Context: an optimization exercise on an open-source flow, tuned for small area, a short achievable clock period and few clock cycles. The choices shown serve that exercise and are no tape-out recipe.
At most, simulation tests tie the RTL to the original design; equivalence was not proved.
Not every run is shown, and edits may drop behaviour that the tests do not exercise.
No functional check of the RTL was part of runs 2, 3 and 15.
Power and IR drop assume default switching activity.

**design/flow/design.v**
```verilog
package rv32i_types_pkg;
localparam DATA_WIDTH = 32;
typedef enum logic [1:0]
{
    MUX_F_A_RS1_DATA_D,
    MUX_F_A_ALU_RESULT_M,
    MUX_F_A_ALU_RESULT_W,
    MUX_F_A_NONE
} mux_forward_A_enum;
typedef enum logic [1:0]
{
    MUX_F_B_RS2_DATA_D,
    MUX_F_B_ALU_RESULT_M,
    MUX_F_B_ALU_RESULT_W,
    MUX_F_B_NONE
} mux_forward_B_enum;
typedef enum logic
{
    MUX_ALU_OPERAND_A_RS1,
    MUX_ALU_OPERAND_A_PC
} mux_ALU_operand_A_enum;
typedef enum logic
{
    MUX_ALU_OPERAND_B_RS2,
    MUX_ALU_OPERAND_B_IMMEDIATE
} mux_ALU_operand_B_enum;
typedef enum logic [2:0]
{
    COND_EQUALS,
    COND_NOT_EQUALS,
    COND_LOWER,
    COND_GREATER_OR_EQUAL,
    COND_LOWER_UNSIGNED,
    COND_GREATER_OR_EQUAL_UNSIGNED,
    COND_NONE
} cond_code_enum;
typedef enum logic [3:0]
{
    ALU_ADD,
    ALU_SUB,
    ALU_XOR,
    ALU_OR,
    ALU_AND,
    ALU_SLL,
    ALU_SRL,
    ALU_SRA,
    ALU_SLT,
    ALU_SLTU,
    ALU_OPERAND_A,
    ALU_OPERAND_B,
    ALU_NONE
} ALU_op_enum;
typedef enum logic [2:0]
{
    WT_BYTE,                
    WT_HALF_WORD,           
    WT_WORD,               
    WT_BYTE_UNSIGNED,       
    WT_HALF_WORD_UNSIGNED   
} width_type_enum;
typedef enum logic [1:0]
{
    MUX_WB_ALU,
    MUX_WB_MEMORY,
    MUX_WB_PC_PLUS_4,
    MUX_WB_NONE
} mux_writeback_enum;
typedef struct packed
{
    logic [DATA_WIDTH-1:0] instruction_F;
    logic [DATA_WIDTH-1:0] PC_F;
    logic [DATA_WIDTH-1:0] PC_plus_4_F;
} pipe_FD_bus_t;
typedef struct packed
{
    logic [31:0] instruction_D;
        logic jump;
        logic i_jump;
        logic branch;
        cond_code_enum cond_code;
        mux_ALU_operand_A_enum mux_ALU_operand_A_select;
        mux_ALU_operand_B_enum mux_ALU_operand_B_select;
        ALU_op_enum ALU_op;
        logic memory_transaction;
        logic mem_write;
        width_type_enum width_type;
        logic reg_write;
        mux_writeback_enum mux_writeback_select;
        logic [4:0] rs1_addr;
        logic [4:0] rs2_addr;
        logic [4:0] rd_addr;
    logic [31:0] rs1_data_D;
    logic [31:0] rs2_data_D;
    logic [31:0] immediate_D;
    logic [31:0] PC_D;
    logic [31:0] PC_plus_4_D;
} DE_pipe_bus_t;
typedef struct packed
{
        logic memory_transaction;
        logic mem_write;
        width_type_enum width_type;
        logic reg_write;
        mux_writeback_enum mux_writeback_select;
        logic [4:0] rd_addr;
    logic [31:0] ALU_result_E;
    logic [31:0] store_data_E;
    logic [31:0] PC_plus_4_E;
} EM_pipe_bus_t;
typedef struct packed
{
    logic reg_write;
    logic [4:0] rd_addr;
    logic [31:0] result_M;
} MW_pipe_bus_t;
endpackage
module mux_generic
#(
    parameter int unsigned CHANNELS_COUNT = 4,
    parameter int unsigned CHANNELS_WIDTH = 8
)
(
	input logic [$clog2(CHANNELS_COUNT)-1:0] select,
	input logic [CHANNELS_COUNT-1:0][CHANNELS_WIDTH-1:0] channels,
	output logic [CHANNELS_WIDTH-1:0] channel_out
);
initial begin
    if (CHANNELS_COUNT < 2) $fatal("multiplexer_mxn: CHANNELS_COUNT must be >= 2 (got %0d)", CHANNELS_COUNT);
    if (CHANNELS_WIDTH < 1) $fatal("multiplexer_mxn: CHANNELS_WIDTH must be >= 1 (got %0d)", CHANNELS_WIDTH);
end
always_comb begin
    int unsigned sel;
    sel = select;
    if (sel < CHANNELS_COUNT) begin
        channel_out = channels[sel];
    end
    else begin
        channel_out = '0;
    end
end
endmodule
module dff_async_rst_n_en
#(
    parameter int unsigned WIDTH = 4
)
(
    input logic clk,
    input logic async_rst_n,
    input logic enabler,
    input logic [WIDTH-1:0] data,
    output logic [WIDTH-1:0] q
);
always_ff @(posedge clk, negedge async_rst_n)
begin
    if(!async_rst_n)
        q <= {WIDTH{1'b0}};
    else if (enabler)
        q <= data;
end
endmodule
module pipe
#(
    parameter int unsigned WIDTH = 32
)
(
        input logic clk,
        input logic async_rst_n,
        input logic sync_rst_n,
        input logic flush,
            input logic [WIDTH-1:0] d,
                output logic ready_out,  
                input logic valid_in,  
            output logic [WIDTH-1:0] q,
                input logic ready_in,  
                output logic valid_out  
);
    assign ready_out = ready_in || !valid_out;
    always_ff @(posedge clk or negedge async_rst_n) begin
        if (!async_rst_n) begin
            q <= '0;
            valid_out <= 1'b0;
        end
        else if (!sync_rst_n) begin
            q <= '0;
            valid_out <= 1'b0;
        end
        else if (flush) begin
            q <= '0;
            valid_out <= 1'b0;
        end
        else begin
            if (ready_in && valid_out) valid_out <= 1'b0;
            if (ready_out && valid_in) begin
                q <= d;
                valid_out <= 1'b1;
            end
        end
    end
endmodule
module regfile
#(
    parameter int unsigned DATA_WIDTH = 32,
    parameter int unsigned ADDR_WIDTH = 5
)
(
    input logic clk,
    input logic async_rst_n,
    input logic write_enable,
    input logic [ADDR_WIDTH-1:0] write_addr,
    input logic [DATA_WIDTH-1:0] write_data,
    input logic [ADDR_WIDTH-1:0] rs1_addr,
    input logic [ADDR_WIDTH-1:0] rs2_addr,
    output logic [DATA_WIDTH-1:0] rs1_data,
    output logic [DATA_WIDTH-1:0] rs2_data
);
localparam int unsigned POSSIBLE_REG_COUNT = 2**ADDR_WIDTH;
localparam int unsigned REAL_REG_COUNT = POSSIBLE_REG_COUNT - 1;  
logic [REAL_REG_COUNT-1:0][DATA_WIDTH-1:0] rf;
integer i;
always_ff @(negedge clk or negedge async_rst_n) begin
    if (!async_rst_n)begin
        for (i = 0; i < REAL_REG_COUNT; i = i + 1) begin
            rf[i] <= '0;
        end
    end
    else begin
        if (write_enable && (write_addr != '0)) begin
            rf[write_addr - 1] <= write_data;
        end
    end
end
assign rs1_data = (rs1_addr != '0) ? rf[rs1_addr - 1] : '0;
assign rs2_data = (rs2_addr != '0) ? rf[rs2_addr - 1] : '0;
endmodule
import rv32i_types_pkg::*;
module ALU
#(
    parameter DATA_WIDTH = 32
)
(
        input rv32i_types_pkg::ALU_op_enum ALU_op,
        input logic [DATA_WIDTH-1:0] A,
        input logic [DATA_WIDTH-1:0] B,
        output logic [DATA_WIDTH-1:0] ALU_result
);
    always_comb begin
        ALU_result = '0;
        unique case (ALU_op)
            ALU_ADD:        ALU_result = A + B;
            ALU_SUB:        ALU_result = A - B;
            ALU_XOR:        ALU_result = A ^ B;
            ALU_OR:         ALU_result = A | B;
            ALU_AND:        ALU_result = A & B;
            ALU_SLL:        ALU_result = A << B[$clog2(DATA_WIDTH)-1:0];
            ALU_SRL:        ALU_result = $unsigned(A) >> B[$clog2(DATA_WIDTH)-1:0];
            ALU_SRA:        ALU_result = $signed(A) >>> B[$clog2(DATA_WIDTH)-1:0];
            ALU_SLT: begin
                if ($signed(A) < $signed(B))
                            ALU_result = {{(DATA_WIDTH-1){1'b0}}, 1'b1};
            end
            ALU_SLTU: begin
                if ($unsigned(A) < $unsigned(B))
                            ALU_result = {{(DATA_WIDTH-1){1'b0}}, 1'b1};
            end
            ALU_OPERAND_A:  ALU_result = A;
            ALU_OPERAND_B:  ALU_result = B;
            ALU_NONE:       ALU_result = '0;
            default:        ALU_result = '0;
        endcase
    end
endmodule
import rv32i_types_pkg::*;
module decode_stage
#(
    parameter DATA_WIDTH = 32
)
(
    input  logic clk,
    input  logic async_rst_n,
    input logic [4:0] rf_write_addr_W,
    input logic rf_write_enable_W,
    input logic [DATA_WIDTH-1:0] instruction,
    input logic [DATA_WIDTH-1:0] rf_write_data_W,
    input logic [DATA_WIDTH-1:0] PC_D,
    output logic jump_D,
    output logic i_jump_D,
    output logic branch_D,
    output rv32i_types_pkg::cond_code_enum cond_code_D,
    output rv32i_types_pkg::mux_ALU_operand_A_enum mux_ALU_operand_A_select_D,
    output rv32i_types_pkg::mux_ALU_operand_B_enum mux_ALU_operand_B_select_D,
    output rv32i_types_pkg::ALU_op_enum ALU_op_D,
    output logic memory_transaction_D,
    output logic mem_write_D,
    output rv32i_types_pkg::width_type_enum width_type_D,
    output logic reg_write_D,
    output rv32i_types_pkg::mux_writeback_enum mux_writeback_select_D,
    output logic [4:0] rs1_addr_D,
    output logic [4:0] rs2_addr_D,
    output logic [4:0] rd_addr_D,
    output logic [DATA_WIDTH-1:0]    rs1_data_D,
    output logic [DATA_WIDTH-1:0]    rs2_data_D,
    output logic [DATA_WIDTH-1:0]    immediate_D,
    output logic [DATA_WIDTH-1:0]    predicted_PC_addr_D
);
    typedef enum logic [2:0]
    {
        IMM_I       = 3'd0,
        IMM_S       = 3'd1,
        IMM_B       = 3'd2,
        IMM_U       = 3'd3,
        IMM_J       = 3'd4,
        IMM_NONE    = 3'd7
    } immediate_enum;
    immediate_enum immediate_type;
    typedef enum logic [6:0]
    {
        OPCODE_R       = 7'b0110011,
        OPCODE_I_ALU   = 7'b0010011,
        OPCODE_I_LOAD  = 7'b0000011,
        OPCODE_S       = 7'b0100011,
        OPCODE_B       = 7'b1100011,
        OPCODE_J       = 7'b1101111,
        OPCODE_I_JUMP  = 7'b1100111,
        OPCODE_U       = 7'b0110111,
        OPCODE_U_PC    = 7'b0010111
    } opcode_enum;
    opcode_enum opcode;
    logic [2:0] funct3;
    logic [6:0] funct7;
    assign opcode = opcode_enum'(instruction[6:0]);
    assign rd_addr_D = instruction[11:7];
    assign funct3 = instruction[14:12];
    assign rs1_addr_D = instruction[19:15];
    assign rs2_addr_D = instruction[24:20];
    assign funct7 = instruction[31:25];
    always_comb begin
        unique case (opcode)  
            OPCODE_R: begin
                immediate_type = IMM_NONE;
                jump_D = 0;
                i_jump_D = 0;
                branch_D = 0;
                mux_ALU_operand_A_select_D = MUX_ALU_OPERAND_A_RS1;
                mux_ALU_operand_B_select_D = MUX_ALU_OPERAND_B_RS2;
                memory_transaction_D = 0;
                mem_write_D = 0;
                reg_write_D = 1;
            end
            OPCODE_I_ALU: begin
                immediate_type = IMM_I;
                jump_D = 0;
                i_jump_D = 0;
                branch_D = 0;
                mux_ALU_operand_A_select_D = MUX_ALU_OPERAND_A_RS1;
                mux_ALU_operand_B_select_D = MUX_ALU_OPERAND_B_IMMEDIATE;
                memory_transaction_D = 0;
                mem_write_D = 0;
                reg_write_D = 1;
            end
            OPCODE_I_LOAD: begin
                immediate_type = IMM_I;
                jump_D = 0;
                i_jump_D = 0;
                branch_D = 0;
                mux_ALU_operand_A_select_D = MUX_ALU_OPERAND_A_RS1;
                mux_ALU_operand_B_select_D = MUX_ALU_OPERAND_B_IMMEDIATE;
                memory_transaction_D = 1;
                mem_write_D = 0;
                reg_write_D = 1;
            end
            OPCODE_S: begin
                immediate_type = IMM_S;
                jump_D = 0;
                i_jump_D = 0;
                branch_D = 0;
                mux_ALU_operand_A_select_D = MUX_ALU_OPERAND_A_RS1;
                mux_ALU_operand_B_select_D = MUX_ALU_OPERAND_B_IMMEDIATE;
                memory_transaction_D = 1;
                mem_write_D = 1;
                reg_write_D = 0;
            end
            OPCODE_B: begin
                immediate_type = IMM_B;
                jump_D = 0;
                i_jump_D = 0;
                branch_D = 1;
                mux_ALU_operand_A_select_D = MUX_ALU_OPERAND_A_PC;
                mux_ALU_operand_B_select_D = MUX_ALU_OPERAND_B_IMMEDIATE;
                memory_transaction_D = 0;
                mem_write_D = 0;
                reg_write_D = 0;
            end
            OPCODE_J: begin
                immediate_type = IMM_J;
                jump_D = 1;
                i_jump_D = 0;
                branch_D = 0;
                mux_ALU_operand_A_select_D = MUX_ALU_OPERAND_A_PC;
                mux_ALU_operand_B_select_D = MUX_ALU_OPERAND_B_IMMEDIATE;
                memory_transaction_D = 0;
                mem_write_D = 0;
                reg_write_D = 1;
            end
            OPCODE_I_JUMP: begin
                immediate_type = IMM_I;
                jump_D = 0;
                i_jump_D = 1;
                branch_D = 0;
                mux_ALU_operand_A_select_D = MUX_ALU_OPERAND_A_RS1;
                mux_ALU_operand_B_select_D = MUX_ALU_OPERAND_B_IMMEDIATE;
                memory_transaction_D = 0;
                mem_write_D = 0;
                reg_write_D = 1;
            end
            OPCODE_U: begin
                immediate_type = IMM_U;
                jump_D = 0;
                i_jump_D = 0;
                branch_D = 0;
                mux_ALU_operand_A_select_D = MUX_ALU_OPERAND_A_RS1;
                mux_ALU_operand_B_select_D = MUX_ALU_OPERAND_B_IMMEDIATE;
                memory_transaction_D = 0;
                mem_write_D = 0;
                reg_write_D = 1;
            end
            OPCODE_U_PC: begin
                immediate_type = IMM_U;
                jump_D = 0;
                i_jump_D = 0;
                branch_D = 0;
                mux_ALU_operand_A_select_D = MUX_ALU_OPERAND_A_PC;
                mux_ALU_operand_B_select_D = MUX_ALU_OPERAND_B_IMMEDIATE;
                memory_transaction_D = 0;
                mem_write_D = 0;
                reg_write_D = 1;
            end
            default: begin
                immediate_type = IMM_NONE;
                jump_D = 0;
                i_jump_D = 0;
                branch_D = 0;
                mux_ALU_operand_A_select_D = MUX_ALU_OPERAND_A_RS1;
                mux_ALU_operand_B_select_D = MUX_ALU_OPERAND_B_RS2;
                memory_transaction_D = 0;
                mem_write_D = 0;
                reg_write_D = 0;
            end
        endcase
    end
    always_comb begin
        unique case (opcode)
            OPCODE_R: begin
                unique case ({funct3, funct7})
                    {3'h0, 7'h0}:   ALU_op_D = ALU_ADD;
                    {3'h0, 7'h20}:  ALU_op_D = ALU_SUB;
                    {3'h4, 7'h0}:   ALU_op_D = ALU_XOR;
                    {3'h6, 7'h0}:   ALU_op_D = ALU_OR;
                    {3'h7, 7'h0}:   ALU_op_D = ALU_AND;
                    {3'h1, 7'h0}:   ALU_op_D = ALU_SLL;
                    {3'h5, 7'h0}:   ALU_op_D = ALU_SRL;
                    {3'h5, 7'h20}:  ALU_op_D = ALU_SRA;
                    {3'h2, 7'h0}:   ALU_op_D = ALU_SLT;
                    {3'h3, 7'h0}:   ALU_op_D = ALU_SLTU;
                    default:        ALU_op_D = ALU_ADD;
                endcase
            end
            OPCODE_I_ALU: begin
                ALU_op_D = ALU_ADD;  
                unique case (funct3)
                    3'h0:   ALU_op_D = ALU_ADD;
                    3'h4:   ALU_op_D = ALU_XOR;
                    3'h6:   ALU_op_D = ALU_OR;
                    3'h7:   ALU_op_D = ALU_AND;
                    3'h1: begin
                        if (funct7 == 7'h0)
                            ALU_op_D = ALU_SLL;
                    end
                    3'h5: begin
                        if (funct7 == 7'h0)
                            ALU_op_D = ALU_SRL;
                        else if (funct7 == 7'h20)
                            ALU_op_D = ALU_SRA;
                    end    
                    3'h2:       ALU_op_D = ALU_SLT;
                    3'h3:       ALU_op_D = ALU_SLTU;
                    default:    ALU_op_D = ALU_ADD;
                endcase
            end
            OPCODE_U: ALU_op_D = ALU_OPERAND_B;
            OPCODE_U_PC: ALU_op_D = ALU_ADD;
            default: ALU_op_D = ALU_ADD;
        endcase
    end
    always_comb begin
        unique case ({opcode, funct3})
            {OPCODE_B, 3'h0}: cond_code_D = COND_EQUALS;
            {OPCODE_B, 3'h1}: cond_code_D = COND_NOT_EQUALS;
            {OPCODE_B, 3'h4}: cond_code_D = COND_LOWER;
            {OPCODE_B, 3'h5}: cond_code_D = COND_GREATER_OR_EQUAL;
            {OPCODE_B, 3'h6}: cond_code_D = COND_LOWER_UNSIGNED;
            {OPCODE_B, 3'h7}: cond_code_D = COND_GREATER_OR_EQUAL_UNSIGNED;
            default: cond_code_D          = COND_NONE;
        endcase
    end
    always_comb begin
        unique case (immediate_type)
            IMM_I:      immediate_D = { {20{instruction[31]}}, instruction[31:20] };
            IMM_S:      immediate_D = {{20{instruction[31]}}, instruction[31:25], instruction[11:7] };
            IMM_B:      immediate_D = { {19{instruction[31]}}, instruction[31], instruction[7], instruction[30:25], instruction[11:8] , 1'b0 };
            IMM_U:      immediate_D = { instruction[31:12], 12'b0 };
            IMM_J:      immediate_D = { {11{instruction[31]}}, instruction[31], instruction[19:12], instruction[20], instruction[30:21], 1'b0 };
            IMM_NONE:   immediate_D = '0;
            default:    immediate_D = '0;
        endcase
    end
    always_comb begin
        unique case (opcode)
            OPCODE_I_LOAD:      mux_writeback_select_D = MUX_WB_MEMORY;
            OPCODE_J:           mux_writeback_select_D = MUX_WB_PC_PLUS_4;
            OPCODE_I_JUMP: begin
                unique case (funct3)
                    3'h0:       mux_writeback_select_D = MUX_WB_PC_PLUS_4;
                    default:    mux_writeback_select_D = MUX_WB_ALU;
                endcase
            end
            default:            mux_writeback_select_D = MUX_WB_ALU;
        endcase
    end
    always_comb begin
        unique case ({opcode, funct3})
            {OPCODE_I_LOAD, 3'h0}:  width_type_D = WT_BYTE;
            {OPCODE_I_LOAD, 3'h1}:  width_type_D = WT_HALF_WORD;
            {OPCODE_I_LOAD, 3'h2}:  width_type_D = WT_WORD;
            {OPCODE_I_LOAD, 3'h4}:  width_type_D = WT_BYTE_UNSIGNED;
            {OPCODE_I_LOAD, 3'h5}:  width_type_D = WT_HALF_WORD_UNSIGNED;
            {OPCODE_S, 3'h0}:       width_type_D = WT_BYTE;
            {OPCODE_S, 3'h1}:       width_type_D = WT_HALF_WORD;
            {OPCODE_S, 3'h2}:       width_type_D = WT_WORD;
            default:                width_type_D = WT_WORD;
        endcase
    end
    regfile
    #(
        .DATA_WIDTH(DATA_WIDTH),
        .ADDR_WIDTH(5)
    )
    rf
    (
        .clk(clk),
        .async_rst_n(async_rst_n),
        .write_enable(rf_write_enable_W),
        .write_addr(rf_write_addr_W),
        .write_data(rf_write_data_W),
        .rs1_addr(rs1_addr_D),
        .rs2_addr(rs2_addr_D),
        .rs1_data(rs1_data_D),
        .rs2_data(rs2_data_D)
    );
    assign predicted_PC_addr_D = PC_D + immediate_D;
endmodule
module fetch_stage
#(
    parameter PC_WIDTH = 32
)
(
    input  logic                     clk,
    input  logic                     async_rst_n,
    input logic [1:0] PC_source_E,
    input logic enable_fetch,
    input logic prediction_source_D,
    input logic [PC_WIDTH-1:0]    PC_plus_4_E,
    input logic [PC_WIDTH-1:0]    ALU_result_E,
    input logic [PC_WIDTH-1:0]    predicted_PC_D,
    output logic [PC_WIDTH-1:0]    PC_F,
    output logic [PC_WIDTH-1:0]    PC_plus_4_F
);
    logic [PC_WIDTH-1:0] mux_PC_source_out;
    logic [PC_WIDTH-1:0] reg_PC_out;
    mux_generic
    #(
        .CHANNELS_COUNT(4),
        .CHANNELS_WIDTH(PC_WIDTH)
    )
    mux_PC_source
    (
        .select(PC_source_E),
        .channels
        (
            {
                '0,              
                ALU_result_E,    
                PC_plus_4_E,     
                PC_plus_4_F      
            }
        ),
        .channel_out(mux_PC_source_out)
    );
    dff_async_rst_n_en
    #(
        .WIDTH(PC_WIDTH)
    )
    reg_PC
    (
        .clk(clk),
        .async_rst_n(async_rst_n),
        .enabler(enable_fetch),
        .data(mux_PC_source_out),
        .q(reg_PC_out)
    );
    mux_generic
    #(
        .CHANNELS_COUNT(2),
        .CHANNELS_WIDTH(PC_WIDTH)
    )
    mux_predictor
    (
        .select(prediction_source_D),
        .channels
        (
            {
                predicted_PC_D,  
                reg_PC_out       
            }
        ),
        .channel_out(PC_F)
    );
    assign PC_plus_4_F = PC_F + 4;
endmodule
import rv32i_types_pkg::*;
module execute_stage
#(
    parameter DATA_WIDTH = 32
)
(
            input logic jump_E,
            input logic i_jump_E,
            input logic branch_E,
            input rv32i_types_pkg::ALU_op_enum ALU_op_E,
            input rv32i_types_pkg::cond_code_enum cond_code_E,
            input rv32i_types_pkg::mux_forward_A_enum mux_forward_A_select_E,
            input rv32i_types_pkg::mux_forward_B_enum mux_forward_B_select_E,
            input rv32i_types_pkg::mux_ALU_operand_A_enum mux_ALU_operand_A_select_E,
            input rv32i_types_pkg::mux_ALU_operand_B_enum mux_ALU_operand_B_select_E,        
            input logic [DATA_WIDTH-1:0] rs1_data_E,
            input logic [DATA_WIDTH-1:0] rs2_data_E,
            input logic [DATA_WIDTH-1:0] ALU_result_M,
            input logic [DATA_WIDTH-1:0] ALU_result_W,
            input logic [DATA_WIDTH-1:0] PC_E,
            input logic [DATA_WIDTH-1:0] immediate_E,
        output logic [1:0] PC_source_E,
        output logic fk_go_back_E,
        output logic [DATA_WIDTH-1:0] ALU_result_E,
        output logic [DATA_WIDTH-1:0] mux_forward_B_out_E
);
    logic [DATA_WIDTH-1:0] mux_forward_A_out_E;
    always_comb begin
        unique case (mux_forward_A_select_E)
            MUX_F_A_RS1_DATA_D:     mux_forward_A_out_E = rs1_data_E;
            MUX_F_A_ALU_RESULT_M:   mux_forward_A_out_E = ALU_result_M;
            MUX_F_A_ALU_RESULT_W:   mux_forward_A_out_E = ALU_result_W;
            MUX_F_A_NONE:           mux_forward_A_out_E = '0;
            default:                mux_forward_A_out_E = '0;
        endcase
    end
    always_comb begin
        unique case (mux_forward_B_select_E)
            MUX_F_B_RS2_DATA_D:     mux_forward_B_out_E = rs2_data_E;
            MUX_F_B_ALU_RESULT_M:   mux_forward_B_out_E = ALU_result_M;
            MUX_F_B_ALU_RESULT_W:   mux_forward_B_out_E = ALU_result_W;
            MUX_F_B_NONE:           mux_forward_B_out_E = '0;
            default:                mux_forward_B_out_E = '0;
        endcase
    end
    logic [DATA_WIDTH-1:0] mux_ALU_operand_A_out;
    always_comb begin
        unique case (mux_ALU_operand_A_select_E)
            MUX_ALU_OPERAND_A_RS1:  mux_ALU_operand_A_out = mux_forward_A_out_E;
            MUX_ALU_OPERAND_A_PC:   mux_ALU_operand_A_out = PC_E;
            default:                mux_ALU_operand_A_out = mux_forward_A_out_E;
        endcase
    end
    logic [DATA_WIDTH-1:0] mux_ALU_operand_B_out;
    always_comb begin
        unique case (mux_ALU_operand_B_select_E)
            MUX_ALU_OPERAND_B_RS2:          mux_ALU_operand_B_out = mux_forward_B_out_E;
            MUX_ALU_OPERAND_B_IMMEDIATE:    mux_ALU_operand_B_out = immediate_E;
            default:                        mux_ALU_operand_B_out = mux_forward_B_out_E;
        endcase
    end
    logic cmp_taken;
    always_comb begin
        cmp_taken = 1'b0;
        unique case (cond_code_E)
            COND_EQUALS: begin
                if (mux_forward_A_out_E == mux_forward_B_out_E)
                    cmp_taken = 1'b1;
            end
            COND_NOT_EQUALS: begin
                if (mux_forward_A_out_E != mux_forward_B_out_E)
                    cmp_taken = 1'b1;
            end
            COND_LOWER: begin
                if ($signed(mux_forward_A_out_E) < $signed(mux_forward_B_out_E))
                    cmp_taken = 1'b1;
            end
            COND_GREATER_OR_EQUAL: begin
                if ($signed(mux_forward_A_out_E) >= $signed(mux_forward_B_out_E))
                    cmp_taken = 1'b1;
            end
            COND_LOWER_UNSIGNED: begin
                if ($unsigned(mux_forward_A_out_E) < $unsigned(mux_forward_B_out_E))
                    cmp_taken = 1'b1;
            end
            COND_GREATER_OR_EQUAL_UNSIGNED: begin
                if ($unsigned(mux_forward_A_out_E) >= $unsigned(mux_forward_B_out_E))
                    cmp_taken = 1'b1;
            end
            COND_NONE: begin
                    cmp_taken = 1'b0;
            end
            default: cmp_taken = 1'b0;
        endcase
    end
    always_comb begin
        PC_source_E = 2'b00;
        if (i_jump_E)                       PC_source_E = 2'b10;  
        else if (branch_E && !cmp_taken)    PC_source_E = 2'b01;  
    end
    assign fk_go_back_E = PC_source_E != 2'b00;  
    ALU
    #(
        .DATA_WIDTH(32)
    )
    alu
    (
            .ALU_op(ALU_op_E),
            .A(mux_ALU_operand_A_out),
            .B(mux_ALU_operand_B_out),
            .ALU_result(ALU_result_E)
    );
endmodule
import rv32i_types_pkg::*;
module memory_stage
#(
    parameter DATA_WIDTH = 32
)
(
            input logic memory_transaction_M,
            input logic mem_write_M,
            input rv32i_types_pkg::width_type_enum width_type_M,
            input rv32i_types_pkg::mux_writeback_enum mux_writeback_select_M,
            input logic [DATA_WIDTH-1:0] ALU_result_M,
            input logic [DATA_WIDTH-1:0] store_data_M,
            input logic [DATA_WIDTH-1:0] PC_plus_4_M,
            input logic [DATA_WIDTH-1:0] data_from_dmem,
            output logic write_enable,
            output logic [DATA_WIDTH-1:0] addr,
            output logic [DATA_WIDTH-1:0] data_to_dmem,
            output logic [3:0] byte_enablers,
            output logic [DATA_WIDTH-1:0] result_M,
            output logic [DATA_WIDTH-1:0] forward_M
);
    assign addr = ALU_result_M;
    assign write_enable = memory_transaction_M && mem_write_M;
    always_comb begin
        data_to_dmem = store_data_M;
        byte_enablers = 4'b0000;
        unique case (width_type_M)
            WT_BYTE: begin
                data_to_dmem = {4{store_data_M[7:0]}};
                byte_enablers = 4'b0001 << ALU_result_M[1:0];
            end
            WT_HALF_WORD: begin
                data_to_dmem = {2{store_data_M[15:0]}};
                byte_enablers = ALU_result_M[1] ? 4'b1100 : 4'b0011;
            end
            default: begin
                data_to_dmem = store_data_M;
                byte_enablers = 4'b1111;
            end
        endcase
        if (!write_enable) byte_enablers = 4'b0000;
    end
    logic [7:0] load_byte;
    logic [15:0] load_half;
    logic [DATA_WIDTH-1:0] load_data;
    always_comb begin
        load_byte = data_from_dmem[8*ALU_result_M[1:0] +: 8];
        load_half = ALU_result_M[1] ? data_from_dmem[31:16] : data_from_dmem[15:0];
        unique case (width_type_M)
            WT_BYTE:                load_data = {{24{load_byte[7]}}, load_byte};
            WT_HALF_WORD:           load_data = {{16{load_half[15]}}, load_half};
            WT_BYTE_UNSIGNED:       load_data = {24'b0, load_byte};
            WT_HALF_WORD_UNSIGNED:  load_data = {16'b0, load_half};
            default:                load_data = data_from_dmem;
        endcase
    end
    assign forward_M = (mux_writeback_select_M == MUX_WB_PC_PLUS_4) ? PC_plus_4_M : ALU_result_M;
    always_comb begin
        unique case (mux_writeback_select_M)
            MUX_WB_MEMORY:      result_M = load_data;
            MUX_WB_PC_PLUS_4:   result_M = PC_plus_4_M;
            default:            result_M = ALU_result_M;
        endcase
    end
endmodule
import rv32i_types_pkg::*;
module core
#(
    parameter PC_WIDTH = 32,
    parameter DATA_WIDTH = 32
)
(
        input logic clk,
        input logic async_rst_n,
        output logic [PC_WIDTH-1:0] PC_F,
        input logic [DATA_WIDTH-1:0] instruction,
        output logic write_enable,
        output logic [DATA_WIDTH-1:0] addr,  
        output logic [DATA_WIDTH-1:0] data_to_dmem,
        output logic [3:0] byte_enablers,
        input logic [DATA_WIDTH-1:0] data_from_dmem
);
        logic stall_D;       
        logic redirect_E;    
                logic [1:0] PC_source_E;
                logic prediction_source_D;
                logic [PC_WIDTH-1:0] PC_plus_4_E;
                logic [DATA_WIDTH-1:0] ALU_result_E;
                logic [PC_WIDTH-1:0] predicted_PC_D;
            logic [PC_WIDTH-1:0] PC_plus_4_F;
            fetch_stage
            #(
                .PC_WIDTH(PC_WIDTH)
            )
            fetch_stage_i
            (
                    .clk(clk),
                    .async_rst_n(async_rst_n),
                    .PC_source_E(PC_source_E),
                    .enable_fetch(!stall_D || redirect_E),
                    .prediction_source_D(prediction_source_D),
                    .PC_plus_4_E(PC_plus_4_E),
                    .ALU_result_E({ALU_result_E[DATA_WIDTH-1:1], 1'b0}),  
                    .predicted_PC_D(predicted_PC_D),
                    .PC_F(PC_F),
                    .PC_plus_4_F(PC_plus_4_F)
            );
        rv32i_types_pkg::pipe_FD_bus_t pipe_FD_d;
        rv32i_types_pkg::pipe_FD_bus_t pipe_FD_q;
        logic pipe_FD_ready_out, pipe_FD_valid_out;
        assign pipe_FD_d.instruction_F = instruction;
        assign pipe_FD_d.PC_F = PC_F;
        assign pipe_FD_d.PC_plus_4_F = PC_plus_4_F;
        pipe
        #(
            .WIDTH($bits(pipe_FD_d))
        )
        pipe_FD_i
        (
            .clk(clk),
            .async_rst_n(async_rst_n),
            .sync_rst_n(1'b1),
            .flush(redirect_E),
            .d(pipe_FD_d),
            .ready_out(pipe_FD_ready_out),
            .valid_in(1'b1),
            .q(pipe_FD_q),
            .ready_in(!stall_D),
            .valid_out(pipe_FD_valid_out)
        );
            logic [4:0] rf_write_addr_W;
            logic rf_write_enable_W;
            logic [DATA_WIDTH-1:0] result_W;
        rv32i_types_pkg::DE_pipe_bus_t pipe_DE_d;
        rv32i_types_pkg::DE_pipe_bus_t pipe_DE_q;
        assign pipe_DE_d.instruction_D = pipe_FD_q.instruction_F;
        assign pipe_DE_d.PC_D = pipe_FD_q.PC_F;
        assign pipe_DE_d.PC_plus_4_D = pipe_FD_q.PC_plus_4_F;
        decode_stage
        #(
            .DATA_WIDTH(DATA_WIDTH)
        )
        decode_stage_i
        (
                .clk(clk),
                .async_rst_n(async_rst_n),
                .rf_write_addr_W(rf_write_addr_W),
                .rf_write_enable_W(rf_write_enable_W),
                .instruction(pipe_FD_q.instruction_F),
                .rf_write_data_W(result_W),
                .PC_D(pipe_FD_q.PC_F),
                .jump_D(pipe_DE_d.jump),
                .i_jump_D(pipe_DE_d.i_jump),
                .branch_D(pipe_DE_d.branch),
                .cond_code_D(pipe_DE_d.cond_code),
                .mux_ALU_operand_A_select_D(pipe_DE_d.mux_ALU_operand_A_select),
                .mux_ALU_operand_B_select_D(pipe_DE_d.mux_ALU_operand_B_select),
                .ALU_op_D(pipe_DE_d.ALU_op),
                .memory_transaction_D(pipe_DE_d.memory_transaction),
                .mem_write_D(pipe_DE_d.mem_write),
                .width_type_D(pipe_DE_d.width_type),
                .reg_write_D(pipe_DE_d.reg_write),
                .mux_writeback_select_D(pipe_DE_d.mux_writeback_select),
                .rs1_addr_D(pipe_DE_d.rs1_addr),
                .rs2_addr_D(pipe_DE_d.rs2_addr),
                .rd_addr_D(pipe_DE_d.rd_addr),
                .rs1_data_D(pipe_DE_d.rs1_data_D),
                .rs2_data_D(pipe_DE_d.rs2_data_D),
                .immediate_D(pipe_DE_d.immediate_D),
                .predicted_PC_addr_D(predicted_PC_D)
        );
        assign prediction_source_D = pipe_DE_d.jump || pipe_DE_d.branch;
        logic pipe_DE_ready_out, pipe_DE_valid_out;
        pipe
        #(
            .WIDTH($bits(pipe_DE_d))
        )
        pipe_DE_i
        (
            .clk(clk),
            .async_rst_n(async_rst_n),
            .sync_rst_n(1'b1),
            .flush(redirect_E || stall_D),
            .d(pipe_DE_d),
            .ready_out(pipe_DE_ready_out),
            .valid_in(1'b1),
            .q(pipe_DE_q),
            .ready_in(1'b1),
            .valid_out(pipe_DE_valid_out)
        );
        rv32i_types_pkg::mux_forward_A_enum mux_forward_A_select_E;
        rv32i_types_pkg::mux_forward_B_enum mux_forward_B_select_E;
        logic fk_go_back_E;
        logic [DATA_WIDTH-1:0] forward_M;
        logic [DATA_WIDTH-1:0] mux_forward_B_out_E;
        rv32i_types_pkg::EM_pipe_bus_t pipe_EM_d;
        rv32i_types_pkg::EM_pipe_bus_t pipe_EM_q;
        rv32i_types_pkg::MW_pipe_bus_t pipe_MW_d;
        rv32i_types_pkg::MW_pipe_bus_t pipe_MW_q;
        execute_stage
        #(
            .DATA_WIDTH(DATA_WIDTH)
        )
        execute_stage_i
        (
            .jump_E(pipe_DE_q.jump),
            .i_jump_E(pipe_DE_q.i_jump),
            .branch_E(pipe_DE_q.branch),
            .ALU_op_E(pipe_DE_q.ALU_op),
            .cond_code_E(pipe_DE_q.cond_code),
            .mux_forward_A_select_E(mux_forward_A_select_E),
            .mux_forward_B_select_E(mux_forward_B_select_E),
            .mux_ALU_operand_A_select_E(pipe_DE_q.mux_ALU_operand_A_select),
            .mux_ALU_operand_B_select_E(pipe_DE_q.mux_ALU_operand_B_select),
            .rs1_data_E(pipe_DE_q.rs1_data_D),
            .rs2_data_E(pipe_DE_q.rs2_data_D),
            .ALU_result_M(forward_M),
            .ALU_result_W(result_W),
            .PC_E(pipe_DE_q.PC_D),
            .immediate_E(pipe_DE_q.immediate_D),
            .PC_source_E(PC_source_E),
            .fk_go_back_E(fk_go_back_E),
            .ALU_result_E(ALU_result_E),
            .mux_forward_B_out_E(mux_forward_B_out_E)
        );
        assign redirect_E = fk_go_back_E;
        assign PC_plus_4_E = pipe_DE_q.PC_plus_4_D;
        always_comb begin
            mux_forward_A_select_E = MUX_F_A_RS1_DATA_D;
            if (pipe_EM_q.reg_write && (pipe_EM_q.rd_addr != '0) && (pipe_EM_q.rd_addr == pipe_DE_q.rs1_addr))
                mux_forward_A_select_E = MUX_F_A_ALU_RESULT_M;
            else if (pipe_MW_q.reg_write && (pipe_MW_q.rd_addr != '0) && (pipe_MW_q.rd_addr == pipe_DE_q.rs1_addr))
                mux_forward_A_select_E = MUX_F_A_ALU_RESULT_W;
        end
        always_comb begin
            mux_forward_B_select_E = MUX_F_B_RS2_DATA_D;
            if (pipe_EM_q.reg_write && (pipe_EM_q.rd_addr != '0) && (pipe_EM_q.rd_addr == pipe_DE_q.rs2_addr))
                mux_forward_B_select_E = MUX_F_B_ALU_RESULT_M;
            else if (pipe_MW_q.reg_write && (pipe_MW_q.rd_addr != '0) && (pipe_MW_q.rd_addr == pipe_DE_q.rs2_addr))
                mux_forward_B_select_E = MUX_F_B_ALU_RESULT_W;
        end
        assign stall_D = pipe_DE_q.memory_transaction && !pipe_DE_q.mem_write && pipe_DE_q.reg_write
                      && (pipe_DE_q.rd_addr != '0)
                      && ((pipe_DE_q.rd_addr == pipe_DE_d.rs1_addr) || (pipe_DE_q.rd_addr == pipe_DE_d.rs2_addr))
                      && !redirect_E;
        logic pipe_EM_ready_out, pipe_EM_valid_out;
        assign pipe_EM_d.memory_transaction = pipe_DE_q.memory_transaction;
        assign pipe_EM_d.mem_write = pipe_DE_q.mem_write;
        assign pipe_EM_d.width_type = pipe_DE_q.width_type;
        assign pipe_EM_d.reg_write = pipe_DE_q.reg_write;
        assign pipe_EM_d.mux_writeback_select = pipe_DE_q.mux_writeback_select;
        assign pipe_EM_d.rd_addr = pipe_DE_q.rd_addr;
        assign pipe_EM_d.ALU_result_E = ALU_result_E;
        assign pipe_EM_d.store_data_E = mux_forward_B_out_E;
        assign pipe_EM_d.PC_plus_4_E = pipe_DE_q.PC_plus_4_D;
        pipe
        #(
            .WIDTH($bits(pipe_EM_d))
        )
        pipe_EM_i
        (
            .clk(clk),
            .async_rst_n(async_rst_n),
            .sync_rst_n(1'b1),
            .flush(1'b0),
            .d(pipe_EM_d),
            .ready_out(pipe_EM_ready_out),
            .valid_in(1'b1),
            .q(pipe_EM_q),
            .ready_in(1'b1),
            .valid_out(pipe_EM_valid_out)
        );
        logic [DATA_WIDTH-1:0] result_M;
        memory_stage
        #(
            .DATA_WIDTH(DATA_WIDTH)
        )
        memory_stage_i
        (
            .memory_transaction_M(pipe_EM_q.memory_transaction),
            .mem_write_M(pipe_EM_q.mem_write),
            .width_type_M(pipe_EM_q.width_type),
            .mux_writeback_select_M(pipe_EM_q.mux_writeback_select),
            .ALU_result_M(pipe_EM_q.ALU_result_E),
            .store_data_M(pipe_EM_q.store_data_E),
            .PC_plus_4_M(pipe_EM_q.PC_plus_4_E),
            .data_from_dmem(data_from_dmem),
            .write_enable(write_enable),
            .addr(addr),
            .data_to_dmem(data_to_dmem),
            .byte_enablers(byte_enablers),
            .result_M(result_M),
            .forward_M(forward_M)
        );
        logic pipe_MW_ready_out, pipe_MW_valid_out;
        assign pipe_MW_d.reg_write = pipe_EM_q.reg_write;
        assign pipe_MW_d.rd_addr = pipe_EM_q.rd_addr;
        assign pipe_MW_d.result_M = result_M;
        pipe
        #(
            .WIDTH($bits(pipe_MW_d))
        )
        pipe_MW_i
        (
            .clk(clk),
            .async_rst_n(async_rst_n),
            .sync_rst_n(1'b1),
            .flush(1'b0),
            .d(pipe_MW_d),
            .ready_out(pipe_MW_ready_out),
            .valid_in(1'b1),
            .q(pipe_MW_q),
            .ready_in(1'b1),
            .valid_out(pipe_MW_valid_out)
        );
        assign rf_write_addr_W = pipe_MW_q.rd_addr;
        assign rf_write_enable_W = pipe_MW_q.reg_write;
        assign result_W = pipe_MW_q.result_M;
endmodule
```
**design/flow/constraint.sdc**
```tcl
create_clock -name core_clock -period 10.0 [get_ports {clk}]
set_input_delay 2.0000 -clock core_clock [delete_from_list [all_inputs] [get_ports {clk}]]
set_output_delay 2.0000 -clock core_clock [all_outputs]
set_load 0.01 [all_outputs]
```
**design/flow/run.sh**
```bash
#!/bin/bash
# synth_recipe.tcl (not shown) runs the flow's synth.tcl, then flattens the netlist and writes it again
# the make line also repeats each setting of config.mk as NAME=value (left out here)
make -C /OpenROAD-flow-scripts/flow DESIGN_CONFIG=/design/flow/config.mk WORK_HOME=/design/flow/orfs CLKGATE_MAP_FILE= SYNTH_SCRIPT=/design/flow/synth_recipe.tcl finish
```
**design/flow/config.mk**
```make
export PLATFORM = sky130hd
export DESIGN_NAME = core
export DESIGN_NICKNAME = core
export VERILOG_FILES = /design/flow/design.v
export SDC_FILE = /design/flow/constraint.sdc
export NUM_CORES = 8
export LEC_CHECK = 0
export CAP_MARGIN = 20
export CORE_MARGIN = 2
export CORE_UTILIZATION = 40
export SLEW_MARGIN = 20
```
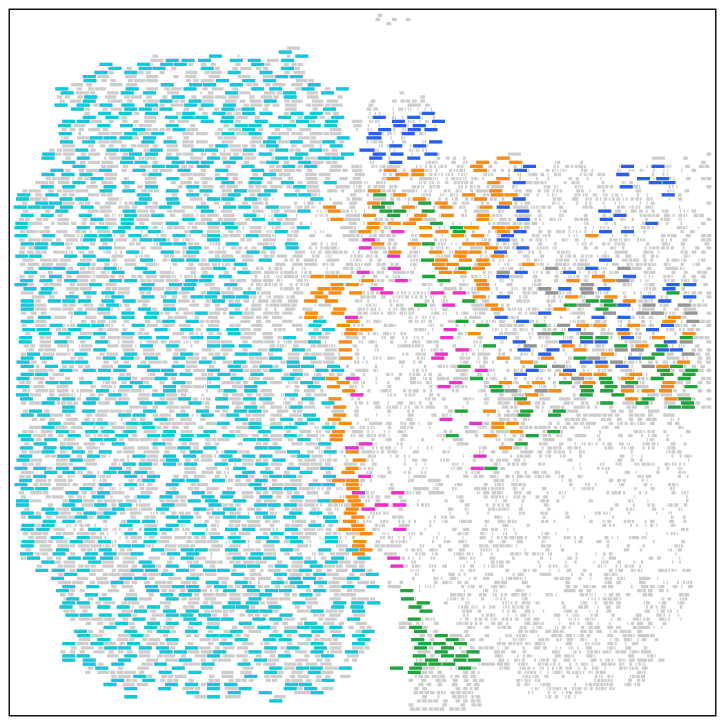
(run_1/ff_map.png)
Drawn at 1.5 px/um.
- pipe_FD_i.q: blue (sequential cells 94)
- pipe_MW_i.q: magenta (sequential cells 38; where middle)
- decode_stage_i.rf.rf: cyan (sequential cells 992)
- pipe_DE_i.q: orange (sequential cells 192)
- pipe_EM_i.q: green (sequential cells 109)
- not colored: 33

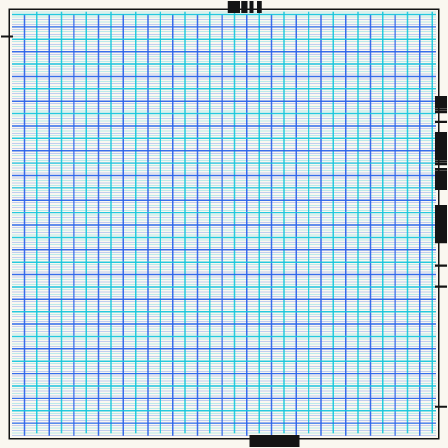
(run_1/floorplan.png)
Pins as bars on the die edge.
- VSS: blue
- VDD: cyan
- met5 straps: 34
- met1 rails: 172
- signal pins: 167

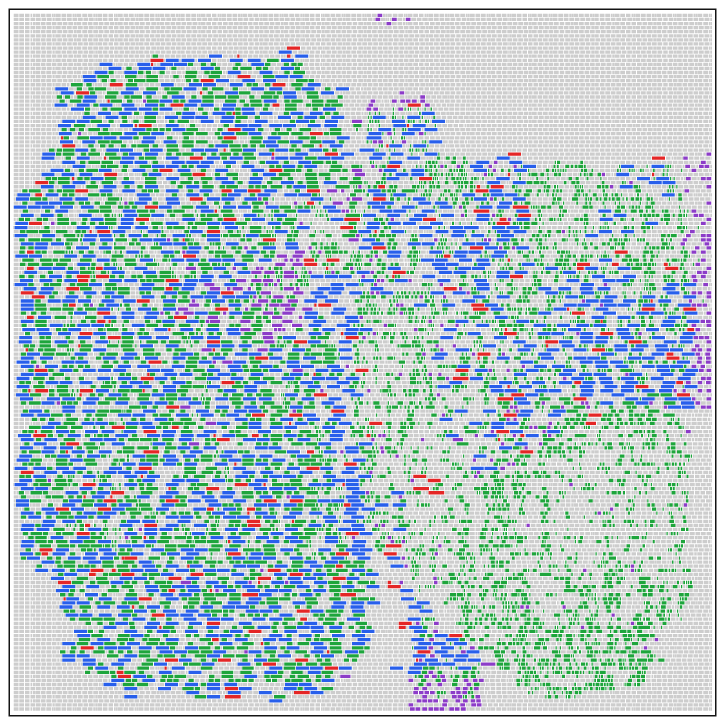
(run_1/class_map.png)
Drawn at 1.5 px/um. Fill, decap, tap and diode cells in gray.
- registers: blue (cells 1458)
- clock drivers and dummy loads: red (cells 290)
- remaining buffers and delay cells: purple (cells 440)
- remaining logic cells: green (cells 5230)

==> results.ini, run 1 <==
[clocking]
hold_buffers = 0
cts_resized = 0
cts_sinks = 1458
cts.clk_slew.worst_paths_ps = 60
clock_latency_ps = 840
cts_buffers = 160
post-cts-setup-buffer-count = 0
cts_root_buf = clkbuf_16

[run_status]
run_status = complete, no violations

[layout]
final_area_mm2 = 0.09792
drive_above_1_share_pct = 31.87
top_register = decode_stage_i.rf.rf
multi_input_area_mm2 = 0.04720
nMultiInputCombCells = 5035
utilization_pct = 45.22
buffers = 440
nNetsFinal = 7535
final_common_cell = mux2_2
clock_buffers = 229
antenna_cells = 14
n_fill_cell = 19770
seq_area_mm2 = 0.03651
reg_top3 = decode_stage_i.rf.rf x992, pipe_DE_i.q x192, pipe_EM_i.q x109
final_cells = 10290
sh_seq_area_pct = 37.28
dominant_cells = multi-input combinational cells
final_cell_mix = mux2_2, dfrtn_1, mux4_2
largest_reg_flops = 992

[timing]
hold_ws_ps = 333.2
finalSetupTns_ps = 0
setup_viol = 0
worst_slew_pin_slew_ps = 1187
layout_setup_ws_ps = 245.7
relSlewSlack_pct = 20.36
slew_viol_final = 0
report.final.hold_viol_count = 0
clock_skew_ps = 122.1

[run]
drv_cap = 0

[grt]
top_usage_layer = met2
use_met2_pct = 46.66
grt_max_degree = 128
grtUsageMet1_pct = 39.80
grt.overflow.total = 0
first_global_vias = 64890

[synth]
synth_top_family_by_area = multiplexers
synth_common_cells = mux2_2, dfrtn_1, mux4_2
ys_seq_area_share_pct = 41.99
synthArstFlopShare_pct = 100.0
yosysMostFrequentCell = mux2_2
synth_cells = 7378
synth_area_per_cell_um2 = 11.78
yosys.area_share.adder_pct = 2.603
synthFlopType = dfrtn_1
synth-simple-area-share_pct = 8.568
synth_area_mm2 = 0.08689
synth_cell_types = 111
synth_compound_area_share_pct = 9.056
synth_edf_count = 0
synth_area_leaders = dfrtn_1, mux4_2, mux2_2
synth_top_area_cell = dfrtn_1

[floorplan]
die_h_um = 470.1
chipWidth_um = 470.1
fp.dieArea_mm2 = 0.2210
num_tap_cells = 2854
boundaryPins = 167
row_count = 171
core-area_mm2 = 0.2165

[drt]
ant_nets = 0
wl_met1_mm = 135.4
routed_wl_mm = 336.5
vias = 65250
wl_met2_mm = 154.5
viasPerCell = 6.343
highest_layer = met5
wl_per_cell_um = 32.72

[setup_path]
worst-r2r-cell-count = 17
rr_startpoint = pipe_MW_i.q[32]
critPathBufInv = 3
path_depth = 17
crit_top_cell = or3_1
arrival_ps = 5340
crit_type = register to register
required_ps = 5580
crit_slowest_cell = or3b_2
cp-end-kind = register
reg2reg_to = decode_stage_i.rf.rf[358]

[power]
clockPowerShare_pct = 34.3
totalPowerFinal_mw = 17.70
powerSeq_mw = 7.27
leakage_nw = 44.10
power_frac_seq_pct = 41.1
p_sw_mw = 6.194
switching_share_pct = 35.00
power_clock_mw = 6.08
internal-power_mw = 11.50
pg_comb_mw = 4.35
vdd.ir_drop.worst_mv = 0.1781

[placed_design]
dp_hpwl_mm = 233.9
place_inst = 9982
dp_slack_ps = 357.0
place_area_mm2 = 0.09246

[min_path]
min_path_type = register to register
hold_path_depth = 0
worstHoldStart = pipe_DE_i.q[176]

Testbench counts for the RTL of run 1, summed over its fixed seeds: cycles 62,981.
--- run 2 (changed files replaced; the others as in run 1) ---
==> design/flow/design.v <==
module regfile
(
    input  logic        clk,
    input  logic        async_rst_n,
    input  logic        write_enable,    
    input  logic [4:0]  write_addr,
    input  logic [31:0] write_data,
    input  logic [4:0]  rs1_addr,
    input  logic [4:0]  rs2_addr,
    output logic [31:0] rs1_data,
    output logic [31:0] rs2_data
);
    logic [31:0] rf [1:31];
    logic [31:0] written;    
    genvar i;
    generate
        for (i = 1; i < 32; i = i + 1) begin : g_reg
            always_ff @(posedge clk) begin
                if (write_enable && write_addr == i)
                    rf[i] <= write_data;
            end
            always_ff @(posedge clk or negedge async_rst_n) begin
                if (!async_rst_n)
                    written[i] <= 1'b0;
                else if (write_enable && write_addr == i)
                    written[i] <= 1'b1;
            end
        end
    endgenerate
    assign written[0] = 1'b0;
    logic [31:0] sel1, sel2;
    always_comb begin
        for (int k = 0; k < 32; k++) begin
            sel1[k] = (rs1_addr == k) && written[k];
            sel2[k] = (rs2_addr == k) && written[k];
        end
    end
    always_comb begin
        rs1_data = '0;
        rs2_data = '0;
        for (int k = 1; k < 32; k++) begin
            rs1_data = rs1_data | ({32{sel1[k]}} & rf[k]);
            rs2_data = rs2_data | ({32{sel2[k]}} & rf[k]);
        end
    end
endmodule
module core
#(
    parameter PC_WIDTH = 32,
    parameter DATA_WIDTH = 32
)
(
    input  logic        clk,
    input  logic        async_rst_n,
    output logic [PC_WIDTH-1:0]   PC_F,
    input  logic [DATA_WIDTH-1:0] instruction,
    output logic                  write_enable,
    output logic [DATA_WIDTH-1:0] addr,
    output logic [DATA_WIDTH-1:0] data_to_dmem,
    output logic [3:0]            byte_enablers,
    input  logic [DATA_WIDTH-1:0] data_from_dmem
);
    localparam int R_SUM  = 0;
    localparam int R_XOR  = 1;
    localparam int R_OR   = 2;
    localparam int R_AND  = 3;
    localparam int R_SLL  = 4;
    localparam int R_SR   = 5;
    localparam int R_SLT  = 6;
    localparam int R_SLTU = 7;
    localparam int R_X    = 8;
    logic        stall_D;
    logic        redirect_E;
    logic [31:2] redirect_pc_E;
    logic [31:2] pc_q;
    assign PC_F = {pc_q, 2'b00};
    logic [31:0] ins_F;
    assign ins_F = instruction;
    logic f_is_br, f_is_jal, f_is_auipc, f_pred;
    assign f_is_br    = ins_F[6:2] == 5'b11000;
    assign f_is_jal   = ins_F[6:2] == 5'b11011;
    assign f_is_auipc = ins_F[6:2] == 5'b00101;
    assign f_pred     = f_is_jal || (f_is_br && ins_F[31]);
    logic [31:2] f_imm;
    always_comb begin
        if (!ins_F[2])
            f_imm = {{19{ins_F[31]}}, ins_F[31], ins_F[7], ins_F[30:25], ins_F[11:9]};
        else if (ins_F[3])
            f_imm = {{11{ins_F[31]}}, ins_F[31], ins_F[19:12], ins_F[20], ins_F[30:22]};
        else
            f_imm = {ins_F[31:12], 10'b0};
    end
    logic [31:2] f_target, f_seq, f_alt, pc_next;
    assign f_target = pc_q + f_imm;
    assign f_seq    = pc_q + 30'd1;
    assign f_alt    = ((f_is_br && !ins_F[31]) || f_is_auipc) ? f_target : f_seq;
    always_comb begin
        if (redirect_E)   pc_next = redirect_pc_E;
        else if (stall_D) pc_next = pc_q;
        else if (f_pred)  pc_next = f_target;
        else              pc_next = f_seq;
    end
    always_ff @(posedge clk or negedge async_rst_n) begin
        if (!async_rst_n) pc_q <= '0;
        else              pc_q <= pc_next;
    end
    logic        valid_D;
    logic [31:0] ir_D;
    logic [31:2] alt_D;      
    logic        pred_D;
    always_ff @(posedge clk or negedge async_rst_n) begin
        if (!async_rst_n)     valid_D <= 1'b0;
        else if (redirect_E)  valid_D <= 1'b0;
        else if (!stall_D)    valid_D <= 1'b1;
    end
    always_ff @(posedge clk) begin
        if (!stall_D) begin
            ir_D   <= ins_F;
            alt_D  <= f_alt;
            pred_D <= f_pred;
        end
    end
    logic [4:0] rd_D, rs1_D, rs2_D;
    logic [2:0] f3_D;
    assign rd_D  = ir_D[11:7];
    assign f3_D  = ir_D[14:12];
    assign rs1_D = ir_D[19:15];
    assign rs2_D = ir_D[24:20];
    logic d_lui, d_auipc, d_jal, d_jalr, d_br, d_load, d_store, d_opimm, d_op;
    assign d_lui   = ir_D[6:2] == 5'b01101;
    assign d_auipc = ir_D[6:2] == 5'b00101;
    assign d_jal   = ir_D[6:2] == 5'b11011;
    assign d_jalr  = ir_D[6:2] == 5'b11001;
    assign d_br    = ir_D[6:2] == 5'b11000;
    assign d_load  = ir_D[6:2] == 5'b00000;
    assign d_store = ir_D[6:2] == 5'b01000;
    assign d_opimm = ir_D[6:2] == 5'b00100;
    assign d_op    = ir_D[6:2] == 5'b01100;
    logic d_use1, d_use2, d_rw;
    assign d_use1 = d_jalr || d_br || d_load || d_store || d_opimm || d_op;
    assign d_use2 = d_br || d_store || d_op;
    assign d_rw   = (d_lui || d_auipc || d_jal || d_jalr || d_load || d_opimm || d_op) && (rd_D != 5'd0);
    logic [8:0] d_rsel;
    logic       d_sub, d_sra;
    always_comb begin
        d_rsel = '0;
        d_sub  = 1'b0;
        d_sra  = ir_D[30];
        if (d_op || d_opimm) begin
            case (f3_D)
                3'd0: d_rsel[R_SUM]  = 1'b1;
                3'd1: d_rsel[R_SLL]  = 1'b1;
                3'd2: d_rsel[R_SLT]  = 1'b1;
                3'd3: d_rsel[R_SLTU] = 1'b1;
                3'd4: d_rsel[R_XOR]  = 1'b1;
                3'd5: d_rsel[R_SR]   = 1'b1;
                3'd6: d_rsel[R_OR]   = 1'b1;
                default: d_rsel[R_AND] = 1'b1;
            endcase
            d_sub = (d_op && f3_D == 3'd0 && ir_D[30]) || f3_D == 3'd2 || f3_D == 3'd3;
        end
        else if (d_lui || d_auipc || d_jal || d_jalr)
            d_rsel[R_X] = 1'b1;
        else begin
            d_rsel[R_SUM] = 1'b1;           
            d_sub = d_br;                   
        end
    end
    logic        rw_W;
    logic [4:0]  rd_W;
    logic [31:0] res_W;
    logic [31:0] rf1, rf2, rs1v, rs2v;
    regfile rf_i
    (
        .clk(clk),
        .async_rst_n(async_rst_n),
        .write_enable(rw_W),
        .write_addr(rd_W),
        .write_data(res_W),
        .rs1_addr(rs1_D),
        .rs2_addr(rs2_D),
        .rs1_data(rf1),
        .rs2_data(rf2)
    );
    assign rs1v = (rw_W && rd_W == rs1_D) ? res_W : rf1;
    assign rs2v = (rw_W && rd_W == rs2_D) ? res_W : rf2;
    logic [31:0] imm_I, imm_S, imm_U;
    assign imm_I = {{20{ir_D[31]}}, ir_D[31:20]};
    assign imm_S = {{20{ir_D[31]}}, ir_D[31:25], ir_D[11:7]};
    assign imm_U = {ir_D[31:12], 12'b0};
    logic [31:0] a_D, b_D, x_D;
    assign a_D = rs1v;
    assign b_D = (d_op || d_br) ? rs2v : (d_store ? imm_S : imm_I);
    assign x_D = d_store ? rs2v : (d_lui ? imm_U : {alt_D, 2'b00});
    logic        rw_E, ld_E;
    logic [4:0]  rd_E;
    logic        rw_M;
    logic [4:0]  rd_M;
    assign stall_D = valid_D && ld_E &&
                     ((d_use1 && rd_E == rs1_D) || (d_use2 && rd_E == rs2_D));
    logic fa_M_D, fa_W_D, fb_M_D, fb_W_D, fx_M_D, fx_W_D;
    assign fa_M_D = rw_E && rd_E == rs1_D;
    assign fa_W_D = rw_M && rd_M == rs1_D && !fa_M_D;
    assign fb_M_D = (d_op || d_br) && rw_E && rd_E == rs2_D;
    assign fb_W_D = (d_op || d_br) && rw_M && rd_M == rs2_D && !(rw_E && rd_E == rs2_D);
    assign fx_M_D = d_store && rw_E && rd_E == rs2_D;
    assign fx_W_D = d_store && rw_M && rd_M == rs2_D && !(rw_E && rd_E == rs2_D);
    logic go_D;
    assign go_D = valid_D && !stall_D && !redirect_E;
    logic        st_E, br_E, jalr_E;
    logic [31:0] a_E, b_E, x_E;
    logic [8:0]  rsel_E;
    logic        sub_E, sra_E, pred_E;
    logic [2:0]  f3_E;
    logic        fa_M, fa_W, fb_M, fb_W, fx_M, fx_W;
    always_ff @(posedge clk or negedge async_rst_n) begin
        if (!async_rst_n) begin
            rw_E   <= 1'b0;
            ld_E   <= 1'b0;
            st_E   <= 1'b0;
            br_E   <= 1'b0;
            jalr_E <= 1'b0;
        end
        else begin
            rw_E   <= go_D && d_rw;
            ld_E   <= go_D && d_load && (rd_D != 5'd0);
            st_E   <= go_D && d_store;
            br_E   <= go_D && d_br;
            jalr_E <= go_D && d_jalr;
        end
    end
    always_ff @(posedge clk) begin
        rd_E   <= rd_D;
        a_E    <= a_D;
        b_E    <= b_D;
        x_E    <= x_D;
        rsel_E <= d_rsel;
        sub_E  <= d_sub;
        sra_E  <= d_sra;
        pred_E <= pred_D;
        f3_E   <= f3_D;
        fa_M   <= fa_M_D;
        fa_W   <= fa_W_D;
        fb_M   <= fb_M_D;
        fb_W   <= fb_W_D;
        fx_M   <= fx_M_D;
        fx_W   <= fx_W_D;
    end
    logic [31:0] res_M;
    logic [31:0] a, b, x;
    assign a = fa_M ? res_M : (fa_W ? res_W : a_E);
    assign b = fb_M ? res_M : (fb_W ? res_W : b_E);
    assign x = fx_M ? res_M : (fx_W ? res_W : x_E);
    logic [32:0] sum;
    assign sum = {1'b0, a} + {1'b0, (sub_E ? ~b : b)} + {32'b0, sub_E};
    logic lt, ltu, eq;
    assign eq  = a == b;
    assign ltu = !sum[32];
    assign lt  = (a[31] != b[31]) ? a[31] : sum[31];
    logic [31:0] sll, sr;
    assign sll = a << b[4:0];
    assign sr  = $signed({sra_E && a[31], a}) >>> b[4:0];
    logic [31:0] result_E;
    always_comb begin
        result_E = ({32{rsel_E[R_SUM]}}  & sum[31:0])
                 | ({32{rsel_E[R_XOR]}}  & (a ^ b))
                 | ({32{rsel_E[R_OR]}}   & (a | b))
                 | ({32{rsel_E[R_AND]}}  & (a & b))
                 | ({32{rsel_E[R_SLL]}}  & sll)
                 | ({32{rsel_E[R_SR]}}   & sr)
                 | ({32{rsel_E[R_SLT]}}  & {31'b0, lt})
                 | ({32{rsel_E[R_SLTU]}} & {31'b0, ltu})
                 | ({32{rsel_E[R_X]}}    & x);
    end
    logic taken;
    always_comb begin
        case (f3_E)
            3'd0: taken = eq;
            3'd1: taken = !eq;
            3'd4: taken = lt;
            3'd5: taken = !lt;
            3'd6: taken = ltu;
            default: taken = !ltu;
        endcase
    end
    assign redirect_E    = (br_E && (taken != pred_E)) || jalr_E;
    assign redirect_pc_E = jalr_E ? sum[31:2] : x[31:2];
    logic [31:0] sd_E;
    logic [3:0]  be_E;
    always_comb begin
        case (f3_E[1:0])
            2'd0: begin
                sd_E = {4{x[7:0]}};
                be_E = 4'b0001 << sum[1:0];
            end
            2'd1: begin
                sd_E = {2{x[15:0]}};
                be_E = sum[1] ? 4'b1100 : 4'b0011;
            end
            default: begin
                sd_E = x;
                be_E = 4'b1111;
            end
        endcase
    end
    logic        ld_M, we_M;
    logic [2:0]  f3_M;
    logic [31:0] sd_M;
    logic [3:0]  be_M;
    always_ff @(posedge clk or negedge async_rst_n) begin
        if (!async_rst_n) begin
            rw_M <= 1'b0;
            ld_M <= 1'b0;
            we_M <= 1'b0;
        end
        else begin
            rw_M <= rw_E;
            ld_M <= ld_E;
            we_M <= st_E;
        end
    end
    always_ff @(posedge clk) begin
        rd_M  <= rd_E;
        f3_M  <= f3_E;
        res_M <= result_E;
        sd_M  <= sd_E;
        be_M  <= be_E;
    end
    assign write_enable  = we_M;
    assign addr          = res_M;
    assign data_to_dmem  = sd_M;
    assign byte_enablers = be_M;
    logic [7:0]  ld_byte;
    logic [15:0] ld_half;
    logic [31:0] ld_data;
    always_comb begin
        case (res_M[1:0])
            2'd0: ld_byte = data_from_dmem[7:0];
            2'd1: ld_byte = data_from_dmem[15:8];
            2'd2: ld_byte = data_from_dmem[23:16];
            default: ld_byte = data_from_dmem[31:24];
        endcase
        ld_half = res_M[1] ? data_from_dmem[31:16] : data_from_dmem[15:0];
        case (f3_M)
            3'd0: ld_data = {{24{ld_byte[7]}}, ld_byte};
            3'd1: ld_data = {{16{ld_half[15]}}, ld_half};
            3'd4: ld_data = {24'b0, ld_byte};
            3'd5: ld_data = {16'b0, ld_half};
            default: ld_data = data_from_dmem;
        endcase
    end
    always_ff @(posedge clk or negedge async_rst_n) begin
        if (!async_rst_n) rw_W <= 1'b0;
        else              rw_W <= rw_M;
    end
    always_ff @(posedge clk) begin
        rd_W  <= rd_M;
        res_W <= ld_M ? ld_data : res_M;
    end
endmodule
==> design/flow/config.mk <==
export PLATFORM = sky130hd
export DESIGN_NAME = core
export DESIGN_NICKNAME = core
export VERILOG_FILES = /design/flow/design.v
export SDC_FILE = /design/flow/constraint.sdc
export NUM_CORES = 8
export LEC_CHECK = 0
export ABC_CLOCK_PERIOD_IN_PS = 3000
export CAP_MARGIN = 20
export CORE_MARGIN = 2
export CORE_UTILIZATION = 40
export SETUP_SLACK_MARGIN = 5
export SLEW_MARGIN = 20
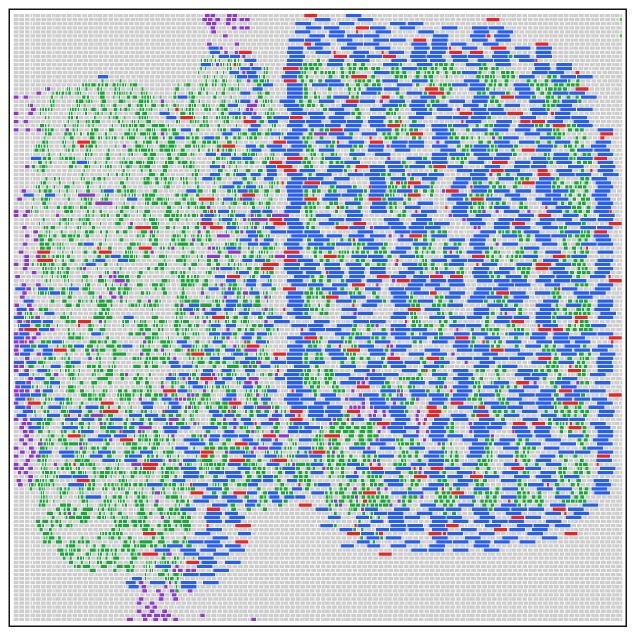
(run_2/class_map.png)
Drawn at 1.5 px/um. Fill, decap, tap and diode cells in gray.
- remaining logic cells: green (cells 3928)
- registers: blue (cells 1359)
- clock drivers and dummy loads: red (cells 270)
- remaining buffers and delay cells: purple (cells 403)

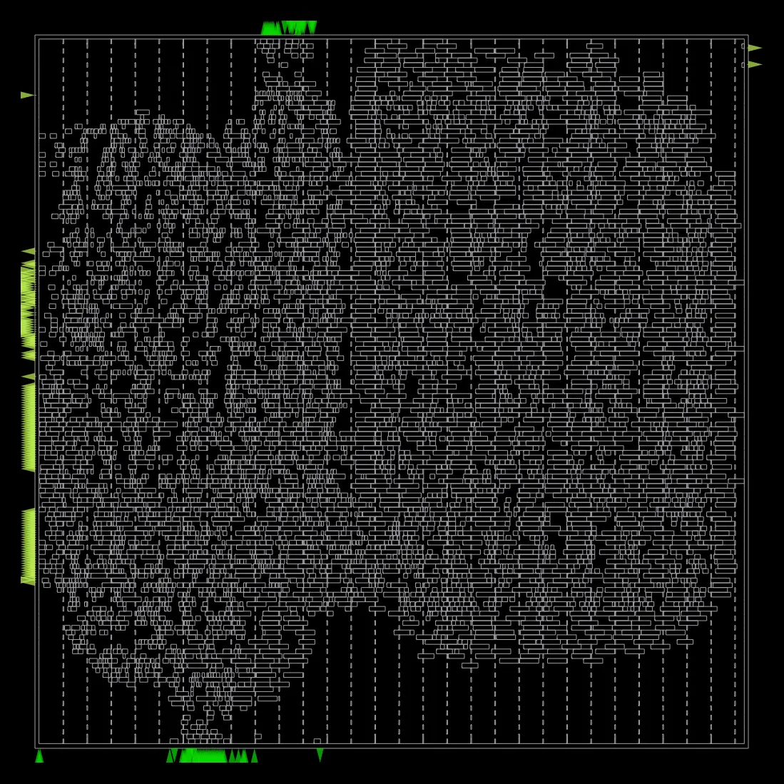
(run_2/placed.png)
sequential cell count: 1359
FP Rows: 149
Final Util: 46.64%
core area: 0.1644 mm^2

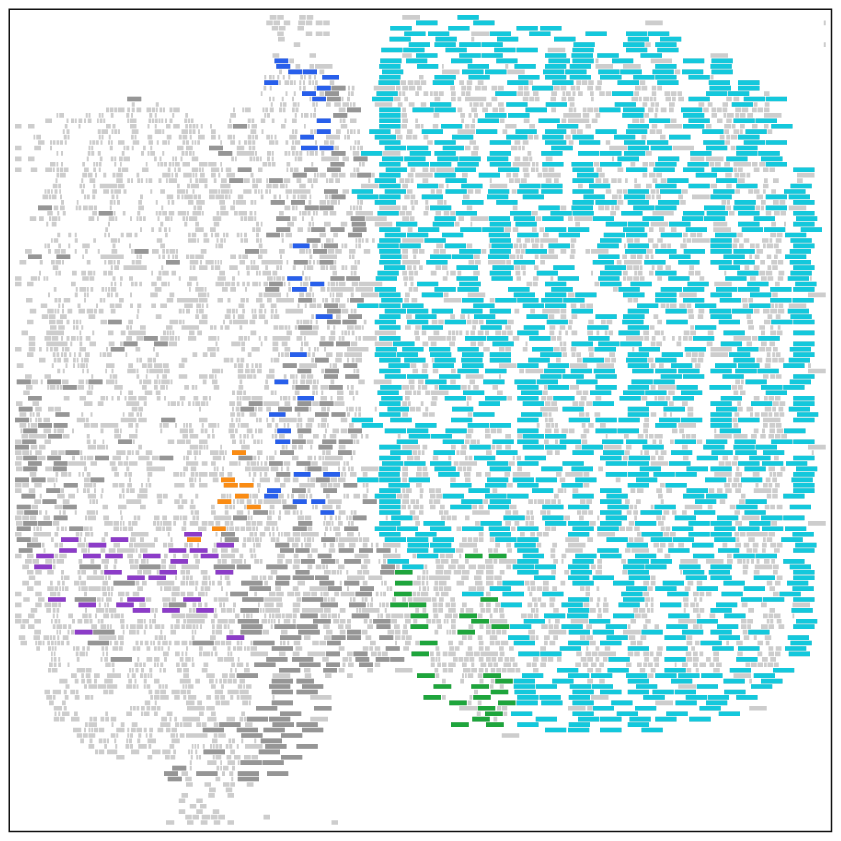
(run_2/ff_map.png)
Drawn at 2 px/um.
- rf_i.written: green (sequential cells 31; where bottom middle)
- res_W: blue (sequential cells 32)
- rsel_E: orange (sequential cells 9; where left middle)
- rf_i.rf: cyan (sequential cells 992)
- pc_q: purple (sequential cells 30)

==> results.ini, run 2 <==
[timing]
finalSetupTns_ps = 0  ; unchanged
report.final.hold_viol_count = 0  ; unchanged
worst_slew_pin_slew_ps = 1365  ; +178.1 ps
slew_viol_final = 0  ; unchanged
hold_ws_ps = 344.2  ; +10.98 ps
setup_viol = 0  ; unchanged
layout_setup_ws_ps = 4977  ; +4732 ps

[placed_design]
dp_hpwl_mm = 206.0  ; -12%
dp_slack_ps = 3303  ; +2946 ps
place_inst = 7809  ; -22%
place_area_mm2 = 0.07034  ; -24%

[layout]
top_register = rf_i.rf
final_common_cell = edfxtp_1
nNetsFinal = 6033  ; -20%
largest_reg_flops = 992  ; unchanged
buffers = 403  ; -8.4%
dominant_cells = flip-flops and latches
n_fill_cell = 14990  ; -24%
seq_area_mm2 = 0.03816  ; +4.5%
final_cell_mix = edfxtp_1, nand2_1, a22oi_1
final_area_mm2 = 0.07669  ; -22%
antenna_cells = 5  ; -9
clock_buffers = 176  ; -23%
multi_input_area_mm2 = 0.02661  ; -44%
sh_seq_area_pct = 49.75  ; +12 points
drive_above_1_share_pct = 12.97  ; -19 points
nMultiInputCombCells = 3813  ; -24%

[setup_path]
rr_startpoint = fb_W
crit_slowest_cell = dfxtp_4
path_depth = 19  ; +2
startpoint = fb_W
cp-end-kind = register
required_ps = 10710  ; +5130 ps
reg2reg_to = pc_q[31]
arrival_ps = 5730  ; +390 ps

[synth]
synth_common_cells = edfxtp_1, nand2_1, clkbuf_1
synth_area_mm2 = 0.06605  ; -24%
ys_seq_area_share_pct = 57.69  ; +16 points
synthFlopType = edfxtp_1
synth_top_family_by_area = compound AO/OA/AOI/OAI gates
synth_top_area_cell = edfxtp_1
synth_edf_count = 1053  ; +1053
synth_cells = 5763  ; -22%
synth_area_per_cell_um2 = 11.46  ; -2.7%
synth_area_leaders = edfxtp_1, dfxtp_1, a221oi_1
synthArstFlopShare_pct = 5.224  ; -95 points
synth_compound_area_share_pct = 21.39  ; +12 points
yosysMostFrequentCell = edfxtp_1
synth_cell_types = 82  ; -26%
yosys.area_share.adder_pct = 2.448  ; -0.16 points

[drt]
wl_met1_mm = 114.5  ; -15%
routed_wl_mm = 335.3  ; -0.37%
viasPerCell = 7.189  ; +13%
vias = 58620  ; -10%
wl_met2_mm = 139.8  ; -9.5%
wl_per_cell_um = 41.12  ; +26%
highest_layer = met5

[grt]
grt.overflow.total = 0  ; unchanged
grtUsageMet1_pct = 46.45  ; +6.6 points
grt_max_degree = 95  ; -26%

[floorplan]
num_tap_cells = 2189  ; -23%
die_h_um = 410.3  ; -13%
chipWidth_um = 410.3  ; -13%
fp.dieArea_mm2 = 0.1684  ; -24%

[power]
p_sw_mw = 5.792  ; -6.5%
p_comb_share_pct = 22.6
switching_share_pct = 33.72  ; -1.3 points
pg_comb_mw = 3.89  ; -11%
power_clock_mw = 5.64  ; -7.2%
totalPowerFinal_mw = 17.18  ; -3.0%
vdd.ir_drop.worst_mv = 0.1787  ; +0.33%
clockPowerShare_pct = 32.8  ; -1.5 points
power_frac_seq_pct = 44.5  ; +3.4 points
internal-power_mw = 11.38  ; -1.0%

[clocking]
hold_buffers = 0  ; unchanged
clock_latency_ps = 860  ; +20 ps
post-cts-setup-buffer-count = 16  ; +16
cts_sinks = 1359  ; -6.8%
cts_max_path_buffers = 3
cts.clk_slew.worst_paths_ps = 60  ; about the same
cts_buffers = 147  ; -8.1%
cts_resized = 94  ; +94

[run]
drv_cap = 0  ; unchanged

[min_path]
min_path_type = register to register
worstHoldStart = pred_D
hold_path_depth = 0  ; unchanged

[run_status]
run_status = complete, no violations

--- run 3 (changed files replaced; the others as in run 2) ---
removed: design/flow/run.sh
==> design/flow/design.v <==
module regfile
(
    input  logic        clk,
    input  logic        async_rst_n,
    input  logic        write_enable,    
    input  logic [4:0]  write_addr,
    input  logic [31:0] write_data,
    input  logic [4:0]  rs1_addr,
    input  logic [4:0]  rs2_addr,
    output logic [31:0] rs1_data,
    output logic [31:0] rs2_data
);
    logic [31:0] rf [1:31];
    logic [31:0] written;    
    genvar i;
    generate
        for (i = 1; i < 32; i = i + 1) begin : g_reg
            always_ff @(posedge clk) begin
                if (write_enable && write_addr == i)
                    rf[i] <= write_data;
            end
            always_ff @(posedge clk or negedge async_rst_n) begin
                if (!async_rst_n)
                    written[i] <= 1'b0;
                else if (write_enable && write_addr == i)
                    written[i] <= 1'b1;
            end
        end
    endgenerate
    assign written[0] = 1'b0;
    logic [31:0] sel1, sel2;
    always_comb begin
        for (int k = 0; k < 32; k++) begin
            sel1[k] = (rs1_addr == k) && written[k];
            sel2[k] = (rs2_addr == k) && written[k];
        end
    end
    always_comb begin
        rs1_data = '0;
        rs2_data = '0;
        for (int k = 1; k < 32; k++) begin
            rs1_data = rs1_data | ({32{sel1[k]}} & rf[k]);
            rs2_data = rs2_data | ({32{sel2[k]}} & rf[k]);
        end
    end
endmodule
module core
#(
    parameter PC_WIDTH = 32,
    parameter DATA_WIDTH = 32
)
(
    input  logic        clk,
    input  logic        async_rst_n,
    output logic [PC_WIDTH-1:0]   PC_F,
    input  logic [DATA_WIDTH-1:0] instruction,
    output logic                  write_enable,
    output logic [DATA_WIDTH-1:0] addr,
    output logic [DATA_WIDTH-1:0] data_to_dmem,
    output logic [3:0]            byte_enablers,
    input  logic [DATA_WIDTH-1:0] data_from_dmem
);
    localparam int R_SUM  = 0;
    localparam int R_XOR  = 1;
    localparam int R_OR   = 2;
    localparam int R_AND  = 3;
    localparam int R_SH   = 4;
    localparam int R_SLT  = 5;
    localparam int R_SLTU = 6;
    localparam int R_X    = 7;
    logic        stall_F;
    logic        redirect_E;
    logic [31:2] redirect_pc_E;
    logic [31:2] pc_q;
    assign PC_F = {pc_q, 2'b00};
    logic [31:0] ir;
    assign ir = instruction;
    logic [4:0] rd_F, rs1_F, rs2_F;
    logic [2:0] f3_F;
    assign rd_F  = ir[11:7];
    assign f3_F  = ir[14:12];
    assign rs1_F = ir[19:15];
    assign rs2_F = ir[24:20];
    logic is_lui, is_auipc, is_jal, is_jalr, is_br, is_load, is_store, is_opimm, is_op;
    assign is_lui   = ir[6:2] == 5'b01101;
    assign is_auipc = ir[6:2] == 5'b00101;
    assign is_jal   = ir[6:2] == 5'b11011;
    assign is_jalr  = ir[6:2] == 5'b11001;
    assign is_br    = ir[6:2] == 5'b11000;
    assign is_load  = ir[6:2] == 5'b00000;
    assign is_store = ir[6:2] == 5'b01000;
    assign is_opimm = ir[6:2] == 5'b00100;
    assign is_op    = ir[6:2] == 5'b01100;
    logic pred_F;
    assign pred_F = is_jal || (is_br && ir[31]);
    logic [31:2] f_imm;
    always_comb begin
        if (!ir[2])
            f_imm = {{19{ir[31]}}, ir[31], ir[7], ir[30:25], ir[11:9]};
        else if (ir[3])
            f_imm = {{11{ir[31]}}, ir[31], ir[19:12], ir[20], ir[30:22]};
        else
            f_imm = {ir[31:12], 10'b0};
    end
    logic [31:2] f_target, f_seq, f_alt, pc_next;
    assign f_target = pc_q + f_imm;
    assign f_seq    = pc_q + 30'd1;
    assign f_alt    = ((is_br && !ir[31]) || is_auipc) ? f_target : f_seq;
    always_comb begin
        if (redirect_E)   pc_next = redirect_pc_E;
        else if (stall_F) pc_next = pc_q;
        else if (pred_F)  pc_next = f_target;
        else              pc_next = f_seq;
    end
    always_ff @(posedge clk or negedge async_rst_n) begin
        if (!async_rst_n) pc_q <= '0;
        else              pc_q <= pc_next;
    end
    logic use1, use2, rw_F;
    assign use1 = is_jalr || is_br || is_load || is_store || is_opimm || is_op;
    assign use2 = is_br || is_store || is_op;
    assign rw_F = (is_lui || is_auipc || is_jal || is_jalr || is_load || is_opimm || is_op) && (rd_F != 5'd0);
    logic [7:0] rsel_F;
    logic       sub_F;
    always_comb begin
        rsel_F = '0;
        sub_F  = 1'b0;
        if (is_op || is_opimm) begin
            case (f3_F)
                3'd0: rsel_F[R_SUM]  = 1'b1;
                3'd2: rsel_F[R_SLT]  = 1'b1;
                3'd3: rsel_F[R_SLTU] = 1'b1;
                3'd4: rsel_F[R_XOR]  = 1'b1;
                3'd6: rsel_F[R_OR]   = 1'b1;
                3'd7: rsel_F[R_AND]  = 1'b1;
                default: rsel_F[R_SH] = 1'b1;
            endcase
            sub_F = (is_op && f3_F == 3'd0 && ir[30]) || f3_F == 3'd2 || f3_F == 3'd3;
        end
        else if (is_lui || is_auipc || is_jal || is_jalr)
            rsel_F[R_X] = 1'b1;
        else begin
            rsel_F[R_SUM] = 1'b1;           
            sub_F = is_br;                  
        end
    end
    logic        rw_W;
    logic [4:0]  rd_W;
    logic [31:0] res_W;
    logic [31:0] rf1, rf2, rs1v, rs2v;
    regfile rf_i
    (
        .clk(clk),
        .async_rst_n(async_rst_n),
        .write_enable(rw_W),
        .write_addr(rd_W),
        .write_data(res_W),
        .rs1_addr(rs1_F),
        .rs2_addr(rs2_F),
        .rs1_data(rf1),
        .rs2_data(rf2)
    );
    assign rs1v = (rw_W && rd_W == rs1_F) ? res_W : rf1;
    assign rs2v = (rw_W && rd_W == rs2_F) ? res_W : rf2;
    logic [31:0] imm_I, imm_S, imm_U;
    assign imm_I = {{20{ir[31]}}, ir[31:20]};
    assign imm_S = {{20{ir[31]}}, ir[31:25], ir[11:7]};
    assign imm_U = {ir[31:12], 12'b0};
    logic [31:0] a_F, b_F, x_F;
    assign a_F = rs1v;
    assign b_F = (is_op || is_br) ? rs2v : (is_store ? imm_S : imm_I);
    assign x_F = is_store ? rs2v : (is_lui ? imm_U : {f_alt, 2'b00});
    logic        rw_E, ld_E;
    logic [4:0]  rd_E;
    logic        rw_M;
    logic [4:0]  rd_M;
    assign stall_F = ld_E && ((use1 && rd_E == rs1_F) || (use2 && rd_E == rs2_F));
    logic m1, m2, w1, w2;
    assign m1 = rw_E && rd_E == rs1_F;
    assign m2 = rw_E && rd_E == rs2_F;
    assign w1 = rw_M && rd_M == rs1_F;
    assign w2 = rw_M && rd_M == rs2_F;
    logic go_F;
    assign go_F = !stall_F && !redirect_E;
    logic        st_E, br_E, jalr_E;
    logic [31:0] a_E, b_E, x_E;
    logic [7:0]  rsel_E;
    logic        sub_E, sra_E, left_E, pred_E;
    logic [2:0]  f3_E;
    logic        fa_M, fa_W, fb_M, fb_W, fx_M, fx_W;
    always_ff @(posedge clk or negedge async_rst_n) begin
        if (!async_rst_n) begin
            rw_E   <= 1'b0;
            ld_E   <= 1'b0;
            st_E   <= 1'b0;
            br_E   <= 1'b0;
            jalr_E <= 1'b0;
        end
        else begin
            rw_E   <= go_F && rw_F;
            ld_E   <= go_F && is_load && (rd_F != 5'd0);
            st_E   <= go_F && is_store;
            br_E   <= go_F && is_br;
            jalr_E <= go_F && is_jalr;
        end
    end
    always_ff @(posedge clk) begin
        rd_E   <= rd_F;
        a_E    <= a_F;
        b_E    <= b_F;
        x_E    <= x_F;
        rsel_E <= rsel_F;
        sub_E  <= sub_F;
        sra_E  <= ir[30];
        left_E <= !f3_F[2];
        pred_E <= pred_F;
        f3_E   <= f3_F;
        fa_M   <= m1;
        fa_W   <= w1 && !m1;
        fb_M   <= (is_op || is_br) && m2;
        fb_W   <= (is_op || is_br) && w2 && !m2;
        fx_M   <= is_store && m2;
        fx_W   <= is_store && w2 && !m2;
    end
    logic [31:0] res_M;
    logic [31:0] a, b, x;
    assign a = fa_M ? res_M : (fa_W ? res_W : a_E);
    assign b = fb_M ? res_M : (fb_W ? res_W : b_E);
    assign x = fx_M ? res_M : (fx_W ? res_W : x_E);
    logic [32:0] sum;
    assign sum = {1'b0, a} + {1'b0, (sub_E ? ~b : b)} + {32'b0, sub_E};
    logic lt, ltu, eq;
    assign eq  = a == b;
    assign ltu = !sum[32];
    assign lt  = (a[31] != b[31]) ? a[31] : sum[31];
    logic [31:0] sh_in, sh_out, sh;
    always_comb begin
        for (int k = 0; k < 32; k++) sh_in[k] = left_E ? a[31-k] : a[k];
    end
    assign sh_out = 32'($signed({sra_E && !left_E && a[31], sh_in}) >>> b[4:0]);
    always_comb begin
        for (int k = 0; k < 32; k++) sh[k] = left_E ? sh_out[31-k] : sh_out[k];
    end
    logic [31:0] result_E;
    always_comb begin
        result_E = ({32{rsel_E[R_SUM]}}  & sum[31:0])
                 | ({32{rsel_E[R_XOR]}}  & (a ^ b))
                 | ({32{rsel_E[R_OR]}}   & (a | b))
                 | ({32{rsel_E[R_AND]}}  & (a & b))
                 | ({32{rsel_E[R_SH]}}   & sh)
                 | ({32{rsel_E[R_SLT]}}  & {31'b0, lt})
                 | ({32{rsel_E[R_SLTU]}} & {31'b0, ltu})
                 | ({32{rsel_E[R_X]}}    & x);
    end
    logic taken;
    always_comb begin
        case (f3_E)
            3'd0: taken = eq;
            3'd1: taken = !eq;
            3'd4: taken = lt;
            3'd5: taken = !lt;
            3'd6: taken = ltu;
            default: taken = !ltu;
        endcase
    end
    assign redirect_E    = (br_E && (taken != pred_E)) || jalr_E;
    assign redirect_pc_E = jalr_E ? sum[31:2] : x[31:2];
    logic [31:0] sd_E;
    logic [3:0]  be_E;
    always_comb begin
        case (f3_E[1:0])
            2'd0: begin
                sd_E = {4{x[7:0]}};
                be_E = 4'b0001 << sum[1:0];
            end
            2'd1: begin
                sd_E = {2{x[15:0]}};
                be_E = sum[1] ? 4'b1100 : 4'b0011;
            end
            default: begin
                sd_E = x;
                be_E = 4'b1111;
            end
        endcase
    end
    logic        ld_M, we_M;
    logic [2:0]  f3_M;
    logic [31:0] sd_M;
    logic [3:0]  be_M;
    always_ff @(posedge clk or negedge async_rst_n) begin
        if (!async_rst_n) begin
            rw_M <= 1'b0;
            ld_M <= 1'b0;
            we_M <= 1'b0;
        end
        else begin
            rw_M <= rw_E;
            ld_M <= ld_E;
            we_M <= st_E;
        end
    end
    always_ff @(posedge clk) begin
        rd_M  <= rd_E;
        f3_M  <= f3_E;
        res_M <= result_E;
        sd_M  <= sd_E;
        be_M  <= be_E;
    end
    assign write_enable  = we_M;
    assign addr          = res_M;
    assign data_to_dmem  = sd_M;
    assign byte_enablers = be_M;
    logic [7:0]  ld_byte;
    logic [15:0] ld_half;
    logic [31:0] ld_data;
    always_comb begin
        case (res_M[1:0])
            2'd0: ld_byte = data_from_dmem[7:0];
            2'd1: ld_byte = data_from_dmem[15:8];
            2'd2: ld_byte = data_from_dmem[23:16];
            default: ld_byte = data_from_dmem[31:24];
        endcase
        ld_half = res_M[1] ? data_from_dmem[31:16] : data_from_dmem[15:0];
        case (f3_M)
            3'd0: ld_data = {{24{ld_byte[7]}}, ld_byte};
            3'd1: ld_data = {{16{ld_half[15]}}, ld_half};
            3'd4: ld_data = {24'b0, ld_byte};
            3'd5: ld_data = {16'b0, ld_half};
            default: ld_data = data_from_dmem;
        endcase
    end
    always_ff @(posedge clk or negedge async_rst_n) begin
        if (!async_rst_n) rw_W <= 1'b0;
        else              rw_W <= rw_M;
    end
    always_ff @(posedge clk) begin
        rd_W  <= rd_M;
        res_W <= ld_M ? ld_data : res_M;
    end
endmodule
==> design/flow/flow/run.sh <==
#!/bin/bash
set -euo pipefail
MARGIN=$(cat flow/setup_margin)
bash standard.sh SETUP_SLACK_MARGIN="$MARGIN" finish > standard_flow.log 2>&1
==> design/flow/flow/setup_margin <==
5.5
==> design/flow/standard.sh <==
#!/bin/bash
# synth_recipe.tcl (not shown) runs the flow's synth.tcl, then flattens the netlist and writes it again
# the make line also repeats each setting of config.mk as NAME=value (left out here)
make -C /OpenROAD-flow-scripts/flow DESIGN_CONFIG=/design/flow/config.mk WORK_HOME=/design/flow/orfs CLKGATE_MAP_FILE= SYNTH_SCRIPT=/design/flow/synth_recipe.tcl "${@:-finish}"
==> design/flow/config.mk <==
export PLATFORM = sky130hd
export DESIGN_NAME = core
export DESIGN_NICKNAME = core
export VERILOG_FILES = /design/flow/design.v
export SDC_FILE = /design/flow/constraint.sdc
export NUM_CORES = 8
export LEC_CHECK = 0
export CAP_MARGIN = 20
export CORE_MARGIN = 2
export CORE_UTILIZATION = 40
export SLEW_MARGIN = 20
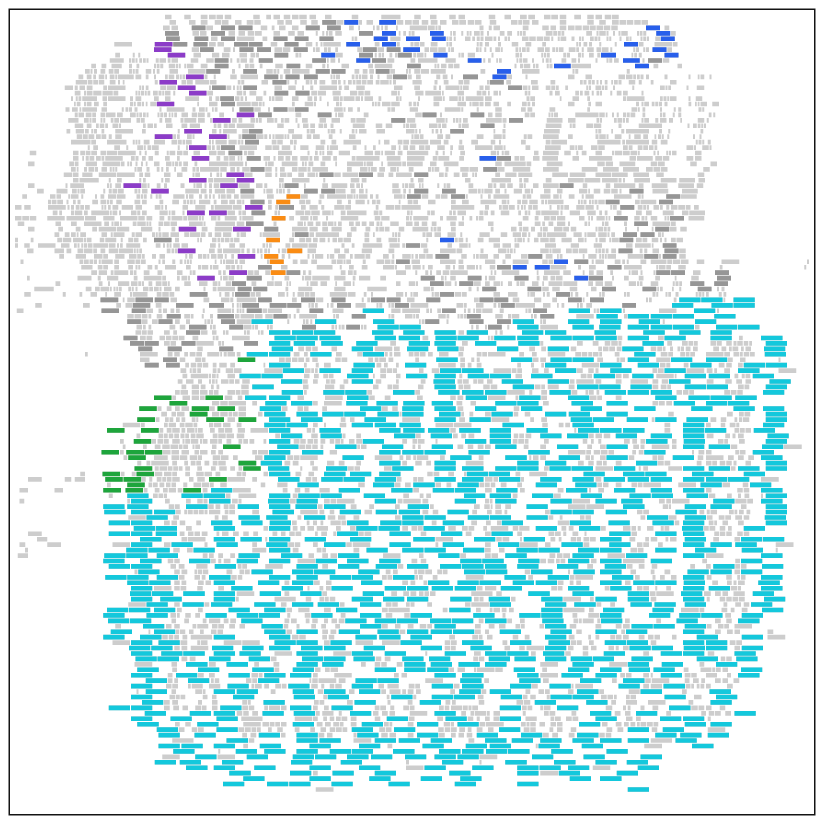
(run_3/ff_map.png)
Drawn at 2 px/um.
sequential cell area: 0.03629 mm^2
Seq/total area: 47.11%
Final Util: 48.80%
Seq power: 7.13 mW

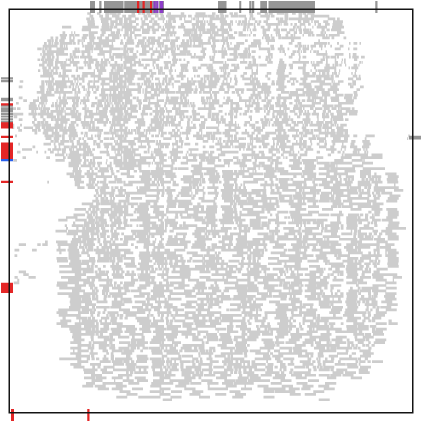
(run_3/pinout.png)
Drawn at 1 px/um. Pins as bars across the die edge, other pins in gray.
- byte_enablers: purple (pins 4; direction output; edge top)
- write_enable: blue (pins 1; direction output; edge left)
- instruction: red (pins 32; direction input; edge 26 left, 3 bottom, 3 top)
- all pins by edge: 123 top, 39 left, 3 bottom, 2 right

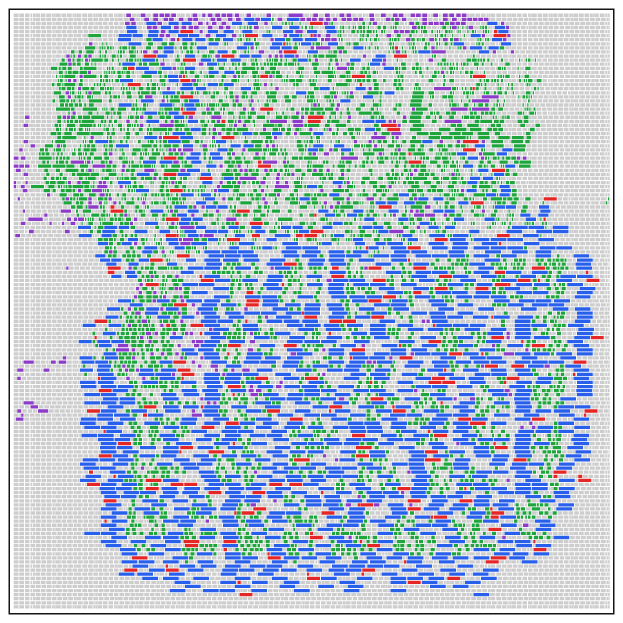
(run_3/class_map.png)
Drawn at 1.5 px/um. Fill, decap, tap and diode cells in gray.
core area: 0.1578 mm^2
FP Rows: 146

==> results.ini, run 3 <==
[floorplan]
die_h_um = 402.0  ; -2.0%
chipWidth_um = 402.0  ; -2.0%
start_util_pct = 40.14
boundaryPins = 167
fp.dieArea_mm2 = 0.1616  ; -4.0%
num_tap_cells = 2072  ; -5.3%

[power]
vdd.ir_drop.worst_mv = 0.1962  ; +9.8%
clockPowerShare_pct = 31.3  ; -1.5 points
totalPowerFinal_mw = 17.13  ; -0.29%
switching_share_pct = 33.80  ; +0.083 points
leakage_nw = 27.19
power_clock_mw = 5.36  ; -5.0%
p_sw_mw = 5.789  ; about the same
pg_comb_mw = 4.64  ; +19%
internal-power_mw = 11.34  ; -0.42%
power_leader = registers
p_comb_share_pct = 27.1  ; +4.5 points
power_frac_seq_pct = 41.6  ; -2.9 points

[synth]
synth_edf_count = 992  ; -5.8%
synth_cell_types = 85  ; +3.7%
synth_top_family_by_area = compound AO/OA/AOI/OAI gates
ys_ff_latch = 1297
synth_top_area_share_pct = 47.02
synth_area_per_cell_um2 = 11.77  ; +2.7%
ys_seq_area_share_pct = 57.21  ; -0.48 points
synth_area_leaders = edfxtp_1, dfxtp_1, a221oi_1
synthMuxAreaShare_pct = 4.975
synth-simple-area-share_pct = 9.231
synth_common_cells = edfxtp_1, clkbuf_1, a22oi_1
synth_area_mm2 = 0.06336  ; -4.1%
yosys.area_share.adder_pct = 2.532  ; +0.084 points
synthArstFlopShare_pct = 5.397  ; +0.17 points
synthFlopType = edfxtp_1
synth_compound_area_share_pct = 20.63  ; -0.76 points
yosysMostFrequentCell = edfxtp_1
synth_top_area_cell = edfxtp_1
synth_cells = 5383  ; -6.6%

[timing]
clock_skew_ps = 53.47
setup_viol = 0  ; unchanged
report.final.hold_viol_count = 0  ; unchanged
finalSetupTns_ps = 0  ; unchanged
layout_setup_ws_ps = 5213  ; +235.5 ps
worst_slew_pin_slew_ps = 1294  ; -70.27 ps
hold_ws_ps = 359.7  ; +15.52 ps
slew_viol_final = 0  ; unchanged
relSlewSlack_pct = 13.13
fin_crit_sh_pct = 47.87
post-route-min-period_ps = 4787

[layout]
largest_reg_flops = 992  ; unchanged
inv_count = 112
clock_buffers = 178  ; +1.1%
final_cell_mix = edfxtp_1, a22oi_1, nand2_1
nNetsFinal = 5812  ; -3.7%
dominant_cells = flip-flops and latches
flops_and_latches = 1297  ; -4.6%
final_cells = 7811
clkCellAreaFrac_pct = 6.025
nMultiInputCombCells = 3534  ; -7.3%
final_area_mm2 = 0.07702  ; +0.43%
drive_above_1_share_pct = 20.34  ; +7.4 points
antenna_cells = 11  ; +6
multi_input_area_share_pct = 36.01
buffers = 536  ; +33%
n_fill_cell = 13970  ; -6.8%
multi_input_area_mm2 = 0.02773  ; +4.2%
final_common_cell = edfxtp_1
top_register = rf_i.rf

[grt]
use_met3_pct = 17.98
track_usage_pct = 38.74
first_global_vias = 53030
top_usage_layer = met2
use_met2_pct = 51.44
grt_pass1_wl_mm = 434.5
grtUsageMet1_pct = 51.05  ; +4.6 points
grt_max_degree = 89  ; -6.3%
grt.overflow.total = 0  ; unchanged
antenna_found_initial = 26

[placed_design]
place_inst = 7362  ; -5.7%
portBuffers = 162
gp_congestion = 1.031
place_area_mm2 = 0.06788  ; -3.5%
dp_slack_ps = 2908  ; -394.8 ps
dp_hpwl_mm = 189.7  ; -7.9%

[min_path]
hold_path_depth = 0  ; unchanged
whs_endpoint = we_M
min_path_type = register to register
worstHoldStart = st_E

[setup_path]
required_ps = 10680  ; -30 ps
path_depth = 20  ; +1
path_max_fanout = 7
crit_path_start_kind = register
rrSetupSlack_ps = 5210
arrival_ps = 5470  ; -260 ps
cp-end-kind = register
startpoint = fb_W
rr_startpoint = fb_W
crit_slowest_cell = dfxtp_4
critPathBufInv = 5
reg2reg_to = pc_q[22]
crit_chain = buf_8, buf_12, mux2i_1, nor2_1, a21oi_4, xnor2_1, ha_4, and4_4, a21bo_4, o21ai_4, o211ai_1, a21o_1, a31o_2, o41ai_4, buf_4, and2_4, buf_8, nand3_4, buf_4, a2bb2oi_2
path_delay_family = compound AO/OA/AOI/OAI gates

[run_status]
run_status = complete, no violations

[clocking]
cts_resized = 422  ; +350%
hold_buffers = 0  ; unchanged
cts.clk_slew.worst_paths_ps = 60  ; about the same
cts_sinks = 1297  ; -4.6%
post-cts-setup-buffer-count = 114  ; +98
clock_latency_ps = 810  ; -50 ps
cts_buffers = 138  ; -6.1%
cts_root_buf = clkbuf_16
cts_max_path_buffers = 3  ; unchanged

[run]
drv_cap = 0  ; unchanged

[drt]
highest_layer = met5
wl_met2_mm = 125.6  ; -10%
wl_met1_mm = 115.6  ; +0.93%
routed_wl_mm = 325.1  ; -3.0%
wl_per_cell_um = 41.62  ; +1.2%
viasPerCell = 7.393  ; +2.8%
vias = 57750  ; -1.5%
wl_met3_mm = 58.54
drtIter0Drc = 14210

--- run 4 (changed files replaced; the others as in run 3) ---
removed: design/flow/flow/setup_margin
==> design/flow/design.v <==
module regfile
(
    input  logic        clk,
    input  logic        async_rst_n,
    input  logic        write_enable,    
    input  logic [4:0]  write_addr,
    input  logic [31:0] write_data,
    input  logic [4:0]  rs1_addr,
    input  logic [4:0]  rs2_addr,
    output logic [31:0] rs1_data,
    output logic [31:0] rs2_data
);
    logic [31:0] rf [1:31];
    logic [31:0] written;    
    genvar i;
    generate
        for (i = 1; i < 32; i = i + 1) begin : g_reg
            always_ff @(posedge clk) begin
                if (write_enable && write_addr == i)
                    rf[i] <= write_data;
            end
            always_ff @(posedge clk or negedge async_rst_n) begin
                if (!async_rst_n)
                    written[i] <= 1'b0;
                else if (write_enable && write_addr == i)
                    written[i] <= 1'b1;
            end
        end
    endgenerate
    assign written[0] = 1'b0;
    logic [31:0] sel1, sel2;
    always_comb begin
        for (int k = 0; k < 32; k++) begin
            sel1[k] = (rs1_addr == k) && written[k];
            sel2[k] = (rs2_addr == k) && written[k];
        end
    end
    always_comb begin
        rs1_data = '0;
        rs2_data = '0;
        for (int k = 1; k < 32; k++) begin
            rs1_data = rs1_data | ({32{sel1[k]}} & rf[k]);
            rs2_data = rs2_data | ({32{sel2[k]}} & rf[k]);
        end
    end
endmodule
module ks_add
#(
    parameter int W = 32
)
(
    input  logic [W-1:0] a,
    input  logic [W-1:0] b,
    input  logic         cin,
    output logic [W-1:0] sum,
    output logic         cout
);
    localparam int L = $clog2(W);
    logic [W-1:0] g [0:L];
    logic [W-1:0] p [0:L];
    logic [W-1:0] p0;
    assign p0 = a ^ b;
    always_comb begin
        g[0] = a & b;
        p[0] = p0;
        g[0][0] = (a[0] & b[0]) | (p0[0] & cin);
        for (int l = 0; l < L; l++) begin
            for (int i = 0; i < W; i++) begin
                if (i >= (1 << l)) begin
                    g[l+1][i] = g[l][i] | (p[l][i] & g[l][i - (1 << l)]);
                    p[l+1][i] = p[l][i] & p[l][i - (1 << l)];
                end
                else begin
                    g[l+1][i] = g[l][i];
                    p[l+1][i] = p[l][i];
                end
            end
        end
    end
    assign sum[0] = p0[0] ^ cin;
    always_comb begin
        for (int i = 1; i < W; i++) sum[i] = p0[i] ^ g[L][i-1];
    end
    assign cout = g[L][W-1];
endmodule
module br_cond
(
    input  logic [31:0] p,
    input  logic [31:0] q,
    input  logic [2:0]  f3,
    output logic        c
);
    always_comb begin
        if (!f3[2])     c = p == q;
        else if (f3[1]) c = p < q;
        else            c = $signed(p) < $signed(q);
    end
endmodule
module core
#(
    parameter PC_WIDTH = 32,
    parameter DATA_WIDTH = 32
)
(
    input  logic        clk,
    input  logic        async_rst_n,
    output logic [PC_WIDTH-1:0]   PC_F,
    input  logic [DATA_WIDTH-1:0] instruction,
    output logic                  write_enable,
    output logic [DATA_WIDTH-1:0] addr,
    output logic [DATA_WIDTH-1:0] data_to_dmem,
    output logic [3:0]            byte_enablers,
    input  logic [DATA_WIDTH-1:0] data_from_dmem
);
    localparam int R_SUM  = 0;
    localparam int R_XOR  = 1;
    localparam int R_OR   = 2;
    localparam int R_AND  = 3;
    localparam int R_SH   = 4;
    localparam int R_SLT  = 5;
    localparam int R_SLTU = 6;
    localparam int R_X    = 7;
    logic        stall_F;
    logic        redirect_E;
    logic [31:2] redirect_pc_E;
    logic        rw_E, ld_E;
    logic [4:0]  rd_E;
    logic        rw_M;
    logic [4:0]  rd_M;
    logic        rw_W;
    logic [4:0]  rd_W;
    logic [31:0] res_M, res_W, wb_next;
    logic [31:2] pc_q;
    assign PC_F = {pc_q, 2'b00};
    logic [31:0] ir;
    assign ir = instruction;
    logic [4:0] rd_F, rs1_F, rs2_F;
    logic [2:0] f3_F;
    assign rd_F  = ir[11:7];
    assign f3_F  = ir[14:12];
    assign rs1_F = ir[19:15];
    assign rs2_F = ir[24:20];
    logic is_lui, is_auipc, is_jal, is_jalr, is_br, is_load, is_store, is_opimm, is_op;
    assign is_lui   = ir[6:2] == 5'b01101;
    assign is_auipc = ir[6:2] == 5'b00101;
    assign is_jal   = ir[6:2] == 5'b11011;
    assign is_jalr  = ir[6:2] == 5'b11001;
    assign is_br    = ir[6:2] == 5'b11000;
    assign is_load  = ir[6:2] == 5'b00000;
    assign is_store = ir[6:2] == 5'b01000;
    assign is_opimm = ir[6:2] == 5'b00100;
    assign is_op    = ir[6:2] == 5'b01100;
    logic pred_F;
    assign pred_F = is_jal || (is_br && ir[31]);
    logic [31:2] f_imm;
    always_comb begin
        if (!ir[2])
            f_imm = {{19{ir[31]}}, ir[31], ir[7], ir[30:25], ir[11:9]};
        else if (ir[3])
            f_imm = {{11{ir[31]}}, ir[31], ir[19:12], ir[20], ir[30:22]};
        else
            f_imm = {ir[31:12], 10'b0};
    end
    logic [31:2] f_target, f_seq, f_alt;
    ks_add #(.W(30)) f_add (.a(pc_q), .b(f_imm), .cin(1'b0), .sum(f_target), .cout());
    assign f_seq = pc_q + 30'd1;
    assign f_alt = ((is_br && !ir[31]) || is_auipc) ? f_target : f_seq;
    logic        take_t;
    logic [31:2] pc_hold_seq, pc_next;
    assign take_t      = pred_F && !stall_F;
    assign pc_hold_seq = stall_F ? pc_q : f_seq;
    always_comb begin
        if (redirect_E)  pc_next = redirect_pc_E;
        else if (take_t) pc_next = f_target;
        else             pc_next = pc_hold_seq;
    end
    always_ff @(posedge clk or negedge async_rst_n) begin
        if (!async_rst_n) pc_q <= '0;
        else              pc_q <= pc_next;
    end
    logic use1, use2, rw_F;
    assign use1 = is_jalr || is_br || is_load || is_store || is_opimm || is_op;
    assign use2 = is_br || is_store || is_op;
    assign rw_F = (is_lui || is_auipc || is_jal || is_jalr || is_load || is_opimm || is_op) && (rd_F != 5'd0);
    logic [7:0] rsel_F;
    logic       sub_F;
    always_comb begin
        rsel_F = '0;
        sub_F  = 1'b0;
        if (is_op || is_opimm) begin
            case (f3_F)
                3'd0: rsel_F[R_SUM]  = 1'b1;
                3'd2: rsel_F[R_SLT]  = 1'b1;
                3'd3: rsel_F[R_SLTU] = 1'b1;
                3'd4: rsel_F[R_XOR]  = 1'b1;
                3'd6: rsel_F[R_OR]   = 1'b1;
                3'd7: rsel_F[R_AND]  = 1'b1;
                default: rsel_F[R_SH] = 1'b1;
            endcase
            sub_F = (is_op && f3_F == 3'd0 && ir[30]) || f3_F == 3'd2 || f3_F == 3'd3;
        end
        else if (is_lui || is_auipc || is_jal || is_jalr)
            rsel_F[R_X] = 1'b1;
        else begin
            rsel_F[R_SUM] = 1'b1;           
            sub_F = is_br;                  
        end
    end
    logic [31:0] rf1, rf2;
    regfile rf_i
    (
        .clk(clk),
        .async_rst_n(async_rst_n),
        .write_enable(rw_W),
        .write_addr(rd_W),
        .write_data(res_W),
        .rs1_addr(rs1_F),
        .rs2_addr(rs2_F),
        .rs1_data(rf1),
        .rs2_data(rf2)
    );
    logic hit1_M, hit1_W, hit2_M, hit2_W;
    assign hit1_M = rw_M && rd_M == rs1_F;
    assign hit1_W = rw_W && rd_W == rs1_F && !hit1_M;
    assign hit2_M = rw_M && rd_M == rs2_F;
    assign hit2_W = rw_W && rd_W == rs2_F && !hit2_M;
    logic [31:0] imm_I, imm_S, imm_U;
    assign imm_I = {{20{ir[31]}}, ir[31:20]};
    assign imm_S = {{20{ir[31]}}, ir[31:25], ir[11:7]};
    assign imm_U = {ir[31:12], 12'b0};
    logic b_reg, x_reg;                 
    assign b_reg = is_op || is_br;
    assign x_reg = is_store;
    logic [31:0] a_F, b_F, x_F;
    always_comb begin
        a_F = ({32{hit1_M}} & wb_next)
            | ({32{hit1_W}} & res_W)
            | ({32{!hit1_M && !hit1_W}} & rf1);
        b_F = ({32{b_reg && hit2_M}} & wb_next)
            | ({32{b_reg && hit2_W}} & res_W)
            | ({32{b_reg && !hit2_M && !hit2_W}} & rf2)
            | ({32{!b_reg && is_store}} & imm_S)
            | ({32{!b_reg && !is_store}} & imm_I);
        x_F = ({32{x_reg && hit2_M}} & wb_next)
            | ({32{x_reg && hit2_W}} & res_W)
            | ({32{x_reg && !hit2_M && !hit2_W}} & rf2)
            | ({32{!x_reg && is_lui}} & imm_U)
            | ({32{!x_reg && !is_lui}} & {f_alt, 2'b00});
    end
    assign stall_F = ld_E && ((use1 && rd_E == rs1_F) || (use2 && rd_E == rs2_F));
    logic m1, m2;
    assign m1 = rw_E && rd_E == rs1_F;
    assign m2 = rw_E && rd_E == rs2_F;
    logic k_F;
    assign k_F = f3_F[0] ^ pred_F;
    logic go_F;
    assign go_F = !stall_F && !redirect_E;
    logic        st_E, br_E, jalr_E;
    logic [31:0] a_E, b_E, x_E;
    logic [7:0]  rsel_E;
    logic        sub_E, sra_E, left_E, k_E;
    logic [2:0]  f3_E;
    logic        fa_M, fb_M, fx_M;
    always_ff @(posedge clk or negedge async_rst_n) begin
        if (!async_rst_n) begin
            rw_E   <= 1'b0;
            ld_E   <= 1'b0;
            st_E   <= 1'b0;
            br_E   <= 1'b0;
            jalr_E <= 1'b0;
        end
        else begin
            rw_E   <= go_F && rw_F;
            ld_E   <= go_F && is_load && (rd_F != 5'd0);
            st_E   <= go_F && is_store;
            br_E   <= go_F && is_br;
            jalr_E <= go_F && is_jalr;
        end
    end
    always_ff @(posedge clk) begin
        rd_E   <= rd_F;
        a_E    <= a_F;
        b_E    <= b_F;
        x_E    <= x_F;
        rsel_E <= rsel_F;
        sub_E  <= sub_F;
        sra_E  <= ir[30];
        left_E <= !f3_F[2];
        k_E    <= k_F;
        f3_E   <= f3_F;
        fa_M   <= use1 && m1;
        fb_M   <= b_reg && m2;
        fx_M   <= x_reg && m2;
    end
    logic [31:0] a, b, x;
    assign a = fa_M ? res_M : a_E;
    assign b = fb_M ? res_M : b_E;
    assign x = fx_M ? res_M : x_E;
    logic [31:0] sum;
    logic        cout;
    ks_add #(.W(32)) e_add (.a(a), .b(sub_E ? ~b : b), .cin(sub_E), .sum(sum), .cout(cout));
    logic lt, ltu;
    assign ltu = !cout;
    assign lt  = ltu ^ a[31] ^ b[31];
    logic [31:0] sh_in, sh_out, sh;
    always_comb begin
        for (int k = 0; k < 32; k++) sh_in[k] = left_E ? a[31-k] : a[k];
    end
    assign sh_out = 32'($signed({sra_E && !left_E && a[31], sh_in}) >>> b[4:0]);
    always_comb begin
        for (int k = 0; k < 32; k++) sh[k] = left_E ? sh_out[31-k] : sh_out[k];
    end
    logic [31:0] result_E;
    always_comb begin
        result_E = ({32{rsel_E[R_SUM]}}  & sum)
                 | ({32{rsel_E[R_XOR]}}  & (a ^ b))
                 | ({32{rsel_E[R_OR]}}   & (a | b))
                 | ({32{rsel_E[R_AND]}}  & (a & b))
                 | ({32{rsel_E[R_SH]}}   & sh)
                 | ({32{rsel_E[R_SLT]}}  & {31'b0, lt})
                 | ({32{rsel_E[R_SLTU]}} & {31'b0, ltu})
                 | ({32{rsel_E[R_X]}}    & x);
    end
    logic c_EE, c_ME, c_EM, c_MM, cond;
    br_cond cmp_EE (.p(a_E),   .q(b_E),   .f3(f3_E), .c(c_EE));
    br_cond cmp_ME (.p(res_M), .q(b_E),   .f3(f3_E), .c(c_ME));
    br_cond cmp_EM (.p(a_E),   .q(res_M), .f3(f3_E), .c(c_EM));
    assign c_MM = !f3_E[2];             
    always_comb begin
        case ({fa_M, fb_M})
            2'b00: cond = c_EE;
            2'b10: cond = c_ME;
            2'b01: cond = c_EM;
            default: cond = c_MM;
        endcase
    end
    assign redirect_E    = (br_E && (cond ^ k_E)) || jalr_E;
    assign redirect_pc_E = jalr_E ? sum[31:2] : x_E[31:2];
    logic [31:0] sd_E;
    logic [3:0]  be_E;
    always_comb begin
        case (f3_E[1:0])
            2'd0: begin
                sd_E = {4{x[7:0]}};
                be_E = 4'b0001 << sum[1:0];
            end
            2'd1: begin
                sd_E = {2{x[15:0]}};
                be_E = sum[1] ? 4'b1100 : 4'b0011;
            end
            default: begin
                sd_E = x;
                be_E = 4'b1111;
            end
        endcase
    end
    logic        ld_M, we_M;
    logic [2:0]  f3_M;
    logic [31:0] sd_M;
    logic [3:0]  be_M;
    always_ff @(posedge clk or negedge async_rst_n) begin
        if (!async_rst_n) begin
            rw_M <= 1'b0;
            ld_M <= 1'b0;
            we_M <= 1'b0;
        end
        else begin
            rw_M <= rw_E;
            ld_M <= ld_E;
            we_M <= st_E;
        end
    end
    always_ff @(posedge clk) begin
        rd_M  <= rd_E;
        f3_M  <= f3_E;
        res_M <= result_E;
        sd_M  <= sd_E;
        be_M  <= be_E;
    end
    assign write_enable  = we_M;
    assign addr          = res_M;
    assign data_to_dmem  = sd_M;
    assign byte_enablers = be_M;
    logic [7:0]  ld_byte;
    logic [15:0] ld_half;
    logic [31:0] ld_data;
    always_comb begin
        case (res_M[1:0])
            2'd0: ld_byte = data_from_dmem[7:0];
            2'd1: ld_byte = data_from_dmem[15:8];
            2'd2: ld_byte = data_from_dmem[23:16];
            default: ld_byte = data_from_dmem[31:24];
        endcase
        ld_half = res_M[1] ? data_from_dmem[31:16] : data_from_dmem[15:0];
        case (f3_M)
            3'd0: ld_data = {{24{ld_byte[7]}}, ld_byte};
            3'd1: ld_data = {{16{ld_half[15]}}, ld_half};
            3'd4: ld_data = {24'b0, ld_byte};
            3'd5: ld_data = {16'b0, ld_half};
            default: ld_data = data_from_dmem;
        endcase
    end
    assign wb_next = ld_M ? ld_data : res_M;
    always_ff @(posedge clk or negedge async_rst_n) begin
        if (!async_rst_n) rw_W <= 1'b0;
        else              rw_W <= rw_M;
    end
    always_ff @(posedge clk) begin
        rd_W  <= rd_M;
        res_W <= wb_next;
    end
endmodule
==> design/flow/flow/run.sh <==
#!/bin/bash
set -euo pipefail
mapfile -t ARGS < flow/make_args
bash standard.sh "${ARGS[@]}" finish > standard_flow.log 2>&1
==> design/flow/flow/make_args <==
SETUP_SLACK_MARGIN=6.5
CTS_ARGS=-sink_clustering_enable -repair_clock_nets -dont_use_dummy_load -buf_list sky130_fd_sc_hd__clkbuf_16 -sink_clustering_size 25 -sink_clustering_max_diameter 60
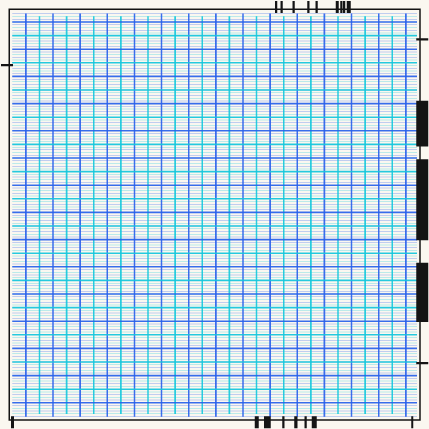
(run_4/floorplan.png)
Drawn at 1 px/um. Pins as bars on the die edge.
Vert. Die Dim: 409.1 um
core area: 0.1630 mm^2

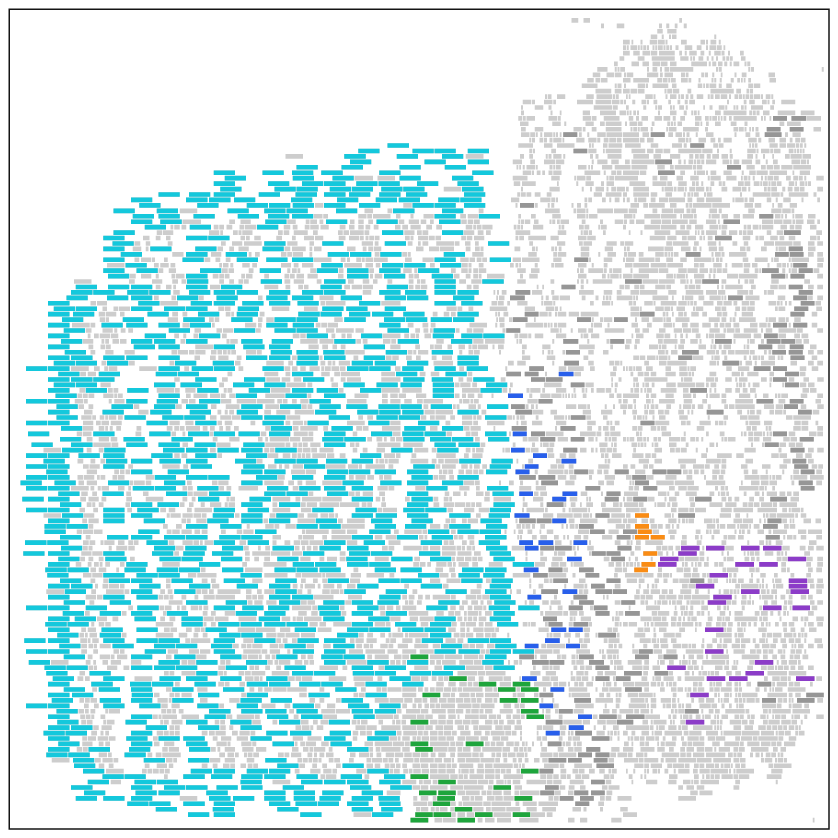
(run_4/ff_map.png)
Drawn at 2 px/um.
Seq power: 7.31 mW
Seq/total area: 41.31%

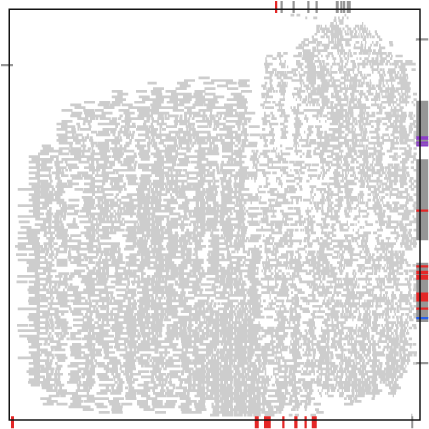
(run_4/pinout.png)
Drawn at 1 px/um. Pins as bars across the die edge, other pins in gray.
- byte_enablers: purple (pins 4; direction output; edge right)
- write_enable: blue (pins 1; direction output; edge right)
- instruction: red (pins 32; direction input; edge 17 bottom, 14 right, 1 top)
- all pins by edge: 137 right, 18 bottom, 11 top, 1 left

==> results.ini, run 4 <==
[run_status]
run_status = complete, no violations

[power]
clockPowerShare_pct = 22.6  ; -8.7 points
totalPowerFinal_mw = 16.86  ; -1.6%
power_frac_seq_pct = 43.4  ; +1.8 points
internal-power_mw = 10.76  ; -5.1%
power_clock_mw = 3.81  ; -29%
leakage_nw = 32.32  ; +19%
pg_comb_mw = 5.73  ; +23%
power_leader = registers
p_per_area_mw_per_mm2 = 191.3
p_comb_share_pct = 34.0  ; +6.9 points
p_sw_mw = 6.097  ; +5.3%
vdd.ir_drop.worst_mv = 0.1574  ; -20%
switching_share_pct = 36.17  ; +2.4 points

[timing]
worst_slew_pin_slew_ps = 1239  ; -55.22 ps
fin_crit_sh_pct = 43.70  ; -4.2 points
relSlewSlack_pct = 17.39  ; +4.3 points
layout_setup_ws_ps = 5630  ; +417.0 ps
setup_viol = 0  ; unchanged
post-route-min-period_ps = 4370  ; -417.0 ps
slew_viol_final = 0  ; unchanged
hold_ws_ps = 346.1  ; -13.57 ps
finalSetupTns_ps = 0  ; unchanged
clock_skew_ps = 151.6  ; +98.15 ps
report.final.hold_viol_count = 0  ; unchanged

[min_path]
whs_endpoint = we_M
worstHoldStart = st_E
min_path_type = register to register

[synth]
synthXorXnorAreaFrac_pct = 1.961
yosysMostFrequentCell = edfxtp_1
synth_cell_types = 87  ; +2.4%
synthArstFlopShare_pct = 5.410  ; +0.013 points
synth_top_area_share_pct = 45.37  ; -1.6 points
synth_area_per_cell_um2 = 11.61  ; -1.3%
yosys.area_share.adder_pct = 4.273  ; +1.7 points
synthFlopType = edfxtp_1
synth_compound_area_share_pct = 20.83  ; +0.20 points
synth_common_cells = edfxtp_1, a22oi_1, clkbuf_1
ys_seq_area_share_pct = 55.12  ; -2.1 points
synth-simple-area-share_pct = 9.468  ; +0.24 points
ys_ff_latch = 1294  ; -0.23%
synth_edf_count = 992  ; unchanged
synth_cells = 5653  ; +5.0%
synth_top_family_by_area = compound AO/OA/AOI/OAI gates
synth_top_area_cell = edfxtp_1
synthMuxAreaShare_pct = 4.423  ; -0.55 points

[setup_path]
crit_path_start_kind = input port
rrSetupSlack_ps = 6250  ; +1040 ps
path_max_fanout = 6  ; -1
critPathBufInv = 4  ; -1
path_delay_family = compound AO/OA/AOI/OAI gates
crit_chain = buf_8, buf_12, nor2b_4, buf_8, nor2b_1, ha_1, o211ai_1, o21ai_2, o211ai_1, buf_4, a31o_4, a31oi_4, a21oi_2, xor2_1, o21ai_1, a221oi_2, o31ai_1
crit_slowest_cell = ha_1
cp-end-kind = register
reg2reg_to = pc_q[15]
arrival_ps = 4950  ; -520 ps
startpoint = instruction[2]

[layout]
antenna_cells = 27  ; +16
top_register = rf_i.rf
clock_buffers = 107  ; -40%
final_cells = 8568  ; +9.7%
n_fill_cell = 13370  ; -4.3%
final_area_mm2 = 0.08813  ; +14%
dominant_cells = flip-flops and latches
flops_and_latches = 1294  ; -0.23%
seq_area_mm2 = 0.03641  ; +0.33%
multi_input_area_share_pct = 37.52  ; +1.5 points
utilization_pct = 54.08  ; +5.3 points
buffers = 1046  ; +95%
clkCellAreaFrac_pct = 3.038  ; -3.0 points
drive_above_1_share_pct = 34.43  ; +14 points
nMultiInputCombCells = 3724  ; +5.4%
final_cell_mix = edfxtp_1, buf_4, a22oi_1
largest_reg_flops = 992  ; unchanged
multi_input_area_mm2 = 0.03307  ; +19%

[drt]
wl_met2_mm = 151.6  ; +21%
routed_wl_mm = 387.5  ; +19%
wl_per_cell_um = 45.23  ; +8.7%
viasPerCell = 7.645  ; +3.4%
highest_layer = met5
wl_met3_mm = 64.83  ; +11%
vias = 65500  ; +13%
wl_met1_mm = 121.8  ; +5.3%

[placed_design]
place_area_mm2 = 0.07160  ; +5.5%
dp_slack_ps = 3418  ; +510.0 ps
portBuffers = 162  ; unchanged
place_inst = 7735  ; +5.1%
gp_congestion = 1.026  ; -0.42%

[grt]
antenna_found_initial = 17  ; -35%
use_met2_pct = 60.57  ; +9.1 points
track_usage_pct = 44.04  ; +5.3 points
use_met3_pct = 22.02  ; +4.0 points
grt_max_degree = 71  ; -20%
grt_pass1_wl_mm = 506.6  ; +17%

[clocking]
cts.clk_slew.worst_paths_ps = 60  ; about the same
cts_resized = 1466  ; +250%
cts_sinks = 1294  ; -0.23%
post-cts-setup-buffer-count = 485  ; +330%
cts_buffers = 107  ; -22%
cts_max_path_buffers = 3  ; unchanged
hold_buffers = 0  ; unchanged
clock_latency_ps = 850  ; +40 ps

[floorplan]
row_count = 148  ; +1.4%
chipWidth_um = 409.1  ; +1.8%
boundaryPins = 167  ; unchanged
num_tap_cells = 2175  ; +5.0%
start_util_pct = 40.29  ; +0.15 points

[run]
drv_cap = 0  ; unchanged

Testbench counts for the RTL of run 4, summed over its fixed seeds: cycles 58,520.
==> run 5: changes to the inputs <==
--- a/design/flow/config.mk
+++ b/design/flow/config.mk
@@ -7,5 +7,5 @@
 export LEC_CHECK = 0
 export CAP_MARGIN = 20
 export CORE_MARGIN = 2
-export CORE_UTILIZATION = 40
+export CORE_UTILIZATION = 30
 export SLEW_MARGIN = 20
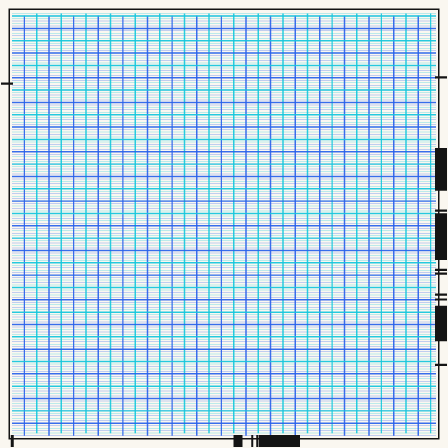
(run_5/floorplan.png)
Pins as bars on the die edge.
- VDD: cyan
- VSS: blue
- signal pins: 167
- met4 straps: 34
- rows: 171

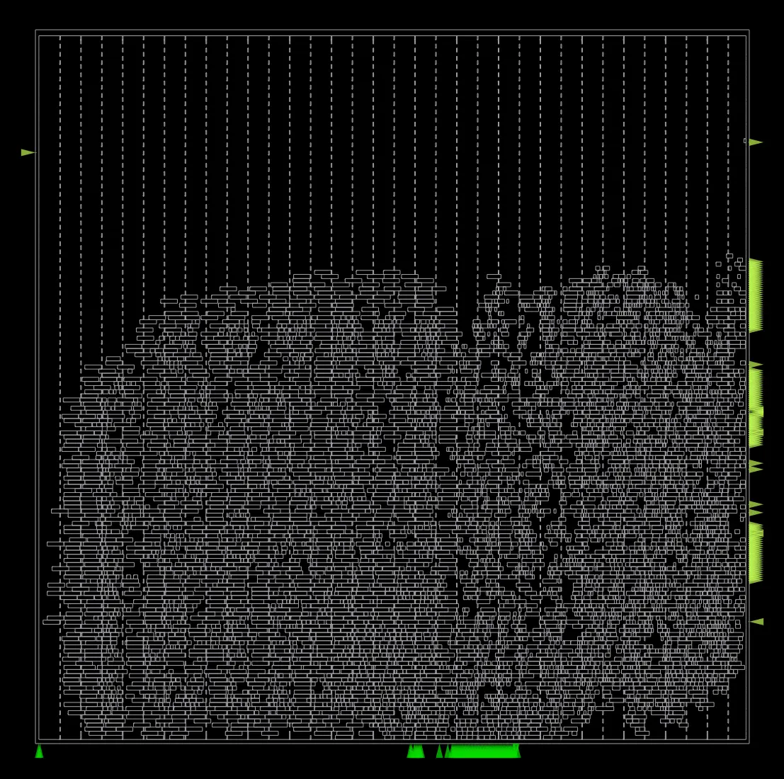
(run_5/placed.png)
final std cells w/o fill: 9217
FP Rows: 171
fill cell count: 19860

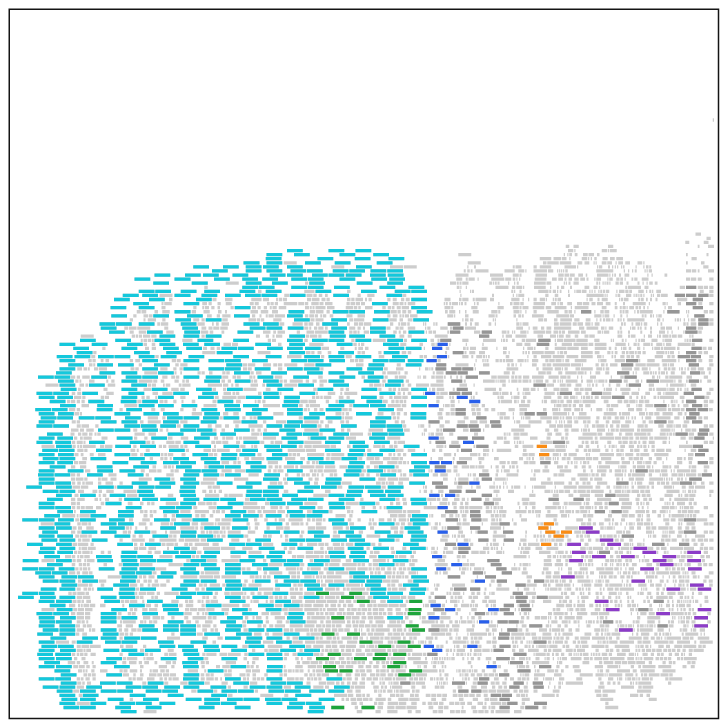
(run_5/ff_map.png)
Drawn at 1.5 px/um.
sequential cell area: 0.03644 mm^2
Final Util: 40.85%
Seq power: 7.32 mW
Seq/total area: 41.03%

==> results.ini, run 5 <==
[drt]
wl_met3_mm = 68.25  ; +5.3%
wl_per_cell_um = 41.45  ; -8.3%
viasPerCell = 7.073  ; -7.5%
vias = 65190  ; -0.47%
highest_layer = met5

[layout]
final_area_mm2 = 0.08881  ; +0.77%
top_register = rf_i.rf
nMultiInputCombCells = 3721  ; -0.081%
largest_reg_flops = 992  ; unchanged
dominant_cells = flip-flops and latches
multi_input_area_share_pct = 37.66  ; +0.14 points

[setup_path]
path_delay_family = simple AND/OR/NAND/NOR gates
arrival_ps = 4930  ; -20 ps
critPathBufInv = 4  ; unchanged
startpoint = instruction[22]
path_max_fanout = 16  ; +10
crit_chain = buf_12, buf_12, and2_4, and3_4, buf_12, buf_12, a222oi_1, nand3_1, or4_4, a222oi_1, o221ai_1

[clocking]
hold_buffers = 0  ; unchanged
cts.clk_slew.worst_paths_ps = 60  ; about the same
cts_max_path_buffers = 3  ; unchanged
clock_latency_ps = 830  ; -20 ps

[power]
totalPowerFinal_mw = 16.57  ; -1.7%
p_sw_mw = 6.082  ; -0.23%
p_comb_share_pct = 34.8  ; +0.8 points
power_clock_mw = 3.49  ; -8.4%
internal-power_mw = 10.49  ; -2.5%
p_per_area_mw_per_mm2 = 186.6  ; -2.4%
leakage_nw = 32.12  ; -0.60%
vdd.ir_drop.worst_mv = 0.1425  ; -9.5%

[timing]
finalSetupTns_ps = 0  ; unchanged
report.final.hold_viol_count = 0  ; unchanged
hold_ws_ps = 349.2  ; +3.119 ps
relSlewSlack_pct = 21.01  ; +3.6 points
post-route-min-period_ps = 4389  ; +18.79 ps

[synth]
synth_top_area_cell = edfxtp_1
synth_compound_area_share_pct = 20.83  ; unchanged
synthXorXnorAreaFrac_pct = 1.961  ; unchanged
yosysMostFrequentCell = edfxtp_1
synth_cell_types = 87  ; unchanged
synth_top_area_share_pct = 45.37  ; unchanged
yosys.area_share.adder_pct = 4.273  ; unchanged
synth_common_cells = edfxtp_1, a22oi_1, clkbuf_1
synthMuxAreaShare_pct = 4.423  ; unchanged
synth_area_per_cell_um2 = 11.61  ; unchanged
ys_ff_latch = 1294  ; unchanged
synth-simple-area-share_pct = 9.468  ; unchanged
synth_top_family_by_area = compound AO/OA/AOI/OAI gates
ys_seq_area_share_pct = 55.12  ; unchanged
synthArstFlopShare_pct = 5.410  ; unchanged

[floorplan]
boundaryPins = 167  ; unchanged
die_h_um = 471.8  ; +15%
core-area_mm2 = 0.2174  ; +33%

[grt]
use_met3_pct = 16.97  ; -5.0 points
track_usage_pct = 32.09  ; -12 points
use_met2_pct = 43.91  ; -17 points
antenna_found_initial = 34  ; +17

[min_path]
worstHoldStart = st_E
whs_endpoint = we_M

[placed_design]
gp_congestion = 1.017  ; -0.93%
portBuffers = 162  ; unchanged
place_area_mm2 = 0.07246  ; +1.2%

[run_status]
run_status = complete, no violations

==> run 6: changes to the inputs <==
--- a/design/flow/design.v
+++ b/design/flow/design.v
@@ -127,9 +127,7 @@
     logic [4:0]  rd_E;
     logic        rw_M;
     logic [4:0]  rd_M;
-    logic        rw_W;
-    logic [4:0]  rd_W;
-    logic [31:0] res_M, res_W, wb_next;
+    logic [31:0] res_M, wb_next;
     logic [31:2] pc_q;
     assign PC_F = {pc_q, 2'b00};
     logic [31:0] ir;
@@ -169,11 +167,9 @@
     logic [31:2] pc_hold_seq, pc_next;
     assign take_t      = pred_F && !stall_F;
     assign pc_hold_seq = stall_F ? pc_q : f_seq;
-    always_comb begin
-        if (redirect_E)  pc_next = redirect_pc_E;
-        else if (take_t) pc_next = f_target;
-        else             pc_next = pc_hold_seq;
-    end
+    assign pc_next = ({30{redirect_E}} & redirect_pc_E)
+                   | ({30{!redirect_E && take_t}} & f_target)
+                   | ({30{!redirect_E && !take_t}} & pc_hold_seq);
     always_ff @(posedge clk or negedge async_rst_n) begin
         if (!async_rst_n) pc_q <= '0;
         else              pc_q <= pc_next;
@@ -211,41 +207,33 @@
     (
         .clk(clk),
         .async_rst_n(async_rst_n),
-        .write_enable(rw_W),
-        .write_addr(rd_W),
-        .write_data(res_W),
+        .write_enable(rw_M),
+        .write_addr(rd_M),
+        .write_data(wb_next),
         .rs1_addr(rs1_F),
         .rs2_addr(rs2_F),
         .rs1_data(rf1),
         .rs2_data(rf2)
     );
-    logic hit1_M, hit1_W, hit2_M, hit2_W;
+    logic hit1_M, hit2_M;
     assign hit1_M = rw_M && rd_M == rs1_F;
-    assign hit1_W = rw_W && rd_W == rs1_F && !hit1_M;
     assign hit2_M = rw_M && rd_M == rs2_F;
-    assign hit2_W = rw_W && rd_W == rs2_F && !hit2_M;
     logic [31:0] imm_I, imm_S, imm_U;
     assign imm_I = {{20{ir[31]}}, ir[31:20]};
     assign imm_S = {{20{ir[31]}}, ir[31:25], ir[11:7]};
     assign imm_U = {ir[31:12], 12'b0};
-    logic b_reg, x_reg;                 
-    assign b_reg = is_op || is_br;
-    assign x_reg = is_store;
+    logic b_reg;                        
+    assign b_reg = is_op || is_br || is_store;
     logic [31:0] a_F, b_F, x_F;
     always_comb begin
         a_F = ({32{hit1_M}} & wb_next)
-            | ({32{hit1_W}} & res_W)
-            | ({32{!hit1_M && !hit1_W}} & rf1);
+            | ({32{!hit1_M}} & rf1);
         b_F = ({32{b_reg && hit2_M}} & wb_next)
-            | ({32{b_reg && hit2_W}} & res_W)
-            | ({32{b_reg && !hit2_M && !hit2_W}} & rf2)
-            | ({32{!b_reg && is_store}} & imm_S)
-            | ({32{!b_reg && !is_store}} & imm_I);
-        x_F = ({32{x_reg && hit2_M}} & wb_next)
-            | ({32{x_reg && hit2_W}} & res_W)
-            | ({32{x_reg && !hit2_M && !hit2_W}} & rf2)
-            | ({32{!x_reg && is_lui}} & imm_U)
-            | ({32{!x_reg && !is_lui}} & {f_alt, 2'b00});
+            | ({32{b_reg && !hit2_M}} & rf2)
+            | ({32{!b_reg}} & imm_I);
+        x_F = ({32{is_store}} & imm_S)
+            | ({32{is_lui}} & imm_U)
+            | ({32{!is_store && !is_lui}} & {f_alt, 2'b00});
     end
     assign stall_F = ld_E && ((use1 && rd_E == rs1_F) || (use2 && rd_E == rs2_F));
     logic m1, m2;
@@ -260,7 +248,7 @@
     logic [7:0]  rsel_E;
     logic        sub_E, sra_E, left_E, k_E;
     logic [2:0]  f3_E;
-    logic        fa_M, fb_M, fx_M;
+    logic        fa_M, fb_M, ob_M, ob_E, ob_X;
     always_ff @(posedge clk or negedge async_rst_n) begin
         if (!async_rst_n) begin
             rw_E   <= 1'b0;
@@ -290,36 +278,39 @@
         f3_E   <= f3_F;
         fa_M   <= use1 && m1;
         fb_M   <= b_reg && m2;
-        fx_M   <= x_reg && m2;
+        ob_M   <= b_reg && m2 && !is_store;
+        ob_E   <= !(b_reg && m2) && !is_store;
+        ob_X   <= is_store;
     end
-    logic [31:0] a, b, x;
+    logic [31:0] a, b;
     assign a = fa_M ? res_M : a_E;
-    assign b = fb_M ? res_M : b_E;
-    assign x = fx_M ? res_M : x_E;
+    logic [31:0] bo;
+    assign b  = fb_M ? res_M : b_E;
+    assign bo = ({32{ob_M}} & res_M) | ({32{ob_E}} & b_E) | ({32{ob_X}} & x_E);
     logic [31:0] sum;
     logic        cout;
-    ks_add #(.W(32)) e_add (.a(a), .b(sub_E ? ~b : b), .cin(sub_E), .sum(sum), .cout(cout));
+    ks_add #(.W(32)) e_add (.a(a), .b(sub_E ? ~bo : bo), .cin(sub_E), .sum(sum), .cout(cout));
     logic lt, ltu;
     assign ltu = !cout;
-    assign lt  = ltu ^ a[31] ^ b[31];
+    assign lt  = ltu ^ a[31] ^ bo[31];
     logic [31:0] sh_in, sh_out, sh;
     always_comb begin
         for (int k = 0; k < 32; k++) sh_in[k] = left_E ? a[31-k] : a[k];
     end
-    assign sh_out = 32'($signed({sra_E && !left_E && a[31], sh_in}) >>> b[4:0]);
+    assign sh_out = 32'($signed({sra_E && !left_E && a[31], sh_in}) >>> bo[4:0]);
     always_comb begin
         for (int k = 0; k < 32; k++) sh[k] = left_E ? sh_out[31-k] : sh_out[k];
     end
     logic [31:0] result_E;
     always_comb begin
         result_E = ({32{rsel_E[R_SUM]}}  & sum)
-                 | ({32{rsel_E[R_XOR]}}  & (a ^ b))
-                 | ({32{rsel_E[R_OR]}}   & (a | b))
-                 | ({32{rsel_E[R_AND]}}  & (a & b))
+                 | ({32{rsel_E[R_XOR]}}  & (a ^ bo))
+                 | ({32{rsel_E[R_OR]}}   & (a | bo))
+                 | ({32{rsel_E[R_AND]}}  & (a & bo))
                  | ({32{rsel_E[R_SH]}}   & sh)
                  | ({32{rsel_E[R_SLT]}}  & {31'b0, lt})
                  | ({32{rsel_E[R_SLTU]}} & {31'b0, ltu})
-                 | ({32{rsel_E[R_X]}}    & x);
+                 | ({32{rsel_E[R_X]}}    & x_E);
     end
     logic c_EE, c_ME, c_EM, c_MM, cond;
     br_cond cmp_EE (.p(a_E),   .q(b_E),   .f3(f3_E), .c(c_EE));
@@ -341,15 +332,15 @@
     always_comb begin
         case (f3_E[1:0])
             2'd0: begin
-                sd_E = {4{x[7:0]}};
+                sd_E = {4{b[7:0]}};
                 be_E = 4'b0001 << sum[1:0];
             end
             2'd1: begin
-                sd_E = {2{x[15:0]}};
+                sd_E = {2{b[15:0]}};
                 be_E = sum[1] ? 4'b1100 : 4'b0011;
             end
             default: begin
-                sd_E = x;
+                sd_E = b;
                 be_E = 4'b1111;
             end
         endcase
@@ -401,12 +392,4 @@
         endcase
     end
     assign wb_next = ld_M ? ld_data : res_M;
-    always_ff @(posedge clk or negedge async_rst_n) begin
-        if (!async_rst_n) rw_W <= 1'b0;
-        else              rw_W <= rw_M;
-    end
-    always_ff @(posedge clk) begin
-        rd_W  <= rd_M;
-        res_W <= wb_next;
-    end
 endmodule
==> design/flow/flow/make_args (replaced) <==
SETUP_SLACK_MARGIN=6.0
CTS_ARGS=-sink_clustering_enable -repair_clock_nets -dont_use_dummy_load -buf_list sky130_fd_sc_hd__clkbuf_16 -sink_clustering_size 25 -sink_clustering_max_diameter 60
--- a/design/flow/config.mk
+++ b/design/flow/config.mk
@@ -7,5 +7,6 @@
 export LEC_CHECK = 0
 export CAP_MARGIN = 20
 export CORE_MARGIN = 2
-export CORE_UTILIZATION = 30
+export CORE_UTILIZATION = 50
+export PLACE_DENSITY = 0.7
 export SLEW_MARGIN = 20
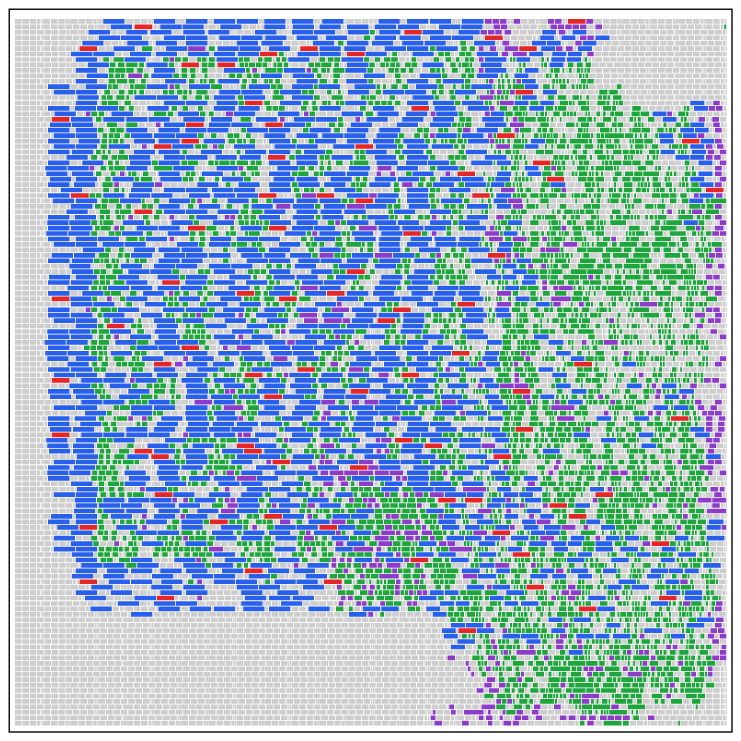
(run_6/class_map.png)
Drawn at 2 px/um. Fill, decap, tap and diode cells in gray.
- registers: blue (cells 1258)
- remaining buffers and delay cells: purple (cells 570)
- remaining logic cells: green (cells 3820)
- clock-net drivers: red (cells 92)

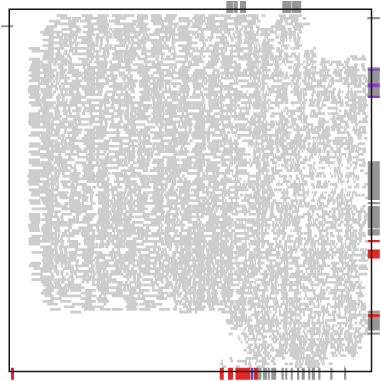
(run_6/pinout.png)
Drawn at 1 px/um. Pins as bars across the die edge, other pins in gray.
- write_enable: blue (pins 1; direction output; edge bottom)
- instruction: red (pins 32; direction input; edge 23 bottom, 9 right)
- byte_enablers: purple (pins 4; direction output; edge right)
- all pins by edge: 93 right, 44 bottom, 29 top, 1 left

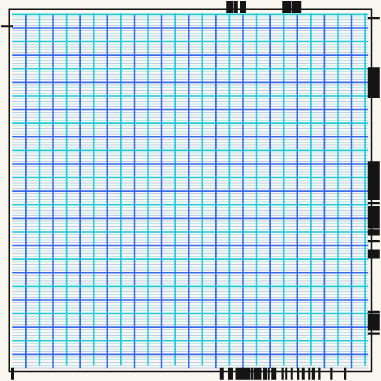
(run_6/floorplan.png)
Drawn at 1 px/um. Pins as bars on the die edge.
- VDD: cyan
- VSS: blue
- met5 straps: 26
- rows: 130
- signal pins: 167
- met4 straps: 26

==> results.ini, run 6 <==
[timing]
report.final.hold_viol_count = 0  ; unchanged
post-route-min-period_ps = 4280  ; -109.4 ps
hold_ws_ps = 347.0  ; -2.203 ps
finalSetupTns_ps = 0  ; unchanged
fin_crit_sh_pct = 42.80
relSlewSlack_pct = 15.51  ; -5.5 points

[power]
p_comb_share_pct = 29.1  ; -5.7 points
leakage_nw = 27.23  ; -15%
internal-power_mw = 9.599  ; -8.5%
p_sw_mw = 5.056  ; -17%
p_per_area_mw_per_mm2 = 194.5  ; +4.2%
totalPowerFinal_mw = 14.66  ; -12%
vdd.ir_drop.worst_mv = 0.1481  ; +3.9%
power_clock_mw = 3.40  ; -3%

[synth]
synth_area_per_cell_um2 = 11.57  ; -0.41%
synth_cells = 5499
synthMuxAreaShare_pct = 2.754  ; -1.7 points
synth_cell_types = 87  ; unchanged
synth_top_family_by_area = compound AO/OA/AOI/OAI gates
ys_seq_area_share_pct = 55.75  ; +0.64 points
synthXorXnorAreaFrac_pct = 1.926  ; -0.035 points
synth_top_area_share_pct = 46.84  ; +1.5 points
synth_common_cells = edfxtp_1, clkbuf_1, a22oi_1
ys_ff_latch = 1258  ; -2.8%
synth-simple-area-share_pct = 9.372  ; -0.096 points
synthArstFlopShare_pct = 5.485  ; +0.075 points
synth_compound_area_share_pct = 22.11  ; +1.3 points
ys_warn_count = 11
yosysMostFrequentCell = edfxtp_1
synth_top_area_cell = edfxtp_1

[grt]
use_met2_pct = 63.11  ; +19 points
use_met3_pct = 25.35  ; +8.4 points
antenna_found_initial = 27  ; -21%
track_usage_pct = 46.01  ; +14 points

[placed_design]
portBuffers = 162  ; unchanged
place_area_mm2 = 0.06744  ; -6.9%
gp_congestion = 1.114  ; +9.6%

[setup_path]
startpoint = instruction[23]
path_delay_family = compound AO/OA/AOI/OAI gates
path_max_fanout = 11  ; -5
crit_chain = buf_6, nand3_1, o21ai_2, inv_1, fa_2, nand2b_4, a21o_1, a21oi_4, a31oi_4, o41a_1, a21oi_2, o21ai_1, nand2b_1, xnor2_2, a2111oi_2, a221o_1
arrival_ps = 4870  ; -60 ps

[drt]
wl_per_cell_um = 43.36  ; +4.6%
vias = 60740  ; -6.8%
viasPerCell = 8.193  ; +16%
wl_met3_mm = 64.44  ; -5.6%

[min_path]
whs_endpoint = ld_M
worstHoldStart = ld_E

[run_status]
run_status = complete, no violations

[layout]
nMultiInputCombCells = 3654  ; -1.8%
sh_seq_area_pct = 47.19  ; +6.2 points
multi_input_area_share_pct = 37.89  ; +0.23 points
dominant_cells = flip-flops and latches
final_cells = 7414  ; -20%
top_register = rf_i.rf
largest_reg_flops = 992  ; unchanged
final_area_mm2 = 0.07536  ; -15%
seq_area_mm2 = 0.03556  ; -2.4%
n_fill_cell = 9738  ; -51%

[clocking]
clock_latency_ps = 760  ; -70 ps
hold_buffers = 0  ; unchanged
cts_max_path_buffers = 3  ; unchanged
cts.clk_slew.worst_paths_ps = 70  ; about the same

[floorplan]
core-area_mm2 = 0.1259  ; -42%
num_tap_cells = 1650
row_count = 130  ; -24%
die_h_um = 360.7  ; -24%
fp.dieArea_mm2 = 0.1301
boundaryPins = 167  ; unchanged

Testbench counts for the RTL of run 6, summed over its fixed seeds: cycles 58,520.
==> run 7: changes to the inputs <==
==> design/flow/flow/make_args (replaced) <==
SETUP_SLACK_MARGIN=5.0
CTS_ARGS=-sink_clustering_enable -repair_clock_nets -dont_use_dummy_load -buf_list sky130_fd_sc_hd__clkbuf_16 -sink_clustering_size 25 -sink_clustering_max_diameter 60
--- a/design/flow/config.mk
+++ b/design/flow/config.mk
@@ -7,6 +7,5 @@
 export LEC_CHECK = 0
 export CAP_MARGIN = 20
 export CORE_MARGIN = 2
-export CORE_UTILIZATION = 50
-export PLACE_DENSITY = 0.7
+export CORE_UTILIZATION = 40
 export SLEW_MARGIN = 20
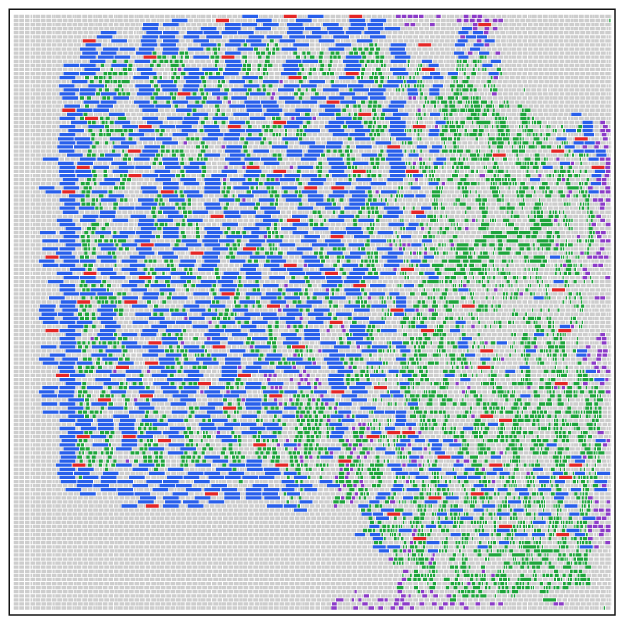
(run_7/class_map.png)
Drawn at 1.5 px/um. Fill, decap, tap and diode cells in gray.
- registers: blue (cells 1258)
- clock-net drivers: red (cells 102)
- remaining logic cells: green (cells 3798)
- remaining buffers and delay cells: purple (cells 367)

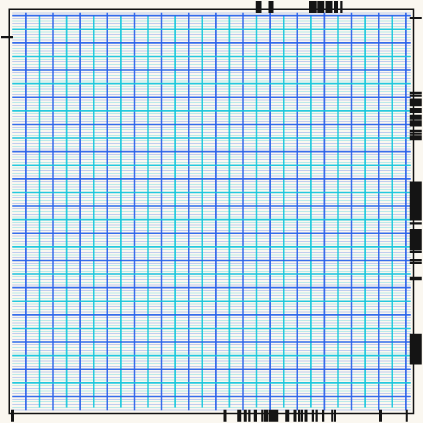
(run_7/floorplan.png)
Drawn at 1 px/um. Pins as bars on the die edge.
core area: 0.1582 mm^2
Max rail drop VDD: 0.1608 mV

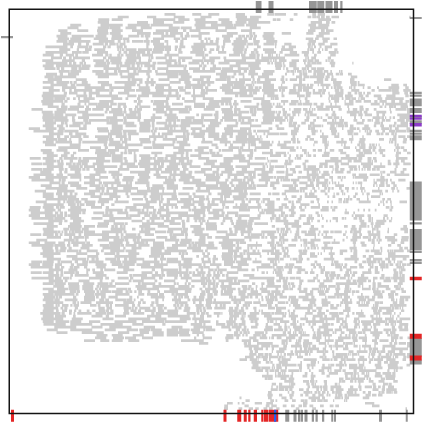
(run_7/pinout.png)
Drawn at 1 px/um. Pins as bars across the die edge, other pins in gray.
- write_enable: blue (pins 1; direction output; edge bottom)
- instruction: red (pins 32; direction input; edge 24 bottom, 8 right)
- byte_enablers: purple (pins 4; direction output; edge right)
- all pins by edge: 94 right, 41 bottom, 31 top, 1 left

==> results.ini, run 7 <==
[drt]
viasPerCell = 7.424  ; -9.4%
wl_met3_mm = 48.82  ; -24%
vias = 56460  ; -7.1%
highest_layer = met5
wl_per_cell_um = 41.72  ; -3.8%
routed_wl_mm = 317.3

[grt]
first_global_vias = 52420
use_met3_pct = 13.99  ; -11 points
antenna_found_initial = 11  ; -59%
use_met2_pct = 55.18  ; -7.9 points
grt.overflow.total = 0
track_usage_pct = 37.76  ; -8.3 points

[timing]
hold_ws_ps = 349.1  ; +2.093 ps
report.final.hold_viol_count = 0  ; unchanged
layout_setup_ws_ps = 4963
rsz0062_at_grt = true
relSlewSlack_pct = 19.82  ; +4.3 points
setup_viol = 0
finalSetupTns_ps = 0  ; unchanged
post-route-min-period_ps = 5037  ; +757.2 ps
clock_skew_ps = 173.4
fin_crit_sh_pct = 50.37  ; +7.6 points

[power]
powerSeq_mw = 6.90
internal-power_mw = 9.396  ; -2.1%
power_frac_seq_pct = 48.7
totalPowerFinal_mw = 14.16  ; -3.4%
power_clock_mw = 3.62  ; +6.5%
p_per_area_mw_per_mm2 = 198.9  ; +2.3%
p_comb_share_pct = 25.7  ; -3.4 points
p_sw_mw = 4.760  ; -5.9%
leakage_nw = 25.41  ; -6.7%

[setup_path]
startpoint = instruction[24]
worst-r2r-cell-count = 14
setup.worst_path.end = b_E[10]
crit_chain = clkdlybuf4s15_2, and3b_1, and3_2, buf_4, a22o_1, a221oi_1, nand4_1, nor3_1, nand2_1, o21ai_0, o21ai_0
path_delay_family = simple AND/OR/NAND/NOR gates
crit_path_start_kind = input port
path_max_fanout = 20  ; +9
arrival_ps = 5650  ; +780 ps
critPathBufInv = 2
rr_startpoint = fa_M
rrSetupSlack_ps = 5030
path_depth = 11

[synth]
synth-simple-area-share_pct = 9.372  ; unchanged
synthMuxAreaShare_pct = 2.754  ; unchanged
synth_cell_types = 87  ; unchanged
synth_top_area_cell = edfxtp_1
synth_cells = 5499  ; unchanged
ys_ff_latch = 1258  ; unchanged
ys_warn_count = 11  ; unchanged
ys_seq_area_share_pct = 55.75  ; unchanged
yosysMostFrequentCell = edfxtp_1
synth_compound_area_share_pct = 22.11  ; unchanged
synth_area_per_cell_um2 = 11.57  ; unchanged
synth_top_family_by_area = compound AO/OA/AOI/OAI gates
synth_common_cells = edfxtp_1, clkbuf_1, a22oi_1
synthArstFlopShare_pct = 5.485  ; unchanged
synthXorXnorAreaFrac_pct = 1.926  ; unchanged
synth_top_area_share_pct = 46.84  ; unchanged

[floorplan]
die_h_um = 402.8  ; +12%
chipWidth_um = 402.8
row_count = 146  ; +12%
boundaryPins = 167  ; unchanged
fp.dieArea_mm2 = 0.1622  ; +25%
num_tap_cells = 2072  ; +26%

[clocking]
cts_sinks = 1258
cts.clk_slew.worst_paths_ps = 80  ; about the same
cts_resized = 64
clock_latency_ps = 820  ; +60 ps
cts_max_path_buffers = 3  ; unchanged
hold_buffers = 0  ; unchanged

[layout]
nNetsFinal = 5816
top_register = rf_i.rf
final_cells = 7605  ; +2.6%
buffers = 367
nMultiInputCombCells = 3633  ; -0.57%
largest_reg_flops = 992  ; unchanged
dominant_cells = flip-flops and latches
n_fill_cell = 14530  ; +49%
multi_input_area_share_pct = 37.56  ; -0.33 points
final_cell_mix = edfxtp_1, a22oi_1, nand2_1
seq_area_mm2 = 0.03547  ; -0.25%
sh_seq_area_pct = 49.84  ; +2.6 points
final_area_mm2 = 0.07118  ; -5.5%

[min_path]
whs_endpoint = we_M
min_path_type = register to register
hold_path_depth = 0
worstHoldStart = st_E

[placed_design]
portBuffers = 162  ; unchanged
gp_congestion = 1.007  ; -9.6%
place_area_mm2 = 0.06816  ; +1.1%

[run_status]
run_status = complete, no violations

==> run 8: changes to the inputs <==
==> design/flow/flow/make_args (replaced) <==
SETUP_SLACK_MARGIN=5.5
CTS_ARGS=-sink_clustering_enable -repair_clock_nets -dont_use_dummy_load -buf_list sky130_fd_sc_hd__clkbuf_16 -sink_clustering_size 25 -sink_clustering_max_diameter 60
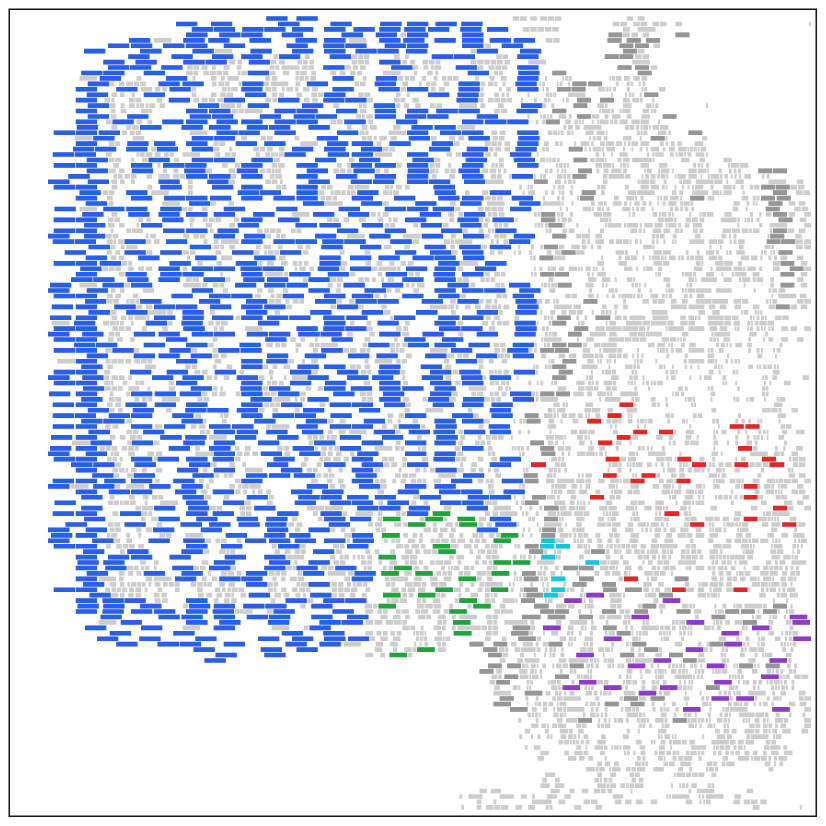
(run_8/ff_map.png)
Drawn at 2 px/um.
- rsel_E: cyan (sequential cells 8)
- pc_q: purple (sequential cells 30; where bottom right)
- res_M: red (sequential cells 32; where right middle)
- rf_i.rf: blue (sequential cells 992)
- rf_i.written: green (sequential cells 31)
- not colored: 165

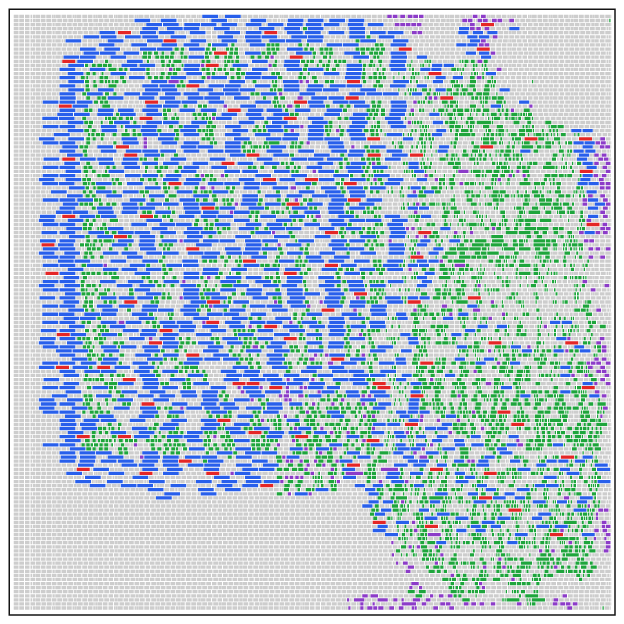
(run_8/class_map.png)
Drawn at 1.5 px/um. Fill, decap, tap and diode cells in gray.
- registers: blue (cells 1258)
- clock-net drivers: red (cells 104)
- remaining logic cells: green (cells 3803)
- remaining buffers and delay cells: purple (cells 382)

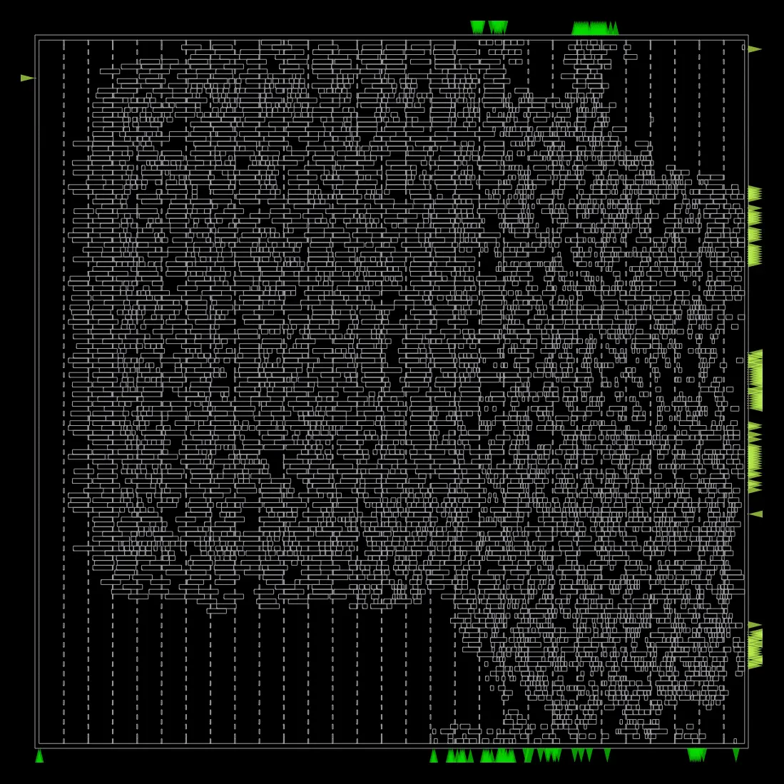
(run_8/placed.png)
Seq/total area: 49.26%
Final Util: 45.53%

==> results.ini, run 8 <==
[placed_design]
place_area_mm2 = 0.06811  ; about the same
portBuffers = 162  ; unchanged
gp_congestion = 1.021  ; +1.4%
place_inst = 7474

[power]
internal-power_mw = 9.468  ; +0.77%
powerSeq_mw = 6.93  ; about the same
switching_share_pct = 33.69
power_clock_mw = 3.65  ; about the same
pg_comb_mw = 3.70
leakage_nw = 25.65  ; +0.92%
vdd.ir_drop.worst_mv = 0.1450  ; -9.9%
power_frac_seq_pct = 48.6  ; about the same
p_comb_share_pct = 25.9  ; +0.2 points
p_sw_mw = 4.810  ; +1.0%
totalPowerFinal_mw = 14.28  ; +0.86%
p_per_area_mw_per_mm2 = 198.2  ; -0.32%
power_leader = registers

[clocking]
cts_buffers = 104
hold_buffers = 0  ; unchanged
cts_sinks = 1258  ; unchanged
cts_root_buf = clkbuf_16
cts.clk_slew.worst_paths_ps = 50  ; -30 ps
cts_max_level = 3
clock_latency_ps = 780  ; -40 ps
cts_tree = done
cts_resized = 241  ; +280%
cts_max_path_buffers = 3  ; unchanged

[timing]
fin_crit_sh_pct = 47.44  ; -2.9 points
relSlewSlack_pct = 17.39  ; -2.4 points
rsz0062_at_grt = true
hold_ws_ps = 346.1  ; -3.037 ps
layout_setup_ws_ps = 5256  ; +292.9 ps
setup_viol = 0  ; unchanged
finalSetupTns_ps = 0  ; unchanged
post-route-min-period_ps = 4744  ; -292.9 ps
clock_skew_ps = 146.7  ; -26.73 ps
clock.fmax_ghz = 0.2108
report.final.hold_viol_count = 0  ; unchanged

[drt]
first_pass_iters = 12
wl_met2_mm = 130.8
drc = 0
wl_met3_mm = 50.93  ; +4.3%
routed_wl_mm = 319.4  ; +0.67%
wl_per_cell_um = 41.88  ; +0.38%
highest_layer = met5
wl_met1_mm = 106.6
vias = 56880  ; +0.74%
viasPerCell = 7.457  ; +0.45%

[setup_path]
worst-r2r-cell-count = 18  ; +4
critPathBufInv = 2  ; unchanged
crit_path_start_kind = input port
path_depth = 9  ; -2
crit_slowest_cell = buf_4
rrSetupSlack_ps = 5550  ; +520 ps
setup.worst_path.end = a_E[16]
path_max_fanout = 27  ; +35%
crit_chain = clkdlybuf4s15_2, nor3b_1, and3_2, buf_4, a22o_1, a221oi_1, nand4_1, nor3_2, a21oi_1
arrival_ps = 5280  ; -370 ps
startpoint = instruction[17]
path_delay_family = simple AND/OR/NAND/NOR gates
rr_startpoint = ob_E

[grt]
grt.overflow.total = 0  ; unchanged
track_usage_pct = 37.74  ; about the same
antenna_found_initial = 13  ; +2
use_met3_pct = 14.79  ; +0.80 points
use_met2_pct = 54.56  ; -0.63 points
first_global_vias = 52200  ; -0.44%

[layout]
dominant_cells = flip-flops and latches
multi_input_area_share_pct = 37.84  ; +0.28 points
final_area_mm2 = 0.07203  ; +1.2%
buffers = 382  ; +4.1%
drive_above_1_share_pct = 12.98
final_common_cell = edfxtp_1
seq_area_mm2 = 0.03548  ; about the same
largest_reg_flops = 992  ; unchanged
nMultiInputCombCells = 3637  ; +0.11%
multi_input_area_mm2 = 0.02725
final_cell_mix = edfxtp_1, a22oi_1, nand2_1
nNetsFinal = 5838  ; +0.38%
clock_buffers = 104
n_fill_cell = 14370  ; -1.1%
antenna_cells = 8
final_cells = 7627  ; +0.29%
top_register = rf_i.rf

[run_status]
run_status = complete, no violations

[floorplan]
row_count = 146  ; unchanged
boundaryPins = 167  ; unchanged
num_tap_cells = 2072  ; unchanged
fp.dieArea_mm2 = 0.1622  ; unchanged
chipWidth_um = 402.8  ; unchanged
core-area_mm2 = 0.1582  ; unchanged
die_h_um = 402.8  ; unchanged

[synth]
synth_top_area_share_pct = 46.84  ; unchanged
synth_compound_area_share_pct = 22.11  ; unchanged
yosys.area_share.adder_pct = 4.411
synthXorXnorAreaFrac_pct = 1.926  ; unchanged
synth_cell_types = 87  ; unchanged
ys_warn_count = 11  ; unchanged
synth_top_area_cell = edfxtp_1
synth_area_leaders = edfxtp_1, dfxtp_1, ha_1
synth_common_cells = edfxtp_1, clkbuf_1, a22oi_1
synth_cells = 5499  ; unchanged
yosysMostFrequentCell = edfxtp_1
synth-simple-area-share_pct = 9.372  ; unchanged
synth_area_mm2 = 0.06360
synth_area_per_cell_um2 = 11.57  ; unchanged
synthMuxAreaShare_pct = 2.754  ; unchanged
ys_ff_latch = 1258  ; unchanged
synth_top_family_by_area = compound AO/OA/AOI/OAI gates
synthArstFlopShare_pct = 5.485  ; unchanged
synthFlopType = edfxtp_1
ys_seq_area_share_pct = 55.75  ; unchanged

[min_path]
min_path_type = register to register
hold_path_depth = 0  ; unchanged
worstHoldStart = st_E
whs_endpoint = we_M

==> run 9: changes to the inputs <==
==> design/flow/flow/make_args (replaced) <==
SETUP_SLACK_MARGIN=6.0
CTS_ARGS=-sink_clustering_enable -repair_clock_nets -dont_use_dummy_load -buf_list sky130_fd_sc_hd__clkbuf_16 -sink_clustering_size 25 -sink_clustering_max_diameter 60
--- a/design/flow/config.mk
+++ b/design/flow/config.mk
@@ -7,5 +7,6 @@
 export LEC_CHECK = 0
 export CAP_MARGIN = 20
 export CORE_MARGIN = 2
-export CORE_UTILIZATION = 40
+export CORE_UTILIZATION = 60
+export PLACE_DENSITY = 0.75
 export SLEW_MARGIN = 20
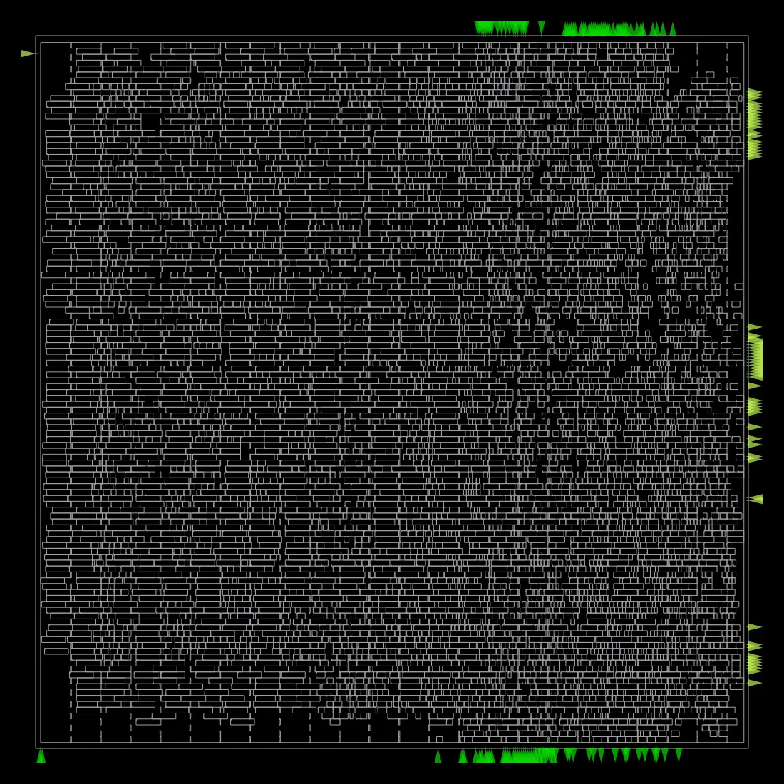
(run_9/placed.png)
n_taps: 1391
sequential cell count: 1258
core area: 0.1053 mm^2
fill cell count: 7156

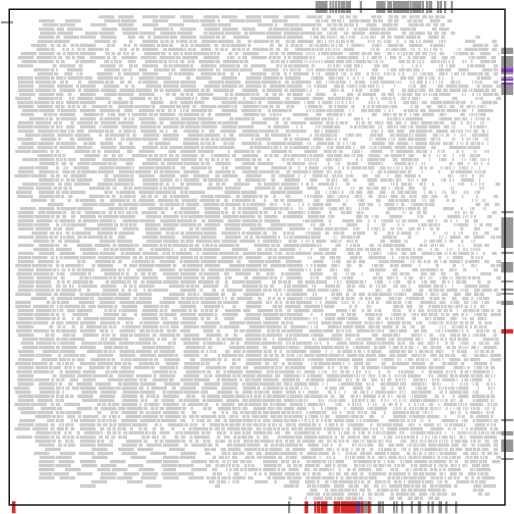
(run_9/pinout.png)
Drawn at 1.5 px/um. Pins as bars across the die edge, other pins in gray.
PortBufs: 162
Vert. Die Dim: 329.6 um
die width: 329.6 um

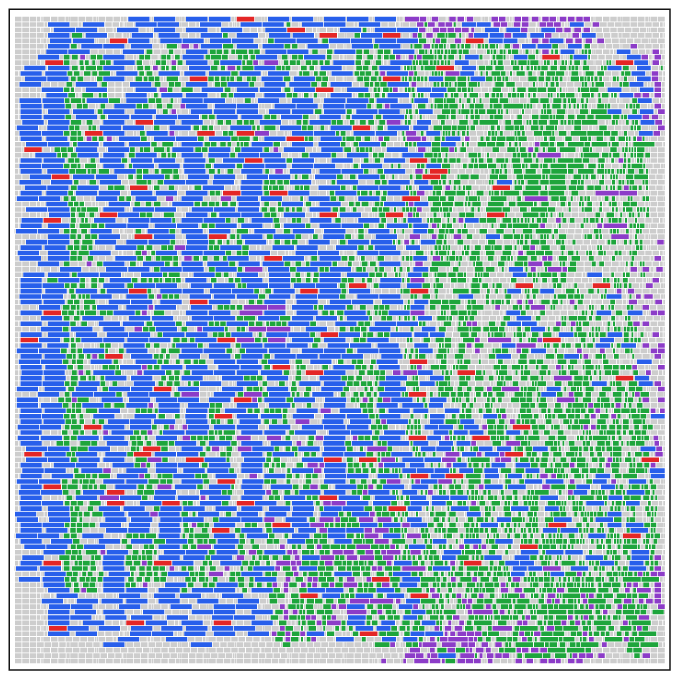
(run_9/class_map.png)
Drawn at 2 px/um. Fill, decap, tap and diode cells in gray.
- clock-net drivers: red (cells 97)
- remaining buffers and delay cells: purple (cells 541)
- remaining logic cells: green (cells 3821)
- registers: blue (cells 1258)

==> results.ini, run 9 <==
[run_status]
run_status = complete, no violations

[clocking]
cts_tree = done
hold_buffers = 0  ; unchanged
cts_resized = 557  ; +130%
cts_max_path_buffers = 3  ; unchanged
cts_sinks = 1258  ; unchanged
cts_buffers = 97  ; -6.7%
cts.clk_slew.worst_paths_ps = 80  ; +30 ps

[setup_path]
path_delay_family = compound AO/OA/AOI/OAI gates
worst-r2r-cell-count = 14  ; -4
path_depth = 17  ; +8
crit_slowest_cell = o41a_1
rr_startpoint = b_E[6]
path_max_fanout = 4  ; -85%
crit_path_start_kind = input port
startpoint = instruction[9]
arrival_ps = 4900  ; -380 ps
rrSetupSlack_ps = 5900  ; +350 ps
critPathBufInv = 3  ; +1

[drt]
first_pass_iters = 17  ; +5
routed_wl_mm = 320.5  ; +0.34%
wl_met1_mm = 93.31  ; -12%
vias = 61470  ; +8.1%
viasPerCell = 8.612  ; +15%
wl_met2_mm = 121.8  ; -6.9%
highest_layer = met5
wl_met3_mm = 61.46  ; +21%
drc = 0  ; unchanged

[placed_design]
place_area_mm2 = 0.06710  ; -1.5%
place_inst = 6767  ; -9.5%
gp_congestion = 1.094  ; +7.1%

[layout]
sh_seq_area_pct = 47.32  ; -1.9 points
final_cell_mix = edfxtp_1, a22oi_1, nand2_1
nNetsFinal = 6008  ; +2.9%
drive_above_1_share_pct = 19.45  ; +6.5 points
dominant_cells = flip-flops and latches
final_area_mm2 = 0.07513  ; +4.3%
top_register = rf_i.rf
multi_input_area_mm2 = 0.02867  ; +5.2%
multi_input_area_share_pct = 38.16  ; +0.32 points
clock_buffers = 97  ; -6.7%
utilization_pct = 71.37  ; +26 points
largest_reg_flops = 992  ; unchanged

[timing]
rsz0062_at_grt = true
fin_crit_sh_pct = 42.69  ; -4.8 points
post-route-min-period_ps = 4269  ; -475.0 ps
clock.fmax_ghz = 0.2343  ; +11%
hold_ws_ps = 366.0  ; +19.92 ps
layout_setup_ws_ps = 5731  ; +475.0 ps
setup_viol = 0  ; unchanged
clock_skew_ps = 158.4  ; +11.76 ps
report.final.hold_viol_count = 0  ; unchanged
relSlewSlack_pct = 16.65  ; -0.74 points
finalSetupTns_ps = 0  ; unchanged

[floorplan]
boundaryPins = 167  ; unchanged
fp.dieArea_mm2 = 0.1086  ; -33%

[synth]
yosys.area_share.adder_pct = 4.411  ; unchanged
synth_cells = 5499  ; unchanged
synthFlopType = edfxtp_1
synthArstFlopShare_pct = 5.485  ; unchanged
synth_area_mm2 = 0.06360  ; unchanged
synth-simple-area-share_pct = 9.372  ; unchanged
synth_cell_types = 87  ; unchanged
ys_seq_area_share_pct = 55.75  ; unchanged
synth_top_area_cell = edfxtp_1
synth_top_family_by_area = compound AO/OA/AOI/OAI gates
yosysMostFrequentCell = edfxtp_1
ys_ff_latch = 1258  ; unchanged
ys_warn_count = 11  ; unchanged

[power]
pg_comb_mw = 4.25  ; +15%
totalPowerFinal_mw = 14.73  ; +3.2%
power_frac_seq_pct = 47.4  ; -1.2 points
power_leader = registers
internal-power_mw = 9.681  ; +2.3%
power_clock_mw = 3.50  ; -4%
p_per_area_mw_per_mm2 = 196.1  ; -1.1%
powerSeq_mw = 6.99  ; +0.9%
p_comb_share_pct = 28.8  ; +2.9 points
switching_share_pct = 34.29  ; +0.60 points
leakage_nw = 27.19  ; +6.0%
p_sw_mw = 5.052  ; +5.0%

[min_path]
whs_endpoint = we_M
hold_path_depth = 0  ; unchanged
min_path_type = register to register
worstHoldStart = st_E

[grt]
use_met3_pct = 32.16  ; +17 points
track_usage_pct = 55.73  ; +18 points
grt.overflow.total = 0  ; unchanged
first_global_vias = 54980  ; +5.3%

==> run 10: changes to the inputs <==
==> design/flow/flow/make_args (replaced) <==
SETUP_SLACK_MARGIN=6.25
CTS_ARGS=-sink_clustering_enable -repair_clock_nets -dont_use_dummy_load -buf_list sky130_fd_sc_hd__clkbuf_16 -sink_clustering_size 25 -sink_clustering_max_diameter 60
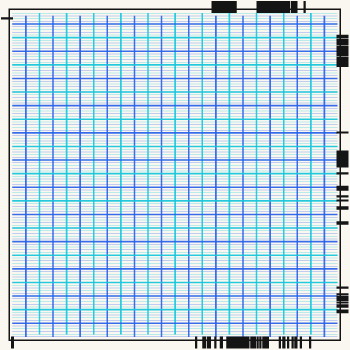
(run_10/floorplan.png)
Drawn at 1 px/um. Pins as bars on the die edge.
- VSS: blue
- VDD: cyan
- met4 straps: 23
- met1 rails: 120
- signal pins: 167
- rows: 119
- met5 straps: 23

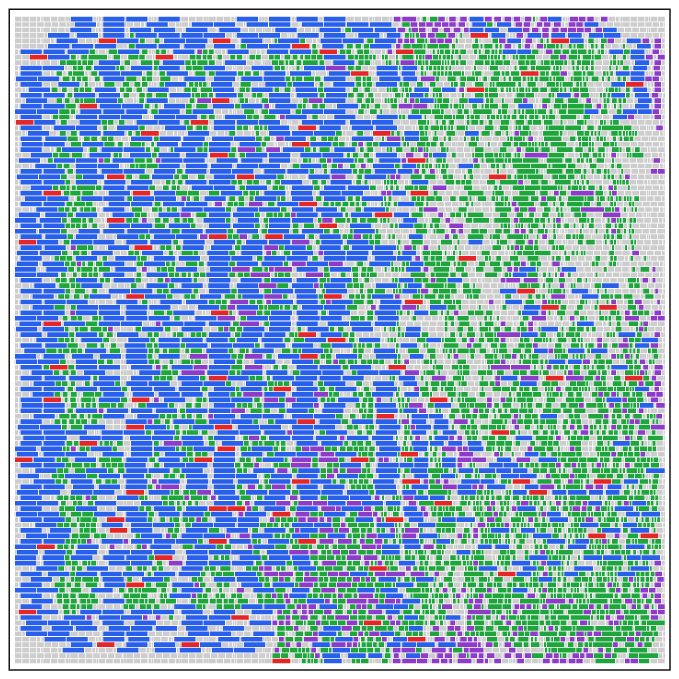
(run_10/class_map.png)
Drawn at 2 px/um. Fill, decap, tap and diode cells in gray.
Final Util: 74.11%
Seq/total area: 45.74%
Final Instance Area: 0.07801 mm^2
FP Rows: 119

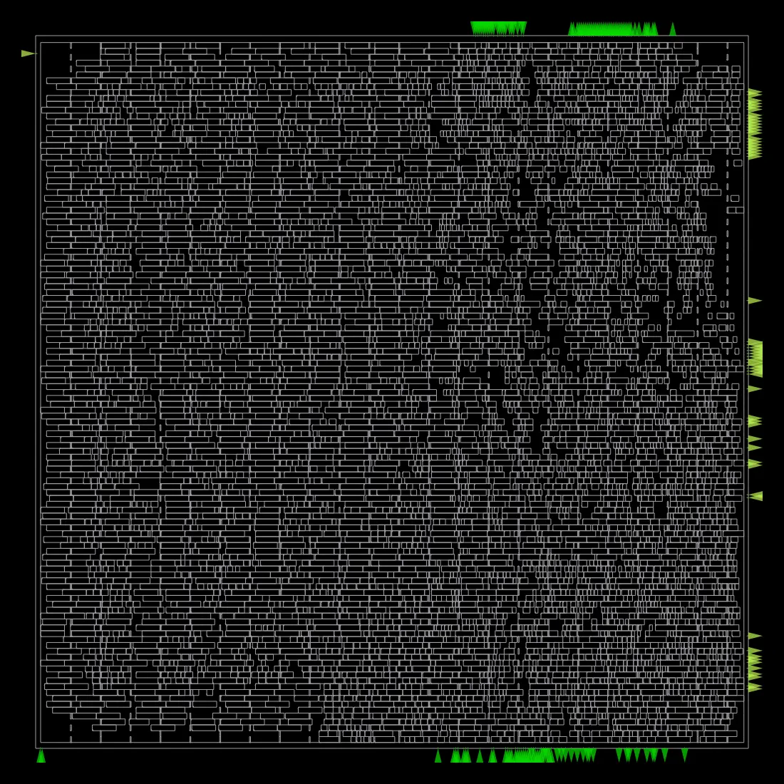
(run_10/placed.png)
final std cells w/o fill: 7288
fill cell count: 6760

==> results.ini, run 10 <==
[run_status]
run_status = complete, no violations

[layout]
multi_input_area_mm2 = 0.02970  ; +3.6%
flops_and_latches = 1258  ; unchanged
dominant_cells = flip-flops and latches
multi_input_area_share_pct = 38.07  ; -0.089 points
top_register = rf_i.rf
final_cell_mix = edfxtp_1, a22oi_1, buf_4
nNetsFinal = 6155  ; +2.4%
clock_buffers = 98  ; +1.0%

[min_path]
min_path_type = register to register
hold_path_depth = 0  ; unchanged

[setup_path]
rrSetupSlack_ps = 5880  ; -20 ps
crit_path_start_kind = input port
arrival_ps = 4990  ; +90 ps
startpoint = instruction[2]
path_delay_family = compound AO/OA/AOI/OAI gates

[power]
power_frac_seq_pct = 46.0  ; -1.4 points
power_leader = registers
switching_share_pct = 34.46  ; +0.17 points
p_per_area_mw_per_mm2 = 194.9  ; -0.62%
totalPowerFinal_mw = 15.20  ; +3.2%
p_sw_mw = 5.239  ; +3.7%
p_comb_share_pct = 30.9  ; +2.1 points
internal-power_mw = 9.964  ; +2.9%
leakage_nw = 28.40  ; +4.5%

[placed_design]
gp_congestion = 1.050  ; -4.0%
portBuffers = 162  ; unchanged

[drt]
drc = 0  ; unchanged
wl_met3_mm = 62.77  ; +2.1%
highest_layer = met5
first_pass_iters = 23  ; +6
wl_met2_mm = 125.4  ; +2.9%
viasPerCell = 8.619  ; about the same

[floorplan]
die_h_um = 329.6  ; unchanged
num_tap_cells = 1391  ; unchanged
boundaryPins = 167  ; unchanged
fp.dieArea_mm2 = 0.1086  ; unchanged

[synth]
yosys.area_share.adder_pct = 4.411  ; unchanged
synth_top_area_cell = edfxtp_1
ys_ff_latch = 1258  ; unchanged
synth_cell_types = 87  ; unchanged
ys_seq_area_share_pct = 55.75  ; unchanged
synth_area_mm2 = 0.06360  ; unchanged
synth_cells = 5499  ; unchanged
synthFlopType = edfxtp_1
yosysMostFrequentCell = edfxtp_1
ys_warn_count = 11  ; unchanged

[clocking]
cts_resized = 818  ; +47%
cts_buffers = 98  ; +1.0%
hold_buffers = 0  ; unchanged
cts_max_path_buffers = 3  ; unchanged
cts.clk_slew.worst_paths_ps = 90  ; about the same
cts_tree = done

[grt]
use_met3_pct = 31.85  ; -0.31 points
track_usage_pct = 56.88  ; +1.2 points
grt.overflow.total = 0  ; unchanged

[timing]
hold_ws_ps = 360.2  ; -5.826 ps
finalSetupTns_ps = 0  ; unchanged
rsz0062_at_grt = true
layout_setup_ws_ps = 5548  ; -182.9 ps
setup_viol = 0  ; unchanged
clock.fmax_ghz = 0.2246  ; -4.1%
relSlewSlack_pct = 18.34  ; +1.7 points
fin_crit_sh_pct = 44.52  ; +1.8 points

==> run 11: changes to the inputs <==
==> design/flow/flow/make_args (replaced) <==
SETUP_SLACK_MARGIN=5.75
CTS_ARGS=-sink_clustering_enable -repair_clock_nets -dont_use_dummy_load -buf_list sky130_fd_sc_hd__clkbuf_16 -sink_clustering_size 25 -sink_clustering_max_diameter 60
--- a/design/flow/config.mk
+++ b/design/flow/config.mk
@@ -7,6 +7,6 @@
 export LEC_CHECK = 0
 export CAP_MARGIN = 20
 export CORE_MARGIN = 2
-export CORE_UTILIZATION = 60
-export PLACE_DENSITY = 0.75
+export CORE_UTILIZATION = 50
+export PLACE_DENSITY = 0.7
 export SLEW_MARGIN = 20
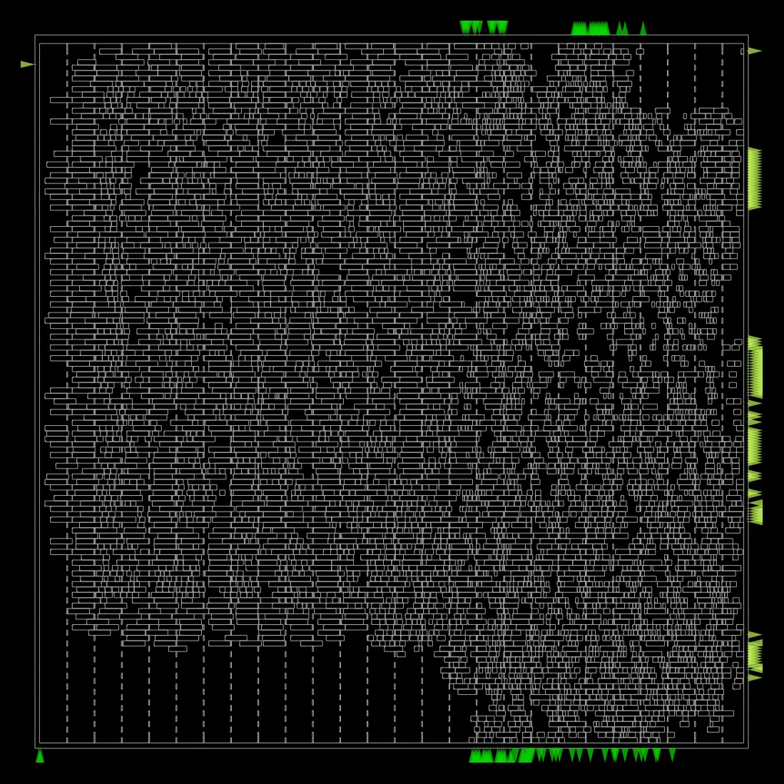
(run_11/placed.png)
final std cells w/o fill: 7302
n_taps: 1650
fill cell count: 10180
core area: 0.1259 mm^2
FP Rows: 130

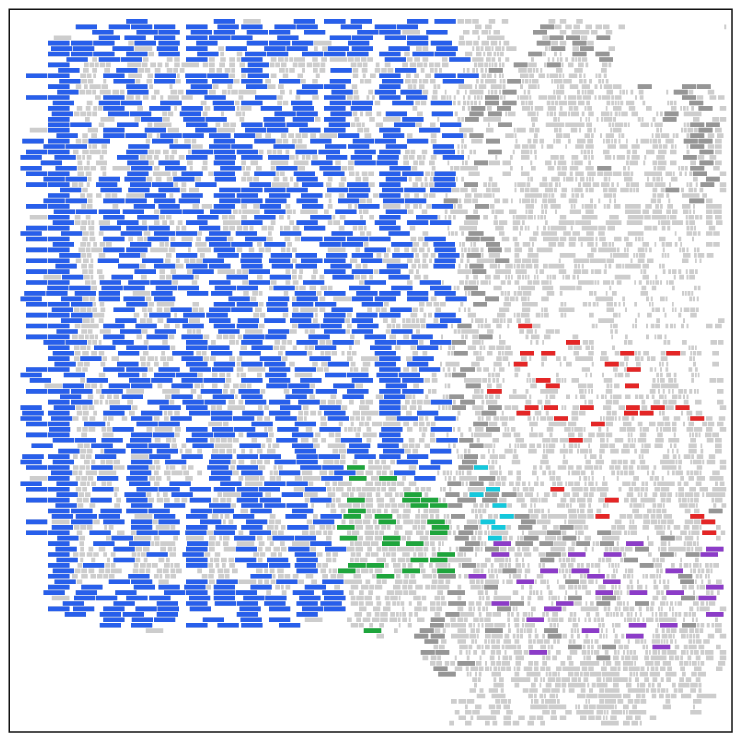
(run_11/ff_map.png)
Drawn at 2 px/um.
- res_M: red (sequential cells 32; where right middle)
- rf_i.written: green (sequential cells 31; where bottom middle)
- pc_q: purple (sequential cells 30; where bottom right)
- rf_i.rf: blue (sequential cells 992)
- rsel_E: cyan (sequential cells 8)
- not colored: 165

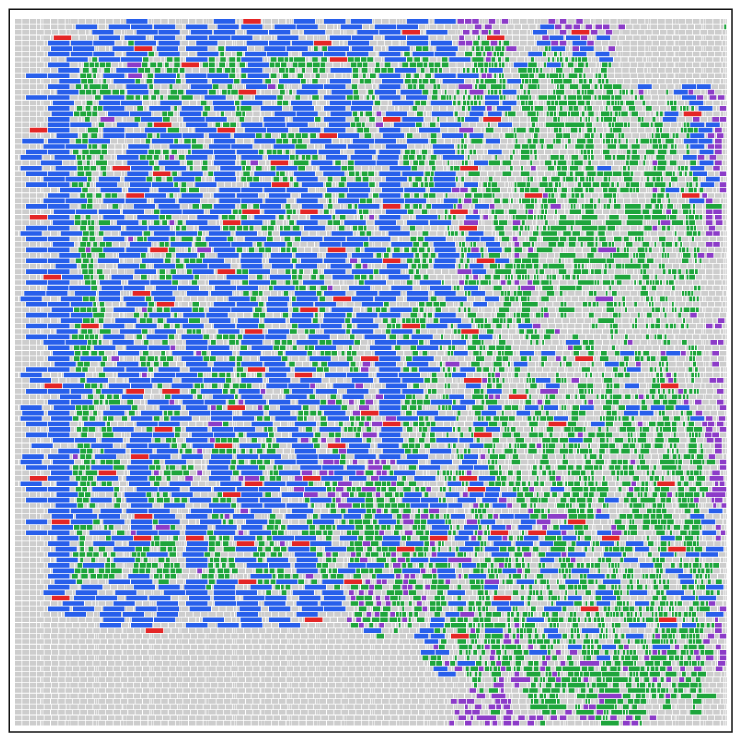
(run_11/class_map.png)
Drawn at 2 px/um. Fill, decap, tap and diode cells in gray.
- registers: blue (cells 1258)
- remaining buffers and delay cells: purple (cells 470)
- remaining logic cells: green (cells 3813)
- clock-net drivers: red (cells 95)

==> results.ini, run 11 <==
[placed_design]
place_inst = 7041
place_area_mm2 = 0.06754
portBuffers = 162  ; unchanged
dp_slack_ps = 3304
dp_hpwl_mm = 177.2
gp_congestion = 1.082  ; +3.1%

[clocking]
cts_max_path_buffers = 3  ; unchanged
cts_tree = done
clock_latency_ps = 770
hold_buffers = 0  ; unchanged
cts_max_level = 3
post-cts-setup-buffer-count = 38
cts_root_buf = clkbuf_16
cts_sinks = 1258
cts_buffers = 95  ; -3.1%
cts_resized = 345  ; -58%
cts.clk_slew.worst_paths_ps = 90  ; about the same

[min_path]
min_path_type = register to register
worstHoldStart = st_E
whs_endpoint = we_M
hold_path_depth = 0  ; unchanged

[setup_path]
path_max_fanout = 16
crit_slowest_cell = and3_2
required_ps = 10660
rr_startpoint = fa_M
cp-end-kind = register
startpoint = instruction[17]
crit_chain = dlygate4sd2_1, buf_6, nor3b_2, and3_2, a222oi_1, nand4_1, nor3_4, a21oi_1
path_delay_family = simple AND/OR/NAND/NOR gates
worst-r2r-cell-count = 12
critPathBufInv = 2
reg2reg_to = res_M[8]
path_depth = 8
rrSetupSlack_ps = 5700  ; -180 ps
crit_type = input port to register
setup.worst_path.end = a_E[4]
arrival_ps = 5220  ; +230 ps
crit_path_start_kind = input port
slowest_delay_ps = 1200

[power]
power_frac_seq_pct = 47.4  ; +1.4 points
power_clock_mw = 3.46
p_sw_mw = 5.003  ; -4.5%
powerSeq_mw = 6.89
leakage_nw = 26.31  ; -7.4%
power_leader = registers
pg_comb_mw = 4.17
internal-power_mw = 9.527  ; -4.4%
p_comb_share_pct = 28.7  ; -2.2 points
clockPowerShare_pct = 23.8
switching_share_pct = 34.43  ; about the same
p_per_area_mw_per_mm2 = 198.5  ; +1.8%
totalPowerFinal_mw = 14.53  ; -4.4%
vdd.ir_drop.worst_mv = 0.1609

[layout]
multi_input_area_share_pct = 38.10  ; about the same
synthToLayoutAreaGrowth_pct = 15.11
dominant_cells = flip-flops and latches
drive_above_1_share_pct = 15.86
final_cell_mix = edfxtp_1, a22oi_1, nand2_1
nMultiInputCombCells = 3647
top_register = rf_i.rf
buffers = 470
final_common_cell = edfxtp_1
sh_seq_area_pct = 48.47  ; +2.7 points
clock_buffers = 95  ; -3.1%
antenna_cells = 16
seq_area_mm2 = 0.03549
clkCellAreaFrac_pct = 3.247
buffer_area_share_pct = 6.395
flops_and_latches = 1258  ; unchanged
largest_reg_flops = 992
nNetsFinal = 5927  ; -3.7%
final_area_mm2 = 0.07322  ; -6.1%
utilization_pct = 58.16  ; -16 points
multi_input_area_mm2 = 0.02790  ; -6.1%
inv_count = 166

[drt]
ant_nets = 0
viasPerCell = 8.128  ; -5.7%
first_pass_iters = 15  ; -35%
drtIter0Drc = 15700
routed_wl_mm = 317.7
vias = 59350
wl_met2_mm = 122.9  ; -2.0%
highest_layer = met5
drc = 0  ; unchanged
wl_met3_mm = 61.05  ; -2.7%
wl_met1_mm = 97.34
wl_per_cell_um = 43.50

[timing]
relSlewSlack_pct = 13.98  ; -4.4 points
worst_slew_pin_slew_ps = 1290
rsz0062_at_grt = true
layout_setup_ws_ps = 5439  ; -109.0 ps
slew_viol_final = 0
finalSetupTns_ps = 0  ; unchanged
report.final.hold_viol_count = 0
setup_viol = 0  ; unchanged
clock.fmax_ghz = 0.2193  ; -2.4%
hold_ws_ps = 357.7  ; -2.472 ps
clock_skew_ps = 145.1
post-route-min-period_ps = 4561
fin_crit_sh_pct = 45.61  ; +1.1 points

[synth]
synth_cell_types = 87  ; unchanged
synth-simple-area-share_pct = 9.372
synth_top_area_cell = edfxtp_1
synth_compound_area_share_pct = 22.11
synthFlopType = edfxtp_1
synth_area_mm2 = 0.06360  ; unchanged
synth_cells = 5499  ; unchanged
ys_seq_area_share_pct = 55.75  ; unchanged
synth_top_family_by_area = compound AO/OA/AOI/OAI gates
synth_area_leaders = edfxtp_1, dfxtp_1, ha_1
synthXorXnorAreaFrac_pct = 1.926
ys_warn_count = 11  ; unchanged
ys_ff_latch = 1258  ; unchanged
synth_top_area_share_pct = 46.84
synth_area_per_cell_um2 = 11.57
synthMuxAreaShare_pct = 2.754
synth_edf_count = 992
yosys.area_share.adder_pct = 4.411  ; unchanged
yosysMostFrequentCell = edfxtp_1
synthArstFlopShare_pct = 5.485
synth_common_cells = edfxtp_1, clkbuf_1, a22oi_1

[floorplan]
chipWidth_um = 360.7
fp.dieArea_mm2 = 0.1301  ; +20%
die_h_um = 360.7  ; +9.4%
start_util_pct = 50.52
boundaryPins = 167  ; unchanged

[grt]
first_global_vias = 53530
top_usage_layer = met2
use_met3_pct = 24.76  ; -7.1 points
track_usage_pct = 46.10  ; -11 points
grt.overflow.total = 0  ; unchanged
use_met2_pct = 63.74
grt_pass1_wl_mm = 419.2
grtUsageMet1_pct = 53.29
antenna_found_initial = 21
grt_max_degree = 70

[run]
drv_cap = 0

[run_status]
run_status = complete, no violations

==> run 12: changes to the inputs <==
==> design/flow/flow/make_args (replaced) <==
SETUP_SLACK_MARGIN=6.0
CTS_ARGS=-sink_clustering_enable -repair_clock_nets -dont_use_dummy_load -buf_list sky130_fd_sc_hd__clkbuf_16 -sink_clustering_size 25 -sink_clustering_max_diameter 60
--- a/design/flow/config.mk
+++ b/design/flow/config.mk
@@ -7,6 +7,6 @@
 export LEC_CHECK = 0
 export CAP_MARGIN = 20
 export CORE_MARGIN = 2
-export CORE_UTILIZATION = 50
-export PLACE_DENSITY = 0.7
+export CORE_UTILIZATION = 65
+export PLACE_DENSITY = 0.8
 export SLEW_MARGIN = 20
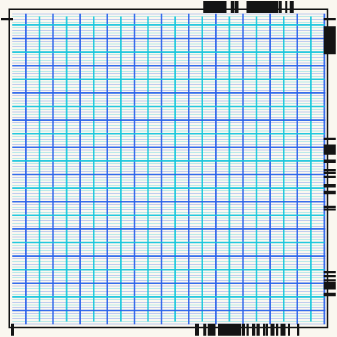
(run_12/floorplan.png)
Drawn at 1 px/um. Pins as bars on the die edge.
- VSS: blue
- VDD: cyan
- signal pins: 167
- met5 straps: 22
- rows: 114

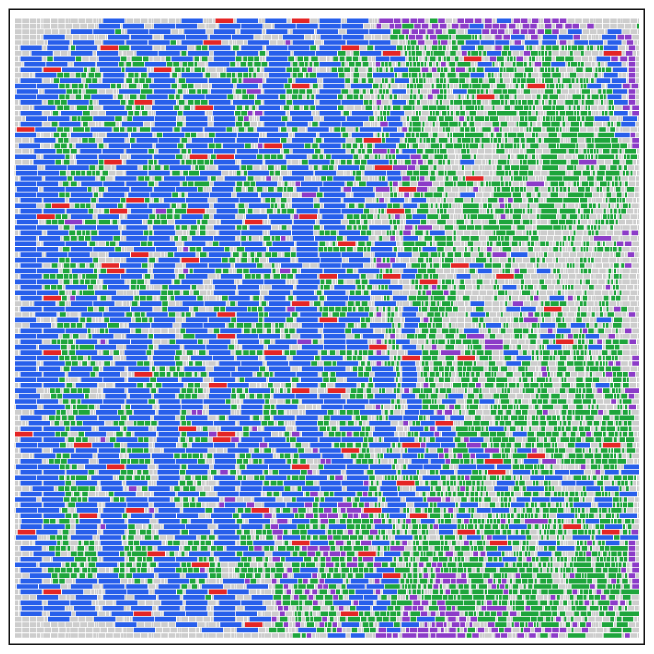
(run_12/class_map.png)
Drawn at 2 px/um. Fill, decap, tap and diode cells in gray.
- remaining logic cells: green (cells 3816)
- remaining buffers and delay cells: purple (cells 462)
- registers: blue (cells 1258)
- clock-net drivers: red (cells 93)

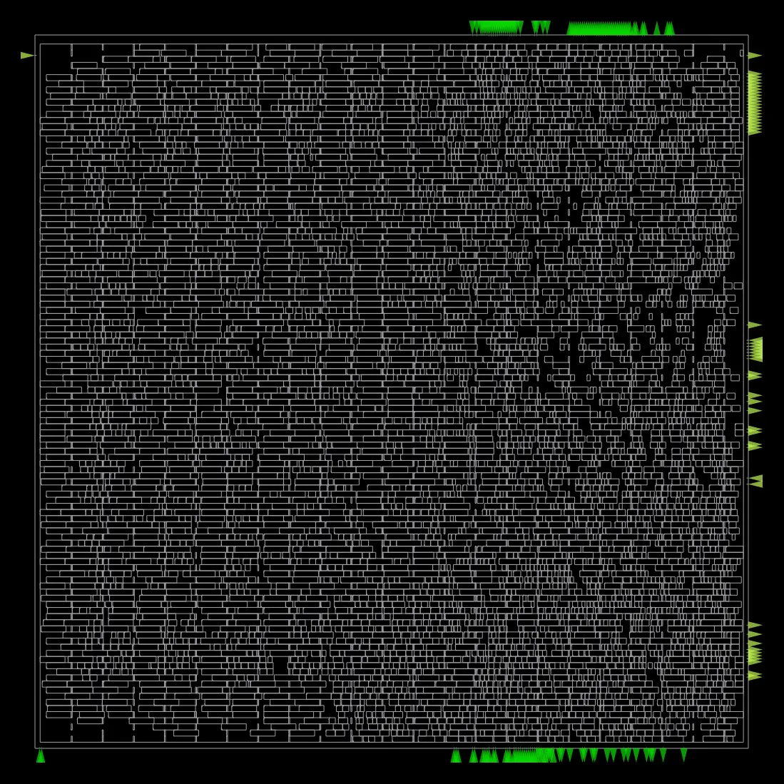
(run_12/placed.png)
fill cell count: 6158
FP Rows: 114

==> results.ini, run 12 <==
[drt]
wl_met2_mm = 114.3  ; -7.0%
highest_layer = met5
drc = 0  ; unchanged
viasPerCell = 8.690  ; +6.9%
wl_met1_mm = 86.54  ; -11%
first_pass_iters = 22  ; +7
vias = 60170  ; +1.4%
ant_nets = 0  ; unchanged
routed_wl_mm = 300.9  ; -5.3%
wl_per_cell_um = 43.46  ; -0.11%
drtIter0Drc = 16850  ; +7.3%

[layout]
dominant_cells = flip-flops and latches
final_common_cell = edfxtp_1
antenna_cells = 19  ; +3
top_register = rf_i.rf
final_cell_mix = edfxtp_1, a22oi_1, nand2_1
drive_above_1_share_pct = 16.89  ; +1.0 points
utilization_pct = 75.40  ; +17 points
inv_count = 166  ; unchanged
largest_reg_flops = 992  ; unchanged
nNetsFinal = 5920  ; -0.12%
flops_and_latches = 1258  ; unchanged
seq_area_mm2 = 0.03555  ; +0.17%
synthToLayoutAreaGrowth_pct = 14.81
multi_input_area_mm2 = 0.02817  ; +0.97%
clkCellAreaFrac_pct = 3.187  ; -0.060 points
final_area_mm2 = 0.07302  ; -0.26%
clock_buffers = 93  ; -2.1%
buffers = 462  ; -1.7%
buffer_area_share_pct = 6.364  ; -0.031 points
multi_input_area_share_pct = 38.57  ; +0.47 points

[synth]
synth_area_mm2 = 0.06360  ; unchanged
synth_edf_count = 992  ; unchanged
synth_area_per_cell_um2 = 11.57  ; unchanged
yosys.area_share.adder_pct = 4.411  ; unchanged
synth_common_cells = edfxtp_1, clkbuf_1, a22oi_1
synth_cells = 5499  ; unchanged
synth-simple-area-share_pct = 9.372  ; unchanged
synth_compound_area_share_pct = 22.11  ; unchanged
synth_top_area_share_pct = 46.84  ; unchanged
synth_cell_types = 87  ; unchanged
ys_seq_area_share_pct = 55.75  ; unchanged
synth_area_leaders = edfxtp_1, dfxtp_1, ha_1
ys_warn_count = 11  ; unchanged
synthArstFlopShare_pct = 5.485  ; unchanged
yosysMostFrequentCell = edfxtp_1
synth_top_family_by_area = compound AO/OA/AOI/OAI gates
synthMuxAreaShare_pct = 2.754  ; unchanged
synth_top_area_cell = edfxtp_1
synthFlopType = edfxtp_1

[grt]
grtUsageMet1_pct = 64.35  ; +11 points
track_usage_pct = 58.11  ; +12 points
grt_pass1_wl_mm = 405.9  ; -3.2%
use_met2_pct = 77.89  ; +14 points
grt.overflow.total = 0  ; unchanged
grt_max_degree = 70  ; unchanged
first_global_vias = 55250  ; +3.2%
antenna_found_initial = 18  ; -14%
top_usage_layer = met2

[clocking]
cts_resized = 466  ; +35%
cts_max_path_buffers = 3  ; unchanged
cts.clk_slew.worst_paths_ps = 70  ; -20 ps
post-cts-setup-buffer-count = 67  ; +76%
clock_latency_ps = 790  ; +20 ps
cts_root_buf = clkbuf_16
cts_max_level = 3  ; unchanged
cts_buffers = 93  ; -2.1%
hold_buffers = 0  ; unchanged

[timing]
clock.fmax_ghz = 0.2273  ; +3.7%
post-route-min-period_ps = 4400  ; -160.7 ps
hold_ws_ps = 353.2  ; -4.514 ps
clock_skew_ps = 144.5  ; -0.6520 ps
fin_crit_sh_pct = 44.00  ; -1.6 points
layout_setup_ws_ps = 5600  ; +160.7 ps
finalSetupTns_ps = 0  ; unchanged
worst_slew_pin_slew_ps = 1173  ; -117.4 ps
report.final.hold_viol_count = 0  ; unchanged
setup_viol = 0  ; unchanged
relSlewSlack_pct = 21.52  ; +7.5 points
rsz0062_at_grt = true

[power]
p_per_area_mw_per_mm2 = 197.9  ; -0.28%
leakage_nw = 26.35  ; +0.16%
totalPowerFinal_mw = 14.45  ; -0.55%
p_sw_mw = 4.914  ; -1.8%
power_frac_seq_pct = 48.3  ; +0.9 points
power_clock_mw = 3.40  ; -2%
internal-power_mw = 9.537  ; +0.10%
clockPowerShare_pct = 23.6  ; -0.2 points
p_comb_share_pct = 28.1  ; -0.6 points
vdd.ir_drop.worst_mv = 0.2077  ; +29%
power_leader = registers
switching_share_pct = 34.01  ; -0.43 points

[setup_path]
path_max_fanout = 19  ; +3
rr_startpoint = b_E[5]
cp-end-kind = register
setup.worst_path.end = b_E[16]
crit_slowest_cell = and3_4
crit_type = input port to register
path_depth = 11  ; +3
required_ps = 10510  ; -150 ps
crit_chain = buf_8, nor3_1, and3_4, buf_4, a22o_1, a221oi_1, nand4_1, nor3_2, nand2_1, o21ai_0, o21ai_0
rrSetupSlack_ps = 5910  ; +210 ps
critPathBufInv = 2  ; unchanged
startpoint = instruction[20]
reg2reg_to = pc_q[22]

[min_path]
whs_endpoint = we_M
hold_path_depth = 0  ; unchanged
min_path_type = register to register
worstHoldStart = st_E

[floorplan]
start_util_pct = 65.67  ; +15 points
num_tap_cells = 1276  ; -23%
boundaryPins = 167  ; unchanged
core-area_mm2 = 0.09685  ; -23%
fp.dieArea_mm2 = 0.1004  ; -23%
chipWidth_um = 316.8  ; -12%
die_h_um = 316.8  ; -12%

[placed_design]
gp_congestion = 1.090  ; +0.74%
place_inst = 6651  ; -5.5%
dp_slack_ps = 3245  ; -59.18 ps
dp_hpwl_mm = 163.4  ; -7.8%

[run]
drv_cap = 0  ; unchanged

[run_status]
run_status = complete, no violations

==> run 13: changes to the inputs <==
--- a/design/flow/config.mk
+++ b/design/flow/config.mk
@@ -7,6 +7,6 @@
 export LEC_CHECK = 0
 export CAP_MARGIN = 20
 export CORE_MARGIN = 2
-export CORE_UTILIZATION = 65
-export PLACE_DENSITY = 0.8
+export CORE_UTILIZATION = 55
+export PLACE_DENSITY = 0.72
 export SLEW_MARGIN = 20
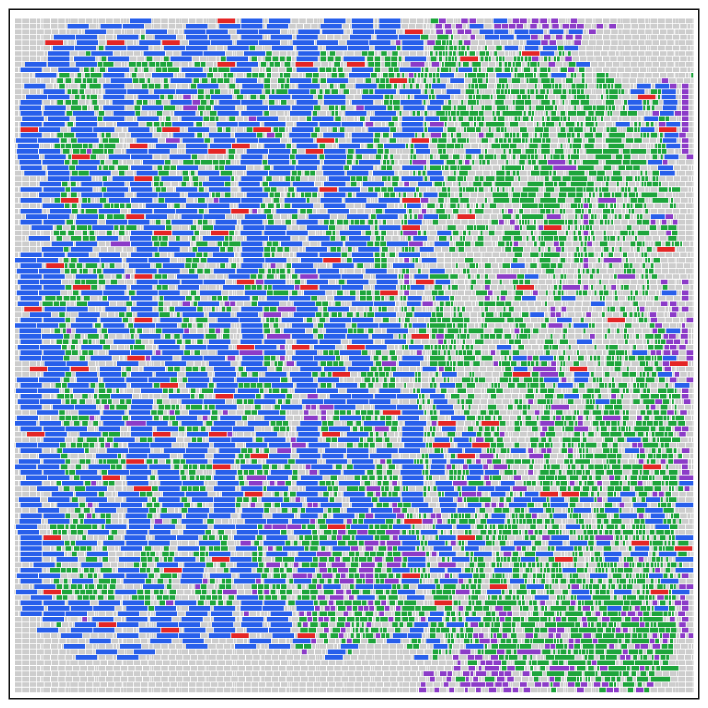
(run_13/class_map.png)
Drawn at 2 px/um. Fill, decap, tap and diode cells in gray.
- remaining logic cells: green (cells 3820)
- registers: blue (cells 1258)
- clock-net drivers: red (cells 97)
- remaining buffers and delay cells: purple (cells 563)

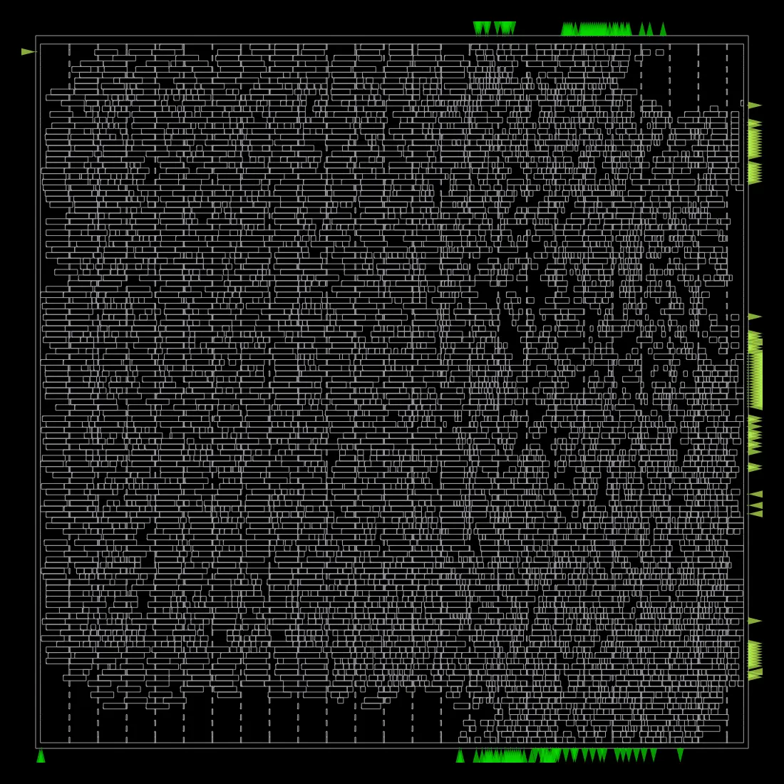
(run_13/placed.png)
n_taps: 1512
Final Util: 65.78%
Seq/total area: 47.21%

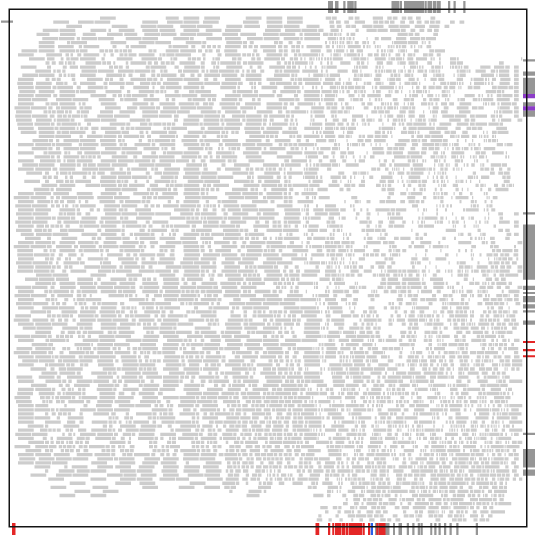
(run_13/pinout.png)
Drawn at 1.5 px/um. Pins as bars across the die edge, other pins in gray.
Vert. Die Dim: 344.1 um
die width: 344.1 um

==> results.ini, run 13 <==
[layout]
buffer_area_share_pct = 7.892  ; +1.5 points
drive_above_1_share_pct = 19.73  ; +2.8 points
flops_and_latches = 1258  ; unchanged
top_register = rf_i.rf
dominant_cells = flip-flops and latches
multi_input_area_mm2 = 0.02873  ; +2.0%
multi_input_area_share_pct = 38.14  ; -0.44 points
n_fill_cell = 8424  ; +37%
buffers = 563  ; +22%
largest_reg_flops = 992  ; unchanged
final_area_mm2 = 0.07532  ; +3.1%
final_cell_mix = edfxtp_1, a22oi_1, nand2_1
seq_area_mm2 = 0.03556  ; about the same
antenna_cells = 22  ; +3
synthToLayoutAreaGrowth_pct = 18.43
final_common_cell = edfxtp_1
nNetsFinal = 6029  ; +1.8%
clkCellAreaFrac_pct = 3.223  ; +0.036 points
inv_count = 167  ; +0.60%
clock_buffers = 97  ; +4.3%
final_cells = 7272
nMultiInputCombCells = 3653

[grt]
top_usage_layer = met2
grt_max_degree = 70  ; unchanged
use_met2_pct = 70.84  ; -7.1 points
grtUsageMet1_pct = 58.41  ; -5.9 points
first_global_vias = 54220  ; -1.9%
grt.overflow.total = 0  ; unchanged
use_met3_pct = 26.71
antenna_found_initial = 29  ; +11
grt_pass1_wl_mm = 421.2  ; +3.8%
track_usage_pct = 51.35  ; -6.8 points

[power]
power_leader = registers
internal-power_mw = 9.795  ; +2.7%
pg_comb_mw = 4.47
vdd.ir_drop.worst_mv = 0.1895  ; -8.8%
p_comb_share_pct = 30.0  ; +1.9 points
power_frac_seq_pct = 46.5  ; -1.8 points
totalPowerFinal_mw = 14.91  ; +3.2%
power_clock_mw = 3.50  ; +3%
powerSeq_mw = 6.94
switching_share_pct = 34.30  ; +0.30 points
leakage_nw = 27.27  ; +3.5%
clockPowerShare_pct = 23.5  ; about the same
p_per_area_mw_per_mm2 = 198.0  ; about the same
p_sw_mw = 5.115  ; +4.1%

[min_path]
hold_path_depth = 0  ; unchanged
whs_endpoint = we_M
worstHoldStart = st_E
min_path_type = register to register

[drt]
ant_nets = 0  ; unchanged
routed_wl_mm = 319.6  ; +6.2%
first_pass_iters = 15  ; -32%
highest_layer = met5
wl_met2_mm = 124.4  ; +8.8%
vias = 60370  ; +0.33%
drtIter0Drc = 14790  ; -12%
wl_met3_mm = 60.04
viasPerCell = 8.301  ; -4.5%
wl_per_cell_um = 43.96  ; +1.2%
drc = 0  ; unchanged
wl_met1_mm = 95.96  ; +11%

[timing]
clock.fmax_ghz = 0.2174  ; -4.4%
setup_viol = 0  ; unchanged
worst_slew_pin_slew_ps = 1142  ; -30.52 ps
hold_ws_ps = 381.7  ; +28.47 ps
fin_crit_sh_pct = 46.00  ; +2.0 points
rsz0062_at_grt = true
clock_skew_ps = 145.2  ; +0.7080 ps
relSlewSlack_pct = 23.56  ; +2.0 points
post-route-min-period_ps = 4600  ; +200.2 ps
finalSetupTns_ps = 0  ; unchanged
layout_setup_ws_ps = 5400  ; -200.2 ps
slew_viol_final = 0
report.final.hold_viol_count = 0  ; unchanged

[synth]
synth-simple-area-share_pct = 9.372  ; unchanged
ys_ff_latch = 1258
synth_edf_count = 992  ; unchanged
synth_area_mm2 = 0.06360  ; unchanged
synth_top_area_cell = edfxtp_1
synth_top_family_by_area = compound AO/OA/AOI/OAI gates
yosys.area_share.adder_pct = 4.411  ; unchanged
synthArstFlopShare_pct = 5.485  ; unchanged
ys_warn_count = 11  ; unchanged
synth_area_per_cell_um2 = 11.57  ; unchanged
synth_cells = 5499  ; unchanged
synthXorXnorAreaFrac_pct = 1.926
synthMuxAreaShare_pct = 2.754  ; unchanged
synthFlopType = edfxtp_1
synth_cell_types = 87  ; unchanged
synth_area_leaders = edfxtp_1, dfxtp_1, ha_1
synth_common_cells = edfxtp_1, clkbuf_1, a22oi_1
ys_seq_area_share_pct = 55.75  ; unchanged
synth_top_area_share_pct = 46.84  ; unchanged
yosysMostFrequentCell = edfxtp_1
synth_compound_area_share_pct = 22.11  ; unchanged

[clocking]
clock_latency_ps = 780  ; about the same
cts_root_buf = clkbuf_16
post-cts-setup-buffer-count = 108  ; +61%
cts_tree = done
cts_buffers = 97  ; +4.3%
cts_max_level = 3  ; unchanged
cts_max_path_buffers = 3  ; unchanged
cts_sinks = 1258
cts.clk_slew.worst_paths_ps = 70  ; about the same
cts_resized = 543  ; +17%
hold_buffers = 0  ; unchanged

[setup_path]
slowest_delay_ps = 360
crit_chain = buf_8, buf_12, buf_8, buf_6, o21ai_4, ha_4, a21o_1, a21o_1, a221o_1, a31oi_4, buf_4, o21ai_2, a21oi_2, o21a_1, xnor2_2, o311a_1, a221o_1
startpoint = instruction[2]
reg2reg_to = pc_q[25]
required_ps = 10550  ; +40 ps
path_delay_family = compound AO/OA/AOI/OAI gates
rrSetupSlack_ps = 5820  ; -90 ps
crit_type = input port to register
setup.worst_path.end = pc_q[24]
path_depth = 17  ; +6
arrival_ps = 5150
crit_slowest_cell = a221o_1
critPathBufInv = 5  ; +3
path_max_fanout = 5  ; -14
crit_path_start_kind = input port
worst-r2r-cell-count = 13
rr_startpoint = b_E[21]
cp-end-kind = register

[floorplan]
row_count = 124  ; +8.8%
fp.dieArea_mm2 = 0.1184  ; +18%
boundaryPins = 167  ; unchanged
core-area_mm2 = 0.1145  ; +18%
start_util_pct = 55.55  ; -10 points

[placed_design]
gp_congestion = 1.063  ; -2.5%
dp_slack_ps = 3577  ; +331.9 ps
portBuffers = 162
place_inst = 6896  ; +3.7%
dp_hpwl_mm = 171.4  ; +4.9%
place_area_mm2 = 0.06731

[run]
drv_cap = 0  ; unchanged

[run_status]
run_status = complete, no violations

==> run 14: changes to the inputs <==
--- a/design/flow/design.v
+++ b/design/flow/design.v
@@ -148,8 +148,14 @@
     assign is_store = ir[6:2] == 5'b01000;
     assign is_opimm = ir[6:2] == 5'b00100;
     assign is_op    = ir[6:2] == 5'b01100;
+    localparam int BHT_BITS = 3;
+    logic [1:0] bht [0:(1<<BHT_BITS)-1];
+    logic [BHT_BITS-1:0] bidx_F;
+    assign bidx_F = pc_q[BHT_BITS+1:2];
+    logic flip_F;
+    assign flip_F = bht[bidx_F][1];
     logic pred_F;
-    assign pred_F = is_jal || (is_br && ir[31]);
+    assign pred_F = is_jal || (is_br && (ir[31] ^ flip_F));
     logic [31:2] f_imm;
     always_comb begin
         if (!ir[2])
@@ -162,7 +168,7 @@
     logic [31:2] f_target, f_seq, f_alt;
     ks_add #(.W(30)) f_add (.a(pc_q), .b(f_imm), .cin(1'b0), .sum(f_target), .cout());
     assign f_seq = pc_q + 30'd1;
-    assign f_alt = ((is_br && !ir[31]) || is_auipc) ? f_target : f_seq;
+    assign f_alt = ((is_br && !pred_F) || is_auipc) ? f_target : f_seq;
     logic        take_t;
     logic [31:2] pc_hold_seq, pc_next;
     assign take_t      = pred_F && !stall_F;
@@ -246,7 +252,8 @@
     logic        st_E, br_E, jalr_E;
     logic [31:0] a_E, b_E, x_E;
     logic [7:0]  rsel_E;
-    logic        sub_E, sra_E, left_E, k_E;
+    logic        sub_E, sra_E, left_E, k_E, bwd_E, pred_E;
+    logic [BHT_BITS-1:0] bidx_E;
     logic [2:0]  f3_E;
     logic        fa_M, fb_M, ob_M, ob_E, ob_X;
     always_ff @(posedge clk or negedge async_rst_n) begin
@@ -275,6 +282,9 @@
         sra_E  <= ir[30];
         left_E <= !f3_F[2];
         k_E    <= k_F;
+        bidx_E <= bidx_F;
+        bwd_E  <= ir[31];
+        pred_E <= pred_F;
         f3_E   <= f3_F;
         fa_M   <= use1 && m1;
         fb_M   <= b_reg && m2;
@@ -392,4 +402,17 @@
         endcase
     end
     assign wb_next = ld_M ? ld_data : res_M;
+    logic taken_E;
+    assign taken_E = pred_E ^ (cond ^ k_E);
+    always_ff @(posedge clk or negedge async_rst_n) begin
+        if (!async_rst_n) begin
+            for (int j = 0; j < (1<<BHT_BITS); j++) bht[j] <= 2'b00;
+        end
+        else if (br_E) begin
+            if (taken_E != bwd_E) begin
+                if (bht[bidx_E] != 2'b11) bht[bidx_E] <= bht[bidx_E] + 2'b01;
+            end
+            else if (bht[bidx_E] != 2'b00) bht[bidx_E] <= bht[bidx_E] - 2'b01;
+        end
+    end
 endmodule
--- a/design/flow/config.mk
+++ b/design/flow/config.mk
@@ -7,6 +7,6 @@
 export LEC_CHECK = 0
 export CAP_MARGIN = 20
 export CORE_MARGIN = 2
-export CORE_UTILIZATION = 55
-export PLACE_DENSITY = 0.72
+export CORE_UTILIZATION = 60
+export PLACE_DENSITY = 0.75
 export SLEW_MARGIN = 20
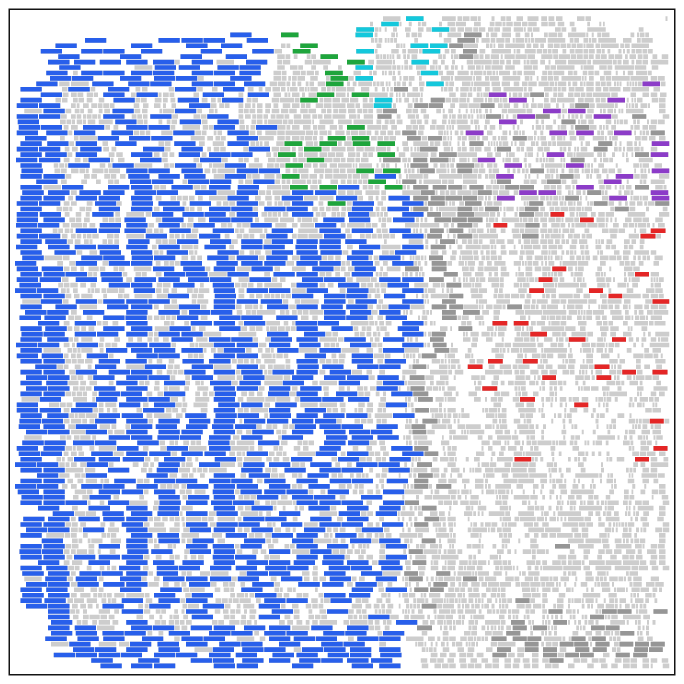
(run_14/ff_map.png)
Drawn at 2 px/um.
- pc_q: purple (sequential cells 30; where top right)
- bht: cyan (sequential cells 16; where top middle)
- rf_i.rf: blue (sequential cells 992)
- rf_i.written: green (sequential cells 31; where top middle)
- res_M: red (sequential cells 32; where right middle)

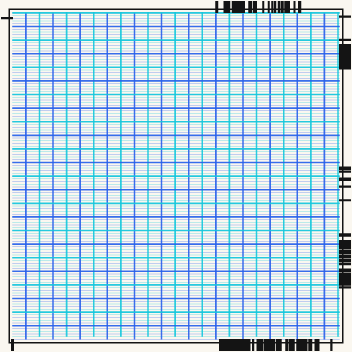
(run_14/floorplan.png)
Drawn at 1 px/um. Pins as bars on the die edge.
- VDD: cyan
- VSS: blue
- signal pins: 167
- met4 straps: 24
- rows: 120

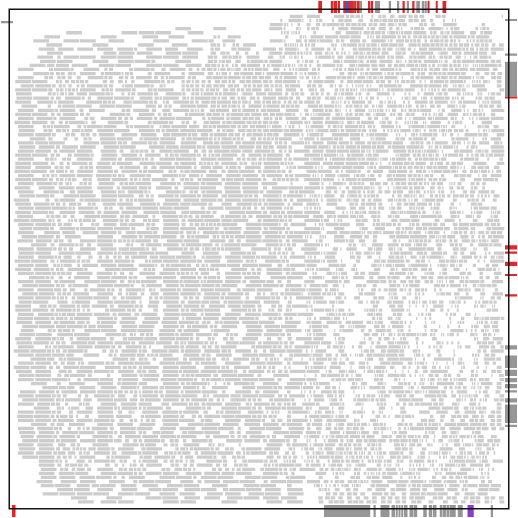
(run_14/pinout.png)
Drawn at 1.5 px/um. Pins as bars across the die edge, other pins in gray.
- instruction: red (pins 32; direction input; edge 22 top, 8 right, 2 bottom)
- byte_enablers: purple (pins 4; direction output; edge bottom)
- write_enable: blue (pins 1; direction output; edge top)

==> results.ini, run 14 <==
[power]
p_per_area_mw_per_mm2 = 195.3  ; -1.4%
switching_share_pct = 34.73  ; +0.42 points
leakage_nw = 28.62  ; +5.0%
power_frac_seq_pct = 46.5  ; about the same
vdd.ir_drop.worst_mv = 0.1891  ; -0.20%
internal-power_mw = 9.953  ; +1.6%
p_comb_share_pct = 30.7  ; +0.7 points
pg_comb_mw = 4.68  ; +4.7%
powerSeq_mw = 7.09  ; +2%
p_sw_mw = 5.295  ; +3.5%
power_clock_mw = 3.48  ; about the same

[timing]
report.final.hold_viol_count = 0  ; unchanged
relSlewSlack_pct = 13.92  ; -9.6 points
finalSetupTns_ps = 0  ; unchanged
fin_crit_sh_pct = 44.43  ; -1.6 points
setup_viol = 0  ; unchanged
clock_skew_ps = 141.7  ; -3.528 ps
layout_setup_ws_ps = 5557  ; +157.6 ps
clock.fmax_ghz = 0.2251  ; +3.5%
hold_ws_ps = 359.0  ; -22.67 ps

[layout]
nMultiInputCombCells = 3700  ; +1.3%
n_fill_cell = 7030  ; -17%
clkCellAreaFrac_pct = 3.044  ; -0.18 points
multi_input_area_share_pct = 37.95  ; -0.19 points
flops_and_latches = 1279  ; +1.7%
buffer_area_share_pct = 9.554  ; +1.7 points
largest_reg_flops = 992  ; unchanged
antenna_cells = 35  ; +59%
inv_count = 165  ; -1.2%
sh_seq_area_pct = 46.18  ; -1.0 points
final_cells = 7362  ; +1.2%
final_common_cell = edfxtp_1
top_register = rf_i.rf
dominant_cells = flip-flops and latches
clock_buffers = 95  ; -2.1%
multi_input_area_mm2 = 0.02963  ; +3.2%
buffers = 685  ; +22%
nNetsFinal = 6220  ; +3.2%
final_cell_mix = edfxtp_1, a22oi_1, buf_4
utilization_pct = 73.05  ; +7.3 points
drive_above_1_share_pct = 21.78  ; +2.0 points
final_area_mm2 = 0.07809  ; +3.7%
seq_area_mm2 = 0.03607  ; +1.4%

[drt]
first_pass_iters = 22  ; +7
wl_per_cell_um = 44.23  ; +0.62%
highest_layer = met5
drtIter0Drc = 16750  ; +13%
wl_met2_mm = 124.2  ; -0.15%
routed_wl_mm = 325.6  ; +1.9%
drc = 0  ; unchanged
wl_met1_mm = 94.53  ; -1.5%
vias = 63040  ; +4.4%
wl_met3_mm = 61.34  ; +2.2%

[grt]
top_usage_layer = met2
first_global_vias = 56280  ; +3.8%
grt_max_degree = 64  ; -8.6%
antenna_found_initial = 29  ; unchanged
use_met2_pct = 75.18  ; +4.3 points
grtUsageMet1_pct = 60.81  ; +2.4 points

[setup_path]
setup.worst_path.end = x_E[29]
slowest_delay_ps = 320  ; -40 ps
crit_path_start_kind = input port
path_delay_family = compound AO/OA/AOI/OAI gates
path_max_fanout = 4  ; -1
cp-end-kind = register
crit_chain = buf_12, buf_12, buf_8, buf_6, nand3_2, o21ai_4, ha_4, buf_4, buf_4, a21o_1, a21oi_2, o21ai_2, a21oi_2, o221ai_4, a41oi_2, o21ai_2, xor2_2, nand2_1, o21ai_0, a221o_1
path_depth = 20  ; +3
worst-r2r-cell-count = 18  ; +5
crit_type = input port to register
rr_startpoint = ob_M
reg2reg_to = pc_q[22]
crit_slowest_cell = a221o_1

[synth]
synthArstFlopShare_pct = 6.646  ; +1.2 points
synth_edf_count = 992  ; unchanged
synth_cells = 5558  ; +1.1%
synthMuxAreaShare_pct = 2.959  ; +0.20 points
synth_compound_area_share_pct = 21.65  ; -0.46 points
yosys.area_share.adder_pct = 4.441  ; +0.031 points
synth_top_area_share_pct = 46.14  ; -0.70 points
ys_warn_count = 12  ; +1
synth-simple-area-share_pct = 9.379  ; about the same
synth_cell_types = 85  ; -2.3%
yosysMostFrequentCell = edfxtp_1
synth_area_per_cell_um2 = 11.62  ; +0.44%
synth_common_cells = edfxtp_1, a22oi_1, clkbuf_1
ys_ff_latch = 1279  ; +1.7%
synthXorXnorAreaFrac_pct = 2.279  ; +0.35 points
ys_seq_area_share_pct = 55.69  ; -0.059 points

[placed_design]
gp_congestion = 1.044  ; -1.7%
dp_hpwl_mm = 173.7  ; +1.3%
portBuffers = 162  ; unchanged
place_area_mm2 = 0.06827  ; +1.4%
dp_slack_ps = 3935  ; +358.0 ps
place_inst = 6853  ; -0.62%

[floorplan]
boundaryPins = 167  ; unchanged
fp.dieArea_mm2 = 0.1103  ; -6.9%
chipWidth_um = 332.0  ; -3.5%
row_count = 120  ; -3.2%
start_util_pct = 60.40  ; +4.9 points

[clocking]
cts_tree = done
cts.clk_slew.worst_paths_ps = 70  ; about the same
hold_buffers = 0  ; unchanged
cts_buffers = 95  ; -2.1%
cts_resized = 550  ; +1.3%
cts_sinks = 1279  ; +1.7%

[min_path]
worstHoldStart = st_E
whs_endpoint = we_M
min_path_type = register to register
hold_path_depth = 0  ; unchanged

[run_status]
run_status = complete, no violations

Testbench counts for the RTL of run 14, summed over its fixed seeds: cycles 57,539.
==> run 15: a larger rewrite; changed files in full <==
==> design/flow/design.v <==
module regfile
(
    input  logic        clk,
    input  logic        async_rst_n,
    input  logic        write_enable,    
    input  logic [4:0]  write_addr,
    input  logic [31:0] write_data,
    input  logic [4:0]  rs1_addr,
    input  logic [4:0]  rs2_addr,
    output logic [31:0] rs1_data,
    output logic [31:0] rs2_data
);
    logic [31:0] rf [1:31];
    logic [31:0] written;    
    genvar i;
    generate
        for (i = 1; i < 32; i = i + 1) begin : g_reg
            always_ff @(posedge clk) begin
                if (write_enable && write_addr == i)
                    rf[i] <= write_data;
            end
            always_ff @(posedge clk or negedge async_rst_n) begin
                if (!async_rst_n)
                    written[i] <= 1'b0;
                else if (write_enable && write_addr == i)
                    written[i] <= 1'b1;
            end
        end
    endgenerate
    assign written[0] = 1'b0;
    logic [31:0] sel1, sel2;
    always_comb begin
        for (int k = 0; k < 32; k++) begin
            sel1[k] = (rs1_addr == k) && written[k];
            sel2[k] = (rs2_addr == k) && written[k];
        end
    end
    always_comb begin
        rs1_data = '0;
        rs2_data = '0;
        for (int k = 1; k < 32; k++) begin
            rs1_data = rs1_data | ({32{sel1[k]}} & rf[k]);
            rs2_data = rs2_data | ({32{sel2[k]}} & rf[k]);
        end
    end
endmodule
module ks_add
#(
    parameter int W = 32
)
(
    input  logic [W-1:0] a,
    input  logic [W-1:0] b,
    input  logic         cin,
    output logic [W-1:0] sum,
    output logic         cout
);
    localparam int L = $clog2(W);
    logic [W-1:0] g [0:L];
    logic [W-1:0] p [0:L];
    logic [W-1:0] p0;
    assign p0 = a ^ b;
    always_comb begin
        g[0] = a & b;
        p[0] = p0;
        g[0][0] = (a[0] & b[0]) | (p0[0] & cin);
        for (int l = 0; l < L; l++) begin
            for (int i = 0; i < W; i++) begin
                if (i >= (1 << l)) begin
                    g[l+1][i] = g[l][i] | (p[l][i] & g[l][i - (1 << l)]);
                    p[l+1][i] = p[l][i] & p[l][i - (1 << l)];
                end
                else begin
                    g[l+1][i] = g[l][i];
                    p[l+1][i] = p[l][i];
                end
            end
        end
    end
    assign sum[0] = p0[0] ^ cin;
    always_comb begin
        for (int i = 1; i < W; i++) sum[i] = p0[i] ^ g[L][i-1];
    end
    assign cout = g[L][W-1];
endmodule
module br_cmp
(
    input  logic [31:0] p,
    input  logic [31:0] q,
    output logic        eq,
    output logic        lt,
    output logic        ltu
);
    assign eq  = p == q;
    assign ltu = p < q;
    assign lt  = $signed(p) < $signed(q);
endmodule
module core
#(
    parameter PC_WIDTH = 32,
    parameter DATA_WIDTH = 32
)
(
    input  logic        clk,
    input  logic        async_rst_n,
    output logic [PC_WIDTH-1:0]   PC_F,
    input  logic [DATA_WIDTH-1:0] instruction,
    output logic                  write_enable,
    output logic [DATA_WIDTH-1:0] addr,
    output logic [DATA_WIDTH-1:0] data_to_dmem,
    output logic [3:0]            byte_enablers,
    input  logic [DATA_WIDTH-1:0] data_from_dmem
);
    localparam int R_SUM  = 0;
    localparam int R_XOR  = 1;
    localparam int R_OR   = 2;
    localparam int R_AND  = 3;
    localparam int R_SH   = 4;
    localparam int R_SLT  = 5;
    localparam int R_SLTU = 6;
    localparam int R_X    = 7;
    logic        stall_F;
    logic        redirect_E;
    logic [31:2] redirect_pc_E;
    logic        rw_E, ld_E;
    logic [4:0]  rd_E;
    logic        rw_M;
    logic [4:0]  rd_M;
    logic [31:0] res_M, wb_next;
    logic [31:2] pc_q;
    assign PC_F = {pc_q, 2'b00};
    logic [31:0] ir;
    assign ir = instruction;
    logic [4:0] rd_F, rs1_F, rs2_F;
    logic [2:0] f3_F;
    assign rd_F  = ir[11:7];
    assign f3_F  = ir[14:12];
    assign rs1_F = ir[19:15];
    assign rs2_F = ir[24:20];
    logic is_lui, is_auipc, is_jal, is_jalr, is_br, is_load, is_store, is_opimm, is_op;
    assign is_lui   = ir[6:2] == 5'b01101;
    assign is_auipc = ir[6:2] == 5'b00101;
    assign is_jal   = ir[6:2] == 5'b11011;
    assign is_jalr  = ir[6:2] == 5'b11001;
    assign is_br    = ir[6:2] == 5'b11000;
    assign is_load  = ir[6:2] == 5'b00000;
    assign is_store = ir[6:2] == 5'b01000;
    assign is_opimm = ir[6:2] == 5'b00100;
    assign is_op    = ir[6:2] == 5'b01100;
    logic pred_F;
    assign pred_F = is_jal || (is_br && ir[31]);
    logic [20:2] f_imm;
    always_comb begin
        if (!ir[2])    
            f_imm = {{9{ir[31]}}, ir[7], ir[30:25], ir[11:9]};
        else           
            f_imm = {ir[31], ir[19:12], ir[20], ir[30:22]};
    end
    logic [20:2] f_lo;
    logic        f_c;
    ks_add #(.W(19)) f_add (.a(pc_q[20:2]), .b(f_imm), .cin(1'b0), .sum(f_lo), .cout(f_c));
    logic [31:21] pc_hi_p1, pc_hi_m1, f_hi;
    assign pc_hi_p1 = pc_q[31:21] + 11'd1;
    assign pc_hi_m1 = pc_q[31:21] - 11'd1;
    always_comb begin
        case ({ir[31], f_c})
            2'b01:   f_hi = pc_hi_p1;
            2'b10:   f_hi = pc_hi_m1;
            default: f_hi = pc_q[31:21];
        endcase
    end
    logic [31:2] f_target, f_seq, f_alt, f_auipc;
    assign f_target = {f_hi, f_lo};
    assign f_seq    = pc_q + 30'd1;
    assign f_auipc  = {pc_q[31:12] + ir[31:12], pc_q[11:2]};
    always_comb begin
        if (is_auipc)                f_alt = f_auipc;
        else if (is_br && !ir[31])   f_alt = f_target;
        else                         f_alt = f_seq;
    end
    logic        take_t;
    logic [31:2] pc_hold_seq, pc_next;
    assign take_t      = pred_F && !stall_F;
    assign pc_hold_seq = stall_F ? pc_q : f_seq;
    assign pc_next = ({30{redirect_E}} & redirect_pc_E)
                   | ({30{!redirect_E && take_t}} & f_target)
                   | ({30{!redirect_E && !take_t}} & pc_hold_seq);
    always_ff @(posedge clk or negedge async_rst_n) begin
        if (!async_rst_n) pc_q <= '0;
        else              pc_q <= pc_next;
    end
    logic use1, use2, rw_F;
    assign use1 = is_jalr || is_br || is_load || is_store || is_opimm || is_op;
    assign use2 = is_br || is_store || is_op;
    assign rw_F = (is_lui || is_auipc || is_jal || is_jalr || is_load || is_opimm || is_op) && (rd_F != 5'd0);
    logic [7:0] rsel_F;
    logic       sub_F;
    always_comb begin
        rsel_F = '0;
        sub_F  = 1'b0;
        if (is_op || is_opimm) begin
            case (f3_F)
                3'd0: rsel_F[R_SUM]  = 1'b1;
                3'd2: rsel_F[R_SLT]  = 1'b1;
                3'd3: rsel_F[R_SLTU] = 1'b1;
                3'd4: rsel_F[R_XOR]  = 1'b1;
                3'd6: rsel_F[R_OR]   = 1'b1;
                3'd7: rsel_F[R_AND]  = 1'b1;
                default: rsel_F[R_SH] = 1'b1;
            endcase
            sub_F = (is_op && f3_F == 3'd0 && ir[30]) || f3_F == 3'd2 || f3_F == 3'd3;
        end
        else if (is_lui || is_auipc || is_jal || is_jalr)
            rsel_F[R_X] = 1'b1;
        else begin
            rsel_F[R_SUM] = 1'b1;           
            sub_F = 1'b0;                   
        end
    end
    logic [31:0] rf1, rf2;
    regfile rf_i
    (
        .clk(clk),
        .async_rst_n(async_rst_n),
        .write_enable(rw_M),
        .write_addr(rd_M),
        .write_data(wb_next),
        .rs1_addr(rs1_F),
        .rs2_addr(rs2_F),
        .rs1_data(rf1),
        .rs2_data(rf2)
    );
    logic hit1_M, hit2_M;
    assign hit1_M = rw_M && rd_M == rs1_F;
    assign hit2_M = rw_M && rd_M == rs2_F;
    logic [31:0] imm_I, imm_S, imm_U;
    assign imm_I = {{20{ir[31]}}, ir[31:20]};
    assign imm_S = {{20{ir[31]}}, ir[31:25], ir[11:7]};
    assign imm_U = {ir[31:12], 12'b0};
    logic b_reg;                        
    assign b_reg = is_op || is_br || is_store;
    logic [31:0] a_F, b_F, x_F;
    always_comb begin
        a_F = ({32{hit1_M}} & wb_next)
            | ({32{!hit1_M}} & rf1);
        b_F = ({32{b_reg && hit2_M}} & wb_next)
            | ({32{b_reg && !hit2_M}} & rf2)
            | ({32{!b_reg}} & imm_I);
        x_F = ({32{is_store}} & imm_S)
            | ({32{is_lui}} & imm_U)
            | ({32{!is_store && !is_lui}} & {f_alt, 2'b00});
    end
    logic go_F;
    assign go_F = !stall_F && !redirect_E;
    assign stall_F = ld_E && ((use1 && rd_E == rs1_F) || (use2 && rd_E == rs2_F));
    logic m1, m2;
    assign m1 = rw_E && rd_E == rs1_F;
    assign m2 = rw_E && rd_E == rs2_F;
    logic k_F;
    assign k_F = f3_F[0] ^ pred_F;
    logic fa_F, fb_F;
    assign fa_F = use1 && m1;
    assign fb_F = b_reg && m2;
    logic [2:0] case_F, kind_F;         
    assign case_F = {!fa_F && fb_F, fa_F && !fb_F, !fa_F && !fb_F};
    assign kind_F = {f3_F[2] && f3_F[1], f3_F[2] && !f3_F[1], !f3_F[2]};
    logic [8:0] pos_F, neg_F;
    always_comb begin
        for (int c = 0; c < 3; c++)
            for (int t = 0; t < 3; t++) begin
                pos_F[3*c+t] = go_F && is_br && case_F[c] && kind_F[t] && !k_F;
                neg_F[3*c+t] = go_F && is_br && case_F[c] && kind_F[t] && k_F;
            end
    end
    logic mpc_F;
    assign mpc_F = go_F && is_br && fa_F && fb_F && (!f3_F[2] ^ k_F);
    logic        st_E, jalr_E;
    logic [8:0]  pos_E, neg_E;
    logic        mpc_E;
    logic [31:0] a_E, b_E, x_E;
    logic [7:0]  rsel_E;
    logic        sub_E, sra_E, left_E;
    logic [2:0]  f3_E;
    logic        fa_M, fb_M, ob_M, ob_E, ob_X;
    always_ff @(posedge clk or negedge async_rst_n) begin
        if (!async_rst_n) begin
            rw_E   <= 1'b0;
            ld_E   <= 1'b0;
            st_E   <= 1'b0;
            jalr_E <= 1'b0;
            pos_E  <= '0;
            neg_E  <= '0;
            mpc_E  <= 1'b0;
        end
        else begin
            rw_E   <= go_F && rw_F;
            ld_E   <= go_F && is_load && (rd_F != 5'd0);
            st_E   <= go_F && is_store;
            jalr_E <= go_F && is_jalr;
            pos_E  <= pos_F;
            neg_E  <= neg_F;
            mpc_E  <= mpc_F;
        end
    end
    always_ff @(posedge clk) begin
        rd_E   <= rd_F;
        a_E    <= a_F;
        b_E    <= sub_F ? ~b_F : b_F;    
        x_E    <= x_F;
        rsel_E <= rsel_F;
        sub_E  <= sub_F;
        sra_E  <= ir[30];
        left_E <= !f3_F[2];
        f3_E   <= f3_F;
        fa_M   <= fa_F;
        fb_M   <= fb_F;
        ob_M   <= b_reg && m2 && !is_store;
        ob_E   <= !(b_reg && m2) && !is_store;
        ob_X   <= is_store;
    end
    logic [31:0] a, b;
    assign a = fa_M ? res_M : a_E;
    logic [31:0] bo;
    assign b  = fb_M ? res_M : b_E;
    assign bo = ({32{ob_M}} & (res_M ^ {32{sub_E}})) | ({32{ob_E}} & b_E) | ({32{ob_X}} & x_E);
    logic [31:0] sum;
    logic        cout;
    ks_add #(.W(32)) e_add (.a(a), .b(bo), .cin(sub_E), .sum(sum), .cout(cout));
    logic lt, ltu;
    assign ltu = !cout;
    assign lt  = ltu ^ a[31] ^ !bo[31];    
    logic [31:0] sh_in, sh_out, sh;
    always_comb begin
        for (int k = 0; k < 32; k++) sh_in[k] = left_E ? a[31-k] : a[k];
    end
    assign sh_out = 32'($signed({sra_E && !left_E && a[31], sh_in}) >>> bo[4:0]);
    always_comb begin
        for (int k = 0; k < 32; k++) sh[k] = left_E ? sh_out[31-k] : sh_out[k];
    end
    logic [31:0] result_E;
    always_comb begin
        result_E = ({32{rsel_E[R_SUM]}}  & sum)
                 | ({32{rsel_E[R_XOR]}}  & (a ^ bo))
                 | ({32{rsel_E[R_OR]}}   & (a | bo))
                 | ({32{rsel_E[R_AND]}}  & (a & bo))
                 | ({32{rsel_E[R_SH]}}   & sh)
                 | ({32{rsel_E[R_SLT]}}  & {31'b0, lt})
                 | ({32{rsel_E[R_SLTU]}} & {31'b0, ltu})
                 | ({32{rsel_E[R_X]}}    & x_E);
    end
    logic [8:0] r;
    br_cmp cmp_EE (.p(a_E),   .q(b_E),   .eq(r[0]), .lt(r[1]), .ltu(r[2]));
    br_cmp cmp_ME (.p(res_M), .q(b_E),   .eq(r[3]), .lt(r[4]), .ltu(r[5]));
    br_cmp cmp_EM (.p(a_E),   .q(res_M), .eq(r[6]), .lt(r[7]), .ltu(r[8]));
    assign redirect_E    = |(pos_E & r) || |(neg_E & ~r) || mpc_E || jalr_E;
    assign redirect_pc_E = jalr_E ? sum[31:2] : x_E[31:2];
    logic [31:0] sd_E;
    logic [3:0]  be_E;
    always_comb begin
        case (f3_E[1:0])
            2'd0: begin
                sd_E = {4{b[7:0]}};
                be_E = 4'b0001 << sum[1:0];
            end
            2'd1: begin
                sd_E = {2{b[15:0]}};
                be_E = sum[1] ? 4'b1100 : 4'b0011;
            end
            default: begin
                sd_E = b;
                be_E = 4'b1111;
            end
        endcase
    end
    logic        ld_M, we_M;
    logic [2:0]  f3_M;
    logic [31:0] sd_M;
    logic [3:0]  be_M;
    logic [31:0] addr_M;              
    always_ff @(posedge clk or negedge async_rst_n) begin
        if (!async_rst_n) begin
            rw_M <= 1'b0;
            ld_M <= 1'b0;
            we_M <= 1'b0;
        end
        else begin
            rw_M <= rw_E;
            ld_M <= ld_E;
            we_M <= st_E;
        end
    end
    always_ff @(posedge clk) begin
        rd_M  <= rd_E;
        f3_M  <= f3_E;
        res_M <= result_E;
        addr_M <= sum;
        sd_M  <= sd_E;
        be_M  <= be_E;
    end
    assign write_enable  = we_M;
    assign addr          = addr_M;
    assign data_to_dmem  = sd_M;
    assign byte_enablers = be_M;
    logic [7:0]  ld_byte;
    logic [15:0] ld_half;
    logic [31:0] ld_data;
    always_comb begin
        case (addr_M[1:0])
            2'd0: ld_byte = data_from_dmem[7:0];
            2'd1: ld_byte = data_from_dmem[15:8];
            2'd2: ld_byte = data_from_dmem[23:16];
            default: ld_byte = data_from_dmem[31:24];
        endcase
        ld_half = addr_M[1] ? data_from_dmem[31:16] : data_from_dmem[15:0];
        case (f3_M)
            3'd0: ld_data = {{24{ld_byte[7]}}, ld_byte};
            3'd1: ld_data = {{16{ld_half[15]}}, ld_half};
            3'd4: ld_data = {24'b0, ld_byte};
            3'd5: ld_data = {16'b0, ld_half};
            default: ld_data = data_from_dmem;
        endcase
    end
    assign wb_next = ld_M ? ld_data : res_M;
endmodule
==> design/flow/flow/make_args <==
SETUP_SLACK_MARGIN=5.5
CTS_ARGS=-sink_clustering_enable -repair_clock_nets -dont_use_dummy_load -buf_list sky130_fd_sc_hd__clkbuf_16 -sink_clustering_size 25 -sink_clustering_max_diameter 60
==> design/flow/config.mk <==
export PLATFORM = sky130hd
export DESIGN_NAME = core
export DESIGN_NICKNAME = core
export VERILOG_FILES = /design/flow/design.v
export SDC_FILE = /design/flow/constraint.sdc
export NUM_CORES = 8
export LEC_CHECK = 0
export CAP_MARGIN = 20
export CORE_MARGIN = 2
export CORE_UTILIZATION = 40
export PLACE_DENSITY = 0.6
export SLEW_MARGIN = 20
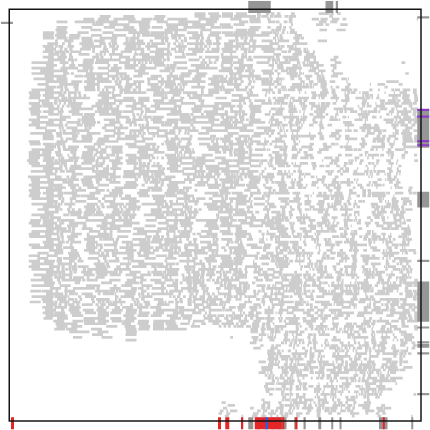
(run_15/pinout.png)
Drawn at 1 px/um. Pins as bars across the die edge, other pins in gray.
- write_enable: blue (pins 1; direction output; edge bottom)
- instruction: red (pins 32; direction input; edge bottom)
- byte_enablers: purple (pins 4; direction output; edge right)
- all pins by edge: 76 right, 59 bottom, 31 top, 1 left

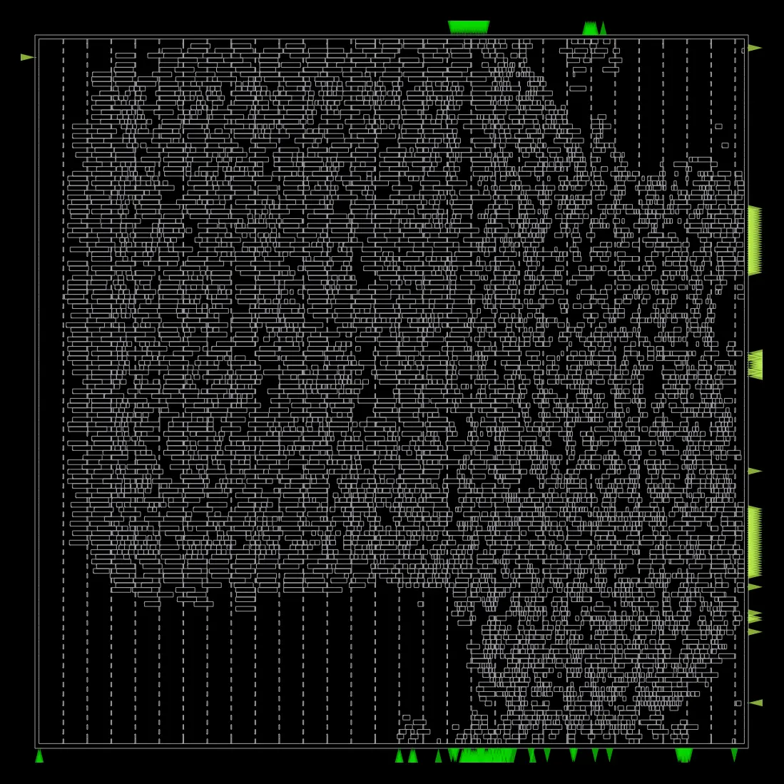
(run_15/placed.png)
n_taps: 2189
Seq/total area: 48.35%
sequential cell count: 1307
fill cell count: 14840

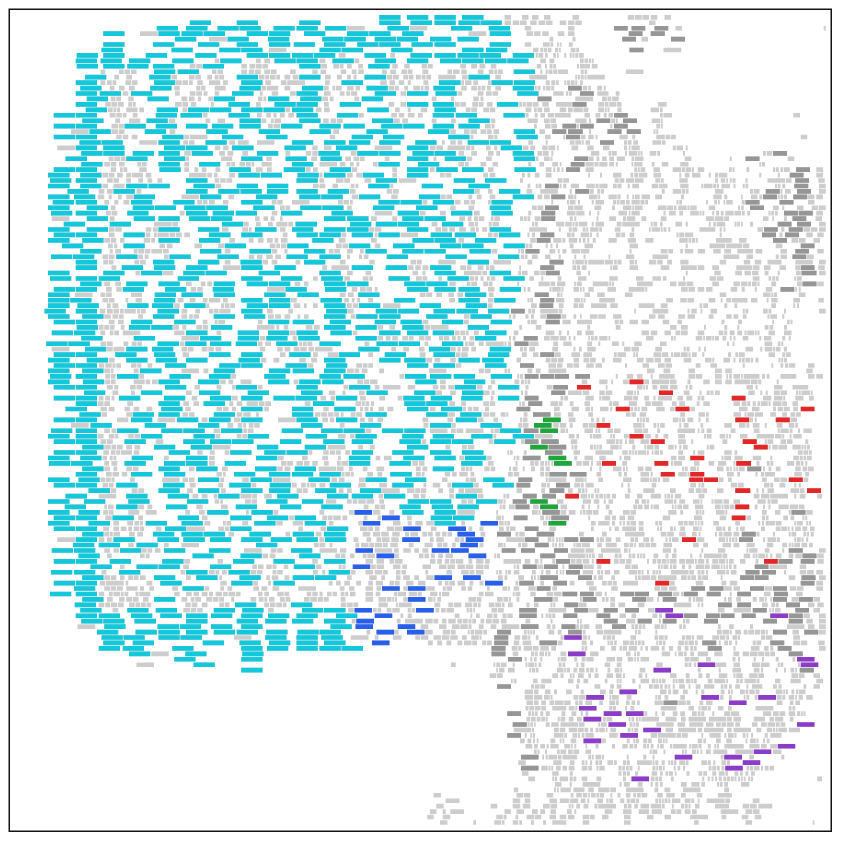
(run_15/ff_map.png)
Drawn at 2 px/um.
Seq power: 7.14 mW
Final Util: 45.97%
sequential cell area: 0.03655 mm^2

==> results.ini, run 15 <==
[setup_path]
setup.worst_path.end = x_E[31]
worst-r2r-cell-count = 22  ; +4
crit_slowest_cell = ha_1
crit_chain = clkdlybuf4s15_2, ha_1, nor3_1, nor2_1, nand4_1, o21ba_4, o21ai_4, a31oi_4, o21ai_2, a21o_1, a21oi_2, ha_4, fa_2, a21o_1, a21oi_4, buf_4, o2111ai_2, a21oi_2, xnor2_2, a22oi_2, xnor2_1, nor2_1, nor4_1
path_delay_family = compound AO/OA/AOI/OAI gates
slowest_delay_ps = 440  ; +120 ps
reg2reg_to = x_E[31]
crit_path_start_kind = input port
cp-end-kind = register
crit_type = input port to register
path_depth = 23  ; +15%
path_max_fanout = 5  ; +1

[layout]
multi_input_area_share_pct = 38.31  ; +0.37 points
clkCellAreaFrac_pct = 3.509  ; +0.47 points
antenna_cells = 13  ; -63%
buffers = 431  ; -37%
nNetsFinal = 6064  ; -2.5%
dominant_cells = flip-flops and latches
final_common_cell = edfxtp_1
buffer_area_share_pct = 5.178  ; -4.4 points
inv_count = 184  ; +12%
final_area_mm2 = 0.07559  ; -3.2%
largest_reg_flops = 992  ; unchanged
final_cell_mix = edfxtp_1, a22oi_1, a221oi_1
clock_buffers = 106  ; +12%
final_cells = 7984  ; +8.4%
multi_input_area_mm2 = 0.02896  ; -2.3%
nMultiInputCombCells = 3754  ; +1.5%
drive_above_1_share_pct = 14.42  ; -7.4 points
top_register = rf_i.rf

[timing]
setup_viol = 0  ; unchanged
fin_crit_sh_pct = 56.97  ; +13 points
clock.fmax_ghz = 0.1755  ; -22%
hold_ws_ps = 332.8  ; -26.19 ps
clock_skew_ps = 165.4  ; +23.74 ps
slew_viol_final = 0
layout_setup_ws_ps = 4303  ; -1255 ps
report.final.hold_viol_count = 0  ; unchanged
relSlewSlack_pct = 17.29  ; +3.4 points

[synth]
yosysMostFrequentCell = edfxtp_1
synth_area_per_cell_um2 = 11.62  ; about the same
synth_common_cells = edfxtp_1, clkbuf_1, a22oi_1
ys_warn_count = 10  ; -2
synth_cells = 5685  ; +2.3%
synthXorXnorAreaFrac_pct = 2.215  ; -0.064 points
synthArstFlopShare_pct = 6.656  ; +0.011 points
synth_edf_count = 992  ; unchanged
synth-simple-area-share_pct = 9.256  ; -0.12 points
yosys.area_share.adder_pct = 4.112  ; -0.33 points
synth_area_leaders = edfxtp_1, dfxtp_1, a221oi_1
synth_top_area_share_pct = 45.11  ; -1.0 points
synthMuxAreaShare_pct = 4.047  ; +1.1 points
ys_seq_area_share_pct = 55.32  ; -0.37 points

[placed_design]
dp_slack_ps = 2428  ; -1507 ps
place_inst = 7807  ; +14%
gp_congestion = 1.027  ; -1.6%
portBuffers = 162  ; unchanged
dp_hpwl_mm = 199.2  ; +15%
place_area_mm2 = 0.07093  ; +3.9%

[clocking]
cts_buffers = 106  ; +12%
hold_buffers = 0  ; unchanged
cts_tree = done
cts_resized = 252  ; -54%
post-cts-setup-buffer-count = 30
cts_sinks = 1307  ; +2.2%
cts.clk_slew.worst_paths_ps = 50  ; -20 ps

[power]
internal-power_mw = 10.10  ; +1.4%
p_comb_share_pct = 29.1  ; -1.6 points
power_clock_mw = 3.76  ; +8.0%
leakage_nw = 26.74  ; -6.6%
pg_comb_mw = 4.47  ; -4.5%
power_frac_seq_pct = 46.4  ; about the same
switching_share_pct = 34.31  ; -0.41 points
p_sw_mw = 5.274  ; -0.40%
vdd.ir_drop.worst_mv = 0.1637  ; -13%
p_per_area_mw_per_mm2 = 203.3  ; +4.1%

[grt]
grt_max_degree = 64  ; unchanged
first_global_vias = 54590  ; -3.0%
grtUsageMet1_pct = 44.84  ; -16 points
use_met2_pct = 55.40  ; -20 points
top_usage_layer = met2
antenna_found_initial = 19  ; -34%

[min_path]
worstHoldStart = f3_E[2]
hold_path_depth = 0  ; unchanged
whs_endpoint = f3_M[2]
min_path_type = register to register

[floorplan]
fp.dieArea_mm2 = 0.1684  ; +53%
chipWidth_um = 410.3  ; +24%
boundaryPins = 167  ; unchanged
start_util_pct = 40.16  ; -20 points
row_count = 149  ; +24%

[drt]
drtIter0Drc = 12790  ; -24%
wl_met3_mm = 50.44  ; -18%
drc = 0  ; unchanged
vias = 58960  ; -6.5%
routed_wl_mm = 329.9  ; +1.3%
highest_layer = met5
wl_met2_mm = 136.5  ; +9.9%
first_pass_iters = 14  ; -36%
wl_per_cell_um = 41.33  ; -6.6%
wl_met1_mm = 109.9  ; +16%

[run_status]
run_status = complete, no violations


==> notes/layouts.md <==
Pictures saved along the way, in no particular order.

Placed cells, one color a class.
shot_01.png
Drawn at 1.5 px/um. Fill, decap, tap and diode cells in gray.
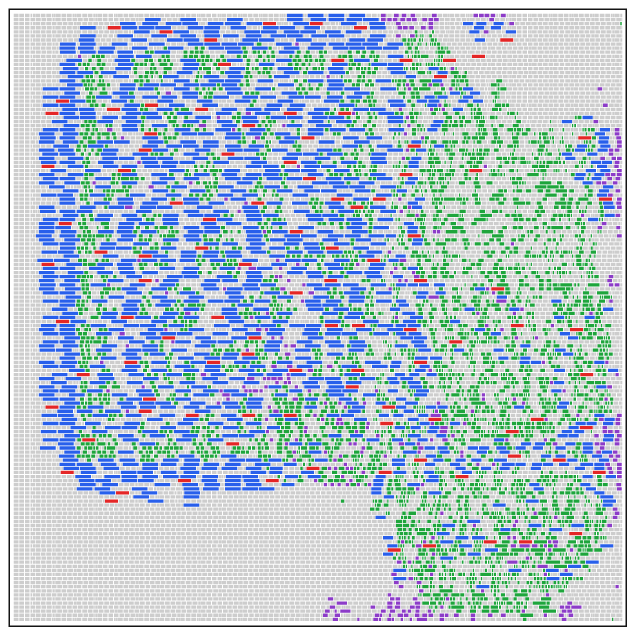
shot_02.png
Drawn at 1.5 px/um. Fill, decap, tap and diode cells in gray.
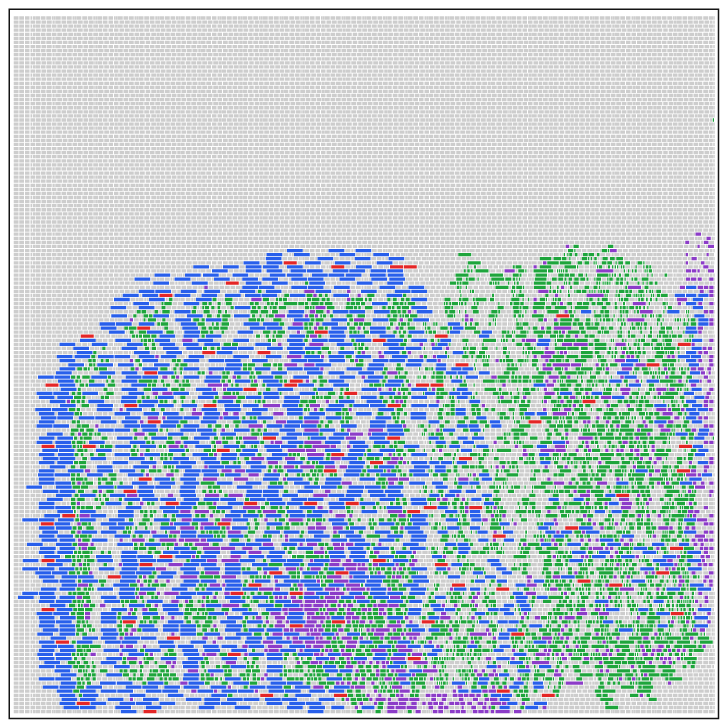
shot_03.png
Drawn at 2 px/um. Fill, decap, tap and diode cells in gray.
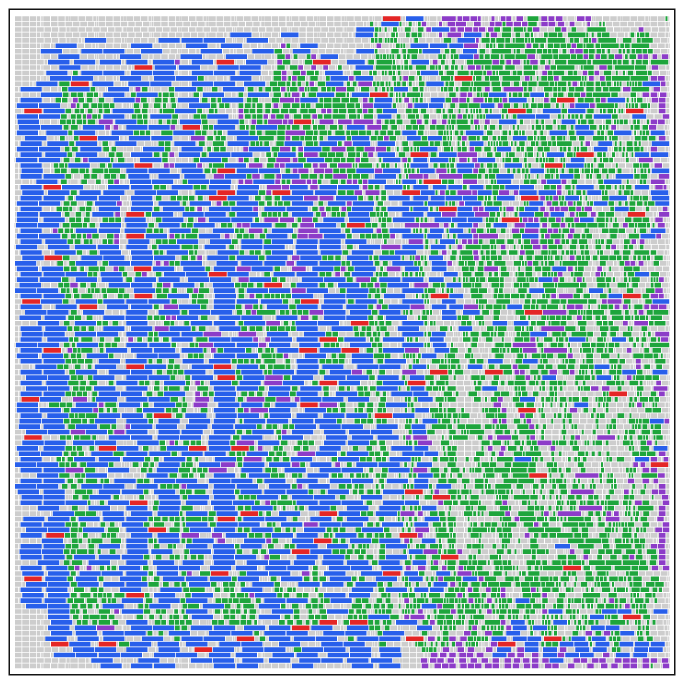
shot_04.png
Drawn at 1.5 px/um. Fill, decap, tap and diode cells in gray.
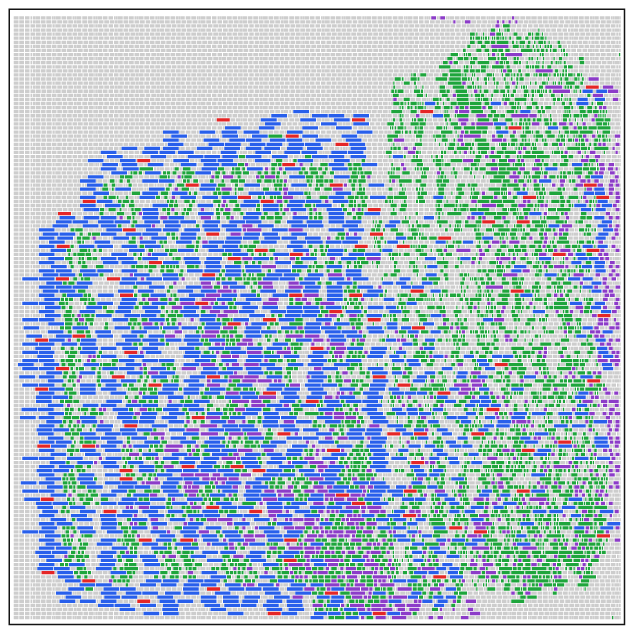
shot_01.png -> run 15
shot_03.png -> run 14
shot_04.png -> run 4
shot_02.png -> run 5


## Gallery

Pin map.
Plate I
Drawn at 1 px/um. Pins as bars across the die edge, other pins in gray.
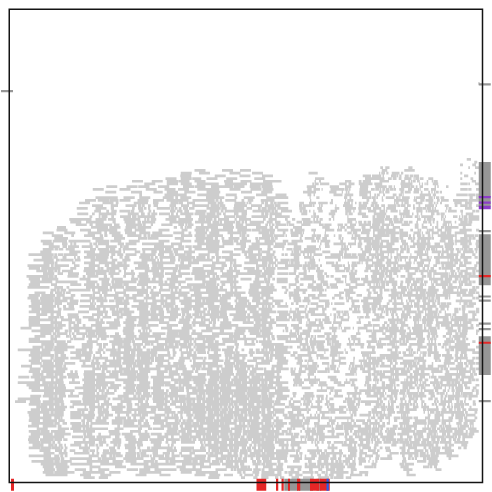
Plate II
Drawn at 1.5 px/um. Pins as bars across the die edge, other pins in gray.
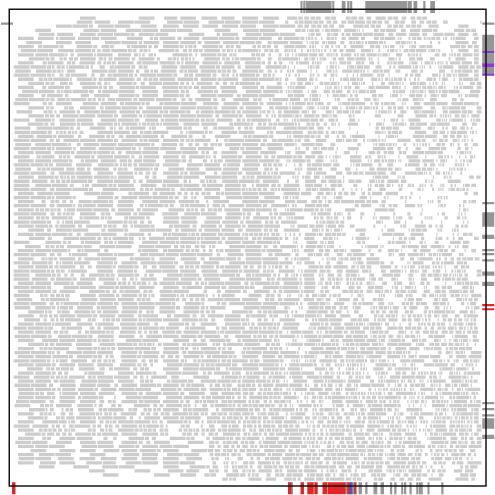
Plate III
Drawn at 1 px/um. Pins as bars across the die edge, other pins in gray.
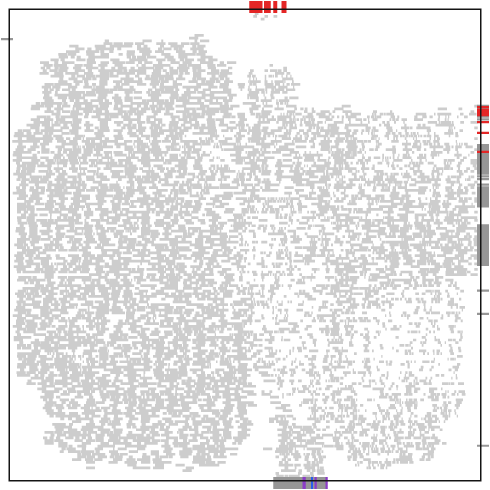
Plate IV
Drawn at 1 px/um. Pins as bars across the die edge, other pins in gray.
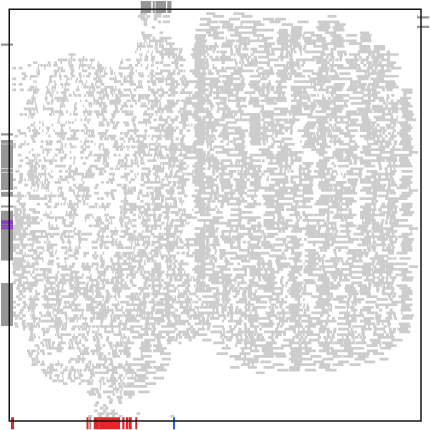
Plate V
Drawn at 1 px/um. Pins as bars across the die edge, other pins in gray.
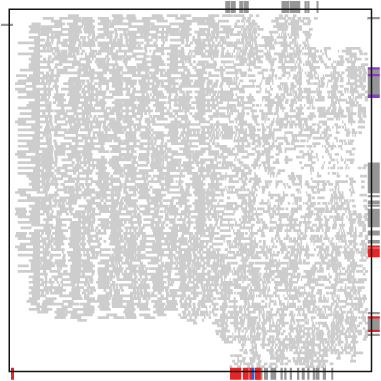
The one with the smallest die is Plate II.
For run 11, see Plate V.
For run 2, see Plate IV.
For run 5, see Plate I.
For run 12, see Plate II.
For run 1, see Plate III.

==> what the ideal ports hide <==
The flow's constraints put no driver on any port. The routed layouts listed below were extracted and timed again, unchanged, in two steps.
Step 1 (the two cells are an assumption about what drives the block):
set clk [get_ports {clk}]
set_driving_cell -lib_cell sky130_fd_sc_hd__clkbuf_16 $clk
set_driving_cell -lib_cell sky130_fd_sc_hd__buf_2 [delete_from_list [all_inputs] $clk]
Step 2 also shifts input and output timing later by t, the mid clock arrival at the registers, as if the neighbouring blocks saw the same clock.
Three values: no drivers, after step 1, after step 2; two values: the first two.
run	t (ns)	setup slack, ns	worst setup path at the end	cell pins on the clock port's net
run 2	0.906	4.977 / 4.977 / 4.299	input to register	1
run 3	0.878	5.213 / 5.213 / 4.509	input to register	1
run 4	0.858	5.630 / 5.563 / 4.706	input to register	1
run 5	0.843	5.611 / 5.654 / 4.812	input to register	1
run 6	0.763	5.720 / 5.598 / 4.835	input to register	1
run 7	0.819	4.963 / 5.029 / 4.210	input to register	1
run 8	0.785	5.256 / 5.314 / 4.529	input to register	1
run 9	0.801	5.731 / 5.587 / 4.786	input to register	1
run 10	0.787	5.548 / 5.516 / 4.729	input to register	1
run 11	0.775	5.439 / 5.470 / 4.695	input to register	1
run 12	0.792	5.600 / 5.513 / 4.721	input to register	1
run 13	0.781	5.400 / 5.434 / 4.652	input to register	1
run 14	0.787	5.557 / 5.592 / 4.805	input to register	1
run 15	0.817	4.303 / 4.344 / 3.527	input to register	1
After both steps setup and hold are still met in every run listed. For run 9, which loses most, drivers alone change the setup slack by -0.144 ns; drivers and shift together by -0.945 ns.
